Context: an optimization exercise on an open-source flow, tuned for small area, a short achievable clock period and few clock cycles. The choices shown serve that exercise and are no tape-out recipe. Where RTL was checked, it was by simulation tests only, not by an equivalence proof against the original. The series may have gaps, and a smaller design here may also do less where the tests do not look. Function not checked in run 10: the RTL went through the layout flow alone.

$ cat design.v
module geofence (clk, reset, X, Y, valid, is_inside);
input               clk;
input               reset;
input       [9:0]   X;
input       [9:0]   Y;
output  reg         valid;
output  reg         is_inside;
reg     [3:0]   cnt;         
reg     [9:0]   PX, PY;
reg signed [10:0] VX, VY;    
reg signed [11:0] VD;        
reg signed [10:0] LX, LY, RX, RY;
reg             deg;         
wire signed [10:0] dx = {1'b0, X} - {1'b0, PX};
wire signed [10:0] dy = {1'b0, Y} - {1'b0, PY};
wire signed [11:0] dd = {1'b0, PX} - {1'b0, X} + {1'b0, Y} - {1'b0, PY};
wire a_neg, a_zero, b_neg, b_zero;
cross_pair u_ab (.lx(LX), .ly(LY), .rx(RX), .ry(RY), .vx(VX), .vy(VY), .d(VD),
                 .a_neg(a_neg), .a_zero(a_zero), .b_neg(b_neg), .b_zero(b_zero));
wire a_pos = ~a_neg & ~a_zero;
wire b_pos = ~b_neg & ~b_zero;
wire v_zero = ~(|VX) & ~(|VY);
wire opp = (|LX) ? (VX[10] ^ LX[10]) : (VY[10] ^ LY[10]);
wire first = (cnt == 4'd2);
wire step  = (cnt >= 4'd2) && (cnt <= 4'd7);
wire cov_now = v_zero | (~a_pos & ~b_pos & (~deg | opp));
always @(posedge clk or posedge reset) begin
    if (reset) begin
        cnt   <= 4'd0;
        valid <= 1'b0;
    end else begin
        cnt   <= (cnt == 4'd8) ? 4'd0 : cnt + 4'd1;
        valid <= (cnt == 4'd7);
    end
end
always @(posedge clk) begin
    if (cnt == 4'd0) begin
        PX <= X;
        PY <= Y;
    end
    VX <= dx;
    VY <= dy;
    VD <= dd;
    if (first) begin
        LX <= VX; LY <= VY;
        RX <= VX; RY <= VY;
        deg <= 1'b1;
        is_inside <= v_zero;
    end else if (step) begin
        if (a_neg) begin LX <= VX; LY <= VY; end
        if (b_neg) begin RX <= VX; RY <= VY; end
        if (a_neg | b_neg) deg <= 1'b0;
        is_inside <= is_inside | cov_now;
    end
end
endmodule
module cross_pair (lx, ly, rx, ry, vx, vy, d, a_neg, a_zero, b_neg, b_zero);
input  [10:0] lx, ly, rx, ry, vx, vy;
input  [11:0] d;
output a_neg, a_zero, b_neg, b_zero;
wire t1 = lx[0] & ~ly[0];
wire t2 = ~lx[0] & ly[0];
wire t3 = lx[0] & ly[0];
wire t4 = (t1 & vy[0]) | (t2 & ~vx[0]) | (t3 & d[0]);
wire t5 = (t1 & vy[1]) | (t2 & ~vx[1]) | (t3 & d[1]);
wire t6 = (t1 & vy[2]) | (t2 & ~vx[2]) | (t3 & d[2]);
wire t7 = (t1 & vy[3]) | (t2 & ~vx[3]) | (t3 & d[3]);
wire t8 = (t1 & vy[4]) | (t2 & ~vx[4]) | (t3 & d[4]);
wire t9 = (t1 & vy[5]) | (t2 & ~vx[5]) | (t3 & d[5]);
wire t10 = (t1 & vy[6]) | (t2 & ~vx[6]) | (t3 & d[6]);
wire t11 = (t1 & vy[7]) | (t2 & ~vx[7]) | (t3 & d[7]);
wire t12 = (t1 & vy[8]) | (t2 & ~vx[8]) | (t3 & d[8]);
wire t13 = (t1 & vy[9]) | (t2 & ~vx[9]) | (t3 & d[9]);
wire t14 = (t1 & vy[10]) | (t2 & ~vx[10]) | (t3 & d[10]);
wire t15 = ~((t1 & vy[10]) | (t2 & ~vx[10]) | (t3 & d[11]));
wire t16 = t2;
wire t17 = lx[1] & ~ly[1];
wire t18 = ~lx[1] & ly[1];
wire t19 = lx[1] & ly[1];
wire t20 = (t17 & vy[0]) | (t18 & ~vx[0]) | (t19 & d[0]);
wire t21 = (t17 & vy[1]) | (t18 & ~vx[1]) | (t19 & d[1]);
wire t22 = (t17 & vy[2]) | (t18 & ~vx[2]) | (t19 & d[2]);
wire t23 = (t17 & vy[3]) | (t18 & ~vx[3]) | (t19 & d[3]);
wire t24 = (t17 & vy[4]) | (t18 & ~vx[4]) | (t19 & d[4]);
wire t25 = (t17 & vy[5]) | (t18 & ~vx[5]) | (t19 & d[5]);
wire t26 = (t17 & vy[6]) | (t18 & ~vx[6]) | (t19 & d[6]);
wire t27 = (t17 & vy[7]) | (t18 & ~vx[7]) | (t19 & d[7]);
wire t28 = (t17 & vy[8]) | (t18 & ~vx[8]) | (t19 & d[8]);
wire t29 = (t17 & vy[9]) | (t18 & ~vx[9]) | (t19 & d[9]);
wire t30 = (t17 & vy[10]) | (t18 & ~vx[10]) | (t19 & d[10]);
wire t31 = ~((t17 & vy[10]) | (t18 & ~vx[10]) | (t19 & d[11]));
wire t32 = t18;
wire t33 = lx[2] & ~ly[2];
wire t34 = ~lx[2] & ly[2];
wire t35 = lx[2] & ly[2];
wire t36 = (t33 & vy[0]) | (t34 & ~vx[0]) | (t35 & d[0]);
wire t37 = (t33 & vy[1]) | (t34 & ~vx[1]) | (t35 & d[1]);
wire t38 = (t33 & vy[2]) | (t34 & ~vx[2]) | (t35 & d[2]);
wire t39 = (t33 & vy[3]) | (t34 & ~vx[3]) | (t35 & d[3]);
wire t40 = (t33 & vy[4]) | (t34 & ~vx[4]) | (t35 & d[4]);
wire t41 = (t33 & vy[5]) | (t34 & ~vx[5]) | (t35 & d[5]);
wire t42 = (t33 & vy[6]) | (t34 & ~vx[6]) | (t35 & d[6]);
wire t43 = (t33 & vy[7]) | (t34 & ~vx[7]) | (t35 & d[7]);
wire t44 = (t33 & vy[8]) | (t34 & ~vx[8]) | (t35 & d[8]);
wire t45 = (t33 & vy[9]) | (t34 & ~vx[9]) | (t35 & d[9]);
wire t46 = (t33 & vy[10]) | (t34 & ~vx[10]) | (t35 & d[10]);
wire t47 = ~((t33 & vy[10]) | (t34 & ~vx[10]) | (t35 & d[11]));
wire t48 = t34;
wire t49 = lx[3] & ~ly[3];
wire t50 = ~lx[3] & ly[3];
wire t51 = lx[3] & ly[3];
wire t52 = (t49 & vy[0]) | (t50 & ~vx[0]) | (t51 & d[0]);
wire t53 = (t49 & vy[1]) | (t50 & ~vx[1]) | (t51 & d[1]);
wire t54 = (t49 & vy[2]) | (t50 & ~vx[2]) | (t51 & d[2]);
wire t55 = (t49 & vy[3]) | (t50 & ~vx[3]) | (t51 & d[3]);
wire t56 = (t49 & vy[4]) | (t50 & ~vx[4]) | (t51 & d[4]);
wire t57 = (t49 & vy[5]) | (t50 & ~vx[5]) | (t51 & d[5]);
wire t58 = (t49 & vy[6]) | (t50 & ~vx[6]) | (t51 & d[6]);
wire t59 = (t49 & vy[7]) | (t50 & ~vx[7]) | (t51 & d[7]);
wire t60 = (t49 & vy[8]) | (t50 & ~vx[8]) | (t51 & d[8]);
wire t61 = (t49 & vy[9]) | (t50 & ~vx[9]) | (t51 & d[9]);
wire t62 = (t49 & vy[10]) | (t50 & ~vx[10]) | (t51 & d[10]);
wire t63 = ~((t49 & vy[10]) | (t50 & ~vx[10]) | (t51 & d[11]));
wire t64 = t50;
wire t65 = lx[4] & ~ly[4];
wire t66 = ~lx[4] & ly[4];
wire t67 = lx[4] & ly[4];
wire t68 = (t65 & vy[0]) | (t66 & ~vx[0]) | (t67 & d[0]);
wire t69 = (t65 & vy[1]) | (t66 & ~vx[1]) | (t67 & d[1]);
wire t70 = (t65 & vy[2]) | (t66 & ~vx[2]) | (t67 & d[2]);
wire t71 = (t65 & vy[3]) | (t66 & ~vx[3]) | (t67 & d[3]);
wire t72 = (t65 & vy[4]) | (t66 & ~vx[4]) | (t67 & d[4]);
wire t73 = (t65 & vy[5]) | (t66 & ~vx[5]) | (t67 & d[5]);
wire t74 = (t65 & vy[6]) | (t66 & ~vx[6]) | (t67 & d[6]);
wire t75 = (t65 & vy[7]) | (t66 & ~vx[7]) | (t67 & d[7]);
wire t76 = (t65 & vy[8]) | (t66 & ~vx[8]) | (t67 & d[8]);
wire t77 = (t65 & vy[9]) | (t66 & ~vx[9]) | (t67 & d[9]);
wire t78 = (t65 & vy[10]) | (t66 & ~vx[10]) | (t67 & d[10]);
wire t79 = ~((t65 & vy[10]) | (t66 & ~vx[10]) | (t67 & d[11]));
wire t80 = t66;
wire t81 = lx[5] & ~ly[5];
wire t82 = ~lx[5] & ly[5];
wire t83 = lx[5] & ly[5];
wire t84 = (t81 & vy[0]) | (t82 & ~vx[0]) | (t83 & d[0]);
wire t85 = (t81 & vy[1]) | (t82 & ~vx[1]) | (t83 & d[1]);
wire t86 = (t81 & vy[2]) | (t82 & ~vx[2]) | (t83 & d[2]);
wire t87 = (t81 & vy[3]) | (t82 & ~vx[3]) | (t83 & d[3]);
wire t88 = (t81 & vy[4]) | (t82 & ~vx[4]) | (t83 & d[4]);
wire t89 = (t81 & vy[5]) | (t82 & ~vx[5]) | (t83 & d[5]);
wire t90 = (t81 & vy[6]) | (t82 & ~vx[6]) | (t83 & d[6]);
wire t91 = (t81 & vy[7]) | (t82 & ~vx[7]) | (t83 & d[7]);
wire t92 = (t81 & vy[8]) | (t82 & ~vx[8]) | (t83 & d[8]);
wire t93 = (t81 & vy[9]) | (t82 & ~vx[9]) | (t83 & d[9]);
wire t94 = (t81 & vy[10]) | (t82 & ~vx[10]) | (t83 & d[10]);
wire t95 = ~((t81 & vy[10]) | (t82 & ~vx[10]) | (t83 & d[11]));
wire t96 = t82;
wire t97 = lx[6] & ~ly[6];
wire t98 = ~lx[6] & ly[6];
wire t99 = lx[6] & ly[6];
wire t100 = (t97 & vy[0]) | (t98 & ~vx[0]) | (t99 & d[0]);
wire t101 = (t97 & vy[1]) | (t98 & ~vx[1]) | (t99 & d[1]);
wire t102 = (t97 & vy[2]) | (t98 & ~vx[2]) | (t99 & d[2]);
wire t103 = (t97 & vy[3]) | (t98 & ~vx[3]) | (t99 & d[3]);
wire t104 = (t97 & vy[4]) | (t98 & ~vx[4]) | (t99 & d[4]);
wire t105 = (t97 & vy[5]) | (t98 & ~vx[5]) | (t99 & d[5]);
wire t106 = (t97 & vy[6]) | (t98 & ~vx[6]) | (t99 & d[6]);
wire t107 = (t97 & vy[7]) | (t98 & ~vx[7]) | (t99 & d[7]);
wire t108 = (t97 & vy[8]) | (t98 & ~vx[8]) | (t99 & d[8]);
wire t109 = (t97 & vy[9]) | (t98 & ~vx[9]) | (t99 & d[9]);
wire t110 = (t97 & vy[10]) | (t98 & ~vx[10]) | (t99 & d[10]);
wire t111 = ~((t97 & vy[10]) | (t98 & ~vx[10]) | (t99 & d[11]));
wire t112 = t98;
wire t113 = lx[7] & ~ly[7];
wire t114 = ~lx[7] & ly[7];
wire t115 = lx[7] & ly[7];
wire t116 = (t113 & vy[0]) | (t114 & ~vx[0]) | (t115 & d[0]);
wire t117 = (t113 & vy[1]) | (t114 & ~vx[1]) | (t115 & d[1]);
wire t118 = (t113 & vy[2]) | (t114 & ~vx[2]) | (t115 & d[2]);
wire t119 = (t113 & vy[3]) | (t114 & ~vx[3]) | (t115 & d[3]);
wire t120 = (t113 & vy[4]) | (t114 & ~vx[4]) | (t115 & d[4]);
wire t121 = (t113 & vy[5]) | (t114 & ~vx[5]) | (t115 & d[5]);
wire t122 = (t113 & vy[6]) | (t114 & ~vx[6]) | (t115 & d[6]);
wire t123 = (t113 & vy[7]) | (t114 & ~vx[7]) | (t115 & d[7]);
wire t124 = (t113 & vy[8]) | (t114 & ~vx[8]) | (t115 & d[8]);
wire t125 = (t113 & vy[9]) | (t114 & ~vx[9]) | (t115 & d[9]);
wire t126 = (t113 & vy[10]) | (t114 & ~vx[10]) | (t115 & d[10]);
wire t127 = ~((t113 & vy[10]) | (t114 & ~vx[10]) | (t115 & d[11]));
wire t128 = t114;
wire t129 = lx[8] & ~ly[8];
wire t130 = ~lx[8] & ly[8];
wire t131 = lx[8] & ly[8];
wire t132 = (t129 & vy[0]) | (t130 & ~vx[0]) | (t131 & d[0]);
wire t133 = (t129 & vy[1]) | (t130 & ~vx[1]) | (t131 & d[1]);
wire t134 = (t129 & vy[2]) | (t130 & ~vx[2]) | (t131 & d[2]);
wire t135 = (t129 & vy[3]) | (t130 & ~vx[3]) | (t131 & d[3]);
wire t136 = (t129 & vy[4]) | (t130 & ~vx[4]) | (t131 & d[4]);
wire t137 = (t129 & vy[5]) | (t130 & ~vx[5]) | (t131 & d[5]);
wire t138 = (t129 & vy[6]) | (t130 & ~vx[6]) | (t131 & d[6]);
wire t139 = (t129 & vy[7]) | (t130 & ~vx[7]) | (t131 & d[7]);
wire t140 = (t129 & vy[8]) | (t130 & ~vx[8]) | (t131 & d[8]);
wire t141 = (t129 & vy[9]) | (t130 & ~vx[9]) | (t131 & d[9]);
wire t142 = (t129 & vy[10]) | (t130 & ~vx[10]) | (t131 & d[10]);
wire t143 = ~((t129 & vy[10]) | (t130 & ~vx[10]) | (t131 & d[11]));
wire t144 = t130;
wire t145 = lx[9] & ~ly[9];
wire t146 = ~lx[9] & ly[9];
wire t147 = lx[9] & ly[9];
wire t148 = (t145 & vy[0]) | (t146 & ~vx[0]) | (t147 & d[0]);
wire t149 = (t145 & vy[1]) | (t146 & ~vx[1]) | (t147 & d[1]);
wire t150 = (t145 & vy[2]) | (t146 & ~vx[2]) | (t147 & d[2]);
wire t151 = (t145 & vy[3]) | (t146 & ~vx[3]) | (t147 & d[3]);
wire t152 = (t145 & vy[4]) | (t146 & ~vx[4]) | (t147 & d[4]);
wire t153 = (t145 & vy[5]) | (t146 & ~vx[5]) | (t147 & d[5]);
wire t154 = (t145 & vy[6]) | (t146 & ~vx[6]) | (t147 & d[6]);
wire t155 = (t145 & vy[7]) | (t146 & ~vx[7]) | (t147 & d[7]);
wire t156 = (t145 & vy[8]) | (t146 & ~vx[8]) | (t147 & d[8]);
wire t157 = (t145 & vy[9]) | (t146 & ~vx[9]) | (t147 & d[9]);
wire t158 = (t145 & vy[10]) | (t146 & ~vx[10]) | (t147 & d[10]);
wire t159 = ~((t145 & vy[10]) | (t146 & ~vx[10]) | (t147 & d[11]));
wire t160 = t146;
wire t161 = lx[10] & ~ly[10];
wire t162 = ~lx[10] & ly[10];
wire t163 = lx[10] & ly[10];
wire t164 = (t161 & ~vy[0]) | (t162 & vx[0]) | (t163 & ~d[0]);
wire t165 = (t161 & ~vy[1]) | (t162 & vx[1]) | (t163 & ~d[1]);
wire t166 = (t161 & ~vy[2]) | (t162 & vx[2]) | (t163 & ~d[2]);
wire t167 = (t161 & ~vy[3]) | (t162 & vx[3]) | (t163 & ~d[3]);
wire t168 = (t161 & ~vy[4]) | (t162 & vx[4]) | (t163 & ~d[4]);
wire t169 = (t161 & ~vy[5]) | (t162 & vx[5]) | (t163 & ~d[5]);
wire t170 = (t161 & ~vy[6]) | (t162 & vx[6]) | (t163 & ~d[6]);
wire t171 = (t161 & ~vy[7]) | (t162 & vx[7]) | (t163 & ~d[7]);
wire t172 = (t161 & ~vy[8]) | (t162 & vx[8]) | (t163 & ~d[8]);
wire t173 = (t161 & ~vy[9]) | (t162 & vx[9]) | (t163 & ~d[9]);
wire t174 = (t161 & ~vy[10]) | (t162 & vx[10]) | (t163 & ~d[10]);
wire t175 = ~((t161 & ~vy[10]) | (t162 & vx[10]) | (t163 & ~d[11]));
wire t176 = t161 | t163;
wire t177 = t12 ^ t27;
wire t178 = t12 & t27;
wire t179 = t13 ^ t28 ^ t43;
wire t180 = (t13 & t28) | (t13 & t43) | (t28 & t43);
wire t181 = t58 ^ t73;
wire t182 = t58 & t73;
wire t183 = t14 ^ t29 ^ t44;
wire t184 = (t14 & t29) | (t14 & t44) | (t29 & t44);
wire t185 = t59 ^ t74 ^ t89;
wire t186 = (t59 & t74) | (t59 & t89) | (t74 & t89);
wire t187 = t104 ^ t119;
wire t188 = t104 & t119;
wire t189 = t15 ^ t30 ^ t45;
wire t190 = (t15 & t30) | (t15 & t45) | (t30 & t45);
wire t191 = t60 ^ t75 ^ t90;
wire t192 = (t60 & t75) | (t60 & t90) | (t75 & t90);
wire t193 = t105 ^ t120 ^ t135;
wire t194 = (t105 & t120) | (t105 & t135) | (t120 & t135);
wire t195 = t31 ^ t46 ^ t61;
wire t196 = (t31 & t46) | (t31 & t61) | (t46 & t61);
wire t197 = t76 ^ t91 ^ t106;
wire t198 = (t76 & t91) | (t76 & t106) | (t91 & t106);
wire t199 = t47 ^ t62 ^ t77;
wire t200 = (t47 & t62) | (t47 & t77) | (t62 & t77);
wire t201 = t9 ^ t24;
wire t202 = t9 & t24;
wire t203 = t10 ^ t25 ^ t40;
wire t204 = (t10 & t25) | (t10 & t40) | (t25 & t40);
wire t205 = t55 ^ t70;
wire t206 = t55 & t70;
wire t207 = t11 ^ t26 ^ t41;
wire t208 = (t11 & t26) | (t11 & t41) | (t26 & t41);
wire t209 = t56 ^ t71 ^ t86;
wire t210 = (t56 & t71) | (t56 & t86) | (t71 & t86);
wire t211 = t101 ^ t116;
wire t212 = t101 & t116;
wire t213 = t177 ^ t42 ^ t57;
wire t214 = (t177 & t42) | (t177 & t57) | (t42 & t57);
wire t215 = t72 ^ t87 ^ t102;
wire t216 = (t72 & t87) | (t72 & t102) | (t87 & t102);
wire t217 = t117 ^ t132 ^ t144;
wire t218 = (t117 & t132) | (t117 & t144) | (t132 & t144);
wire t219 = t178 ^ t179 ^ t181;
wire t220 = (t178 & t179) | (t178 & t181) | (t179 & t181);
wire t221 = t88 ^ t103 ^ t118;
wire t222 = (t88 & t103) | (t88 & t118) | (t103 & t118);
wire t223 = t133 ^ t148 ^ t160;
wire t224 = (t133 & t148) | (t133 & t160) | (t148 & t160);
wire t225 = t180 ^ t182 ^ t183;
wire t226 = (t180 & t182) | (t180 & t183) | (t182 & t183);
wire t227 = t185 ^ t187 ^ t134;
wire t228 = (t185 & t187) | (t185 & t134) | (t187 & t134);
wire t229 = t149 ^ t164 ^ t176;
wire t230 = (t149 & t164) | (t149 & t176) | (t164 & t176);
wire t231 = t184 ^ t186 ^ t188;
wire t232 = (t184 & t186) | (t184 & t188) | (t186 & t188);
wire t233 = t189 ^ t191 ^ t193;
wire t234 = (t189 & t191) | (t189 & t193) | (t191 & t193);
wire t235 = t150 ^ t165 ^ 1'b1;
wire t236 = (t150 & t165) | (t150 & 1'b1) | (t165 & 1'b1);
wire t237 = t190 ^ t192 ^ t194;
wire t238 = (t190 & t192) | (t190 & t194) | (t192 & t194);
wire t239 = t195 ^ t197 ^ t121;
wire t240 = (t195 & t197) | (t195 & t121) | (t197 & t121);
wire t241 = t136 ^ t151 ^ t166;
wire t242 = (t136 & t151) | (t136 & t166) | (t151 & t166);
wire t243 = t196 ^ t198 ^ t199;
wire t244 = (t196 & t198) | (t196 & t199) | (t198 & t199);
wire t245 = t92 ^ t107 ^ t122;
wire t246 = (t92 & t107) | (t92 & t122) | (t107 & t122);
wire t247 = t137 ^ t152 ^ t167;
wire t248 = (t137 & t152) | (t137 & t167) | (t152 & t167);
wire t249 = t200 ^ t63 ^ t78;
wire t250 = (t200 & t63) | (t200 & t78) | (t63 & t78);
wire t251 = t93 ^ t108 ^ t123;
wire t252 = (t93 & t108) | (t93 & t123) | (t108 & t123);
wire t253 = t138 ^ t153 ^ t168;
wire t254 = (t138 & t153) | (t138 & t168) | (t153 & t168);
wire t255 = t79 ^ t94 ^ t109;
wire t256 = (t79 & t94) | (t79 & t109) | (t94 & t109);
wire t257 = t124 ^ t139 ^ t154;
wire t258 = (t124 & t139) | (t124 & t154) | (t139 & t154);
wire t259 = t95 ^ t110 ^ t125;
wire t260 = (t95 & t110) | (t95 & t125) | (t110 & t125);
wire t261 = t7 ^ t22;
wire t262 = t7 & t22;
wire t263 = t8 ^ t23 ^ t38;
wire t264 = (t8 & t23) | (t8 & t38) | (t23 & t38);
wire t265 = t53 ^ t68;
wire t266 = t53 & t68;
wire t267 = t201 ^ t39 ^ t54;
wire t268 = (t201 & t39) | (t201 & t54) | (t39 & t54);
wire t269 = t69 ^ t84 ^ t96;
wire t270 = (t69 & t84) | (t69 & t96) | (t84 & t96);
wire t271 = t202 ^ t203 ^ t205;
wire t272 = (t202 & t203) | (t202 & t205) | (t203 & t205);
wire t273 = t85 ^ t100 ^ t112;
wire t274 = (t85 & t100) | (t85 & t112) | (t100 & t112);
wire t275 = t204 ^ t206 ^ t207;
wire t276 = (t204 & t206) | (t204 & t207) | (t206 & t207);
wire t277 = t209 ^ t211 ^ t128;
wire t278 = (t209 & t211) | (t209 & t128) | (t211 & t128);
wire t279 = t208 ^ t210 ^ t212;
wire t280 = (t208 & t210) | (t208 & t212) | (t210 & t212);
wire t281 = t213 ^ t215 ^ t217;
wire t282 = (t213 & t215) | (t213 & t217) | (t215 & t217);
wire t283 = t214 ^ t216 ^ t218;
wire t284 = (t214 & t216) | (t214 & t218) | (t216 & t218);
wire t285 = t219 ^ t221 ^ t223;
wire t286 = (t219 & t221) | (t219 & t223) | (t221 & t223);
wire t287 = t220 ^ t222 ^ t224;
wire t288 = (t220 & t222) | (t220 & t224) | (t222 & t224);
wire t289 = t225 ^ t227 ^ t229;
wire t290 = (t225 & t227) | (t225 & t229) | (t227 & t229);
wire t291 = t226 ^ t228 ^ t230;
wire t292 = (t226 & t228) | (t226 & t230) | (t228 & t230);
wire t293 = t231 ^ t233 ^ t235;
wire t294 = (t231 & t233) | (t231 & t235) | (t233 & t235);
wire t295 = t232 ^ t234 ^ t236;
wire t296 = (t232 & t234) | (t232 & t236) | (t234 & t236);
wire t297 = t237 ^ t239 ^ t241;
wire t298 = (t237 & t239) | (t237 & t241) | (t239 & t241);
wire t299 = t238 ^ t240 ^ t242;
wire t300 = (t238 & t240) | (t238 & t242) | (t240 & t242);
wire t301 = t243 ^ t245 ^ t247;
wire t302 = (t243 & t245) | (t243 & t247) | (t245 & t247);
wire t303 = t244 ^ t246 ^ t248;
wire t304 = (t244 & t246) | (t244 & t248) | (t246 & t248);
wire t305 = t249 ^ t251 ^ t253;
wire t306 = (t249 & t251) | (t249 & t253) | (t251 & t253);
wire t307 = t250 ^ t252 ^ t254;
wire t308 = (t250 & t252) | (t250 & t254) | (t252 & t254);
wire t309 = t255 ^ t257 ^ t169;
wire t310 = (t255 & t257) | (t255 & t169) | (t257 & t169);
wire t311 = t256 ^ t258 ^ t259;
wire t312 = (t256 & t258) | (t256 & t259) | (t258 & t259);
wire t313 = t140 ^ t155 ^ t170;
wire t314 = (t140 & t155) | (t140 & t170) | (t155 & t170);
wire t315 = t260 ^ t111 ^ t126;
wire t316 = (t260 & t111) | (t260 & t126) | (t111 & t126);
wire t317 = t141 ^ t156 ^ t171;
wire t318 = (t141 & t156) | (t141 & t171) | (t156 & t171);
wire t319 = t127 ^ t142 ^ t157;
wire t320 = (t127 & t142) | (t127 & t157) | (t142 & t157);
wire t321 = t6 ^ t21;
wire t322 = t6 & t21;
wire t323 = t261 ^ t37 ^ t52;
wire t324 = (t261 & t37) | (t261 & t52) | (t37 & t52);
wire t325 = t262 ^ t263 ^ t265;
wire t326 = (t262 & t263) | (t262 & t265) | (t263 & t265);
wire t327 = t264 ^ t266 ^ t267;
wire t328 = (t264 & t266) | (t264 & t267) | (t266 & t267);
wire t329 = t268 ^ t270 ^ t271;
wire t330 = (t268 & t270) | (t268 & t271) | (t270 & t271);
wire t331 = t272 ^ t274 ^ t275;
wire t332 = (t272 & t274) | (t272 & t275) | (t274 & t275);
wire t333 = t276 ^ t278 ^ t279;
wire t334 = (t276 & t278) | (t276 & t279) | (t278 & t279);
wire t335 = t280 ^ t282 ^ t283;
wire t336 = (t280 & t282) | (t280 & t283) | (t282 & t283);
wire t337 = t284 ^ t286 ^ t287;
wire t338 = (t284 & t286) | (t284 & t287) | (t286 & t287);
wire t339 = t288 ^ t290 ^ t291;
wire t340 = (t288 & t290) | (t288 & t291) | (t290 & t291);
wire t341 = t292 ^ t294 ^ t295;
wire t342 = (t292 & t294) | (t292 & t295) | (t294 & t295);
wire t343 = t296 ^ t298 ^ t299;
wire t344 = (t296 & t298) | (t296 & t299) | (t298 & t299);
wire t345 = t300 ^ t302 ^ t303;
wire t346 = (t300 & t302) | (t300 & t303) | (t302 & t303);
wire t347 = t304 ^ t306 ^ t307;
wire t348 = (t304 & t306) | (t304 & t307) | (t306 & t307);
wire t349 = t308 ^ t310 ^ t311;
wire t350 = (t308 & t310) | (t308 & t311) | (t310 & t311);
wire t351 = t312 ^ t314 ^ t315;
wire t352 = (t312 & t314) | (t312 & t315) | (t314 & t315);
wire t353 = t316 ^ t318 ^ t319;
wire t354 = (t316 & t318) | (t316 & t319) | (t318 & t319);
wire t355 = t320 ^ t143 ^ t158;
wire t356 = (t320 & t143) | (t320 & t158) | (t143 & t158);
wire t357 = t5 ^ t20;
wire t358 = t5 & t20;
wire t359 = t321 ^ t36 ^ t48;
wire t360 = (t321 & t36) | (t321 & t48) | (t36 & t48);
wire t361 = t322 ^ t323 ^ t64;
wire t362 = (t322 & t323) | (t322 & t64) | (t323 & t64);
wire t363 = t324 ^ t325 ^ t80;
wire t364 = (t324 & t325) | (t324 & t80) | (t325 & t80);
wire t365 = t326 ^ t327 ^ t269;
wire t366 = (t326 & t327) | (t326 & t269) | (t327 & t269);
wire t367 = t328 ^ t329 ^ t273;
wire t368 = (t328 & t329) | (t328 & t273) | (t329 & t273);
wire t369 = t330 ^ t331 ^ t277;
wire t370 = (t330 & t331) | (t330 & t277) | (t331 & t277);
wire t371 = t332 ^ t333 ^ t281;
wire t372 = (t332 & t333) | (t332 & t281) | (t333 & t281);
wire t373 = t334 ^ t335 ^ t285;
wire t374 = (t334 & t335) | (t334 & t285) | (t335 & t285);
wire t375 = t336 ^ t337 ^ t289;
wire t376 = (t336 & t337) | (t336 & t289) | (t337 & t289);
wire t377 = t338 ^ t339 ^ t293;
wire t378 = (t338 & t339) | (t338 & t293) | (t339 & t293);
wire t379 = t340 ^ t341 ^ t297;
wire t380 = (t340 & t341) | (t340 & t297) | (t341 & t297);
wire t381 = t342 ^ t343 ^ t301;
wire t382 = (t342 & t343) | (t342 & t301) | (t343 & t301);
wire t383 = t344 ^ t345 ^ t305;
wire t384 = (t344 & t345) | (t344 & t305) | (t345 & t305);
wire t385 = t346 ^ t347 ^ t309;
wire t386 = (t346 & t347) | (t346 & t309) | (t347 & t309);
wire t387 = t348 ^ t349 ^ t313;
wire t388 = (t348 & t349) | (t348 & t313) | (t349 & t313);
wire t389 = t350 ^ t351 ^ t317;
wire t390 = (t350 & t351) | (t350 & t317) | (t351 & t317);
wire t391 = t352 ^ t353 ^ t172;
wire t392 = (t352 & t353) | (t352 & t172) | (t353 & t172);
wire t393 = t354 ^ t355 ^ t173;
wire t394 = (t354 & t355) | (t354 & t173) | (t355 & t173);
wire t395 = t356 ^ t159 ^ t174;
wire t396 = (t356 & t159) | (t356 & t174) | (t159 & t174);
wire t397 = t4 & t16;
wire t398 = t4 | t16;
wire t399 = t357 & t32;
wire t400 = t357 | t32;
wire t401 = t358 & t359;
wire t402 = t358 | t359;
wire t403 = t360 & t361;
wire t404 = t360 | t361;
wire t405 = t362 & t363;
wire t406 = t362 | t363;
wire t407 = t364 & t365;
wire t408 = t364 | t365;
wire t409 = t366 & t367;
wire t410 = t366 | t367;
wire t411 = t368 & t369;
wire t412 = t368 | t369;
wire t413 = t370 & t371;
wire t414 = t370 | t371;
wire t415 = t372 & t373;
wire t416 = t372 | t373;
wire t417 = t374 & t375;
wire t418 = t374 | t375;
wire t419 = t376 & t377;
wire t420 = t376 | t377;
wire t421 = t378 & t379;
wire t422 = t378 | t379;
wire t423 = t380 & t381;
wire t424 = t380 | t381;
wire t425 = t382 & t383;
wire t426 = t382 | t383;
wire t427 = t384 & t385;
wire t428 = t384 | t385;
wire t429 = t386 & t387;
wire t430 = t386 | t387;
wire t431 = t388 & t389;
wire t432 = t388 | t389;
wire t433 = t390 & t391;
wire t434 = t390 | t391;
wire t435 = t392 & t393;
wire t436 = t392 | t393;
wire t437 = t394 & t395;
wire t438 = t394 | t395;
wire t439 = t399 | (t400 & t397);
wire t440 = t400 & t398;
wire t441 = t403 | (t404 & t401);
wire t442 = t404 & t402;
wire t443 = t407 | (t408 & t405);
wire t444 = t408 & t406;
wire t445 = t411 | (t412 & t409);
wire t446 = t412 & t410;
wire t447 = t415 | (t416 & t413);
wire t448 = t416 & t414;
wire t449 = t419 | (t420 & t417);
wire t450 = t420 & t418;
wire t451 = t423 | (t424 & t421);
wire t452 = t424 & t422;
wire t453 = t427 | (t428 & t425);
wire t454 = t428 & t426;
wire t455 = t431 | (t432 & t429);
wire t456 = t432 & t430;
wire t457 = t435 | (t436 & t433);
wire t458 = t436 & t434;
wire t459 = t441 | (t442 & t439);
wire t460 = t442 & t440;
wire t461 = t445 | (t446 & t443);
wire t462 = t446 & t444;
wire t463 = t449 | (t450 & t447);
wire t464 = t450 & t448;
wire t465 = t453 | (t454 & t451);
wire t466 = t454 & t452;
wire t467 = t457 | (t458 & t455);
wire t468 = t458 & t456;
wire t469 = t461 | (t462 & t459);
wire t470 = t462 & t460;
wire t471 = t465 | (t466 & t463);
wire t472 = t466 & t464;
wire t473 = t437 | (t438 & t467);
wire t474 = t438 & t468;
wire t475 = t471 | (t472 & t469);
wire t476 = t472 & t470;
wire t477 = t473 | (t474 & t475);
wire t478 = t474 & t476;
wire t479 = t396 ^ t175 ^ t477;
wire t480 = (t4 ^ t16);
wire t481 = (t357 ^ t32) ^ (t4 | t16);
wire t482 = (t358 ^ t359) ^ (t357 | t32);
wire t483 = (t360 ^ t361) ^ (t358 | t359);
wire t484 = (t362 ^ t363) ^ (t360 | t361);
wire t485 = (t364 ^ t365) ^ (t362 | t363);
wire t486 = (t366 ^ t367) ^ (t364 | t365);
wire t487 = (t368 ^ t369) ^ (t366 | t367);
wire t488 = (t370 ^ t371) ^ (t368 | t369);
wire t489 = (t372 ^ t373) ^ (t370 | t371);
wire t490 = (t374 ^ t375) ^ (t372 | t373);
wire t491 = (t376 ^ t377) ^ (t374 | t375);
wire t492 = (t378 ^ t379) ^ (t376 | t377);
wire t493 = (t380 ^ t381) ^ (t378 | t379);
wire t494 = (t382 ^ t383) ^ (t380 | t381);
wire t495 = (t384 ^ t385) ^ (t382 | t383);
wire t496 = (t386 ^ t387) ^ (t384 | t385);
wire t497 = (t388 ^ t389) ^ (t386 | t387);
wire t498 = (t390 ^ t391) ^ (t388 | t389);
wire t499 = (t392 ^ t393) ^ (t390 | t391);
wire t500 = (t394 ^ t395) ^ (t392 | t393);
wire t501 = (t396 ^ t175) ^ (t394 | t395);
wire t502 = ~(t480 | t481 | t482 | t483 | t484 | t485 | t486 | t487 | t488 | t489 | t490 | t491 | t492 | t493 | t494 | t495 | t496 | t497 | t498 | t499 | t500 | t501);
wire t503 = ry[0] & ~rx[0];
wire t504 = ~ry[0] & rx[0];
wire t505 = ry[0] & rx[0];
wire t506 = (t503 & vx[0]) | (t504 & ~vy[0]) | (t505 & ~d[0]);
wire t507 = (t503 & vx[1]) | (t504 & ~vy[1]) | (t505 & ~d[1]);
wire t508 = (t503 & vx[2]) | (t504 & ~vy[2]) | (t505 & ~d[2]);
wire t509 = (t503 & vx[3]) | (t504 & ~vy[3]) | (t505 & ~d[3]);
wire t510 = (t503 & vx[4]) | (t504 & ~vy[4]) | (t505 & ~d[4]);
wire t511 = (t503 & vx[5]) | (t504 & ~vy[5]) | (t505 & ~d[5]);
wire t512 = (t503 & vx[6]) | (t504 & ~vy[6]) | (t505 & ~d[6]);
wire t513 = (t503 & vx[7]) | (t504 & ~vy[7]) | (t505 & ~d[7]);
wire t514 = (t503 & vx[8]) | (t504 & ~vy[8]) | (t505 & ~d[8]);
wire t515 = (t503 & vx[9]) | (t504 & ~vy[9]) | (t505 & ~d[9]);
wire t516 = (t503 & vx[10]) | (t504 & ~vy[10]) | (t505 & ~d[10]);
wire t517 = ~((t503 & vx[10]) | (t504 & ~vy[10]) | (t505 & ~d[11]));
wire t518 = t504 | t505;
wire t519 = ry[1] & ~rx[1];
wire t520 = ~ry[1] & rx[1];
wire t521 = ry[1] & rx[1];
wire t522 = (t519 & vx[0]) | (t520 & ~vy[0]) | (t521 & ~d[0]);
wire t523 = (t519 & vx[1]) | (t520 & ~vy[1]) | (t521 & ~d[1]);
wire t524 = (t519 & vx[2]) | (t520 & ~vy[2]) | (t521 & ~d[2]);
wire t525 = (t519 & vx[3]) | (t520 & ~vy[3]) | (t521 & ~d[3]);
wire t526 = (t519 & vx[4]) | (t520 & ~vy[4]) | (t521 & ~d[4]);
wire t527 = (t519 & vx[5]) | (t520 & ~vy[5]) | (t521 & ~d[5]);
wire t528 = (t519 & vx[6]) | (t520 & ~vy[6]) | (t521 & ~d[6]);
wire t529 = (t519 & vx[7]) | (t520 & ~vy[7]) | (t521 & ~d[7]);
wire t530 = (t519 & vx[8]) | (t520 & ~vy[8]) | (t521 & ~d[8]);
wire t531 = (t519 & vx[9]) | (t520 & ~vy[9]) | (t521 & ~d[9]);
wire t532 = (t519 & vx[10]) | (t520 & ~vy[10]) | (t521 & ~d[10]);
wire t533 = ~((t519 & vx[10]) | (t520 & ~vy[10]) | (t521 & ~d[11]));
wire t534 = t520 | t521;
wire t535 = ry[2] & ~rx[2];
wire t536 = ~ry[2] & rx[2];
wire t537 = ry[2] & rx[2];
wire t538 = (t535 & vx[0]) | (t536 & ~vy[0]) | (t537 & ~d[0]);
wire t539 = (t535 & vx[1]) | (t536 & ~vy[1]) | (t537 & ~d[1]);
wire t540 = (t535 & vx[2]) | (t536 & ~vy[2]) | (t537 & ~d[2]);
wire t541 = (t535 & vx[3]) | (t536 & ~vy[3]) | (t537 & ~d[3]);
wire t542 = (t535 & vx[4]) | (t536 & ~vy[4]) | (t537 & ~d[4]);
wire t543 = (t535 & vx[5]) | (t536 & ~vy[5]) | (t537 & ~d[5]);
wire t544 = (t535 & vx[6]) | (t536 & ~vy[6]) | (t537 & ~d[6]);
wire t545 = (t535 & vx[7]) | (t536 & ~vy[7]) | (t537 & ~d[7]);
wire t546 = (t535 & vx[8]) | (t536 & ~vy[8]) | (t537 & ~d[8]);
wire t547 = (t535 & vx[9]) | (t536 & ~vy[9]) | (t537 & ~d[9]);
wire t548 = (t535 & vx[10]) | (t536 & ~vy[10]) | (t537 & ~d[10]);
wire t549 = ~((t535 & vx[10]) | (t536 & ~vy[10]) | (t537 & ~d[11]));
wire t550 = t536 | t537;
wire t551 = ry[3] & ~rx[3];
wire t552 = ~ry[3] & rx[3];
wire t553 = ry[3] & rx[3];
wire t554 = (t551 & vx[0]) | (t552 & ~vy[0]) | (t553 & ~d[0]);
wire t555 = (t551 & vx[1]) | (t552 & ~vy[1]) | (t553 & ~d[1]);
wire t556 = (t551 & vx[2]) | (t552 & ~vy[2]) | (t553 & ~d[2]);
wire t557 = (t551 & vx[3]) | (t552 & ~vy[3]) | (t553 & ~d[3]);
wire t558 = (t551 & vx[4]) | (t552 & ~vy[4]) | (t553 & ~d[4]);
wire t559 = (t551 & vx[5]) | (t552 & ~vy[5]) | (t553 & ~d[5]);
wire t560 = (t551 & vx[6]) | (t552 & ~vy[6]) | (t553 & ~d[6]);
wire t561 = (t551 & vx[7]) | (t552 & ~vy[7]) | (t553 & ~d[7]);
wire t562 = (t551 & vx[8]) | (t552 & ~vy[8]) | (t553 & ~d[8]);
wire t563 = (t551 & vx[9]) | (t552 & ~vy[9]) | (t553 & ~d[9]);
wire t564 = (t551 & vx[10]) | (t552 & ~vy[10]) | (t553 & ~d[10]);
wire t565 = ~((t551 & vx[10]) | (t552 & ~vy[10]) | (t553 & ~d[11]));
wire t566 = t552 | t553;
wire t567 = ry[4] & ~rx[4];
wire t568 = ~ry[4] & rx[4];
wire t569 = ry[4] & rx[4];
wire t570 = (t567 & vx[0]) | (t568 & ~vy[0]) | (t569 & ~d[0]);
wire t571 = (t567 & vx[1]) | (t568 & ~vy[1]) | (t569 & ~d[1]);
wire t572 = (t567 & vx[2]) | (t568 & ~vy[2]) | (t569 & ~d[2]);
wire t573 = (t567 & vx[3]) | (t568 & ~vy[3]) | (t569 & ~d[3]);
wire t574 = (t567 & vx[4]) | (t568 & ~vy[4]) | (t569 & ~d[4]);
wire t575 = (t567 & vx[5]) | (t568 & ~vy[5]) | (t569 & ~d[5]);
wire t576 = (t567 & vx[6]) | (t568 & ~vy[6]) | (t569 & ~d[6]);
wire t577 = (t567 & vx[7]) | (t568 & ~vy[7]) | (t569 & ~d[7]);
wire t578 = (t567 & vx[8]) | (t568 & ~vy[8]) | (t569 & ~d[8]);
wire t579 = (t567 & vx[9]) | (t568 & ~vy[9]) | (t569 & ~d[9]);
wire t580 = (t567 & vx[10]) | (t568 & ~vy[10]) | (t569 & ~d[10]);
wire t581 = ~((t567 & vx[10]) | (t568 & ~vy[10]) | (t569 & ~d[11]));
wire t582 = t568 | t569;
wire t583 = ry[5] & ~rx[5];
wire t584 = ~ry[5] & rx[5];
wire t585 = ry[5] & rx[5];
wire t586 = (t583 & vx[0]) | (t584 & ~vy[0]) | (t585 & ~d[0]);
wire t587 = (t583 & vx[1]) | (t584 & ~vy[1]) | (t585 & ~d[1]);
wire t588 = (t583 & vx[2]) | (t584 & ~vy[2]) | (t585 & ~d[2]);
wire t589 = (t583 & vx[3]) | (t584 & ~vy[3]) | (t585 & ~d[3]);
wire t590 = (t583 & vx[4]) | (t584 & ~vy[4]) | (t585 & ~d[4]);
wire t591 = (t583 & vx[5]) | (t584 & ~vy[5]) | (t585 & ~d[5]);
wire t592 = (t583 & vx[6]) | (t584 & ~vy[6]) | (t585 & ~d[6]);
wire t593 = (t583 & vx[7]) | (t584 & ~vy[7]) | (t585 & ~d[7]);
wire t594 = (t583 & vx[8]) | (t584 & ~vy[8]) | (t585 & ~d[8]);
wire t595 = (t583 & vx[9]) | (t584 & ~vy[9]) | (t585 & ~d[9]);
wire t596 = (t583 & vx[10]) | (t584 & ~vy[10]) | (t585 & ~d[10]);
wire t597 = ~((t583 & vx[10]) | (t584 & ~vy[10]) | (t585 & ~d[11]));
wire t598 = t584 | t585;
wire t599 = ry[6] & ~rx[6];
wire t600 = ~ry[6] & rx[6];
wire t601 = ry[6] & rx[6];
wire t602 = (t599 & vx[0]) | (t600 & ~vy[0]) | (t601 & ~d[0]);
wire t603 = (t599 & vx[1]) | (t600 & ~vy[1]) | (t601 & ~d[1]);
wire t604 = (t599 & vx[2]) | (t600 & ~vy[2]) | (t601 & ~d[2]);
wire t605 = (t599 & vx[3]) | (t600 & ~vy[3]) | (t601 & ~d[3]);
wire t606 = (t599 & vx[4]) | (t600 & ~vy[4]) | (t601 & ~d[4]);
wire t607 = (t599 & vx[5]) | (t600 & ~vy[5]) | (t601 & ~d[5]);
wire t608 = (t599 & vx[6]) | (t600 & ~vy[6]) | (t601 & ~d[6]);
wire t609 = (t599 & vx[7]) | (t600 & ~vy[7]) | (t601 & ~d[7]);
wire t610 = (t599 & vx[8]) | (t600 & ~vy[8]) | (t601 & ~d[8]);
wire t611 = (t599 & vx[9]) | (t600 & ~vy[9]) | (t601 & ~d[9]);
wire t612 = (t599 & vx[10]) | (t600 & ~vy[10]) | (t601 & ~d[10]);
wire t613 = ~((t599 & vx[10]) | (t600 & ~vy[10]) | (t601 & ~d[11]));
wire t614 = t600 | t601;
wire t615 = ry[7] & ~rx[7];
wire t616 = ~ry[7] & rx[7];
wire t617 = ry[7] & rx[7];
wire t618 = (t615 & vx[0]) | (t616 & ~vy[0]) | (t617 & ~d[0]);
wire t619 = (t615 & vx[1]) | (t616 & ~vy[1]) | (t617 & ~d[1]);
wire t620 = (t615 & vx[2]) | (t616 & ~vy[2]) | (t617 & ~d[2]);
wire t621 = (t615 & vx[3]) | (t616 & ~vy[3]) | (t617 & ~d[3]);
wire t622 = (t615 & vx[4]) | (t616 & ~vy[4]) | (t617 & ~d[4]);
wire t623 = (t615 & vx[5]) | (t616 & ~vy[5]) | (t617 & ~d[5]);
wire t624 = (t615 & vx[6]) | (t616 & ~vy[6]) | (t617 & ~d[6]);
wire t625 = (t615 & vx[7]) | (t616 & ~vy[7]) | (t617 & ~d[7]);
wire t626 = (t615 & vx[8]) | (t616 & ~vy[8]) | (t617 & ~d[8]);
wire t627 = (t615 & vx[9]) | (t616 & ~vy[9]) | (t617 & ~d[9]);
wire t628 = (t615 & vx[10]) | (t616 & ~vy[10]) | (t617 & ~d[10]);
wire t629 = ~((t615 & vx[10]) | (t616 & ~vy[10]) | (t617 & ~d[11]));
wire t630 = t616 | t617;
wire t631 = ry[8] & ~rx[8];
wire t632 = ~ry[8] & rx[8];
wire t633 = ry[8] & rx[8];
wire t634 = (t631 & vx[0]) | (t632 & ~vy[0]) | (t633 & ~d[0]);
wire t635 = (t631 & vx[1]) | (t632 & ~vy[1]) | (t633 & ~d[1]);
wire t636 = (t631 & vx[2]) | (t632 & ~vy[2]) | (t633 & ~d[2]);
wire t637 = (t631 & vx[3]) | (t632 & ~vy[3]) | (t633 & ~d[3]);
wire t638 = (t631 & vx[4]) | (t632 & ~vy[4]) | (t633 & ~d[4]);
wire t639 = (t631 & vx[5]) | (t632 & ~vy[5]) | (t633 & ~d[5]);
wire t640 = (t631 & vx[6]) | (t632 & ~vy[6]) | (t633 & ~d[6]);
wire t641 = (t631 & vx[7]) | (t632 & ~vy[7]) | (t633 & ~d[7]);
wire t642 = (t631 & vx[8]) | (t632 & ~vy[8]) | (t633 & ~d[8]);
wire t643 = (t631 & vx[9]) | (t632 & ~vy[9]) | (t633 & ~d[9]);
wire t644 = (t631 & vx[10]) | (t632 & ~vy[10]) | (t633 & ~d[10]);
wire t645 = ~((t631 & vx[10]) | (t632 & ~vy[10]) | (t633 & ~d[11]));
wire t646 = t632 | t633;
wire t647 = ry[9] & ~rx[9];
wire t648 = ~ry[9] & rx[9];
wire t649 = ry[9] & rx[9];
wire t650 = (t647 & vx[0]) | (t648 & ~vy[0]) | (t649 & ~d[0]);
wire t651 = (t647 & vx[1]) | (t648 & ~vy[1]) | (t649 & ~d[1]);
wire t652 = (t647 & vx[2]) | (t648 & ~vy[2]) | (t649 & ~d[2]);
wire t653 = (t647 & vx[3]) | (t648 & ~vy[3]) | (t649 & ~d[3]);
wire t654 = (t647 & vx[4]) | (t648 & ~vy[4]) | (t649 & ~d[4]);
wire t655 = (t647 & vx[5]) | (t648 & ~vy[5]) | (t649 & ~d[5]);
wire t656 = (t647 & vx[6]) | (t648 & ~vy[6]) | (t649 & ~d[6]);
wire t657 = (t647 & vx[7]) | (t648 & ~vy[7]) | (t649 & ~d[7]);
wire t658 = (t647 & vx[8]) | (t648 & ~vy[8]) | (t649 & ~d[8]);
wire t659 = (t647 & vx[9]) | (t648 & ~vy[9]) | (t649 & ~d[9]);
wire t660 = (t647 & vx[10]) | (t648 & ~vy[10]) | (t649 & ~d[10]);
wire t661 = ~((t647 & vx[10]) | (t648 & ~vy[10]) | (t649 & ~d[11]));
wire t662 = t648 | t649;
wire t663 = ry[10] & ~rx[10];
wire t664 = ~ry[10] & rx[10];
wire t665 = ry[10] & rx[10];
wire t666 = (t663 & ~vx[0]) | (t664 & vy[0]) | (t665 & d[0]);
wire t667 = (t663 & ~vx[1]) | (t664 & vy[1]) | (t665 & d[1]);
wire t668 = (t663 & ~vx[2]) | (t664 & vy[2]) | (t665 & d[2]);
wire t669 = (t663 & ~vx[3]) | (t664 & vy[3]) | (t665 & d[3]);
wire t670 = (t663 & ~vx[4]) | (t664 & vy[4]) | (t665 & d[4]);
wire t671 = (t663 & ~vx[5]) | (t664 & vy[5]) | (t665 & d[5]);
wire t672 = (t663 & ~vx[6]) | (t664 & vy[6]) | (t665 & d[6]);
wire t673 = (t663 & ~vx[7]) | (t664 & vy[7]) | (t665 & d[7]);
wire t674 = (t663 & ~vx[8]) | (t664 & vy[8]) | (t665 & d[8]);
wire t675 = (t663 & ~vx[9]) | (t664 & vy[9]) | (t665 & d[9]);
wire t676 = (t663 & ~vx[10]) | (t664 & vy[10]) | (t665 & d[10]);
wire t677 = ~((t663 & ~vx[10]) | (t664 & vy[10]) | (t665 & d[11]));
wire t678 = t663;
wire t679 = t514 ^ t529;
wire t680 = t514 & t529;
wire t681 = t515 ^ t530 ^ t545;
wire t682 = (t515 & t530) | (t515 & t545) | (t530 & t545);
wire t683 = t560 ^ t575;
wire t684 = t560 & t575;
wire t685 = t516 ^ t531 ^ t546;
wire t686 = (t516 & t531) | (t516 & t546) | (t531 & t546);
wire t687 = t561 ^ t576 ^ t591;
wire t688 = (t561 & t576) | (t561 & t591) | (t576 & t591);
wire t689 = t606 ^ t621;
wire t690 = t606 & t621;
wire t691 = t517 ^ t532 ^ t547;
wire t692 = (t517 & t532) | (t517 & t547) | (t532 & t547);
wire t693 = t562 ^ t577 ^ t592;
wire t694 = (t562 & t577) | (t562 & t592) | (t577 & t592);
wire t695 = t607 ^ t622 ^ t637;
wire t696 = (t607 & t622) | (t607 & t637) | (t622 & t637);
wire t697 = t533 ^ t548 ^ t563;
wire t698 = (t533 & t548) | (t533 & t563) | (t548 & t563);
wire t699 = t578 ^ t593 ^ t608;
wire t700 = (t578 & t593) | (t578 & t608) | (t593 & t608);
wire t701 = t549 ^ t564 ^ t579;
wire t702 = (t549 & t564) | (t549 & t579) | (t564 & t579);
wire t703 = t511 ^ t526;
wire t704 = t511 & t526;
wire t705 = t512 ^ t527 ^ t542;
wire t706 = (t512 & t527) | (t512 & t542) | (t527 & t542);
wire t707 = t557 ^ t572;
wire t708 = t557 & t572;
wire t709 = t513 ^ t528 ^ t543;
wire t710 = (t513 & t528) | (t513 & t543) | (t528 & t543);
wire t711 = t558 ^ t573 ^ t588;
wire t712 = (t558 & t573) | (t558 & t588) | (t573 & t588);
wire t713 = t603 ^ t618;
wire t714 = t603 & t618;
wire t715 = t679 ^ t544 ^ t559;
wire t716 = (t679 & t544) | (t679 & t559) | (t544 & t559);
wire t717 = t574 ^ t589 ^ t604;
wire t718 = (t574 & t589) | (t574 & t604) | (t589 & t604);
wire t719 = t619 ^ t634 ^ t646;
wire t720 = (t619 & t634) | (t619 & t646) | (t634 & t646);
wire t721 = t680 ^ t681 ^ t683;
wire t722 = (t680 & t681) | (t680 & t683) | (t681 & t683);
wire t723 = t590 ^ t605 ^ t620;
wire t724 = (t590 & t605) | (t590 & t620) | (t605 & t620);
wire t725 = t635 ^ t650 ^ t662;
wire t726 = (t635 & t650) | (t635 & t662) | (t650 & t662);
wire t727 = t682 ^ t684 ^ t685;
wire t728 = (t682 & t684) | (t682 & t685) | (t684 & t685);
wire t729 = t687 ^ t689 ^ t636;
wire t730 = (t687 & t689) | (t687 & t636) | (t689 & t636);
wire t731 = t651 ^ t666 ^ t678;
wire t732 = (t651 & t666) | (t651 & t678) | (t666 & t678);
wire t733 = t686 ^ t688 ^ t690;
wire t734 = (t686 & t688) | (t686 & t690) | (t688 & t690);
wire t735 = t691 ^ t693 ^ t695;
wire t736 = (t691 & t693) | (t691 & t695) | (t693 & t695);
wire t737 = t652 ^ t667 ^ 1'b1;
wire t738 = (t652 & t667) | (t652 & 1'b1) | (t667 & 1'b1);
wire t739 = t692 ^ t694 ^ t696;
wire t740 = (t692 & t694) | (t692 & t696) | (t694 & t696);
wire t741 = t697 ^ t699 ^ t623;
wire t742 = (t697 & t699) | (t697 & t623) | (t699 & t623);
wire t743 = t638 ^ t653 ^ t668;
wire t744 = (t638 & t653) | (t638 & t668) | (t653 & t668);
wire t745 = t698 ^ t700 ^ t701;
wire t746 = (t698 & t700) | (t698 & t701) | (t700 & t701);
wire t747 = t594 ^ t609 ^ t624;
wire t748 = (t594 & t609) | (t594 & t624) | (t609 & t624);
wire t749 = t639 ^ t654 ^ t669;
wire t750 = (t639 & t654) | (t639 & t669) | (t654 & t669);
wire t751 = t702 ^ t565 ^ t580;
wire t752 = (t702 & t565) | (t702 & t580) | (t565 & t580);
wire t753 = t595 ^ t610 ^ t625;
wire t754 = (t595 & t610) | (t595 & t625) | (t610 & t625);
wire t755 = t640 ^ t655 ^ t670;
wire t756 = (t640 & t655) | (t640 & t670) | (t655 & t670);
wire t757 = t581 ^ t596 ^ t611;
wire t758 = (t581 & t596) | (t581 & t611) | (t596 & t611);
wire t759 = t626 ^ t641 ^ t656;
wire t760 = (t626 & t641) | (t626 & t656) | (t641 & t656);
wire t761 = t597 ^ t612 ^ t627;
wire t762 = (t597 & t612) | (t597 & t627) | (t612 & t627);
wire t763 = t509 ^ t524;
wire t764 = t509 & t524;
wire t765 = t510 ^ t525 ^ t540;
wire t766 = (t510 & t525) | (t510 & t540) | (t525 & t540);
wire t767 = t555 ^ t570;
wire t768 = t555 & t570;
wire t769 = t703 ^ t541 ^ t556;
wire t770 = (t703 & t541) | (t703 & t556) | (t541 & t556);
wire t771 = t571 ^ t586 ^ t598;
wire t772 = (t571 & t586) | (t571 & t598) | (t586 & t598);
wire t773 = t704 ^ t705 ^ t707;
wire t774 = (t704 & t705) | (t704 & t707) | (t705 & t707);
wire t775 = t587 ^ t602 ^ t614;
wire t776 = (t587 & t602) | (t587 & t614) | (t602 & t614);
wire t777 = t706 ^ t708 ^ t709;
wire t778 = (t706 & t708) | (t706 & t709) | (t708 & t709);
wire t779 = t711 ^ t713 ^ t630;
wire t780 = (t711 & t713) | (t711 & t630) | (t713 & t630);
wire t781 = t710 ^ t712 ^ t714;
wire t782 = (t710 & t712) | (t710 & t714) | (t712 & t714);
wire t783 = t715 ^ t717 ^ t719;
wire t784 = (t715 & t717) | (t715 & t719) | (t717 & t719);
wire t785 = t716 ^ t718 ^ t720;
wire t786 = (t716 & t718) | (t716 & t720) | (t718 & t720);
wire t787 = t721 ^ t723 ^ t725;
wire t788 = (t721 & t723) | (t721 & t725) | (t723 & t725);
wire t789 = t722 ^ t724 ^ t726;
wire t790 = (t722 & t724) | (t722 & t726) | (t724 & t726);
wire t791 = t727 ^ t729 ^ t731;
wire t792 = (t727 & t729) | (t727 & t731) | (t729 & t731);
wire t793 = t728 ^ t730 ^ t732;
wire t794 = (t728 & t730) | (t728 & t732) | (t730 & t732);
wire t795 = t733 ^ t735 ^ t737;
wire t796 = (t733 & t735) | (t733 & t737) | (t735 & t737);
wire t797 = t734 ^ t736 ^ t738;
wire t798 = (t734 & t736) | (t734 & t738) | (t736 & t738);
wire t799 = t739 ^ t741 ^ t743;
wire t800 = (t739 & t741) | (t739 & t743) | (t741 & t743);
wire t801 = t740 ^ t742 ^ t744;
wire t802 = (t740 & t742) | (t740 & t744) | (t742 & t744);
wire t803 = t745 ^ t747 ^ t749;
wire t804 = (t745 & t747) | (t745 & t749) | (t747 & t749);
wire t805 = t746 ^ t748 ^ t750;
wire t806 = (t746 & t748) | (t746 & t750) | (t748 & t750);
wire t807 = t751 ^ t753 ^ t755;
wire t808 = (t751 & t753) | (t751 & t755) | (t753 & t755);
wire t809 = t752 ^ t754 ^ t756;
wire t810 = (t752 & t754) | (t752 & t756) | (t754 & t756);
wire t811 = t757 ^ t759 ^ t671;
wire t812 = (t757 & t759) | (t757 & t671) | (t759 & t671);
wire t813 = t758 ^ t760 ^ t761;
wire t814 = (t758 & t760) | (t758 & t761) | (t760 & t761);
wire t815 = t642 ^ t657 ^ t672;
wire t816 = (t642 & t657) | (t642 & t672) | (t657 & t672);
wire t817 = t762 ^ t613 ^ t628;
wire t818 = (t762 & t613) | (t762 & t628) | (t613 & t628);
wire t819 = t643 ^ t658 ^ t673;
wire t820 = (t643 & t658) | (t643 & t673) | (t658 & t673);
wire t821 = t629 ^ t644 ^ t659;
wire t822 = (t629 & t644) | (t629 & t659) | (t644 & t659);
wire t823 = t508 ^ t523;
wire t824 = t508 & t523;
wire t825 = t763 ^ t539 ^ t554;
wire t826 = (t763 & t539) | (t763 & t554) | (t539 & t554);
wire t827 = t764 ^ t765 ^ t767;
wire t828 = (t764 & t765) | (t764 & t767) | (t765 & t767);
wire t829 = t766 ^ t768 ^ t769;
wire t830 = (t766 & t768) | (t766 & t769) | (t768 & t769);
wire t831 = t770 ^ t772 ^ t773;
wire t832 = (t770 & t772) | (t770 & t773) | (t772 & t773);
wire t833 = t774 ^ t776 ^ t777;
wire t834 = (t774 & t776) | (t774 & t777) | (t776 & t777);
wire t835 = t778 ^ t780 ^ t781;
wire t836 = (t778 & t780) | (t778 & t781) | (t780 & t781);
wire t837 = t782 ^ t784 ^ t785;
wire t838 = (t782 & t784) | (t782 & t785) | (t784 & t785);
wire t839 = t786 ^ t788 ^ t789;
wire t840 = (t786 & t788) | (t786 & t789) | (t788 & t789);
wire t841 = t790 ^ t792 ^ t793;
wire t842 = (t790 & t792) | (t790 & t793) | (t792 & t793);
wire t843 = t794 ^ t796 ^ t797;
wire t844 = (t794 & t796) | (t794 & t797) | (t796 & t797);
wire t845 = t798 ^ t800 ^ t801;
wire t846 = (t798 & t800) | (t798 & t801) | (t800 & t801);
wire t847 = t802 ^ t804 ^ t805;
wire t848 = (t802 & t804) | (t802 & t805) | (t804 & t805);
wire t849 = t806 ^ t808 ^ t809;
wire t850 = (t806 & t808) | (t806 & t809) | (t808 & t809);
wire t851 = t810 ^ t812 ^ t813;
wire t852 = (t810 & t812) | (t810 & t813) | (t812 & t813);
wire t853 = t814 ^ t816 ^ t817;
wire t854 = (t814 & t816) | (t814 & t817) | (t816 & t817);
wire t855 = t818 ^ t820 ^ t821;
wire t856 = (t818 & t820) | (t818 & t821) | (t820 & t821);
wire t857 = t822 ^ t645 ^ t660;
wire t858 = (t822 & t645) | (t822 & t660) | (t645 & t660);
wire t859 = t507 ^ t522;
wire t860 = t507 & t522;
wire t861 = t823 ^ t538 ^ t550;
wire t862 = (t823 & t538) | (t823 & t550) | (t538 & t550);
wire t863 = t824 ^ t825 ^ t566;
wire t864 = (t824 & t825) | (t824 & t566) | (t825 & t566);
wire t865 = t826 ^ t827 ^ t582;
wire t866 = (t826 & t827) | (t826 & t582) | (t827 & t582);
wire t867 = t828 ^ t829 ^ t771;
wire t868 = (t828 & t829) | (t828 & t771) | (t829 & t771);
wire t869 = t830 ^ t831 ^ t775;
wire t870 = (t830 & t831) | (t830 & t775) | (t831 & t775);
wire t871 = t832 ^ t833 ^ t779;
wire t872 = (t832 & t833) | (t832 & t779) | (t833 & t779);
wire t873 = t834 ^ t835 ^ t783;
wire t874 = (t834 & t835) | (t834 & t783) | (t835 & t783);
wire t875 = t836 ^ t837 ^ t787;
wire t876 = (t836 & t837) | (t836 & t787) | (t837 & t787);
wire t877 = t838 ^ t839 ^ t791;
wire t878 = (t838 & t839) | (t838 & t791) | (t839 & t791);
wire t879 = t840 ^ t841 ^ t795;
wire t880 = (t840 & t841) | (t840 & t795) | (t841 & t795);
wire t881 = t842 ^ t843 ^ t799;
wire t882 = (t842 & t843) | (t842 & t799) | (t843 & t799);
wire t883 = t844 ^ t845 ^ t803;
wire t884 = (t844 & t845) | (t844 & t803) | (t845 & t803);
wire t885 = t846 ^ t847 ^ t807;
wire t886 = (t846 & t847) | (t846 & t807) | (t847 & t807);
wire t887 = t848 ^ t849 ^ t811;
wire t888 = (t848 & t849) | (t848 & t811) | (t849 & t811);
wire t889 = t850 ^ t851 ^ t815;
wire t890 = (t850 & t851) | (t850 & t815) | (t851 & t815);
wire t891 = t852 ^ t853 ^ t819;
wire t892 = (t852 & t853) | (t852 & t819) | (t853 & t819);
wire t893 = t854 ^ t855 ^ t674;
wire t894 = (t854 & t855) | (t854 & t674) | (t855 & t674);
wire t895 = t856 ^ t857 ^ t675;
wire t896 = (t856 & t857) | (t856 & t675) | (t857 & t675);
wire t897 = t858 ^ t661 ^ t676;
wire t898 = (t858 & t661) | (t858 & t676) | (t661 & t676);
wire t899 = t506 & t518;
wire t900 = t506 | t518;
wire t901 = t859 & t534;
wire t902 = t859 | t534;
wire t903 = t860 & t861;
wire t904 = t860 | t861;
wire t905 = t862 & t863;
wire t906 = t862 | t863;
wire t907 = t864 & t865;
wire t908 = t864 | t865;
wire t909 = t866 & t867;
wire t910 = t866 | t867;
wire t911 = t868 & t869;
wire t912 = t868 | t869;
wire t913 = t870 & t871;
wire t914 = t870 | t871;
wire t915 = t872 & t873;
wire t916 = t872 | t873;
wire t917 = t874 & t875;
wire t918 = t874 | t875;
wire t919 = t876 & t877;
wire t920 = t876 | t877;
wire t921 = t878 & t879;
wire t922 = t878 | t879;
wire t923 = t880 & t881;
wire t924 = t880 | t881;
wire t925 = t882 & t883;
wire t926 = t882 | t883;
wire t927 = t884 & t885;
wire t928 = t884 | t885;
wire t929 = t886 & t887;
wire t930 = t886 | t887;
wire t931 = t888 & t889;
wire t932 = t888 | t889;
wire t933 = t890 & t891;
wire t934 = t890 | t891;
wire t935 = t892 & t893;
wire t936 = t892 | t893;
wire t937 = t894 & t895;
wire t938 = t894 | t895;
wire t939 = t896 & t897;
wire t940 = t896 | t897;
wire t941 = t901 | (t902 & t899);
wire t942 = t902 & t900;
wire t943 = t905 | (t906 & t903);
wire t944 = t906 & t904;
wire t945 = t909 | (t910 & t907);
wire t946 = t910 & t908;
wire t947 = t913 | (t914 & t911);
wire t948 = t914 & t912;
wire t949 = t917 | (t918 & t915);
wire t950 = t918 & t916;
wire t951 = t921 | (t922 & t919);
wire t952 = t922 & t920;
wire t953 = t925 | (t926 & t923);
wire t954 = t926 & t924;
wire t955 = t929 | (t930 & t927);
wire t956 = t930 & t928;
wire t957 = t933 | (t934 & t931);
wire t958 = t934 & t932;
wire t959 = t937 | (t938 & t935);
wire t960 = t938 & t936;
wire t961 = t943 | (t944 & t941);
wire t962 = t944 & t942;
wire t963 = t947 | (t948 & t945);
wire t964 = t948 & t946;
wire t965 = t951 | (t952 & t949);
wire t966 = t952 & t950;
wire t967 = t955 | (t956 & t953);
wire t968 = t956 & t954;
wire t969 = t959 | (t960 & t957);
wire t970 = t960 & t958;
wire t971 = t963 | (t964 & t961);
wire t972 = t964 & t962;
wire t973 = t967 | (t968 & t965);
wire t974 = t968 & t966;
wire t975 = t939 | (t940 & t969);
wire t976 = t940 & t970;
wire t977 = t973 | (t974 & t971);
wire t978 = t974 & t972;
wire t979 = t975 | (t976 & t977);
wire t980 = t976 & t978;
wire t981 = t898 ^ t677 ^ t979;
wire t982 = (t506 ^ t518);
wire t983 = (t859 ^ t534) ^ (t506 | t518);
wire t984 = (t860 ^ t861) ^ (t859 | t534);
wire t985 = (t862 ^ t863) ^ (t860 | t861);
wire t986 = (t864 ^ t865) ^ (t862 | t863);
wire t987 = (t866 ^ t867) ^ (t864 | t865);
wire t988 = (t868 ^ t869) ^ (t866 | t867);
wire t989 = (t870 ^ t871) ^ (t868 | t869);
wire t990 = (t872 ^ t873) ^ (t870 | t871);
wire t991 = (t874 ^ t875) ^ (t872 | t873);
wire t992 = (t876 ^ t877) ^ (t874 | t875);
wire t993 = (t878 ^ t879) ^ (t876 | t877);
wire t994 = (t880 ^ t881) ^ (t878 | t879);
wire t995 = (t882 ^ t883) ^ (t880 | t881);
wire t996 = (t884 ^ t885) ^ (t882 | t883);
wire t997 = (t886 ^ t887) ^ (t884 | t885);
wire t998 = (t888 ^ t889) ^ (t886 | t887);
wire t999 = (t890 ^ t891) ^ (t888 | t889);
wire t1000 = (t892 ^ t893) ^ (t890 | t891);
wire t1001 = (t894 ^ t895) ^ (t892 | t893);
wire t1002 = (t896 ^ t897) ^ (t894 | t895);
wire t1003 = (t898 ^ t677) ^ (t896 | t897);
wire t1004 = ~(t982 | t983 | t984 | t985 | t986 | t987 | t988 | t989 | t990 | t991 | t992 | t993 | t994 | t995 | t996 | t997 | t998 | t999 | t1000 | t1001 | t1002 | t1003);
assign a_neg = t479;
assign a_zero = t502;
assign b_neg = t981;
assign b_zero = t1004;
endmodule
$ cat flow/run.sh
#!/bin/bash
# Standard ORFS layout, with one extra step between synthesis and floorplan:
# flow/polfix.py rewrites the synthesized netlist (same registers, same
# function) to drop the inverters between full adders and to turn half
# adders with an unused output into plain gates.
set -euo pipefail
bash standard.sh synth > synth.log 2>&1
R=orfs/results/${FLOW_PLATFORM}/geofence/base
cp $R/1_2_yosys.v 1_2_yosys.orig.v
python3 flow/polfix.py $R/1_2_yosys.v > polfix.log 2>&1
bash standard.sh finish > finish.log 2>&1
$ cat standard.sh
#!/bin/bash
# synth_recipe.tcl (not shown) runs the flow's synth.tcl, then flattens the netlist and writes it again
# the make line also repeats each setting of config.mk as NAME=value (left out here)
make -C /OpenROAD-flow-scripts/flow DESIGN_CONFIG=/design/flow/config.mk WORK_HOME=/design/flow/orfs CLKGATE_MAP_FILE= SYNTH_SCRIPT=/design/flow/synth_recipe.tcl "${@:-finish}"
$ cat constraint.sdc
create_clock -name core_clock -period 10.0 [get_ports {clk}]
set_input_delay 2.0000 -clock core_clock [delete_from_list [all_inputs] [get_ports {clk}]]
set_output_delay 2.0000 -clock core_clock [all_outputs]
set_load 0.01 [all_outputs]
$ cat flow/polfix.py
#!/usr/bin/env python3
"""Clean up a Yosys gate netlist (sky130hd) without changing its function
or its registers:
  * a half adder whose SUM (COUT) drives nothing becomes an and2 (xor2);
  * full adders are self-dual (inverting all three inputs inverts both
    outputs), so each full adder may be flipped; the flips are chosen by
    local search to need as few inverters as possible, and the inverters
    are then rebuilt, one per net that needs its inverse.
usage: polfix.py netlist.v  (rewritten in place)"""
import re, sys

path = sys.argv[1]
txt = open(path).read()
m = re.search(r'\n\s*sky130_fd_sc_hd__', txt)
head, body = txt[:m.start() + 1], txt[m.start() + 1:]
end = body.rindex('endmodule')
tail = body[end:]
body = body[:end]
cell_re = re.compile(r'\s*(sky130_fd_sc_hd__\w+)\s+(\\\S+ |\S+)\s*\((.*?)\);\s*', re.S)
pin_re = re.compile(r'\.(\w+)\(\s*((?:\\\S+ )|[^()\s]+)\s*\)')
cells = []
pos = 0
while pos < len(body):
    mm = cell_re.match(body, pos)
    if not mm:
        raise SystemExit(f"cannot parse near: {body[pos:pos+200]!r}")
    typ, name, pins = mm.group(1), mm.group(2), mm.group(3)
    cells.append({"type": typ, "name": name, "pins": {p: n.strip() if not n.startswith('\\') else n
                                                      for p, n in pin_re.findall(pins)}})
    pos = mm.end()

ports = set()
mh = re.search(r'module\s+\w+\s*\((.*?)\);', head, re.S)
for p in mh.group(1).split(','):
    ports.add(p.strip())
def is_port(n):
    base = n.split('[')[0].strip()
    return base in ports

OUTS = {"X", "Y", "Q", "Q_N", "SUM", "COUT", "HI", "LO"}
def norm(n):
    return n.strip()

def loads_of():
    ld = {}
    for i, c in enumerate(cells):
        for p, n in c["pins"].items():
            if p not in OUTS:
                ld.setdefault(norm(n), []).append((i, p))
    return ld

# 1. half adders with one output unused
ld = loads_of()
nha = 0
for c in cells:
    if re.fullmatch(r'sky130_fd_sc_hd__ha_\d', c["type"]):
        s, co = c["pins"].get("SUM"), c["pins"].get("COUT")
        if s is not None and norm(s) not in ld and not is_port(s):
            c["type"] = "sky130_fd_sc_hd__and2_1"
            c["pins"] = {"A": c["pins"]["A"], "B": c["pins"]["B"], "X": co}
            nha += 1
        elif co is not None and norm(co) not in ld and not is_port(co):
            c["type"] = "sky130_fd_sc_hd__xor2_1"
            c["pins"] = {"A": c["pins"]["A"], "B": c["pins"]["B"], "X": s}
            nha += 1

# 2. polarity: full adders may be flipped (self-dual); 2-input AND-family
# gates may flip inputs and/or output (De Morgan, cell swap); XOR-family
# gates absorb input inversions and may flip their output for free.
drv = {}
for i, c in enumerate(cells):
    for p, n in c["pins"].items():
        if p in OUTS:
            drv[norm(n)] = (i, p)
ld = loads_of()
isinv = lambda c: re.fullmatch(r'sky130_fd_sc_hd__inv_\d+', c["type"]) is not None
isfa = lambda c: re.fullmatch(r'sky130_fd_sc_hd__fa_\d+', c["type"]) is not None
ANDF = {"sky130_fd_sc_hd__and2_1": (0, 0), "sky130_fd_sc_hd__nand2_1": (0, 1),
        "sky130_fd_sc_hd__nor2_1": (1, 0), "sky130_fd_sc_hd__or2_1": (1, 1)}
ANDF_BY = {v: k for k, v in ANDF.items()}
XORF = {"sky130_fd_sc_hd__xor2_1": 0, "sky130_fd_sc_hd__xnor2_1": 1}
INV_AREA = 3.7536
OUTPIN = {"sky130_fd_sc_hd__and2_1": "X", "sky130_fd_sc_hd__or2_1": "X", "sky130_fd_sc_hd__xor2_1": "X",
          "sky130_fd_sc_hd__nand2_1": "Y", "sky130_fd_sc_hd__nor2_1": "Y", "sky130_fd_sc_hd__xnor2_1": "Y"}
def andf_area(i1, o1):
    return 3.7536 if (i1 ^ o1) else 6.256
removable = set()
for i, c in enumerate(cells):
    if isinv(c) and not is_port(c["pins"]["A"]) and not is_port(c["pins"]["Y"]):
        removable.add(i)
def resolve(n):
    n = norm(n); pol = 0
    seen = 0
    while n in drv and drv[n][0] in removable:
        n = norm(cells[drv[n][0]]["pins"]["A"]); pol ^= 1
        seen += 1
        if seen > 100: raise SystemExit("inverter loop")
    return n, pol
kind = {}
for i, c in enumerate(cells):
    if i in removable: continue
    if isfa(c): kind[i] = "fa"
    elif c["type"] in ANDF and set(c["pins"]) in ({"A", "B", "X"}, {"A", "B", "Y"}): kind[i] = "and"
    elif c["type"] in XORF and set(c["pins"]) in ({"A", "B", "X"}, {"A", "B", "Y"}): kind[i] = "xor"
fi = {i: 0 for i in kind}
fo = {i: 0 for i in kind}
reqs = []     # (cell, pin, root, pol)
for i, c in enumerate(cells):
    if i in removable: continue
    for p, n in c["pins"].items():
        if p in OUTS: continue
        r, pol = resolve(n)
        reqs.append((i, p, r, pol))
before_inv = len(removable)
by_root = {}
for k, (i, p, r, pol) in enumerate(reqs):
    by_root.setdefault(r, []).append(k)
def root_phys(r):
    d = drv.get(r)
    if d and d[0] in fo: return fo[d[0]]
    return 0
def mismatch(k):
    i, p, r, pol = reqs[k]
    return pol ^ fi.get(i, 0) ^ root_phys(r)
def need(k):
    if kind.get(reqs[k][0]) == "xor": return 0
    return mismatch(k)
def root_cost(r):
    return INV_AREA if any(need(k) for k in by_root.get(r, [])) else 0.0
def cell_cost(i):
    if kind.get(i) == "and":
        i0, o0 = ANDF[cells[i]["type"]]
        return andf_area(i0 ^ fi[i], o0 ^ fo[i])
    return 0.0
touch = {}
for i in kind:
    rs = set()
    for p, n in cells[i]["pins"].items():
        if p in OUTS: rs.add(norm(n))
        else: rs.add(resolve(n)[0])
    touch[i] = rs
var_ids = list(kind)
def total():
    return sum(root_cost(r) for r in by_root) + sum(cell_cost(i) for i in kind)
cost0 = total()
import random, math
rng = random.Random(1)
def move(i, which):
    if kind[i] == "fa":
        fi[i] ^= 1; fo[i] ^= 1
    elif kind[i] == "and":
        if which == 0: fi[i] ^= 1
        elif which == 1: fo[i] ^= 1
        else: fi[i] ^= 1; fo[i] ^= 1
    else:
        fo[i] ^= 1
def local(i):
    return sum(root_cost(r) for r in touch[i]) + cell_cost(i)
cur = cost0; best = cur
best_state = (dict(fi), dict(fo))
steps = 300000
for st in range(steps):
    T = max(0.05, 4.0 * (1 - st / steps))
    i = var_ids[rng.randrange(len(var_ids))]
    w = rng.randrange(3)
    b = local(i)
    move(i, w)
    a = local(i)
    d = a - b
    if d <= 0 or rng.random() < math.exp(-d / T):
        cur += d
        if cur < best - 1e-9:
            best = cur; best_state = (dict(fi), dict(fo))
    else:
        move(i, w)
fi.update(best_state[0]); fo.update(best_state[1])
cost1 = total()
# rebuild
newcells = [c for i, c in enumerate(cells) if i not in removable]
idx_map = {}
j = 0
for i in range(len(cells)):
    if i not in removable:
        idx_map[i] = j; j += 1
invnet = {}
extra_wires = []
for r, ks in by_root.items():
    if any(need(k) for k in ks):
        nn = f"polfix_n{len(invnet)}"
        invnet[r] = nn
        extra_wires.append(nn)
        newcells.append({"type": "sky130_fd_sc_hd__inv_1", "name": f"polfix_inv{len(invnet)}",
                         "pins": {"A": r, "Y": nn}})
xpar = {}
for k, (i, p, r, pol) in enumerate(reqs):
    c = newcells[idx_map[i]]
    if kind.get(i) == "xor":
        c["pins"][p] = r
        xpar[i] = xpar.get(i, 0) ^ mismatch(k)
    else:
        c["pins"][p] = invnet[r] if need(k) else r
nswap = 0
for i, kd in kind.items():
    c = newcells[idx_map[i]]
    if kd == "and":
        i0, o0 = ANDF[c["type"]]
        t = ANDF_BY[(i0 ^ fi[i], o0 ^ fo[i])]
    elif kd == "xor":
        t0 = XORF[c["type"]]
        t1 = t0 ^ fo[i] ^ xpar.get(i, 0)
        t = "sky130_fd_sc_hd__xnor2_1" if t1 else "sky130_fd_sc_hd__xor2_1"
    else:
        continue
    if t != c["type"]:
        nswap += 1
        onet = c["pins"].get("X", c["pins"].get("Y"))
        c["pins"] = {"A": c["pins"]["A"], "B": c["pins"]["B"],
                     OUTPIN[t]: onet}
        c["type"] = t
total0 = cost0; total1 = cost1
# nets that were only inverter outputs and now float are simply unused wires
def esc(n):
    n = n.strip()
    return n + " " if n.startswith("\\") else n
out = [head.rstrip('\n')]
for w in extra_wires:
    out.append(f"  wire {w};")
for c in newcells:
    pins = ",\n".join(f"    .{p}({esc(n)})" for p, n in c["pins"].items())
    out.append(f"  {c['type']} {c['name']} (\n{pins}\n  );")
out.append(tail)
open(path, "w").write("\n".join(out))
print(f"polfix: {nha} half adders reduced, {before_inv} inverters removed, {len(invnet)} rebuilt, "
      f"{nswap} gates swapped, polarity cost {total0:.1f} -> {total1:.1f} um2")
$ cat config.mk
export PLATFORM = sky130hd
export DESIGN_NAME = geofence
export DESIGN_NICKNAME = geofence
export VERILOG_FILES = /design/flow/design.v
export SDC_FILE = /design/flow/constraint.sdc
export NUM_CORES = 4
export LEC_CHECK = 0
export CAP_MARGIN = 20
export CORE_MARGIN = 2
export CORE_UTILIZATION = 40
export PLACE_DENSITY = 0.75
export SETUP_SLACK_MARGIN = 5
export SLEW_MARGIN = 20
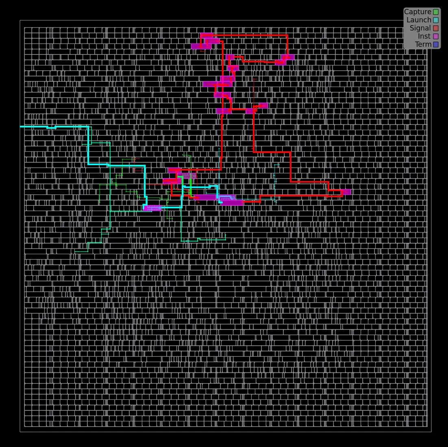
Fig. 1. Path with the least slack (run 1).
final std cells w/o fill: 2380
Final min period: 5794 ps
setup TNS: 0 ps
post-route core utilization: 0.4812
crit path setup slack, layout: 4206 ps

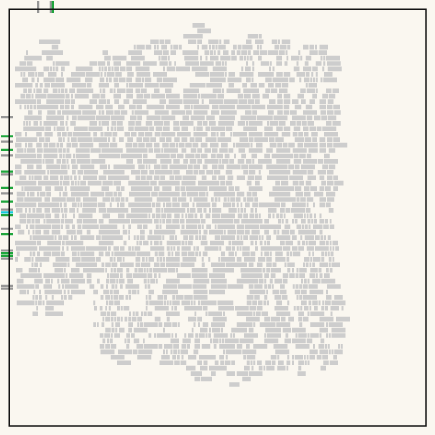
Fig. 2. Ports around the boundary (run 1).
Drawn at 2 px/micron. Pins as bars across the die edge, other pins in grey.
Key: green = Y [pins 10, direction input, edge 9 left, 1 top]; cyan = is_inside [pins 1, direction output, edge left]
All pins by edge: 21 left, 3 top.

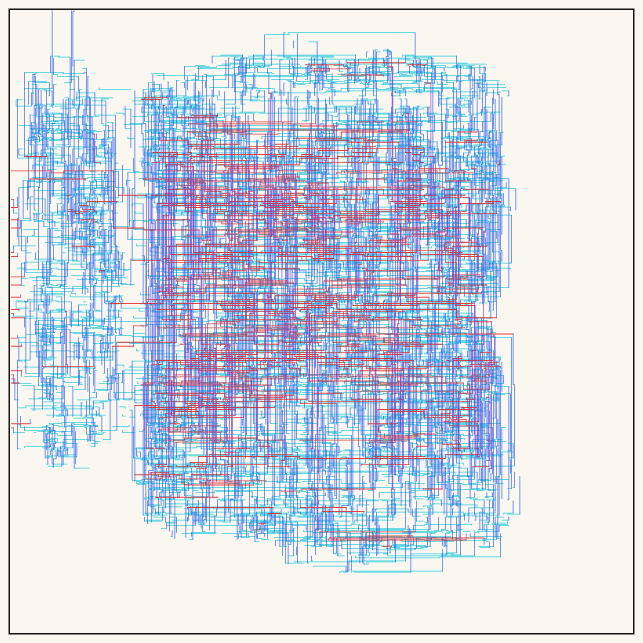
Fig. 3. Routed metal, one colour a layer (run 1).
Drawn at 3 px/micron.
Key: blue = met2 [wire length 25.5 mm]; red = met3 [wire length 7120 microns]; cyan = met1 [wire length 20.8 mm]; purple = met4 [wire length 3510 microns]

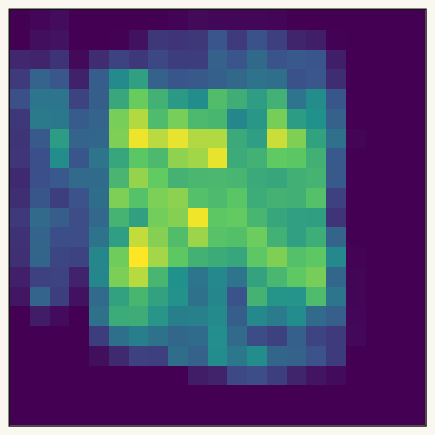
Fig. 4. Signal metal coverage by tile (run 1).
Drawn at 2 px/micron. The die is cut into 21 by 21 equal tiles; dark purple is low, yellow is high, scaled to the fullest tile. Values are wire area over tile area, all layers added.
The emptiest ninth of the die: bottom right. 26% of the tiles are over half the peak. The mean over all tiles is 0.23. The densest ninth of the die: middle.

==> notes.md, run 1 <==
Final Max Tran Viols: 0
Non-Clock Buffer Area Fraction: 0.09956
Max-Cap Viols: 0
Cell count along the critical path: 20
Die area: 43110 sq um
Sum of buffers and inverters on the critical path: 5
Fin Hold WS: 497.9 ps
CP Capture Point: RX[4]
Post-Place Worst Slack: 3008 ps
RR Endpoint: RX[4]
Initial antenna violation count: 0
Vias/cell: 6.289
Largest register FFs: 12
Hold WC Path Type: register to register
Placeable Area: 40920 sq um
Met3 usage: 0.06233
Most frequent CP cell: fa_1
Worst path max stage delay: 570 ps
Post-Syn Area: 16590 sq um
Max FO, Critical Path: 5
Met2 routed WL: 25.52 mm
Well Taps: 532
Skew-Pair Late Insertion Delay: 360 ps
Clock-cell share of area: 0.01506
FMAX: 0.1726 GHz
Commonest non-fill, non-tap cell in the layout: fa_1
Final Skew: 11.33 ps
Die width: 207.6 microns
Boundary Pins: 24
Clock Root Buffer: clkbuf_16
Signal buffers: 207
Net Count, Synth: 2122
Router iterations before antenna repair: 8
Syn avg cell area: 9.256 sq um
FILL cells: 3629
GP Congestion: 0.9330
Register area: 2791 sq um
Cell area after layout: 19690 sq um
Flop2flop setup slack: 4210 ps
Setup CP Type: register to register
Post-route clock period utilization: 0.5794
Placed Area: 17300 sq um
Port Buffers: 23
Post-Syn Instances: 1792
Layout net count: 2173
GR peak layer: met2
H-tree depth: 3
Clk sinks: 105
Layout area overhead: 18.73%
Delay-heaviest family, CP: adder cells
Setup crit end kind: register
Vias: 14970
Reg clk slew, reported paths: 80 ps
FF-to-FF path depth: 20
Num sequential: 105
Drt wl/cell: 23.93 microns
Multi-input logic portion of the cell area: 0.6782
Final Setup Violations: 0
Clock buffers: 10
CTS Buffer Depth: 2
Most frequent cells in the layout: fa_1 (172), inv_1 (155), nand2_1 (144), a22o_1 (142), mux2i_1 (132)
Worst hold path depth: 1
Final ANT Viol Nets: 0
Placed Cells: 2213
Hpwl dp: 35.34 mm
Critical Path AT: 5880 ps
Number of global-route vias before repair: 15320
Cts repair resizes: 123
Global-route wire length before repair: 86.71 mm
Met3 wire len: 7.117 mm
Row cnt: 74
Largest net degree at the start of global routing: 29
Cts-stage hold buffer count: 0
Layout cells sized above 1: 0.2073
Met1 GRT Util: 0.3285
Top Metal Used: met4
Cell-by-cell trace of the critical path: nor2b_4 > buf_6 > a22oi_2 > fa_1 > inv_2 > fa_2 > fa_1 > fa_1 > fa_1 > inv_1 > ha_2 > or4_4 > a311oi_2 > o211ai_1 > a41o_1 > nand3_4 > xor2_4 > buf_12 > o21ai_4 > clkbuf_16
TritonCTS clock tree: built
Setup Fix Bufs, Post-CTS: 106
Multi-input gates: 1355
Final Hold Fails: 0
DRC violations left: 0
GR Util All Layers: 0.2547
Non-clk invs: 165
Ant. Diodes: 0
Multi-input gate area: 13360 sq um
Top cell category: multi-input combinational cells
Gr ovfl total: 0
Max-slew headroom: 0.4797
RSZ-0062 raised after global routing: yes
DR iter-0 viols: 2047
CTS buffer count: 9
Yosys warning count: 1
Seq/total area: 0.1418
RR Startpoint: RX[3]
Starting Density: 0.4053
Met2 usage: 0.3975
Critical path launch point type: register
WP data required: 10080 ps
Worst slew pin tran: 769.6 ps
Slowest cell on crit path: fa_1
Total Wirelength: 56.96 mm
Crit path launch: RX[3]
Die Ht: 207.6 microns
Hold EP: cnt[0]
DRT met1 WL: 20.81 mm
Status: finished clean
Most flop-heavy register: VD
Hold_sp: cnt[0]
Testbench counts for the RTL of run 1, summed over its fixed seeds: cycles 28,800.
## Run 2: what changed since run 1
--- a/config.mk
+++ b/config.mk
@@ -9,5 +9,5 @@
 export CORE_MARGIN = 2
 export CORE_UTILIZATION = 40
-export PLACE_DENSITY = 0.75
+export PLACE_DENSITY = 0.6
 export SETUP_SLACK_MARGIN = 5
 export SLEW_MARGIN = 20
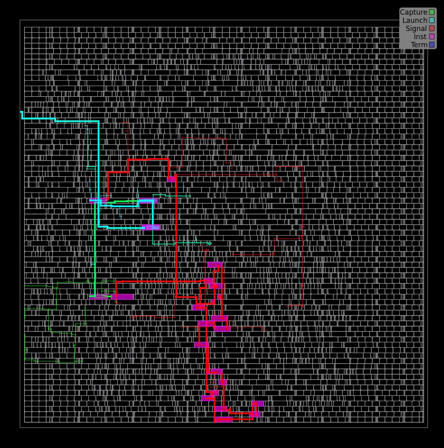
Fig. 5. Path with the least slack (run 2).
crit path setup slack, layout: 4210 ps
post-route core utilization: 0.4718

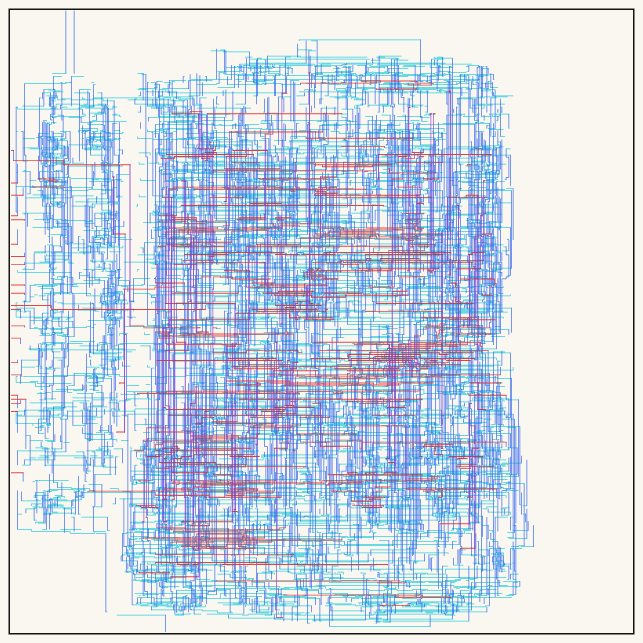
Fig. 6. Routed metal, one colour a layer (run 2).
Drawn at 3 px/micron.
Vias: 14200
drt wl/cell: 23.86 microns
GR Util All Layers: 0.2572

==> run 2 against run 1 <==
  * Synthesized cell count is the same
  * Highest routed layer unchanged
  * Sequential share of layout area grew 0.29 points
  * Still clean on timing, DRC and antenna
  * Critical path type unchanged
  * Cell count down 1.2%
==> notes.md, run 2 <==
Ant. Diodes: 0
Final min period: 5790 ps
FMAX: 0.1727 GHz
FF-to-FF path depth: 21
Layout cells sized above 1: 0.1780
Die width: 207.6 microns
Commonest non-fill, non-tap cell in the layout: fa_1
Final Skew: 16.76 ps
Layout area overhead: 16.42%
Vias/cell: 6.038
Gr ovfl total: 0
Hold EP: cnt[0]
DRC violations left: 0
Clock Root Buffer: clkbuf_16
Cell-by-cell trace of the critical path: buf_6 > inv_1 > mux2i_1 > a22oi_1 > fa_1 > inv_1 > fa_2 > fa_2 > fa_2 > fa_1 > inv_1 > ha_2 > or4_4 > nor3_4 > o2111ai_2 > a41oi_2 > nor4b_4 > xnor2_2 > buf_6 > o21ai_4 > buf_6
Met3 usage: 0.05976
Placed Cells: 2217
Post-Syn Instances: 1792
Post-route clock period utilization: 0.5790
Final std cells w/o fill: 2352
Final Hold Fails: 0
Sum of buffers and inverters on the critical path: 6
Met2 usage: 0.4089
Starting Density: 0.4053
Largest net degree at the start of global routing: 47
RR Startpoint: VD[6]
Initial antenna violation count: 0
FILL cells: 3833
Post-Syn Area: 16590 sq um
Final ANT Viol Nets: 0
Layout net count: 2145
Clk sinks: 105
Flop2flop setup slack: 4210 ps
Fin Hold WS: 464.7 ps
Top cell category: multi-input combinational cells
Net Count, Synth: 2122
Global-route wire length before repair: 85.75 mm
Post-Place Worst Slack: 2949 ps
Met2 routed WL: 25.51 mm
Cts-stage hold buffer count: 0
Met1 GRT Util: 0.3327
Max-Cap Viols: 0
Seq/total area: 0.1446
Slowest cell on crit path: fa_1
Router iterations before antenna repair: 6
RSZ-0062 raised after global routing: yes
Setup TNS: 0 ps
Setup crit end kind: register
DR iter-0 viols: 1610
TritonCTS clock tree: built
Die area: 43110 sq um
GR peak layer: met2
Most frequent cells in the layout: fa_1 (177), inv_1 (160), nand2_1 (145), a22o_1 (142), o21ai_0 (134)
Skew-Pair Late Insertion Delay: 360 ps
Non-Clock Buffer Area Fraction: 0.08683
Multi-input gates: 1355
Worst path max stage delay: 550 ps
Well Taps: 532
Non-clk invs: 165
Final Setup Violations: 0
Row cnt: 74
CTS buffer count: 9
Hold_sp: cnt[0]
Num sequential: 105
Delay-heaviest family, CP: adder cells
Final Max Tran Viols: 0
Most flop-heavy register: VD
Cts repair resizes: 109
Crit path launch: VD[6]
Hold WC Path Type: register to register
Worst slew pin tran: 771.2 ps
Status: finished clean
Setup Fix Bufs, Post-CTS: 98
Multi-input logic portion of the cell area: 0.6852
Setup CP Type: register to register
Register area: 2793 sq um
RR Endpoint: LY[7]
Met3 wire len: 5.630 mm
GP Congestion: 0.9145
WP data required: 10080 ps
Port Buffers: 23
CTS Buffer Depth: 2
Yosys warning count: 1
Syn avg cell area: 9.256 sq um
Multi-input gate area: 13230 sq um
Max FO, Critical Path: 13
Worst hold path depth: 1
Signal buffers: 179
Largest register FFs: 12
Placeable Area: 40920 sq um
Die Ht: 207.6 microns
Cell area after layout: 19310 sq um
DRT met1 WL: 22.24 mm
H-tree depth: 3
Cell count along the critical path: 21
Max-slew headroom: 0.4786
CP Capture Point: LY[7]
Placed Area: 17330 sq um
Clock buffers: 9
Number of global-route vias before repair: 14600
Clock-cell share of area: 0.01678
Boundary Pins: 24
Reg clk slew, reported paths: 80 ps
Top Metal Used: met4
Hpwl dp: 36.37 mm
Critical Path AT: 5870 ps
Critical path launch point type: register
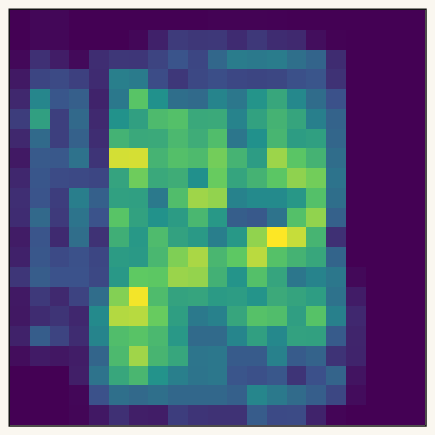
Fig. 7. Signal metal coverage by tile (run 2).
Drawn at 2 px/micron. The die is cut into 21 by 21 equal tiles; dark purple is low, yellow is high, scaled to the fullest tile. Values are wire area over tile area, all layers added.
Total Wirelength: 56.13 mm

## Run 3: what changed since run 2
--- a/config.mk
+++ b/config.mk
@@ -6,8 +6,8 @@
 export NUM_CORES = 4
 export LEC_CHECK = 0
-export CAP_MARGIN = 20
+export CAP_MARGIN = 0
 export CORE_MARGIN = 2
 export CORE_UTILIZATION = 40
 export PLACE_DENSITY = 0.6
 export SETUP_SLACK_MARGIN = 5
-export SLEW_MARGIN = 20
+export SLEW_MARGIN = 0
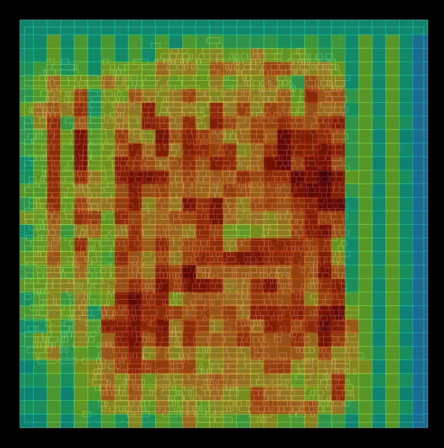
Fig. 8. Routing congestion (run 3).
met1 GRT Util: 0.3327
met3 usage: 0.05976
GR peak layer: met2

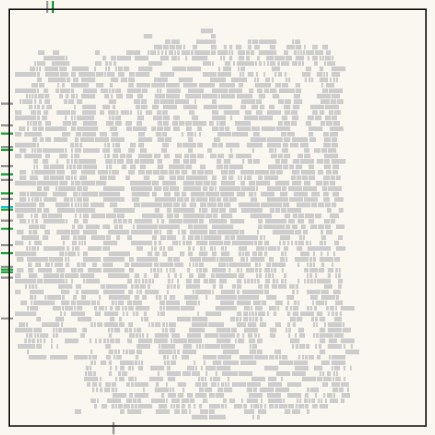
Fig. 9. Ports around the boundary (run 3).
Drawn at 2 px/micron. Pins as bars across the die edge, other pins in grey.
Key: green = Y [pins 10, direction input, edge 9 left, 1 top]; cyan = is_inside [pins 1, direction output, edge left]
All pins by edge: 21 left, 2 top, 1 bottom.

==> run 3 against run 2 <==
  * Still clean on timing, DRC and antenna
  * Core utilization is the same
  * Hold slack did not move
  * Fmax is the same
  * Setup slack did not move
  * Die area unchanged
==> notes.md, run 3 <==
Status: finished clean
Layout area overhead: 16.42%
Yosys warning count: 1
Reg clk slew, reported paths: 80 ps
Hpwl dp: 36.37 mm
Final std cells w/o fill: 2352
Clk sinks: 105
FMAX: 0.1727 GHz
TritonCTS clock tree: built
Commonest non-fill, non-tap cell in the layout: fa_1
Row cnt: 74
Met3 wire len: 5.630 mm
DR iter-0 viols: 1610
Post-Syn Instances: 1792
CTS Buffer Depth: 2
Critical path launch point type: register
Die Ht: 207.6 microns
Post-route clock period utilization: 0.5790
WP data required: 10080 ps
Sum of buffers and inverters on the critical path: 6
Worst path max stage delay: 550 ps
Flop2flop setup slack: 4210 ps
Fin Hold WS: 464.7 ps
Top cell category: multi-input combinational cells
RSZ-0062 raised after global routing: yes
DRT met1 WL: 22.24 mm
Clock buffers: 9
Max-slew headroom: 0.4786
Worst hold path depth: 1
Non-Clock Buffer Area Fraction: 0.08683
Final Setup Violations: 0
Drt wl/cell: 23.86 microns
Global-route wire length before repair: 85.75 mm
RR Endpoint: LY[7]
FF-to-FF path depth: 21
Cell count along the critical path: 21
Cts repair resizes: 109
Layout cells sized above 1: 0.1780
GP Congestion: 0.9145
Seq/total area: 0.1446
Die area: 43110 sq um
Layout net count: 2145
Delay-heaviest family, CP: adder cells
Post-route core utilization: 0.4718
Ant. Diodes: 0
Vias/cell: 6.038
Most flop-heavy register: VD
Placeable Area: 40920 sq um
Syn avg cell area: 9.256 sq um
Final Skew: 16.76 ps
Hold_sp: cnt[0]
Final min period: 5790 ps
Max FO, Critical Path: 13
Final ANT Viol Nets: 0
Post-Syn Area: 16590 sq um
GR Util All Layers: 0.2572
Vias: 14200
H-tree depth: 3
Skew-Pair Late Insertion Delay: 360 ps
Largest register FFs: 12
Boundary Pins: 24
Setup Fix Bufs, Post-CTS: 98
Most frequent cells in the layout: fa_1 (177), inv_1 (160), nand2_1 (145), a22o_1 (142), o21ai_0 (134)
Final Max Tran Viols: 0
Slowest cell on crit path: fa_1
Non-clk invs: 165
CP Capture Point: LY[7]
Largest net degree at the start of global routing: 47
Num sequential: 105
Worst slew pin tran: 771.2 ps
Max-Cap Viols: 0
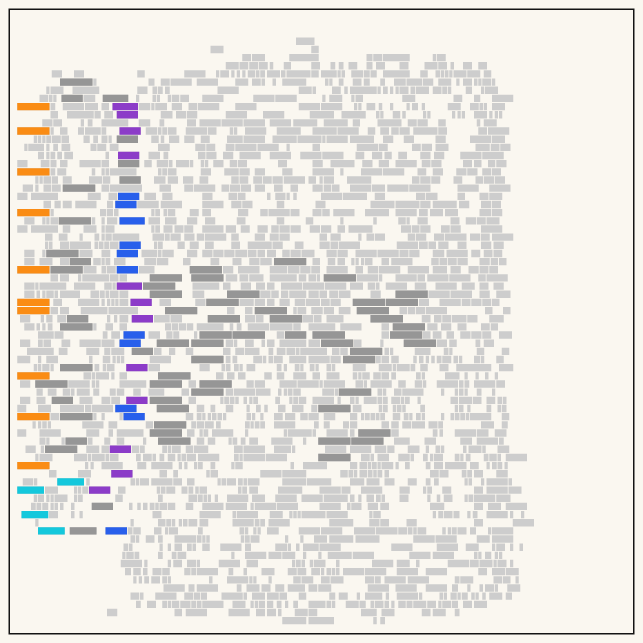
Fig. 10. Sequential cells grouped by signal name (run 3).
Drawn at 3 px/micron. Other sequential cells in the stronger grey, the rest of the logic in the fainter grey.
Key: purple = VD [placed flops 12]; cyan = cnt [placed flops 4, where bottom left]; orange = PX [placed flops 10]; blue = VY [placed flops 11]
Another 68 sequential cells are not coloured.

## Run 4: what changed since run 3
--- a/config.mk
+++ b/config.mk
@@ -6,8 +6,9 @@
 export NUM_CORES = 4
 export LEC_CHECK = 0
-export CAP_MARGIN = 0
+export ABC_AREA = 1
+export CAP_MARGIN = 20
 export CORE_MARGIN = 2
 export CORE_UTILIZATION = 40
-export PLACE_DENSITY = 0.6
+export PLACE_DENSITY = 0.5
 export SETUP_SLACK_MARGIN = 5
-export SLEW_MARGIN = 0
+export SLEW_MARGIN = 20
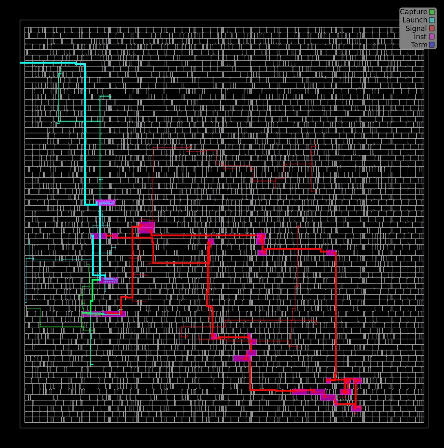
Fig. 11. Path with the least slack (run 4).
final std cells w/o fill: 2453
Final min period: 5299 ps
post-route core utilization: 0.5064

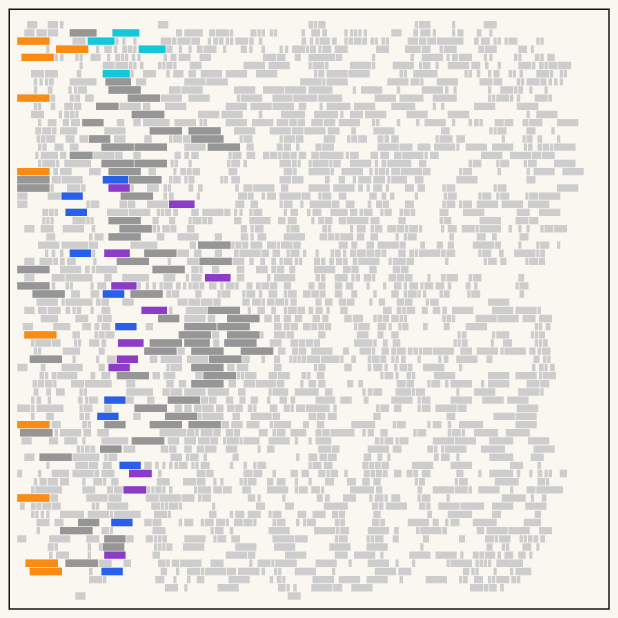
Fig. 12. Sequential cells grouped by signal name (run 4).
Drawn at 3 px/micron. Other sequential cells in the stronger grey, the rest of the logic in the fainter grey.
Key: cyan = cnt [placed flops 4, where top left]; blue = VY [placed flops 11]; purple = VD [placed flops 12]; orange = PX [placed flops 10]
Another 68 sequential cells are not coloured.
register area: 2816 sq um
Seq/total area: 0.1477

==> run 4 against run 3 <==
  * First-iteration DRC count up 20%
  * Hold slack better by 9.6 ps
  * Core utilization up 3.5 points
  * Fmax rose by 9.3%
  * Final area fell by 1.2%
  * Die area is 7.8% lower
  * Count of clock-buffer cells in the layout did not move
  * Via count is 6.4% higher
  * Setup slack improved by 490 ps
  * Routed wire length up 14%
  * Synthesized area down 7.9%
  * Highest routed layer unchanged
==> notes.md, run 4 <==
Max-Cap Viols: 0
Cts repair resizes: 290
Setup Fix Bufs, Post-CTS: 148
Net Count, Synth: 2141
Setup TNS: 0 ps
Num sequential: 105
GR Util All Layers: 0.3259
RR Startpoint: VY[5]
Placed Area: 15950 sq um
Hpwl dp: 44.46 mm
Worst slew pin tran: 884.4 ps
Multi-input gate area: 12280 sq um
Met3 usage: 0.06987
Crit path launch: VY[5]
Max-slew headroom: 0.4097
Clock Root Buffer: clkbuf_16
Multi-input gates: 1321
Final ANT Viol Nets: 0
Row cnt: 71
TritonCTS clock tree: built
Setup CP Type: register to register
Critical Path AT: 5340 ps
Syn avg cell area: 8.433 sq um
Number of global-route vias before repair: 14890
DRC violations left: 0
CTS Buffer Depth: 2
Final Setup Violations: 0
Fin Hold WS: 474.4 ps
FF-to-FF path depth: 23
Hold_sp: deg
Cell area after layout: 19070 sq um
Max FO, Critical Path: 18
Yosys warning count: 1
CTS buffer count: 9
Placed Cells: 2255
RSZ-0062 raised after global routing: yes
Skew-Pair Late Insertion Delay: 350 ps
Ant. Diodes: 0
DRT met1 WL: 25.47 mm
Final Hold Fails: 0
Setup crit end kind: register
Clock-cell share of area: 0.01496
Post-Syn Instances: 1811
Flop2flop setup slack: 4700 ps
H-tree depth: 3
Delay-heaviest family, CP: adder cells
Starting Density: 0.4055
Met2 routed WL: 27.40 mm
Initial antenna violation count: 0
Gr ovfl total: 0
Post-Syn Area: 15270 sq um
Clock buffers: 9
Worst path max stage delay: 510 ps
Final Skew: 8.979 ps
Cell count along the critical path: 23
Layout net count: 2267
Hold WC Path Type: register to register
GP Congestion: 0.9646
Die width: 199.4 microns
Cell-by-cell trace of the critical path: buf_4 > clkinvlp_4 > buf_4 > nand2_1 > o221ai_1 > ha_1 > fa_2 > fa_1 > fa_1 > fa_1 > inv_1 > ha_1 > nor2_4 > nand3_1 > nand3_2 > a21oi_2 > nand2_2 > nand2_4 > nand2_4 > nand2_4 > nand2_4 > nand2_8 > nand2_8
Layout area overhead: 24.90%
Largest net degree at the start of global routing: 21
Boundary Pins: 24
Die area: 39760 sq um
Most frequent cells in the layout: nand2_1 (264), inv_1 (209), buf_4 (184), fa_1 (180), o221ai_1 (156)
Post-Place Worst Slack: 3491 ps
Met2 usage: 0.4972
Final Max Tran Viols: 0
DR iter-0 viols: 1924
RR Endpoint: RX[0]
Non-Clock Buffer Area Fraction: 0.09892
Placeable Area: 37670 sq um
Signal buffers: 226
WP data required: 10050 ps
Clk sinks: 105
Hold EP: deg
Router iterations before antenna repair: 6
Top cell category: multi-input combinational cells
CP Capture Point: RX[0]
Most flop-heavy register: VD
Port Buffers: 23
GR peak layer: met2
Met3 wire len: 7.463 mm
Most frequent CP cell: nand2_4
Multi-input logic portion of the cell area: 0.6440
FILL cells: 3612
Total Wirelength: 63.84 mm
FMAX: 0.1887 GHz
Post-route clock period utilization: 0.5299
Largest register FFs: 12
Reg clk slew, reported paths: 70 ps
Commonest non-fill, non-tap cell in the layout: nand2_1
Layout cells sized above 1: 0.2606
Top Metal Used: met4
Vias/cell: 6.157
Global-route wire length before repair: 94.01 mm
Cts-stage hold buffer count: 0
Met1 GRT Util: 0.4423
Sum of buffers and inverters on the critical path: 4
Crit path setup slack, layout: 4701 ps
Slowest cell on crit path: fa_1
Status: finished clean
Well Taps: 511
Non-clk invs: 274
Worst hold path depth: 2
Die Ht: 199.4 microns
Critical path launch point type: register
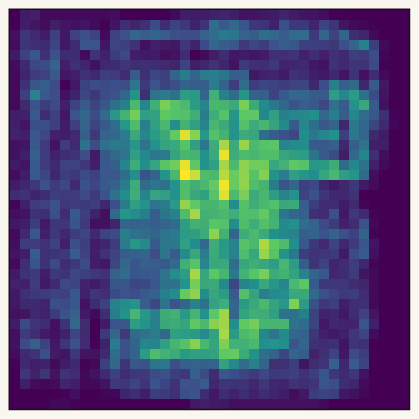
Fig. 13. Signal metal coverage by tile (run 4).
Drawn at 2 px/micron. The die is cut into 40 by 40 equal tiles; dark purple is low, yellow is high, scaled to the fullest tile. Values are wire area over tile area, all layers added.
Vias: 15100
drt wl/cell: 26.03 microns

## Run 5: what changed since run 4
--- a/config.mk
+++ b/config.mk
@@ -10,5 +10,5 @@
 export CORE_MARGIN = 2
 export CORE_UTILIZATION = 40
-export PLACE_DENSITY = 0.5
-export SETUP_SLACK_MARGIN = 5
+export PLACE_DENSITY = 0.6
+export SETUP_SLACK_MARGIN = 3
 export SLEW_MARGIN = 20
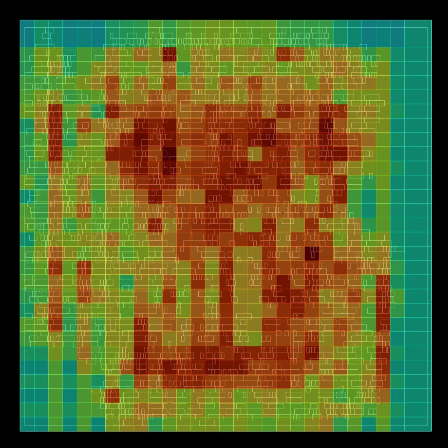
Fig. 14. Routing congestion (run 5).
post-route core utilization: 0.4318
met1 GRT Util: 0.4105
drt wl/cell: 25.85 microns

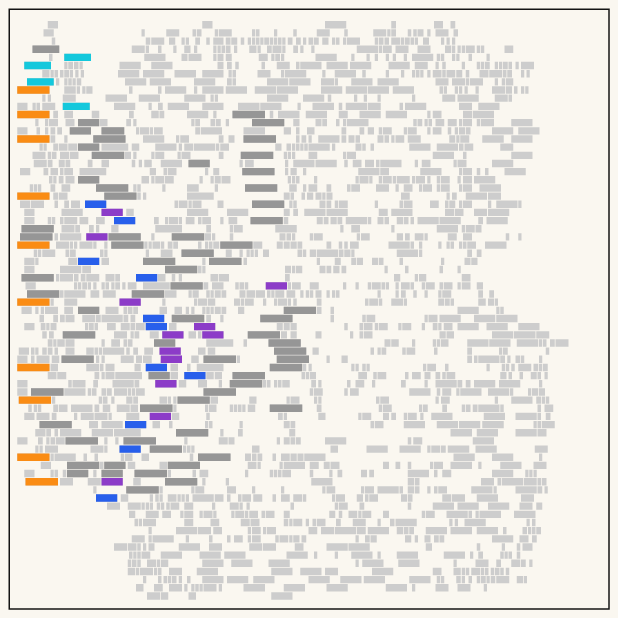
Fig. 15. Sequential cells grouped by signal name (run 5).
Drawn at 3 px/micron. Other sequential cells in the stronger grey, the rest of the logic in the fainter grey.
Key: orange = PX [placed flops 10]; purple = VD [placed flops 12, where left middle]; cyan = cnt [placed flops 4, where top left]; blue = VY [placed flops 11, where left middle]
Another 68 sequential cells are not coloured.
Seq/total area: 0.1709
register area: 2779 sq um

==> run 5 against run 4 <==
  * Still clean on timing, DRC and antenna
  * Count of clock-buffer cells in the layout unchanged
  * Final area decreased by 15%
  * Routed wire length decreased by 7.7%
  * Die area unchanged
  * Non-clock buffer count decreased by 166
  * Synthesized area unchanged
  * Critical endpoint is now RY[7]
  * Largest cell class unchanged
==> notes.md, run 5 <==
Starting Density: 0.4055
Met3 usage: 0.07325
CP Capture Point: RY[7]
WP data required: 9980 ps
Most flop-heavy register: VD
Max FO, Critical Path: 22
Delay-heaviest family, CP: adder cells
Setup Fix Bufs, Post-CTS: 0
Met2 routed WL: 25.54 mm
Cell count along the critical path: 23
Router iterations before antenna repair: 9
Initial antenna violation count: 0
RSZ-0062 raised after global routing: no
Post-route clock period utilization: 0.6756
Clk sinks: 105
Row cnt: 71
Critical Path AT: 6740 ps
Multi-input gates: 1315
TritonCTS clock tree: built
Final Max Tran Viols: 0
Clock Root Buffer: clkbuf_16
Reg clk slew, reported paths: 70 ps
Layout area overhead: 6.496%
Setup crit end kind: register
Met3 wire len: 6.439 mm
Commonest non-fill, non-tap cell in the layout: nand2_1
Largest net degree at the start of global routing: 23
FMAX: 0.1480 GHz
Well Taps: 511
Fin Hold WS: 561.5 ps
Top Metal Used: met4
DRT met1 WL: 24.32 mm
Met2 usage: 0.4681
Largest register FFs: 12
Worst slew pin tran: 1000 ps
Post-Syn Instances: 1811
Top cell category: multi-input combinational cells
Die Ht: 199.4 microns
Signal buffers: 60
Clock buffers: 9
Cell area after layout: 16260 sq um
Worst path max stage delay: 880 ps
DR iter-0 viols: 2020
Final Hold Fails: 0
Status: finished clean
FF-to-FF path depth: 23
Hpwl dp: 43.97 mm
Worst hold path depth: 2
Boundary Pins: 24
Num sequential: 105
Skew-Pair Late Insertion Delay: 350 ps
Layout net count: 2094
Non-clk invs: 273
RR Startpoint: VY[10]
RR Endpoint: RY[7]
Cts repair resizes: 1
Post-Syn Area: 15270 sq um
Vias/cell: 6.133
Clock-cell share of area: 0.01746
CTS buffer count: 9
Setup CP Type: register to register
Sum of buffers and inverters on the critical path: 3
Port Buffers: 23
Total Wirelength: 58.95 mm
Ant. Diodes: 0
Multi-input gate area: 11030 sq um
Most frequent CP cell: nand2_1
Hold WC Path Type: register to register
Vias: 13980
Die width: 199.4 microns
Crit path launch: VY[10]
Syn avg cell area: 8.433 sq um
Hold_sp: cnt[2]
GR Util All Layers: 0.3033
GP Congestion: 0.9795
Gr ovfl total: 0
Cell-by-cell trace of the critical path: clkinvlp_4 > buf_4 > nand2_1 > o21ai_0 > a31oi_1 > fa_1 > fa_1 > fa_1 > fa_1 > fa_1 > inv_1 > ha_1 > or2_1 > nor3_2 > nor2b_1 > nand2_1 > nand2_1 > nand2_1 > nand2_1 > nand2_1 > nand2_1 > nand2_1 > nand2_2
Post-Place Worst Slack: 2771 ps
H-tree depth: 3
Net Count, Synth: 2141
DRC violations left: 0
Max-slew headroom: 0.3321
Cts-stage hold buffer count: 0
Layout cells sized above 1: 0.04014
FILL cells: 3773
GR peak layer: met2
Yosys warning count: 1
Hold EP: valid
Flop2flop setup slack: 3240 ps
Placeable Area: 37670 sq um
Final ANT Viol Nets: 0
Die area: 39760 sq um
Multi-input logic portion of the cell area: 0.6779
Critical path launch point type: register
Most frequent cells in the layout: nand2_1 (310), inv_1 (261), fa_1 (211), o221ai_1 (163), a21oi_1 (123)
Placed Cells: 2261
Placed Area: 15950 sq um
Global-route wire length before repair: 88.18 mm
Final Setup Violations: 0
Max-Cap Viols: 0
Number of global-route vias before repair: 14100
CTS Buffer Depth: 2
Final Skew: 9.020 ps
Setup TNS: 0 ps
Non-Clock Buffer Area Fraction: 0.03123
Slowest cell on crit path: dfxtp_1
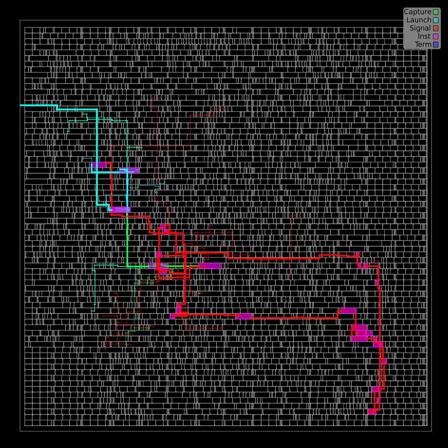
Fig. 16. Path with the least slack (run 5).
crit path setup slack, layout: 3244 ps
Final min period: 6756 ps
final std cells w/o fill: 2280

## Run 6: what changed since run 5
--- a/config.mk
+++ b/config.mk
@@ -11,4 +11,4 @@
 export CORE_UTILIZATION = 40
 export PLACE_DENSITY = 0.6
-export SETUP_SLACK_MARGIN = 3
+export SETUP_SLACK_MARGIN = 2
 export SLEW_MARGIN = 20
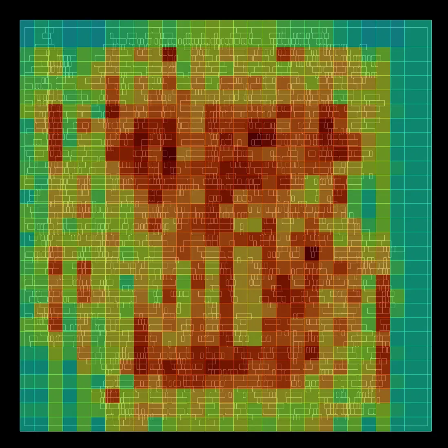
Fig. 17. Routing congestion (run 6).
met2 usage: 0.4674
post-route core utilization: 0.4310
drt wl/cell: 25.85 microns

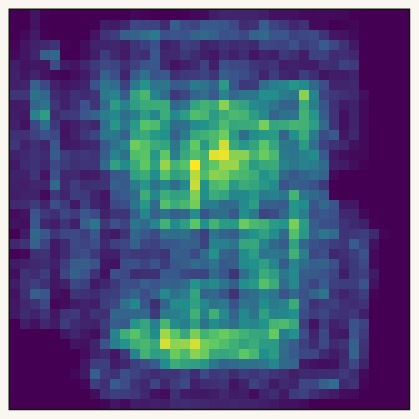
Fig. 18. Signal metal coverage by tile (run 6).
Drawn at 2 px/micron. The die is cut into 40 by 40 equal tiles; dark purple is low, yellow is high, scaled to the fullest tile. Values are wire area over tile area, all layers added.
The densest ninth of the die: middle. 15% of the tiles are over half the peak. The mean over all tiles is 0.25. The fullest tile reaches 1.1. 18% of the tiles are nearly empty.
Total Wirelength: 58.86 mm
Vias: 14110

==> run 6 against run 5 <==
  * Still clean on timing, DRC and antenna
  * Sequential cell count stayed put
  * Die area is the same
  * Core utilization decreased by 0.080 points
  * Final area decreased by 0.18%
  * Global-route usage hardly changed
  * Setup slack worse by 600 ps
  * Register-to-register slack lost 600 ps
  * Via count is 0.93% higher
  * Critical path depth shrank 1
  * Critical path type unchanged
==> notes.md, run 6 <==
Global-route wire length before repair: 88.24 mm
GP Congestion: 0.9795
GR peak layer: met2
Fin Hold WS: 561.7 ps
Final Max Tran Viols: 0
Hpwl dp: 43.97 mm
Slowest cell on crit path: dfxtp_1
Crit path launch: VY[10]
Post-Syn Area: 15270 sq um
Clk sinks: 105
FILL cells: 3777
Post-Syn Instances: 1811
Most flop-heavy register: VD
Ant. Diodes: 0
Max-Cap Viols: 0
Multi-input gates: 1315
DR iter-0 viols: 1923
Met1 GRT Util: 0.4115
Final ANT Viol Nets: 0
Critical Path AT: 7320 ps
Starting Density: 0.4055
Signal buffers: 57
Hold_sp: cnt[2]
Status: finished clean
Non-clk invs: 273
Yosys warning count: 1
Cell count along the critical path: 22
RSZ-0062 raised after global routing: no
Max FO, Critical Path: 22
Die Ht: 199.4 microns
Cts repair resizes: 0
Setup Fix Bufs, Post-CTS: 0
Worst path max stage delay: 820 ps
Final Hold Fails: 0
Vias/cell: 6.198
Row cnt: 71
Die area: 39760 sq um
Die width: 199.4 microns
Post-Place Worst Slack: 2771 ps
Cell area after layout: 16230 sq um
Multi-input logic portion of the cell area: 0.6790
Most frequent CP cell: nand2_1
Flop2flop setup slack: 2650 ps
Boundary Pins: 24
Net Count, Synth: 2141
Commonest non-fill, non-tap cell in the layout: nand2_1
Register area: 2778 sq um
H-tree depth: 3
Port Buffers: 23
Non-Clock Buffer Area Fraction: 0.02990
Setup CP Type: register to register
Syn avg cell area: 8.433 sq um
RR Endpoint: RX[3]
Well Taps: 511
DRC violations left: 0
Layout cells sized above 1: 0.03681
Setup TNS: 0 ps
Reg clk slew, reported paths: 70 ps
Delay-heaviest family, CP: adder cells
Layout net count: 2091
Final min period: 7354 ps
Placed Cells: 2261
Worst hold path depth: 2
Final std cells w/o fill: 2277
Initial antenna violation count: 0
CP Capture Point: RX[3]
Setup crit end kind: register
Clock buffers: 9
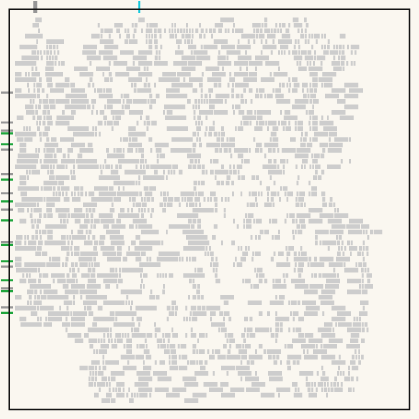
Fig. 19. Ports around the boundary (run 6).
Drawn at 2 px/micron. Pins as bars across the die edge, other pins in grey.
Key: green = Y [pins 10, direction input, edge left]; cyan = is_inside [pins 1, direction output, edge top]

## Run 7: what changed since run 6
--- a/config.mk
+++ b/config.mk
@@ -11,4 +11,4 @@
 export CORE_UTILIZATION = 40
 export PLACE_DENSITY = 0.6
-export SETUP_SLACK_MARGIN = 2
+export SETUP_SLACK_MARGIN = 5
 export SLEW_MARGIN = 20
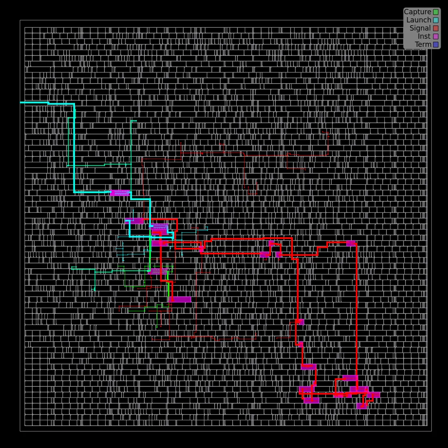
Fig. 20. Path with the least slack (run 7).
Final min period: 5392 ps
crit path setup slack, layout: 4608 ps
post-route core utilization: 0.4949
final std cells w/o fill: 2412

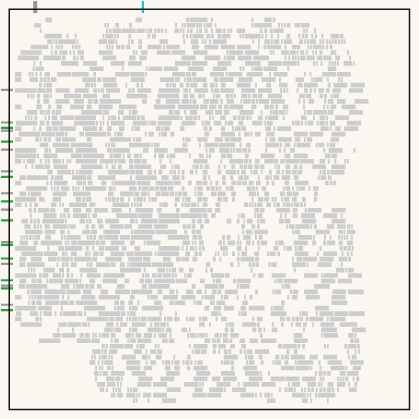
Fig. 21. Ports around the boundary (run 7).
Drawn at 2 px/micron. Pins as bars across the die edge, other pins in grey.
Die Ht: 199.4 microns
Port Buffers: 23
die width: 199.4 microns

==> run 7 against run 6 <==
  * Still clean on timing, DRC and antenna
  * Register-to-register slack gained 2000 ps
  * Fmax grew 36%
  * Clock skew is 0.60 ps lower
  * Setup slack improved by 2000 ps
  * Synthesized cell count is the same
  * Cell count up 5.9%
  * Count of clock-buffer cells in the layout grew 2
  * Routed wire length up 6.8%
  * Sequential share of layout area decreased by 2.0 points
  * Sequential cell count stayed put
  * Synthesized area stayed put
  * Critical path type unchanged
==> notes.md, run 7 <==
Final Hold Fails: 0
Max-Cap Viols: 0
Worst slew pin tran: 1420 ps
Placed Area: 15960 sq um
FF-to-FF path depth: 21
Router iterations before antenna repair: 6
CTS Buffer Depth: 2
Placeable Area: 37670 sq um
TritonCTS clock tree: built
Seq/total area: 0.1512
Final Max Tran Viols: 0
Post-Syn Area: 15270 sq um
Well Taps: 511
Cell-by-cell trace of the critical path: clkinv_2 > o22ai_1 > a21oi_1 > fa_1 > inv_1 > fa_1 > fa_1 > fa_1 > fa_1 > inv_1 > ha_1 > nor3_4 > nor2b_1 > nand2_1 > nand2_2 > nand2_4 > nand2_2 > nand2_2 > nand2_4 > nand2_8 > nand2_8
Final Skew: 8.966 ps
Non-clk invs: 273
H-tree depth: 3
Post-Place Worst Slack: 3407 ps
Status: finished clean
Max FO, Critical Path: 17
DRC violations left: 0
Critical path launch point type: register
FMAX: 0.1854 GHz
Multi-input logic portion of the cell area: 0.6529
Cts repair resizes: 224
Syn avg cell area: 8.433 sq um
Met3 wire len: 6.972 mm
Clock-cell share of area: 0.01497
Worst hold path depth: 2
DRT met1 WL: 24.71 mm
Layout net count: 2226
Top cell category: multi-input combinational cells
FILL cells: 3566
Net Count, Synth: 2141
Boundary Pins: 24
Setup crit end kind: register
Row cnt: 71
Most frequent cells in the layout: nand2_1 (266), inv_1 (220), fa_1 (190), o221ai_1 (152), buf_4 (145)
Met2 routed WL: 26.63 mm
Delay-heaviest family, CP: adder cells
Initial antenna violation count: 0
Hold EP: deg
Clk sinks: 105
Multi-input gates: 1321
Register area: 2818 sq um
RR Endpoint: RX[8]
Hpwl dp: 43.96 mm
Num sequential: 105
Post-route clock period utilization: 0.5392
Skew-Pair Late Insertion Delay: 350 ps
Largest register FFs: 12
Cts-stage hold buffer count: 0
Top Metal Used: met4
Met2 usage: 0.4851
Most frequent CP cell: fa_1
Slowest cell on crit path: dfxtp_4
Clock Root Buffer: clkbuf_16
Critical Path AT: 5440 ps
Worst path max stage delay: 550 ps
Reg clk slew, reported paths: 70 ps
Non-Clock Buffer Area Fraction: 0.08646
RSZ-0062 raised after global routing: yes
Cell count along the critical path: 21
Hold_sp: deg
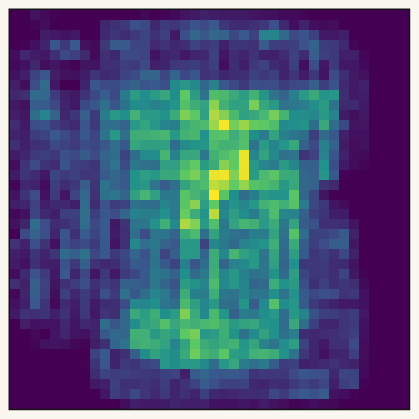
Fig. 22. Signal metal coverage by tile (run 7).
Drawn at 2 px/micron. The die is cut into 40 by 40 equal tiles; dark purple is low, yellow is high, scaled to the fullest tile. Values are wire area over tile area, all layers added.
Total Wirelength: 62.86 mm
GR Util All Layers: 0.3218

## Run 8: what changed since run 7
--- a/config.mk
+++ b/config.mk
@@ -11,4 +11,4 @@
 export CORE_UTILIZATION = 40
 export PLACE_DENSITY = 0.6
-export SETUP_SLACK_MARGIN = 5
+export SETUP_SLACK_MARGIN = 4
 export SLEW_MARGIN = 20
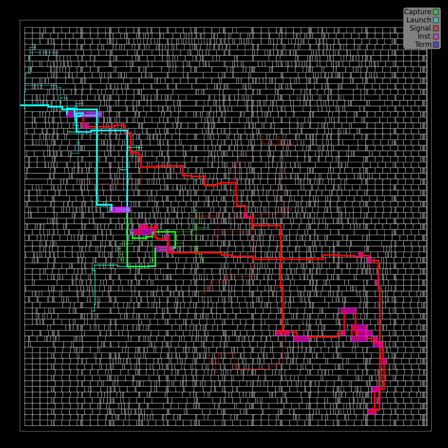
Fig. 23. Path with the least slack (run 8).
post-route core utilization: 0.4444
final std cells w/o fill: 2314
crit path setup slack, layout: 4153 ps
Final min period: 5847 ps

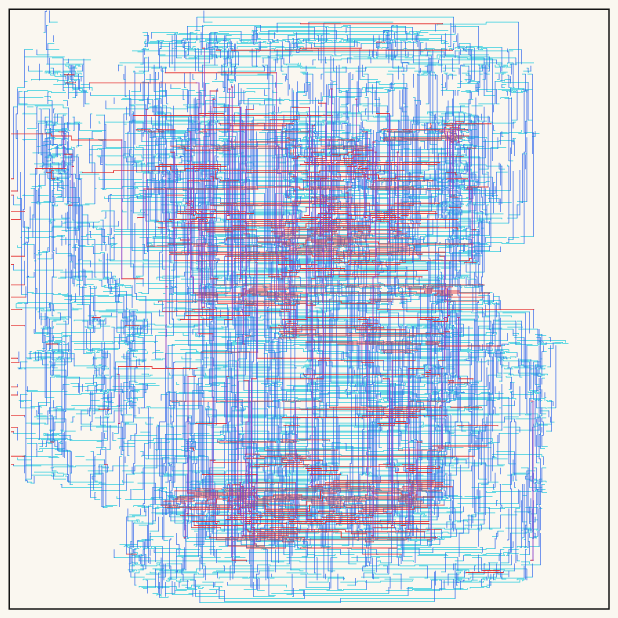
Fig. 24. Routed metal, one colour a layer (run 8).
Drawn at 3 px/micron.
Key: blue = met2 [wire length 25.6 mm]; cyan = met1 [wire length 24.5 mm]; red = met3 [wire length 6580 microns]; purple = met4 [wire length 2920 microns]
drt wl/cell: 25.75 microns
Total Wirelength: 59.59 mm

==> run 8 against run 7 <==
  * Non-clock buffer count shrank 97
  * Core utilization is 5.0 points lower
  * Fmax is 7.8% lower
  * Critical endpoint is now is_inside
  * Die area unchanged
  * Final area fell by 10%
  * Clock skew barely moved
  * Sequential share of layout area up 1.6 points
  * Routed wire length is 5.2% lower
  * Synthesized cell count unchanged
  * Cell count fell by 4.1%
  * Setup slack worse by 450 ps
==> notes.md, run 8 <==
Status: finished clean
Clk sinks: 105
Critical Path AT: 5950 ps
Boundary Pins: 24
DR iter-0 viols: 1898
Final Max Tran Viols: 0
Yosys warning count: 1
Met1 GRT Util: 0.4130
Placeable Area: 37670 sq um
GP Congestion: 0.9795
DRC violations left: 0
Multi-input logic portion of the cell area: 0.6707
Slowest cell on crit path: fa_1
TritonCTS clock tree: built
Well Taps: 511
Gr ovfl total: 0
Post-Syn Instances: 1811
Die Ht: 199.4 microns
CTS buffer count: 9
Router iterations before antenna repair: 8
Die area: 39760 sq um
Vias: 14260
Final Setup Violations: 0
Layout net count: 2128
Setup Fix Bufs, Post-CTS: 5
Hold EP: valid
Row cnt: 71
Placed Area: 15950 sq um
Post-Syn Area: 15270 sq um
Syn avg cell area: 8.433 sq um
GR Util All Layers: 0.3046
Hpwl dp: 43.97 mm
RR Startpoint: VX[7]
Max FO, Critical Path: 15
Post-route clock period utilization: 0.5847
FILL cells: 3757
Die width: 199.4 microns
Largest net degree at the start of global routing: 23
Fin Hold WS: 561.5 ps
Most frequent CP cell: nand2_1
Multi-input gate area: 11230 sq um
Cell area after layout: 16740 sq um
RR Endpoint: is_inside
Post-Place Worst Slack: 2771 ps
Hold WC Path Type: register to register
Signal buffers: 89
Top Metal Used: met4
Skew-Pair Late Insertion Delay: 350 ps
Flop2flop setup slack: 4150 ps
Worst slew pin tran: 1343 ps
Cts-stage hold buffer count: 0
Multi-input gates: 1320
Commonest non-fill, non-tap cell in the layout: nand2_1
Setup crit end kind: register
Max-slew headroom: 0.1020
Seq/total area: 0.1669
Crit path launch: VX[7]
GR peak layer: met2
Clock-cell share of area: 0.01697
H-tree depth: 3
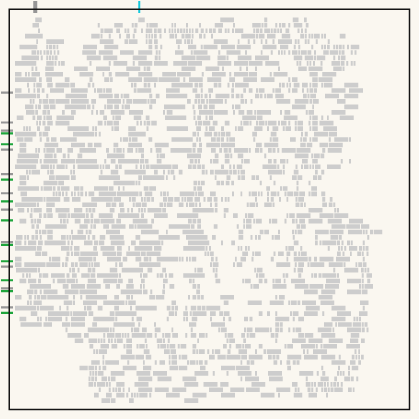
Fig. 25. Ports around the boundary (run 8).
Drawn at 2 px/micron. Pins as bars across the die edge, other pins in grey.
Key: green = Y [pins 10, direction input, edge left]; cyan = is_inside [pins 1, direction output, edge top]

## Run 9: what changed since run 8
==> run.sh (new file) <==
#!/bin/bash
# synth_recipe.tcl (not shown) runs the flow's synth.tcl, then flattens the netlist and writes it again
# the make line also repeats each setting of config.mk as NAME=value (left out here)
make -C /OpenROAD-flow-scripts/flow DESIGN_CONFIG=/design/flow/config.mk WORK_HOME=/design/flow/orfs CLKGATE_MAP_FILE= SYNTH_SCRIPT=/design/flow/synth_recipe.tcl finish
removed: flow/run.sh
removed: flow/polfix.py
removed: standard.sh
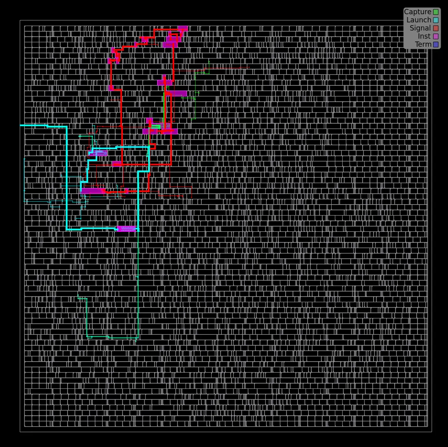
Fig. 26. Path with the least slack (run 9).
crit path setup slack, layout: 4220 ps
Final min period: 5780 ps
post-route core utilization: 0.4486

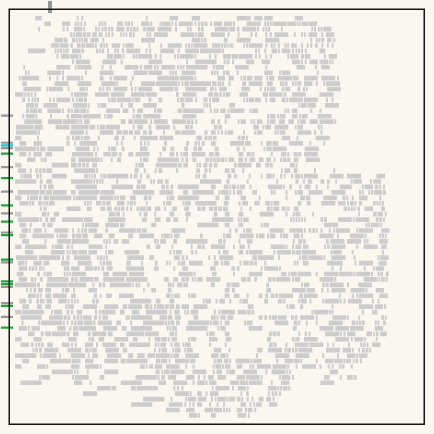
Fig. 27. Ports around the boundary (run 9).
Drawn at 2 px/micron. Pins as bars across the die edge, other pins in grey.
Die Ht: 206.8 microns
die width: 206.8 microns

==> run 9 against run 8 <==
  * Largest cell class unchanged
  * Die area grew 7.6%
  * Non-clock buffer count rose by 22
  * First-iteration DRC count decreased by 1.7%
  * Critical endpoint is now LY[2]
  * Still clean
  * Fmax grew 1.2%
==> notes.md, run 9 <==
Status: finished clean
RSZ-0062 raised after global routing: no
Multi-input gates: 1320
Clock-cell share of area: 0.01876
H-tree depth: 3
Multi-input logic portion of the cell area: 0.6429
Syn avg cell area: 8.192 sq um
Cts-stage hold buffer count: 0
Cell count along the critical path: 21
Hold EP: LX[10]
Post-Place Worst Slack: 2716 ps
Ant. Diodes: 0
FF-to-FF path depth: 21
Final ANT Viol Nets: 0
Setup Fix Bufs, Post-CTS: 5
Placed Cells: 2473
Final Skew: 12.45 ps
Net Count, Synth: 2392
Well Taps: 532
CP Capture Point: LY[2]
Top cell category: multi-input combinational cells
Initial antenna violation count: 0
Register area: 2808 sq um
DRC violations left: 0
Row cnt: 74
CTS Buffer Depth: 2
Max-Cap Viols: 0
FILL cells: 4063
Placeable Area: 40740 sq um
Setup CP Type: register to register
Met3 usage: 0.07378
CTS buffer count: 9
Global-route wire length before repair: 92.14 mm
Met2 routed WL: 26.22 mm
FMAX: 0.1730 GHz
Starting Density: 0.4038
WP data required: 10030 ps
Final std cells w/o fill: 2554
Hold WC Path Type: register to register
Skew-Pair Late Insertion Delay: 370 ps
Post-Syn Area: 16450 sq um
Placed Area: 17100 sq um
GP Congestion: 0.9977
Final Max Tran Viols: 0
Worst slew pin tran: 1326 ps
Vias/cell: 5.912
Setup crit end kind: register
Sum of buffers and inverters on the critical path: 4
Num sequential: 105
Post-route clock period utilization: 0.5780
Commonest non-fill, non-tap cell in the layout: inv_1
Max FO, Critical Path: 10
Top Metal Used: met4
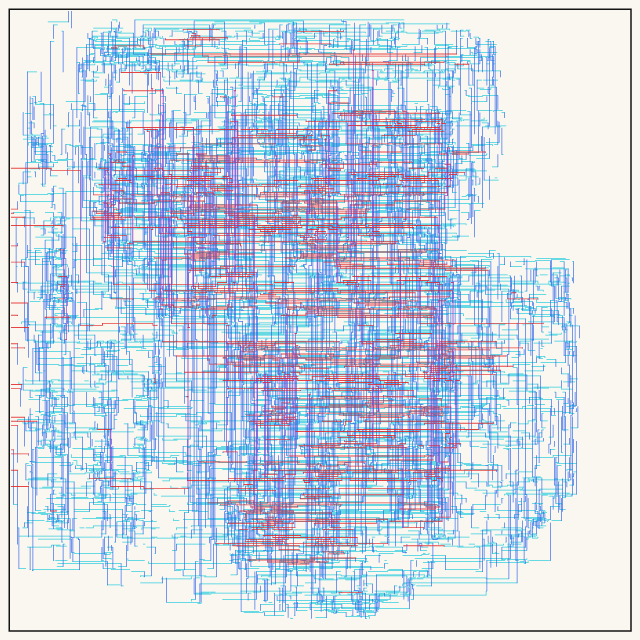
Fig. 28. Routed metal, one colour a layer (run 9).
Drawn at 3 px/micron.
Key: cyan = met1 [wire length 25.0 mm]; red = met3 [wire length 7420 microns]; blue = met2 [wire length 26.2 mm]; purple = met4 [wire length 2620 microns]

## Run 10: large edit since run 9, in outline
design.v: 1069 -> 1075 lines; modules unchanged: 0
  geofence: edited, 56 -> 62 lines
  cross_pair: edited, 1013 -> 1013 lines
==> module geofence as of run 10 <==
module geofence (clk, reset, X, Y, valid, is_inside);
input               clk;
input               reset;
input       [9:0]   X;
input       [9:0]   Y;
output  reg         valid;
output  reg         is_inside;
reg     [3:0]   cnt;         
reg     [9:0]   PX, PY;
reg signed [10:0] VX, VY;    
reg signed [11:0] VD;        
reg        [10:0] NVX, NVY;  
reg        [11:0] NVD;       
reg signed [10:0] LX, LY, RX, RY;
reg             deg;         
wire signed [10:0] dx = {1'b0, X} - {1'b0, PX};
wire signed [10:0] dy = {1'b0, Y} - {1'b0, PY};
wire signed [11:0] dd = {1'b0, PX} - {1'b0, X} + {1'b0, Y} - {1'b0, PY};
wire a_neg, a_zero, b_neg, b_zero;
cross_pair u_ab (.lx(LX), .ly(LY), .rx(RX), .ry(RY), .vx(VX), .vy(VY), .d(VD),
                 .nvx(NVX), .nvy(NVY), .nd(NVD),
                 .a_neg(a_neg), .a_zero(a_zero), .b_neg(b_neg), .b_zero(b_zero));
wire a_pos = ~a_neg & ~a_zero;
wire b_pos = ~b_neg & ~b_zero;
wire v_zero = ~(|VX) & ~(|VY);
wire opp = (|LX) ? (VX[10] ^ LX[10]) : (VY[10] ^ LY[10]);
wire first = (cnt == 4'd2);
wire step  = (cnt >= 4'd2) && (cnt <= 4'd7);
wire cov_now = v_zero | (~a_pos & ~b_pos & (~deg | opp));
always @(posedge clk or posedge reset) begin
    if (reset) begin
        cnt   <= 4'd0;
        valid <= 1'b0;
    end else begin
        cnt   <= (cnt == 4'd8) ? 4'd0 : cnt + 4'd1;
        valid <= (cnt == 4'd7);
    end
end
always @(posedge clk) begin
    if (cnt == 4'd0) begin
        PX <= X;
        PY <= Y;
    end
    VX <= dx;
    VY <= dy;
    VD <= dd;
    NVX <= ~dx;
    NVY <= ~dy;
    NVD <= ~dd;
    if (first) begin
        LX <= VX; LY <= VY;
        RX <= VX; RY <= VY;
        deg <= 1'b1;
        is_inside <= v_zero;
    end else if (step) begin
        if (a_neg) begin LX <= VX; LY <= VY; end
        if (b_neg) begin RX <= VX; RY <= VY; end
        if (a_neg | b_neg) deg <= 1'b0;
        is_inside <= is_inside | cov_now;
    end
end
endmodule
==> flow/run.sh (new file) <==
#!/bin/bash
# Standard ORFS layout, with one extra step between synthesis and floorplan:
# flow/polfix.py rewrites the synthesized netlist (same registers, same
# function) to drop the inverters between full adders and to turn half
# adders with an unused output into plain gates.
set -euo pipefail
bash standard.sh synth > synth.log 2>&1
R=orfs/results/${FLOW_PLATFORM}/geofence/base
cp $R/1_2_yosys.v 1_2_yosys.orig.v
python3 flow/polfix.py $R/1_2_yosys.v > polfix.log 2>&1
bash standard.sh finish > finish.log 2>&1
==> flow/polfix.py (new file) <==
#!/usr/bin/env python3
"""Clean up a Yosys gate netlist (sky130hd) without changing its function
or its registers:
  * a half adder whose SUM (COUT) drives nothing becomes an and2 (xor2);
  * full adders are self-dual (inverting all three inputs inverts both
    outputs), so each full adder may be flipped; the flips are chosen by
    local search to need as few inverters as possible, and the inverters
    are then rebuilt, one per net that needs its inverse.
usage: polfix.py netlist.v  (rewritten in place)"""
import re, sys

path = sys.argv[1]
txt = open(path).read()
m = re.search(r'\n\s*sky130_fd_sc_hd__', txt)
head, body = txt[:m.start() + 1], txt[m.start() + 1:]
end = body.rindex('endmodule')
tail = body[end:]
body = body[:end]
cell_re = re.compile(r'\s*(sky130_fd_sc_hd__\w+)\s+(\\\S+ |\S+)\s*\((.*?)\);\s*', re.S)
pin_re = re.compile(r'\.(\w+)\(\s*((?:\\\S+ )|[^()\s]+)\s*\)')
cells = []
pos = 0
while pos < len(body):
    mm = cell_re.match(body, pos)
    if not mm:
        raise SystemExit(f"cannot parse near: {body[pos:pos+200]!r}")
    typ, name, pins = mm.group(1), mm.group(2), mm.group(3)
    cells.append({"type": typ, "name": name, "pins": {p: n.strip() if not n.startswith('\\') else n
                                                      for p, n in pin_re.findall(pins)}})
    pos = mm.end()

ports = set()
mh = re.search(r'module\s+\w+\s*\((.*?)\);', head, re.S)
for p in mh.group(1).split(','):
    ports.add(p.strip())
def is_port(n):
    base = n.split('[')[0].strip()
    return base in ports

OUTS = {"X", "Y", "Q", "Q_N", "SUM", "COUT", "HI", "LO"}
def norm(n):
    return n.strip()

def loads_of():
    ld = {}
    for i, c in enumerate(cells):
        for p, n in c["pins"].items():
            if p not in OUTS:
                ld.setdefault(norm(n), []).append((i, p))
    return ld

# 1. half adders with one output unused
ld = loads_of()
nha = 0
for c in cells:
    if re.fullmatch(r'sky130_fd_sc_hd__ha_\d', c["type"]):
        s, co = c["pins"].get("SUM"), c["pins"].get("COUT")
        if s is not None and norm(s) not in ld and not is_port(s):
            c["type"] = "sky130_fd_sc_hd__and2_1"
            c["pins"] = {"A": c["pins"]["A"], "B": c["pins"]["B"], "X": co}
            nha += 1
        elif co is not None and norm(co) not in ld and not is_port(co):
            c["type"] = "sky130_fd_sc_hd__xor2_1"
            c["pins"] = {"A": c["pins"]["A"], "B": c["pins"]["B"], "X": s}
            nha += 1

# 2. polarity: full adders may be flipped (self-dual); 2-input AND-family
# gates may flip inputs and/or output (De Morgan, cell swap); XOR-family
# gates absorb input inversions and may flip their output for free.
drv = {}
for i, c in enumerate(cells):
    for p, n in c["pins"].items():
        if p in OUTS:
            drv[norm(n)] = (i, p)
ld = loads_of()
isinv = lambda c: re.fullmatch(r'sky130_fd_sc_hd__inv_\d+', c["type"]) is not None
isfa = lambda c: re.fullmatch(r'sky130_fd_sc_hd__fa_\d+', c["type"]) is not None
ANDF = {"sky130_fd_sc_hd__and2_1": (0, 0), "sky130_fd_sc_hd__nand2_1": (0, 1),
        "sky130_fd_sc_hd__nor2_1": (1, 0), "sky130_fd_sc_hd__or2_1": (1, 1)}
ANDF_BY = {v: k for k, v in ANDF.items()}
XORF = {"sky130_fd_sc_hd__xor2_1": 0, "sky130_fd_sc_hd__xnor2_1": 1}
INV_AREA = 3.7536
OUTPIN = {"sky130_fd_sc_hd__and2_1": "X", "sky130_fd_sc_hd__or2_1": "X", "sky130_fd_sc_hd__xor2_1": "X",
          "sky130_fd_sc_hd__nand2_1": "Y", "sky130_fd_sc_hd__nor2_1": "Y", "sky130_fd_sc_hd__xnor2_1": "Y"}
def andf_area(i1, o1):
    return 3.7536 if (i1 ^ o1) else 6.256
removable = set()
for i, c in enumerate(cells):
    if isinv(c) and not is_port(c["pins"]["A"]) and not is_port(c["pins"]["Y"]):
        removable.add(i)
def resolve(n):
    n = norm(n); pol = 0
    seen = 0
    while n in drv and drv[n][0] in removable:
        n = norm(cells[drv[n][0]]["pins"]["A"]); pol ^= 1
        seen += 1
        if seen > 100: raise SystemExit("inverter loop")
    return n, pol
kind = {}
for i, c in enumerate(cells):
    if i in removable: continue
    if isfa(c): kind[i] = "fa"
    elif c["type"] in ANDF and set(c["pins"]) in ({"A", "B", "X"}, {"A", "B", "Y"}): kind[i] = "and"
    elif c["type"] in XORF and set(c["pins"]) in ({"A", "B", "X"}, {"A", "B", "Y"}): kind[i] = "xor"
fi = {i: 0 for i in kind}
fo = {i: 0 for i in kind}
reqs = []     # (cell, pin, root, pol)
for i, c in enumerate(cells):
    if i in removable: continue
    for p, n in c["pins"].items():
        if p in OUTS: continue
        r, pol = resolve(n)
        reqs.append((i, p, r, pol))
before_inv = len(removable)
by_root = {}
for k, (i, p, r, pol) in enumerate(reqs):
    by_root.setdefault(r, []).append(k)
def root_phys(r):
    d = drv.get(r)
    if d and d[0] in fo: return fo[d[0]]
    return 0
def mismatch(k):
    i, p, r, pol = reqs[k]
    return pol ^ fi.get(i, 0) ^ root_phys(r)
def need(k):
    if kind.get(reqs[k][0]) == "xor": return 0
    return mismatch(k)
def root_cost(r):
    return INV_AREA if any(need(k) for k in by_root.get(r, [])) else 0.0
def cell_cost(i):
    if kind.get(i) == "and":
        i0, o0 = ANDF[cells[i]["type"]]
        return andf_area(i0 ^ fi[i], o0 ^ fo[i])
    return 0.0
touch = {}
for i in kind:
    rs = set()
    for p, n in cells[i]["pins"].items():
        if p in OUTS: rs.add(norm(n))
        else: rs.add(resolve(n)[0])
    touch[i] = rs
var_ids = list(kind)
def total():
    return sum(root_cost(r) for r in by_root) + sum(cell_cost(i) for i in kind)
cost0 = total()
import random, math
rng = random.Random(1)
def move(i, which):
    if kind[i] == "fa":
        fi[i] ^= 1; fo[i] ^= 1
    elif kind[i] == "and":
        if which == 0: fi[i] ^= 1
        elif which == 1: fo[i] ^= 1
        else: fi[i] ^= 1; fo[i] ^= 1
    else:
        fo[i] ^= 1
def local(i):
    return sum(root_cost(r) for r in touch[i]) + cell_cost(i)
cur = cost0; best = cur
best_state = (dict(fi), dict(fo))
steps = 300000
for st in range(steps):
    T = max(0.05, 4.0 * (1 - st / steps))
    i = var_ids[rng.randrange(len(var_ids))]
    w = rng.randrange(3)
    b = local(i)
    move(i, w)
    a = local(i)
    d = a - b
    if d <= 0 or rng.random() < math.exp(-d / T):
        cur += d
        if cur < best - 1e-9:
            best = cur; best_state = (dict(fi), dict(fo))
    else:
        move(i, w)
fi.update(best_state[0]); fo.update(best_state[1])
cost1 = total()
# rebuild
newcells = [c for i, c in enumerate(cells) if i not in removable]
idx_map = {}
j = 0
for i in range(len(cells)):
    if i not in removable:
        idx_map[i] = j; j += 1
invnet = {}
extra_wires = []
for r, ks in by_root.items():
    if any(need(k) for k in ks):
        nn = f"polfix_n{len(invnet)}"
        invnet[r] = nn
        extra_wires.append(nn)
        newcells.append({"type": "sky130_fd_sc_hd__inv_1", "name": f"polfix_inv{len(invnet)}",
                         "pins": {"A": r, "Y": nn}})
xpar = {}
for k, (i, p, r, pol) in enumerate(reqs):
    c = newcells[idx_map[i]]
    if kind.get(i) == "xor":
        c["pins"][p] = r
        xpar[i] = xpar.get(i, 0) ^ mismatch(k)
    else:
        c["pins"][p] = invnet[r] if need(k) else r
nswap = 0
for i, kd in kind.items():
    c = newcells[idx_map[i]]
    if kd == "and":
        i0, o0 = ANDF[c["type"]]
        t = ANDF_BY[(i0 ^ fi[i], o0 ^ fo[i])]
    elif kd == "xor":
        t0 = XORF[c["type"]]
        t1 = t0 ^ fo[i] ^ xpar.get(i, 0)
        t = "sky130_fd_sc_hd__xnor2_1" if t1 else "sky130_fd_sc_hd__xor2_1"
    else:
        continue
    if t != c["type"]:
        nswap += 1
        onet = c["pins"].get("X", c["pins"].get("Y"))
        c["pins"] = {"A": c["pins"]["A"], "B": c["pins"]["B"],
                     OUTPIN[t]: onet}
        c["type"] = t
total0 = cost0; total1 = cost1
# nets that were only inverter outputs and now float are simply unused wires
def esc(n):
    n = n.strip()
    return n + " " if n.startswith("\\") else n
out = [head.rstrip('\n')]
for w in extra_wires:
    out.append(f"  wire {w};")
for c in newcells:
    pins = ",\n".join(f"    .{p}({esc(n)})" for p, n in c["pins"].items())
    out.append(f"  {c['type']} {c['name']} (\n{pins}\n  );")
out.append(tail)
open(path, "w").write("\n".join(out))
print(f"polfix: {nha} half adders reduced, {before_inv} inverters removed, {len(invnet)} rebuilt, "
      f"{nswap} gates swapped, polarity cost {total0:.1f} -> {total1:.1f} um2")
==> standard.sh (new file) <==
#!/bin/bash
# synth_recipe.tcl (not shown) runs the flow's synth.tcl, then flattens the netlist and writes it again
# the make line also repeats each setting of config.mk as NAME=value (left out here)
make -C /OpenROAD-flow-scripts/flow DESIGN_CONFIG=/design/flow/config.mk WORK_HOME=/design/flow/orfs CLKGATE_MAP_FILE= SYNTH_SCRIPT=/design/flow/synth_recipe.tcl "${@:-finish}"
--- a/config.mk
+++ b/config.mk
@@ -11,4 +11,4 @@
 export CORE_UTILIZATION = 40
 export PLACE_DENSITY = 0.6
-export SETUP_SLACK_MARGIN = 4
+export SETUP_SLACK_MARGIN = 5
 export SLEW_MARGIN = 20
removed: run.sh
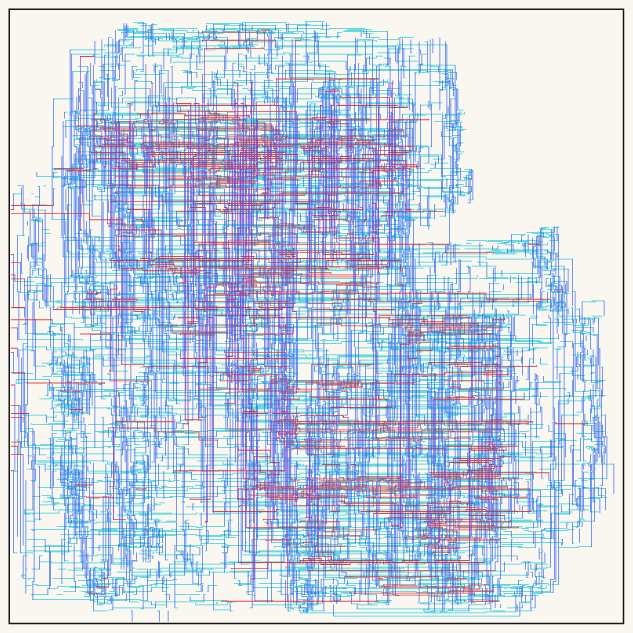
Fig. 29. Routed metal, one colour a layer (run 10).
Drawn at 3 px/micron.
Vias: 15450
drt wl/cell: 26.56 microns
Total Wirelength: 67.09 mm

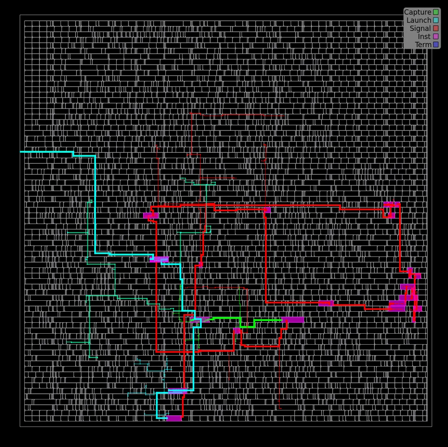
Fig. 30. Path with the least slack (run 10).
crit path setup slack, layout: 4506 ps
post-route core utilization: 0.5020
Final min period: 5494 ps
final std cells w/o fill: 2526

==> run 10 against run 9 <==
  * Synthesized cell count decreased by 7.3%
  * Critical endpoint is now RY[2]
  * Global-route usage increased by 3.2 points
  * Setup slack improved by 290 ps
  * Count of clock-buffer cells in the layout increased by 8
  * Sequential share of layout area increased by 2.2 points
  * Clock skew about the same
  * First-iteration DRC count decreased by 1.1%
  * Still clean on timing, DRC and antenna
  * Cell count decreased by 1.1%
  * Routed wire length increased by 9.4%
  * Synthesized area decreased by 2.5%
==> notes.md, run 10 <==
Status: finished clean
Max-slew headroom: 0.3391
Initial antenna violation count: 0
RSZ-0062 raised after global routing: yes
Net Count, Synth: 2192
Starting Density: 0.4045
Non-clk invs: 330
Row cnt: 73
Placed Area: 16930 sq um
GR peak layer: met2
Clock Root Buffer: clkbuf_16
CTS Buffer Depth: 2
Post-Syn Instances: 1862
Non-Clock Buffer Area Fraction: 0.07331
Router iterations before antenna repair: 8
Registers with the most flip-flops: NVD (12), VD (12)
Hpwl dp: 50.25 mm
FILL cells: 3716
Most frequent cells in the layout: nand2_1 (261), inv_1 (261), fa_1 (175), o221ai_1 (152), buf_4 (139)
Clock-cell share of area: 0.03094
Syn avg cell area: 8.612 sq um
Final Max Tran Viols: 0
Setup Fix Bufs, Post-CTS: 110
GP Congestion: 1.035
Met1 GRT Util: 0.4296
Clock buffers: 18
Layout area overhead: 24.09%
Critical path launch point type: register
Setup crit end kind: register
Cts-stage hold buffer count: 0
Vias/cell: 6.116
Flop2flop setup slack: 4510 ps
Post-route clock period utilization: 0.5494
RR Endpoint: RY[2]
Setup CP Type: register to register
Post-Syn Area: 16040 sq um
H-tree depth: 4
WP data required: 10140 ps
Met2 usage: 0.4943
Port Buffers: 23
Max-Cap Viols: 0
Boundary Pins: 24
Worst path max stage delay: 710 ps
Hold WC Path Type: register to register
FMAX: 0.1820 GHz
Seq/total area: 0.1760
TritonCTS clock tree: built
Die area: 41710 sq um
Die width: 204.2 microns
Well Taps: 525
DR iter-0 viols: 1845
Ant. Diodes: 0
Yosys warning count: 1
Worst hold path depth: 2
Cell area after layout: 19900 sq um
Die Ht: 204.2 microns
CP Capture Point: RY[2]
Hold_sp: deg
Top cell category: multi-input combinational cells
Critical Path AT: 5640 ps
Met2 routed WL: 29.35 mm
Cell count along the critical path: 19
RR Startpoint: VY[0]
Delay-heaviest family, CP: adder cells
Hold EP: deg
Sum of buffers and inverters on the critical path: 2
Final Setup Violations: 0
Setup TNS: 0 ps
Gr ovfl total: 0
Register area: 3502 sq um
Signal buffers: 175
CTS buffer count: 17
Slowest cell on crit path: dfxtp_1
Clk sinks: 139
Placed Cells: 2342
Layout net count: 2318
Multi-input logic portion of the cell area: 0.6173
DRC violations left: 0
Layout cells sized above 1: 0.2419
Fin Hold WS: 485.0 ps
Final Skew: 12.61 ps
DRT met1 WL: 26.47 mm
Final Hold Fails: 0
Worst slew pin tran: 991.3 ps
FF-to-FF path depth: 19
Post-Place Worst Slack: 3594 ps
Global-route wire length before repair: 98.30 mm
Met3 wire len: 7.374 mm
Crit path launch: VY[0]
Max FO, Critical Path: 8
Multi-input gate area: 12280 sq um
Number of global-route vias before repair: 15310
Cts repair resizes: 263
Largest net degree at the start of global routing: 21
Top Metal Used: met4
Num sequential: 139
Placeable Area: 39640 sq um
Reg clk slew, reported paths: 70 ps
Met3 usage: 0.07685
Multi-input gates: 1325
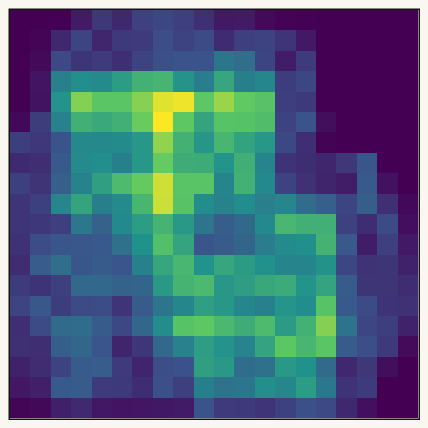
Fig. 31. Signal metal coverage by tile (run 10).
Drawn at 2 px/micron. The die is cut into 20 by 20 equal tiles; dark purple is low, yellow is high, scaled to the fullest tile. Values are wire area over tile area, all layers added.
GR Util All Layers: 0.3233

## Run 11: large edit since run 10, in outline
design.v: 1075 -> 1151 lines; modules unchanged: 0
  geofence: edited, 62 -> 56 lines
  cross_pair: edited, 1013 -> 1095 lines
==> module geofence as of run 11 <==
module geofence (clk, reset, X, Y, valid, is_inside);
input               clk;
input               reset;
input       [9:0]   X;
input       [9:0]   Y;
output  reg         valid;
output  reg         is_inside;
reg     [3:0]   cnt;         
reg     [9:0]   PX, PY;
reg signed [10:0] VX, VY;    
reg signed [11:0] VD;        
reg signed [10:0] LX, LY, RX, RY;
reg             deg;         
wire signed [10:0] dx = {1'b0, X} - {1'b0, PX};
wire signed [10:0] dy = {1'b0, Y} - {1'b0, PY};
wire signed [11:0] dd = {1'b0, PX} - {1'b0, X} + {1'b0, Y} - {1'b0, PY};
wire a_neg, a_le, b_neg, b_le;
cross_pair u_ab (.lx(LX), .ly(LY), .rx(RX), .ry(RY), .vx(VX), .vy(VY), .d(VD),
                 .a_neg(a_neg), .a_le(a_le), .b_neg(b_neg), .b_le(b_le));
wire a_pos = ~a_le;
wire b_pos = ~b_le;
wire v_zero = ~(|VX) & ~(|VY);
wire opp = (|LX) ? (VX[10] ^ LX[10]) : (VY[10] ^ LY[10]);
wire first = (cnt == 4'd2);
wire step  = (cnt >= 4'd2) && (cnt <= 4'd7);
wire cov_now = v_zero | (~a_pos & ~b_pos & (~deg | opp));
always @(posedge clk or posedge reset) begin
    if (reset) begin
        cnt   <= 4'd0;
        valid <= 1'b0;
    end else begin
        cnt   <= (cnt == 4'd8) ? 4'd0 : cnt + 4'd1;
        valid <= (cnt == 4'd7);
    end
end
always @(posedge clk) begin
    if (cnt == 4'd0) begin
        PX <= X;
        PY <= Y;
    end
    VX <= dx;
    VY <= dy;
    VD <= dd;
    if (first) begin
        LX <= VX; LY <= VY;
        RX <= VX; RY <= VY;
        deg <= 1'b1;
        is_inside <= v_zero;
    end else if (step) begin
        if (a_neg) begin LX <= VX; LY <= VY; end
        if (b_neg) begin RX <= VX; RY <= VY; end
        if (a_neg | b_neg) deg <= 1'b0;
        is_inside <= is_inside | cov_now;
    end
end
endmodule
--- a/config.mk
+++ b/config.mk
@@ -11,4 +11,4 @@
 export CORE_UTILIZATION = 40
 export PLACE_DENSITY = 0.6
-export SETUP_SLACK_MARGIN = 5
+export SETUP_SLACK_MARGIN = 4
 export SLEW_MARGIN = 20
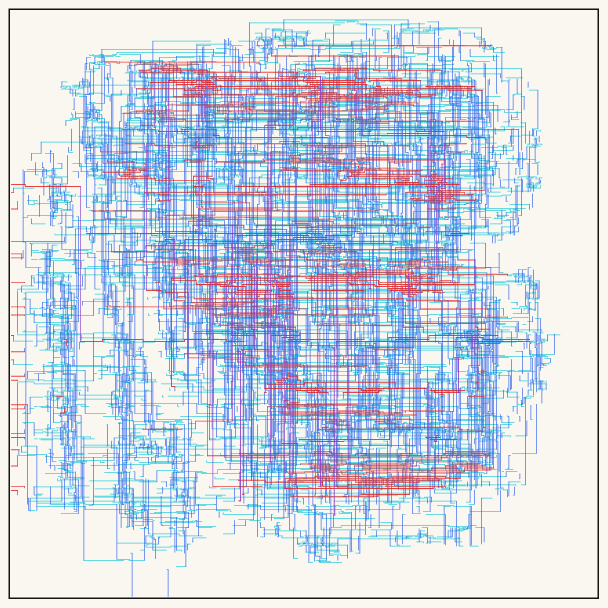
Fig. 32. Routed metal, one colour a layer (run 11).
Drawn at 3 px/micron.
Key: purple = met4 [wire length 2450 microns]; cyan = met1 [wire length 21.1 mm]; blue = met2 [wire length 23.5 mm]; red = met3 [wire length 7110 microns]

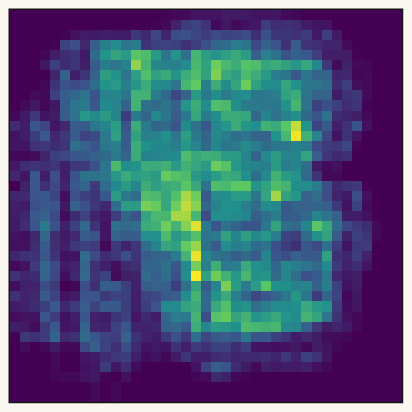
Fig. 33. Signal metal coverage by tile (run 11).
Drawn at 2 px/micron. The die is cut into 39 by 39 equal tiles; dark purple is low, yellow is high, scaled to the fullest tile. Values are wire area over tile area, all layers added.
16% of the tiles are over half the peak. 23% of the tiles are nearly empty. The densest ninth of the die: middle.
drt wl/cell: 25.00 microns
GR Util All Layers: 0.2847
Vias: 13490

==> run 11 against run 10 <==
  * Setup slack worse by 350 ps
  * Largest cell class unchanged
  * Global-route usage shrank 3.9 points
  * First-iteration DRC count rose by 17%
  * Synthesized area decreased by 8.2%
  * Non-clock buffer count fell by 104
  * Count of clock-buffer cells in the layout is 8 lower
  * Critical endpoint is now RX[2]
  * Critical path type unchanged
==> notes.md, run 11 <==
Flop2flop setup slack: 4160 ps
Status: finished clean
Router iterations before antenna repair: 8
Post-route clock period utilization: 0.5843
Multi-input logic portion of the cell area: 0.6652
Die width: 195.9 microns
Row cnt: 70
Yosys warning count: 1
TritonCTS clock tree: built
Worst hold path depth: 2
Total Wirelength: 54.12 mm
Seq/total area: 0.1750
Post-Syn Area: 14720 sq um
Commonest non-fill, non-tap cell in the layout: nand2_1
Final Max Tran Viols: 0
Layout net count: 2002
Worst path max stage delay: 540 ps
Ant. Diodes: 0
Clk sinks: 105
Clock buffers: 10
Largest net degree at the start of global routing: 23
Num sequential: 105
Top Metal Used: met4
Register area: 2794 sq um
Crit path launch: RX[8]
Critical Path AT: 5910 ps
Boundary Pins: 24
Final Hold Fails: 0
Delay-heaviest family, CP: adder cells
Final ANT Viol Nets: 0
Hold_sp: deg
Setup CP Type: register to register
Setup crit end kind: register
Final std cells w/o fill: 2165
Layout area overhead: 8.413%
CTS buffer count: 9
Non-Clock Buffer Area Fraction: 0.03802
Fin Hold WS: 496.6 ps
Crit path setup slack, layout: 4157 ps
Placed Area: 15310 sq um
FMAX: 0.1711 GHz
Signal buffers: 71
Largest register FFs: 12
Cell area after layout: 15960 sq um
Placed Cells: 2124
DRT met1 WL: 21.10 mm
RR Endpoint: RX[2]
Hold WC Path Type: register to register
H-tree depth: 3
Net Count, Synth: 2031
Non-clk invs: 270
DRC violations left: 0
WP data required: 10070 ps
Slowest cell on crit path: fa_1
CP Capture Point: RX[2]
Gr ovfl total: 0
Port Buffers: 23
RSZ-0062 raised after global routing: no
Setup Fix Bufs, Post-CTS: 14
Reg clk slew, reported paths: 90 ps
Max-Cap Viols: 0
FILL cells: 3543
Met2 routed WL: 23.47 mm
Clock-cell share of area: 0.01850
Final min period: 5843 ps
GP Congestion: 0.9943
Skew-Pair Late Insertion Delay: 380 ps
Top cell category: multi-input combinational cells
Most flop-heavy register: VD
Cts repair resizes: 27
Well Taps: 468
Number of global-route vias before repair: 13660
FF-to-FF path depth: 20
Setup TNS: 0 ps
Most frequent cells in the layout: nand2_1 (330), inv_1 (251), fa_1 (213), o221ai_1 (172), a21oi_1 (104)
Hold EP: deg
Die area: 38360 sq um
Cell-by-cell trace of the critical path: inv_1 > nand2_1 > o221ai_1 > fa_1 > fa_1 > fa_1 > fa_1 > fa_1 > or2_1 > nand2_1 > clkinv_1 > nand3_1 > nand2_1 > a21oi_2 > nand2_1 > nand2_1 > nand2_1 > xor2_2 > nand2_2 > and2_4
Critical path launch point type: register
Post-Syn Instances: 1721
Multi-input gate area: 10620 sq um
Layout cells sized above 1: 0.07602
Max-slew headroom: 0.1084
Worst slew pin tran: 1331 ps
Starting Density: 0.4041
Final Skew: 18.02 ps
GR peak layer: met2
Post-Place Worst Slack: 2820 ps
RR Startpoint: RX[8]
Sum of buffers and inverters on the critical path: 2
Placeable Area: 36430 sq um
Final Setup Violations: 0
Multi-input gates: 1235
Cell count along the critical path: 20
Vias/cell: 6.231
Max FO, Critical Path: 10
DR iter-0 viols: 2161
Testbench counts for the RTL of run 11, summed over its fixed seeds: cycles 28,800.
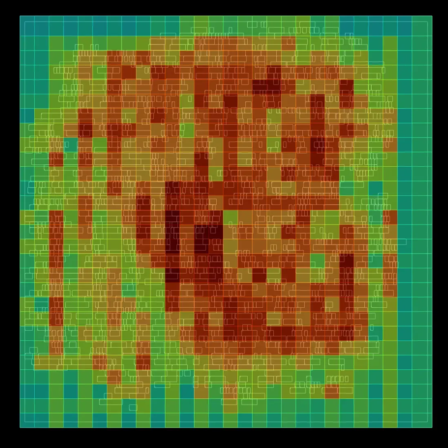
Fig. 34. Routing congestion (run 11).
met2 usage: 0.4355
met3 usage: 0.08131
post-route core utilization: 0.4381
met1 GRT Util: 0.3803

## Run 12: what changed since run 11
--- a/design.v
+++ b/design.v
@@ -14,5 +14,5 @@
 wire signed [10:0] dx = {1'b0, X} - {1'b0, PX};
 wire signed [10:0] dy = {1'b0, Y} - {1'b0, PY};
-wire signed [11:0] dd = {1'b0, PX} - {1'b0, X} + {1'b0, Y} - {1'b0, PY};
+wire signed [11:0] dd = {dy[10], dy} - {dx[10], dx};
 wire a_neg, a_le, b_neg, b_le;
 cross_pair u_ab (.lx(LX), .ly(LY), .rx(RX), .ry(RY), .vx(VX), .vy(VY), .d(VD),
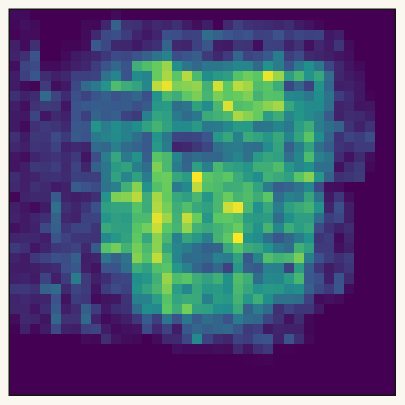
Fig. 35. Signal metal coverage by tile (run 12).
Drawn at 2 px/micron. The die is cut into 38 by 38 equal tiles; dark purple is low, yellow is high, scaled to the fullest tile. Values are wire area over tile area, all layers added.
21% of the tiles are over half the peak. 26% of the tiles are nearly empty. The mean over all tiles is 0.24.

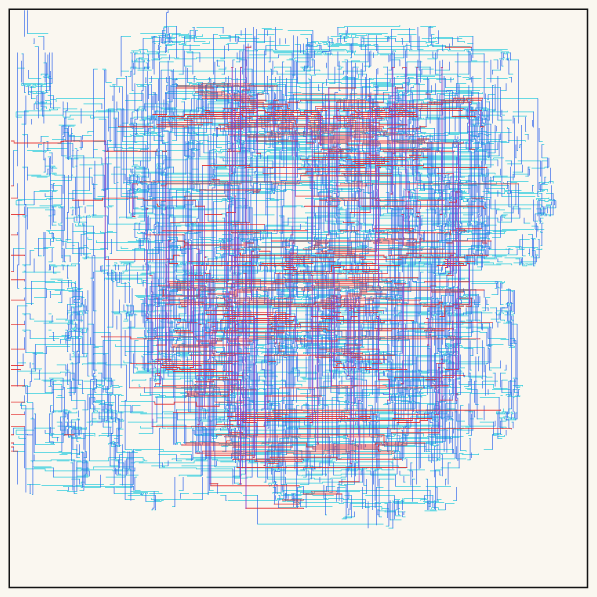
Fig. 36. Routed metal, one colour a layer (run 12).
Drawn at 3 px/micron.
Key: red = met3 [wire length 6180 microns]; blue = met2 [wire length 21.7 mm]; cyan = met1 [wire length 19100 microns]; purple = met4 [wire length 2720 microns]
Total Wirelength: 49.72 mm
GR Util All Layers: 0.2767

==> run 12 against run 11 <==
  * Still clean on timing, DRC and antenna
  * Routed wire length decreased by 8.1%
  * Critical path type unchanged
  * Highest routed layer unchanged
  * Final area decreased by 4.2%
  * Largest cell class unchanged
==> notes.md, run 12 <==
Status: finished clean
RR Startpoint: VX[5]
Final Max Tran Viols: 0
FF-to-FF path depth: 24
Cts repair resizes: 12
Register area: 2796 sq um
Setup Fix Bufs, Post-CTS: 3
Post-route clock period utilization: 0.5857
Yosys warning count: 1
Placed Cells: 2055
Final ANT Viol Nets: 0
Multi-input gates: 1180
Syn avg cell area: 8.545 sq um
Crit path launch: VX[5]
Slowest cell on crit path: fa_1
TritonCTS clock tree: built
GR peak layer: met2
Placeable Area: 34710 sq um
GP Congestion: 1.006
Final min period: 5857 ps
Net Count, Synth: 1958
Largest net degree at the start of global routing: 24
RSZ-0062 raised after global routing: no
Hpwl dp: 36.40 mm
Post-Syn Area: 14180 sq um
Final std cells w/o fill: 2087
Ant. Diodes: 0
Cell-by-cell trace of the critical path: buf_4 > inv_1 > o22ai_1 > a31oi_1 > fa_1 > inv_1 > fa_1 > fa_1 > fa_1 > fa_1 > inv_1 > nand2_1 > nand3_1 > o21ai_0 > nand2_1 > nand2_1 > a21oi_1 > nand2_1 > nand2_1 > nand2_1 > nand2_1 > nand2_1 > nand2_1 > and2_4
Cell count along the critical path: 24
Largest register FFs: 12
Die area: 36960 sq um
Most flop-heavy register: VD
RR Endpoint: RX[2]
FMAX: 0.1707 GHz
Flop2flop setup slack: 4140 ps
Non-Clock Buffer Area Fraction: 0.03615
FILL cells: 3382
Final Setup Violations: 0
Reg clk slew, reported paths: 80 ps
Post-Syn Instances: 1659
Setup TNS: 0 ps
Top Metal Used: met4
Well Taps: 455
Initial antenna violation count: 0
CP Capture Point: RX[2]
Most frequent cells in the layout: nand2_1 (336), inv_1 (251), fa_1 (203), o221ai_1 (168), a21oi_1 (95)
Port Buffers: 23
Worst path max stage delay: 570 ps
Multi-input gate area: 10080 sq um
Most frequent CP cell: nand2_1
Top cell category: multi-input combinational cells
CTS buffer count: 9
Signal buffers: 66
Worst hold path depth: 2
Vias: 12930
Skew-Pair Late Insertion Delay: 360 ps
Sum of buffers and inverters on the critical path: 4
WP data required: 10050 ps
Max-slew headroom: 0.3702
Met2 routed WL: 21.73 mm
Multi-input logic portion of the cell area: 0.6586
Global-route wire length before repair: 76.73 mm
DRT met1 WL: 19.09 mm
Commonest non-fill, non-tap cell in the layout: nand2_1
DRC violations left: 0
Clock-cell share of area: 0.01897
Setup CP Type: register to register
CTS Buffer Depth: 2
Crit path setup slack, layout: 4143 ps
Cell area after layout: 15300 sq um
Critical path launch point type: register
Vias/cell: 6.196
Clock Root Buffer: clkbuf_16
Die Ht: 192.3 microns
Final Hold Fails: 0
Critical Path AT: 5910 ps
Hold WC Path Type: register to register
Seq/total area: 0.1828
Final Skew: 11.60 ps
Starting Density: 0.4084
Delay-heaviest family, CP: adder cells
Gr ovfl total: 0
Router iterations before antenna repair: 7
Cts-stage hold buffer count: 0
Max-Cap Viols: 0
Clk sinks: 105
H-tree depth: 3
Number of global-route vias before repair: 12950
Placed Area: 14780 sq um
Post-Place Worst Slack: 3392 ps
Layout cells sized above 1: 0.06556
Num sequential: 105
Die width: 192.3 microns
Layout net count: 1926
Fin Hold WS: 451.4 ps
Setup crit end kind: register
Non-clk invs: 265
Met3 wire len: 6.176 mm
Max FO, Critical Path: 19
Worst slew pin tran: 943.7 ps
Boundary Pins: 24
Hold_sp: deg
Clock buffers: 10
Hold EP: deg
Row cnt: 68
Layout area overhead: 7.917%
DR iter-0 viols: 1560
Testbench counts for the RTL of run 12, summed over its fixed seeds: cycles 28,800.
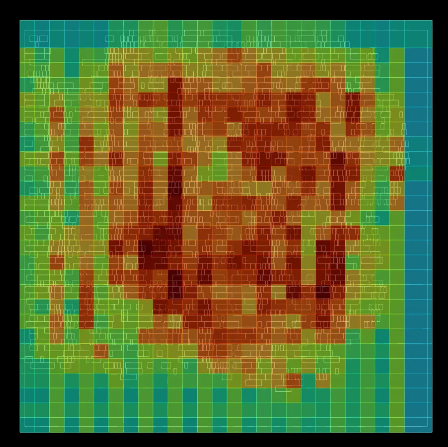
Fig. 37. Routing congestion (run 12).
drt wl/cell: 23.82 microns
met3 usage: 0.07420
post-route core utilization: 0.4407
met1 GRT Util: 0.3705
met2 usage: 0.4182

## Run 13: what changed since run 12
--- a/config.mk
+++ b/config.mk
@@ -11,4 +11,4 @@
 export CORE_UTILIZATION = 40
 export PLACE_DENSITY = 0.6
-export SETUP_SLACK_MARGIN = 4
+export SETUP_SLACK_MARGIN = 5
 export SLEW_MARGIN = 20
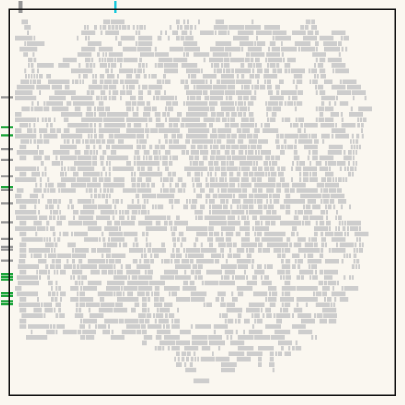
Fig. 38. Ports around the boundary (run 13).
Drawn at 2 px/micron. Pins as bars across the die edge, other pins in grey.
Key: cyan = is_inside [pins 1, direction output, edge top]; green = Y [pins 10, direction input, edge left]
All pins by edge: 21 left, 3 top.
Die Ht: 192.3 microns
die width: 192.3 microns

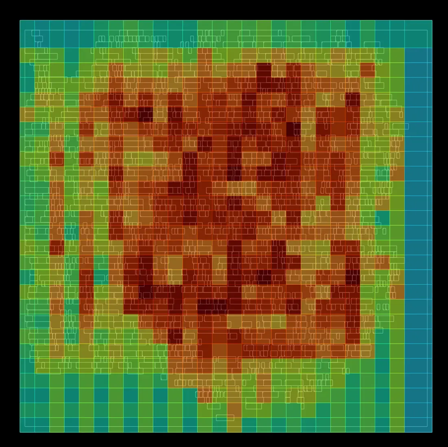
Fig. 39. Routing congestion (run 13).
met2 usage: 0.4732
drt wl/cell: 25.53 microns
GR Util All Layers: 0.3172
met3 usage: 0.1002

==> run 13 against run 12 <==
  * Count of clock-buffer cells in the layout stayed put
  * Setup slack gained 580 ps
  * Core utilization increased by 8.6 points
  * Still clean on timing, DRC and antenna
  * First-iteration DRC count rose by 35%
  * Sequential share of layout area fell by 2.8 points
  * Largest cell class unchanged
  * Final area increased by 20%
  * Fmax up 11%
==> notes.md, run 13 <==
Status: finished clean
RSZ-0062 raised after global routing: yes
Register area: 2821 sq um
Worst slew pin tran: 931.8 ps
Layout net count: 2113
Clk sinks: 105
Multi-input logic portion of the cell area: 0.6119
Layout cells sized above 1: 0.2963
Final ANT Viol Nets: 0
RR Startpoint: RX[3]
Worst hold path depth: 1
Final Setup Violations: 0
Setup Fix Bufs, Post-CTS: 152
Cell-by-cell trace of the critical path: nor2_4 > inv_2 > o22ai_1 > o21bai_4 > fa_2 > fa_2 > fa_1 > fa_2 > fa_2 > o21ai_2 > buf_4 > nor3_4 > nand2_1 > nand2_2 > nand2_2 > nand3_2 > nand2_2 > nand2_4 > and2_4
DRC violations left: 0
GR peak layer: met2
Crit path setup slack, layout: 4720 ps
H-tree depth: 3
Layout area overhead: 28.98%
Met3 wire len: 8.209 mm
Yosys warning count: 1
CTS Buffer Depth: 2
Critical Path AT: 5340 ps
Clock-cell share of area: 0.01677
Max-slew headroom: 0.3781
Global-route wire length before repair: 86.33 mm
Placeable Area: 34710 sq um
Skew-Pair Late Insertion Delay: 380 ps
Non-Clock Buffer Area Fraction: 0.1248
Vias: 14340
Post-route core utilization: 0.5267
Number of global-route vias before repair: 14250
Crit path launch: RX[3]
Top cell category: multi-input combinational cells
Post-Place Worst Slack: 3325 ps
FILL cells: 3188
Net Count, Synth: 1958
Post-route clock period utilization: 0.5280
Starting Density: 0.4084
Initial antenna violation count: 0
Placed Cells: 2058
Cell area after layout: 18280 sq um
DR iter-0 viols: 2102
Cts repair resizes: 324
Worst path max stage delay: 620 ps
Final Skew: 18.50 ps
TritonCTS clock tree: built
Signal buffers: 248
Commonest non-fill, non-tap cell in the layout: nand2_1
Sum of buffers and inverters on the critical path: 2
Top Metal Used: met4
RR Endpoint: RX[6]
FMAX: 0.1894 GHz
Clock buffers: 10
Reg clk slew, reported paths: 80 ps
Multi-input gate area: 11190 sq um
Num sequential: 105
Boundary Pins: 24
Cell count along the critical path: 19
Die area: 36960 sq um
Post-Syn Area: 14180 sq um
Setup CP Type: register to register
Final Max Tran Viols: 0
Setup TNS: 0 ps
Total Wirelength: 58.06 mm
Multi-input gates: 1185
Vias/cell: 6.306
Delay-heaviest family, CP: adder cells
Most frequent cells in the layout: nand2_1 (287), inv_1 (205), buf_4 (187), fa_1 (149), o221ai_1 (146)
Port Buffers: 23
Met2 routed WL: 24.67 mm
Post-Syn Instances: 1659
Hold WC Path Type: register to register
Well Taps: 455
Hpwl dp: 37.54 mm
Largest register FFs: 12
Largest net degree at the start of global routing: 24
Hold EP: cnt[0]
Most frequent CP cell: fa_2
Final std cells w/o fill: 2274
Final min period: 5280 ps
Flop2flop setup slack: 4720 ps
Max FO, Critical Path: 6
Ant. Diodes: 0
Placed Area: 14810 sq um
Non-clk invs: 265
Fin Hold WS: 468.9 ps
Hold_sp: cnt[0]
Syn avg cell area: 8.545 sq um
CTS buffer count: 9
Setup crit end kind: register
Max-Cap Viols: 0
GP Congestion: 0.9739
Slowest cell on crit path: fa_2
Cts-stage hold buffer count: 0
CP Capture Point: RX[6]
Router iterations before antenna repair: 10
Met1 GRT Util: 0.4054
Clock Root Buffer: clkbuf_16
WP data required: 10060 ps
Most flop-heavy register: VD
DRT met1 WL: 21.13 mm
Seq/total area: 0.1543
Final Hold Fails: 0
FF-to-FF path depth: 19
Critical path launch point type: register
Row cnt: 68
Gr ovfl total: 0
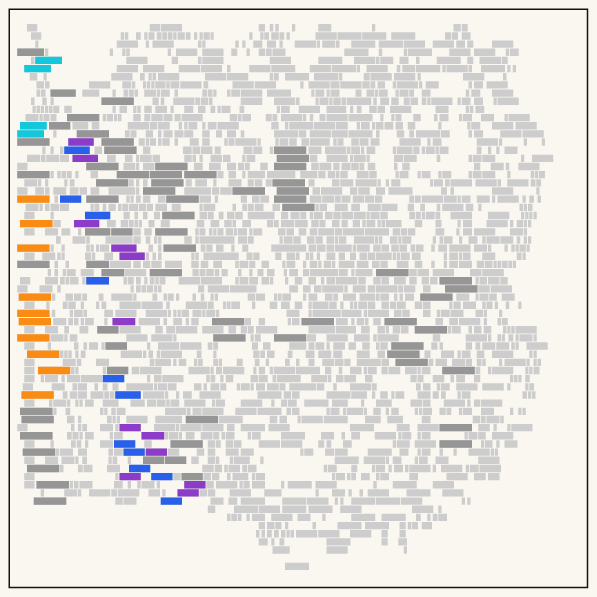
Fig. 40. Sequential cells grouped by signal name (run 13).
Drawn at 3 px/micron. Other sequential cells in the stronger grey, the rest of the logic in the fainter grey.
Key: orange = PX [placed flops 10, where left middle]; blue = VY [placed flops 11]; purple = VD [placed flops 12]; cyan = cnt [placed flops 4, where top left]
Another 68 sequential cells are not coloured.

## Run 14: what changed since run 13
==> run.sh (new file) <==
#!/bin/bash
# synth_recipe.tcl (not shown) runs the flow's synth.tcl, then flattens the netlist and writes it again
# the make line also repeats each setting of config.mk as NAME=value (left out here)
make -C /OpenROAD-flow-scripts/flow DESIGN_CONFIG=/design/flow/config.mk WORK_HOME=/design/flow/orfs CLKGATE_MAP_FILE= SYNTH_SCRIPT=/design/flow/synth_recipe.tcl finish
--- a/config.mk
+++ b/config.mk
@@ -11,4 +11,4 @@
 export CORE_UTILIZATION = 40
 export PLACE_DENSITY = 0.6
-export SETUP_SLACK_MARGIN = 5
+export SETUP_SLACK_MARGIN = 4
 export SLEW_MARGIN = 20
removed: flow/run.sh
removed: flow/polfix.py
removed: standard.sh
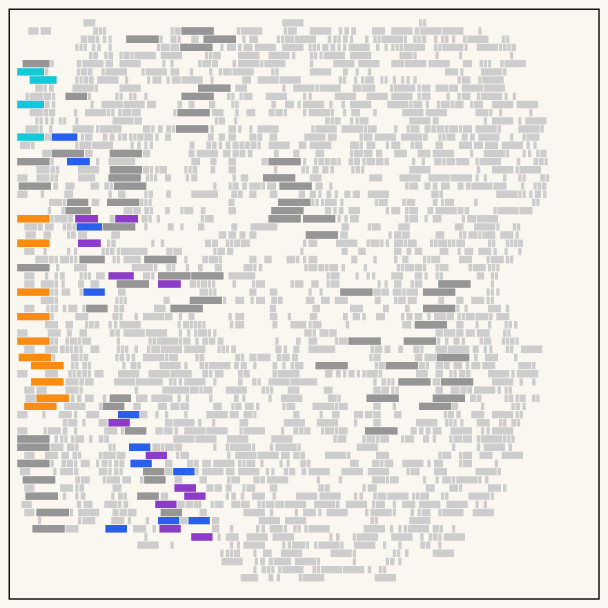
Fig. 41. Sequential cells grouped by signal name (run 14).
Drawn at 3 px/micron. Other sequential cells in the stronger grey, the rest of the logic in the fainter grey.
Key: blue = VY [placed flops 11]; orange = PX [placed flops 10, where left middle]; purple = VD [placed flops 12]; cyan = cnt [placed flops 4, where top left]
Another 68 sequential cells are not coloured.

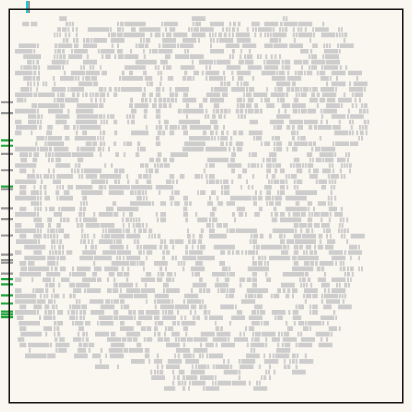
Fig. 42. Ports around the boundary (run 14).
Drawn at 2 px/micron. Pins as bars across the die edge, other pins in grey.
Key: cyan = is_inside [pins 1, direction output, edge top]; green = Y [pins 10, direction input, edge left]
Die Ht: 196.1 microns
die width: 196.1 microns

==> run 14 against run 13 <==
  * Sequential cell count unchanged
  * Critical path depth up 4
  * First-iteration DRC count shrank 31%
  * Fmax down 7.9%
  * Hold slack improved by 12 ps
  * Global-route usage shrank 3.1 points
  * Routed wire length down 6.9%
  * Sequential share of layout area up 1.6 points
  * Final area shrank 10%
  * Largest cell class unchanged
==> notes.md, run 14 <==
Max-Cap Viols: 0
Hpwl dp: 39.24 mm
Die area: 38440 sq um
Max-slew headroom: 0.3707
Drt wl/cell: 23.38 microns
FF-to-FF path depth: 23
Net Count, Synth: 2122
RR Endpoint: RX[0]
Critical path launch point type: register
Layout net count: 2141
TritonCTS clock tree: built
Multi-input gates: 1180
DRT met1 WL: 21.69 mm
Met3 wire len: 5.707 mm
DR iter-0 viols: 1448
Gr ovfl total: 0
Final Skew: 15.95 ps
Seq/total area: 0.1703
Cts repair resizes: 27
Clock-cell share of area: 0.01741
RSZ-0062 raised after global routing: no
GR peak layer: met2
FMAX: 0.1745 GHz
Largest register FFs: 12
Setup Fix Bufs, Post-CTS: 7
Cts-stage hold buffer count: 0
Commonest non-fill, non-tap cell in the layout: inv_1
Most frequent cells in the layout: inv_1 (402), nand2_1 (326), fa_1 (203), o221ai_1 (168), a21oi_1 (94)
Row cnt: 70
Non-clk invs: 429
GP Congestion: 0.9696
Vias/cell: 5.901
CP Capture Point: RX[0]
Crit path launch: VD[11]
Skew-Pair Late Insertion Delay: 370 ps
Yosys warning count: 1
Port Buffers: 23
Worst hold path depth: 1
Slowest cell on crit path: dfxtp_2
Cell area after layout: 16460 sq um
Largest net degree at the start of global routing: 24
H-tree depth: 3
Clock Root Buffer: clkbuf_16
Number of global-route vias before repair: 13790
Placeable Area: 36430 sq um
WP data required: 10080 ps
Signal buffers: 115
GR Util All Layers: 0.2859
Most frequent CP cell: nand2_1
Top cell category: multi-input combinational cells
Post-Place Worst Slack: 2923 ps
FILL cells: 3612
Placed Area: 15400 sq um
Syn avg cell area: 8.102 sq um
Top Metal Used: met4
Global-route wire length before repair: 82.31 mm
Register area: 2803 sq um
Clock buffers: 10
Post-route clock period utilization: 0.5732
Worst path max stage delay: 580 ps
Status: finished clean
Met2 routed WL: 24.11 mm
RR Startpoint: VD[11]
Post-Syn Instances: 1821
Num sequential: 105
Clk sinks: 105
Sum of buffers and inverters on the critical path: 4
Cell count along the critical path: 23
Flop2flop setup slack: 4270 ps
Most flop-heavy register: VD
Reg clk slew, reported paths: 90 ps
Setup CP Type: register to register
Layout cells sized above 1: 0.1041
Boundary Pins: 24
Initial antenna violation count: 0
Final Setup Violations: 0
Setup TNS: 0 ps
Delay-heaviest family, CP: adder cells
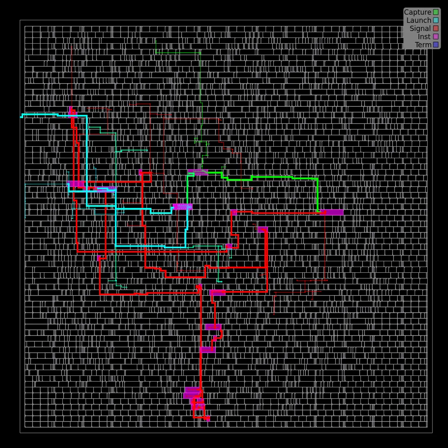
Fig. 43. Path with the least slack (run 14).
post-route core utilization: 0.4518
Final min period: 5732 ps
final std cells w/o fill: 2313
crit path setup slack, layout: 4268 ps


## Gallery

Routed metal, one colour a layer.
Drawn at 3 px/micron.
image #1
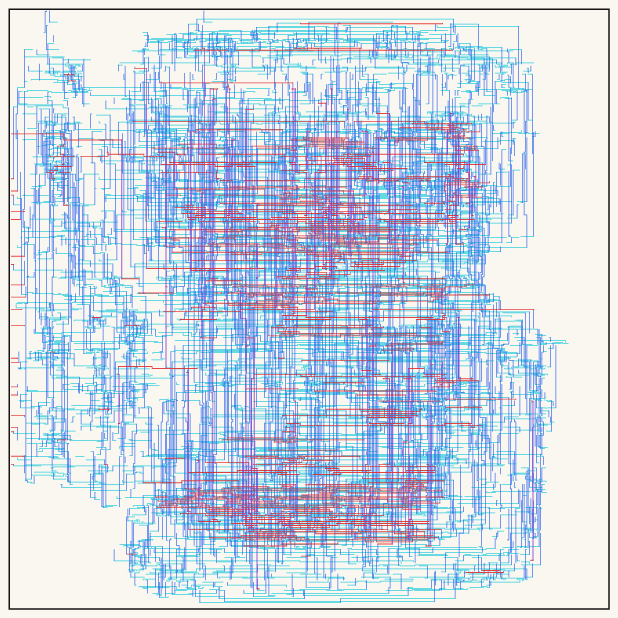
image #2
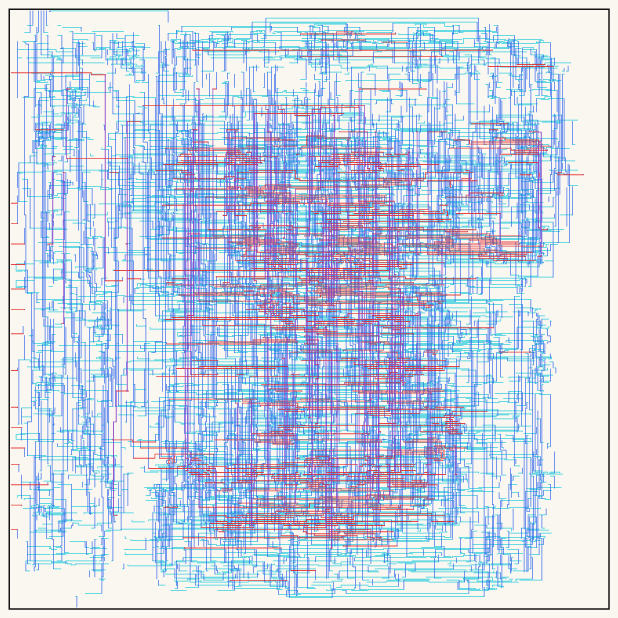
image #3
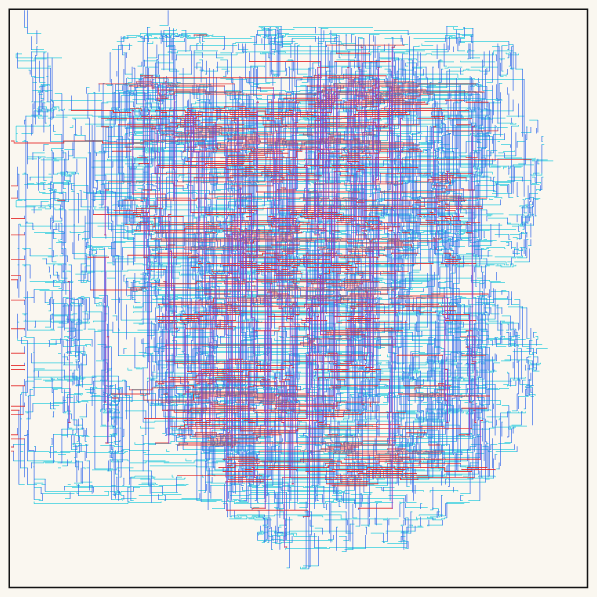
run 13: image #3
run 4: image #2
run 5: image #1

==> re-timing with driven ports <==
The flow's constraints put no driver on any port. The routed layouts listed below were extracted and timed again, unchanged, in two steps.
Step 1, drivers: a clkbuf_16 drives clk and a buf_2 each remaining input, both assumed.
Step 2 also shifts input and output timing later by t, the mid clock arrival at the registers, as if the neighbouring blocks saw the same clock.
a / b / c = ideal / step 1 / step 2; a / b = the first two.
run | t, ns | slack for setup (ns) | hold WS [ns] | worst setup path at the end | slew at the worst register clock pin (ns)
run 1 | 0.399 | 4.206 / 4.206 / 4.206 | 0.498 / 0.498 / 0.498 | register to register | 0.08 / 0.08
run 2 | 0.398 | 4.210 / 4.210 / 4.210 | 0.465 / 0.465 / 0.465 | register to register | 0.08 / 0.08
run 3 | 0.398 | 4.210 / 4.210 / 4.210 | 0.465 / 0.465 / 0.465 | register to register | 0.08 / 0.08
run 4 | 0.389 | 4.701 / 4.701 / 4.701 | 0.474 / 0.474 / 0.474 | register to register | 0.08 / 0.08
run 5 | 0.381 | 3.244 / 3.244 / 3.244 | 0.561 / 0.561 / 0.561 | register to register | 0.08 / 0.08
run 6 | 0.380 | 2.646 / 2.646 / 2.646 | 0.562 / 0.562 / 0.562 | register to register | 0.08 / 0.08
run 7 | 0.385 | 4.608 / 4.608 / 4.608 | 0.490 / 0.490 / 0.490 | register to register | 0.08 / 0.08
run 8 | 0.379 | 4.153 / 4.153 / 4.124 | 0.562 / 0.562 / 0.562 | input to register | 0.08 / 0.08
run 9 | 0.398 | 4.220 / 4.220 / 4.220 | 0.528 / 0.528 / 0.528 | register to register | 0.08 / 0.08
run 10 | 0.479 | 4.506 / 4.506 / 4.506 | 0.485 / 0.485 / 0.485 | register to register | 0.07 / 0.07
run 11 | 0.413 | 4.157 / 4.157 / 4.156 | 0.497 / 0.497 / 0.497 | input to register | 0.09 / 0.09
run 12 | 0.392 | 4.143 / 4.143 / 4.143 | 0.451 / 0.451 / 0.451 | register to register | 0.08 / 0.08
run 13 | 0.413 | 4.720 / 4.720 / 4.720 | 0.469 / 0.469 / 0.469 | register to register | 0.09 / 0.09
run 14 | 0.414 | 4.268 / 4.268 / 4.268 | 0.481 / 0.481 / 0.481 | register to register | 0.09 / 0.09
After both steps every run listed still meets setup and hold. The setup slack of run 8, which loses most, moves by 0.000 ns with the drivers and by -0.029 ns with both steps.
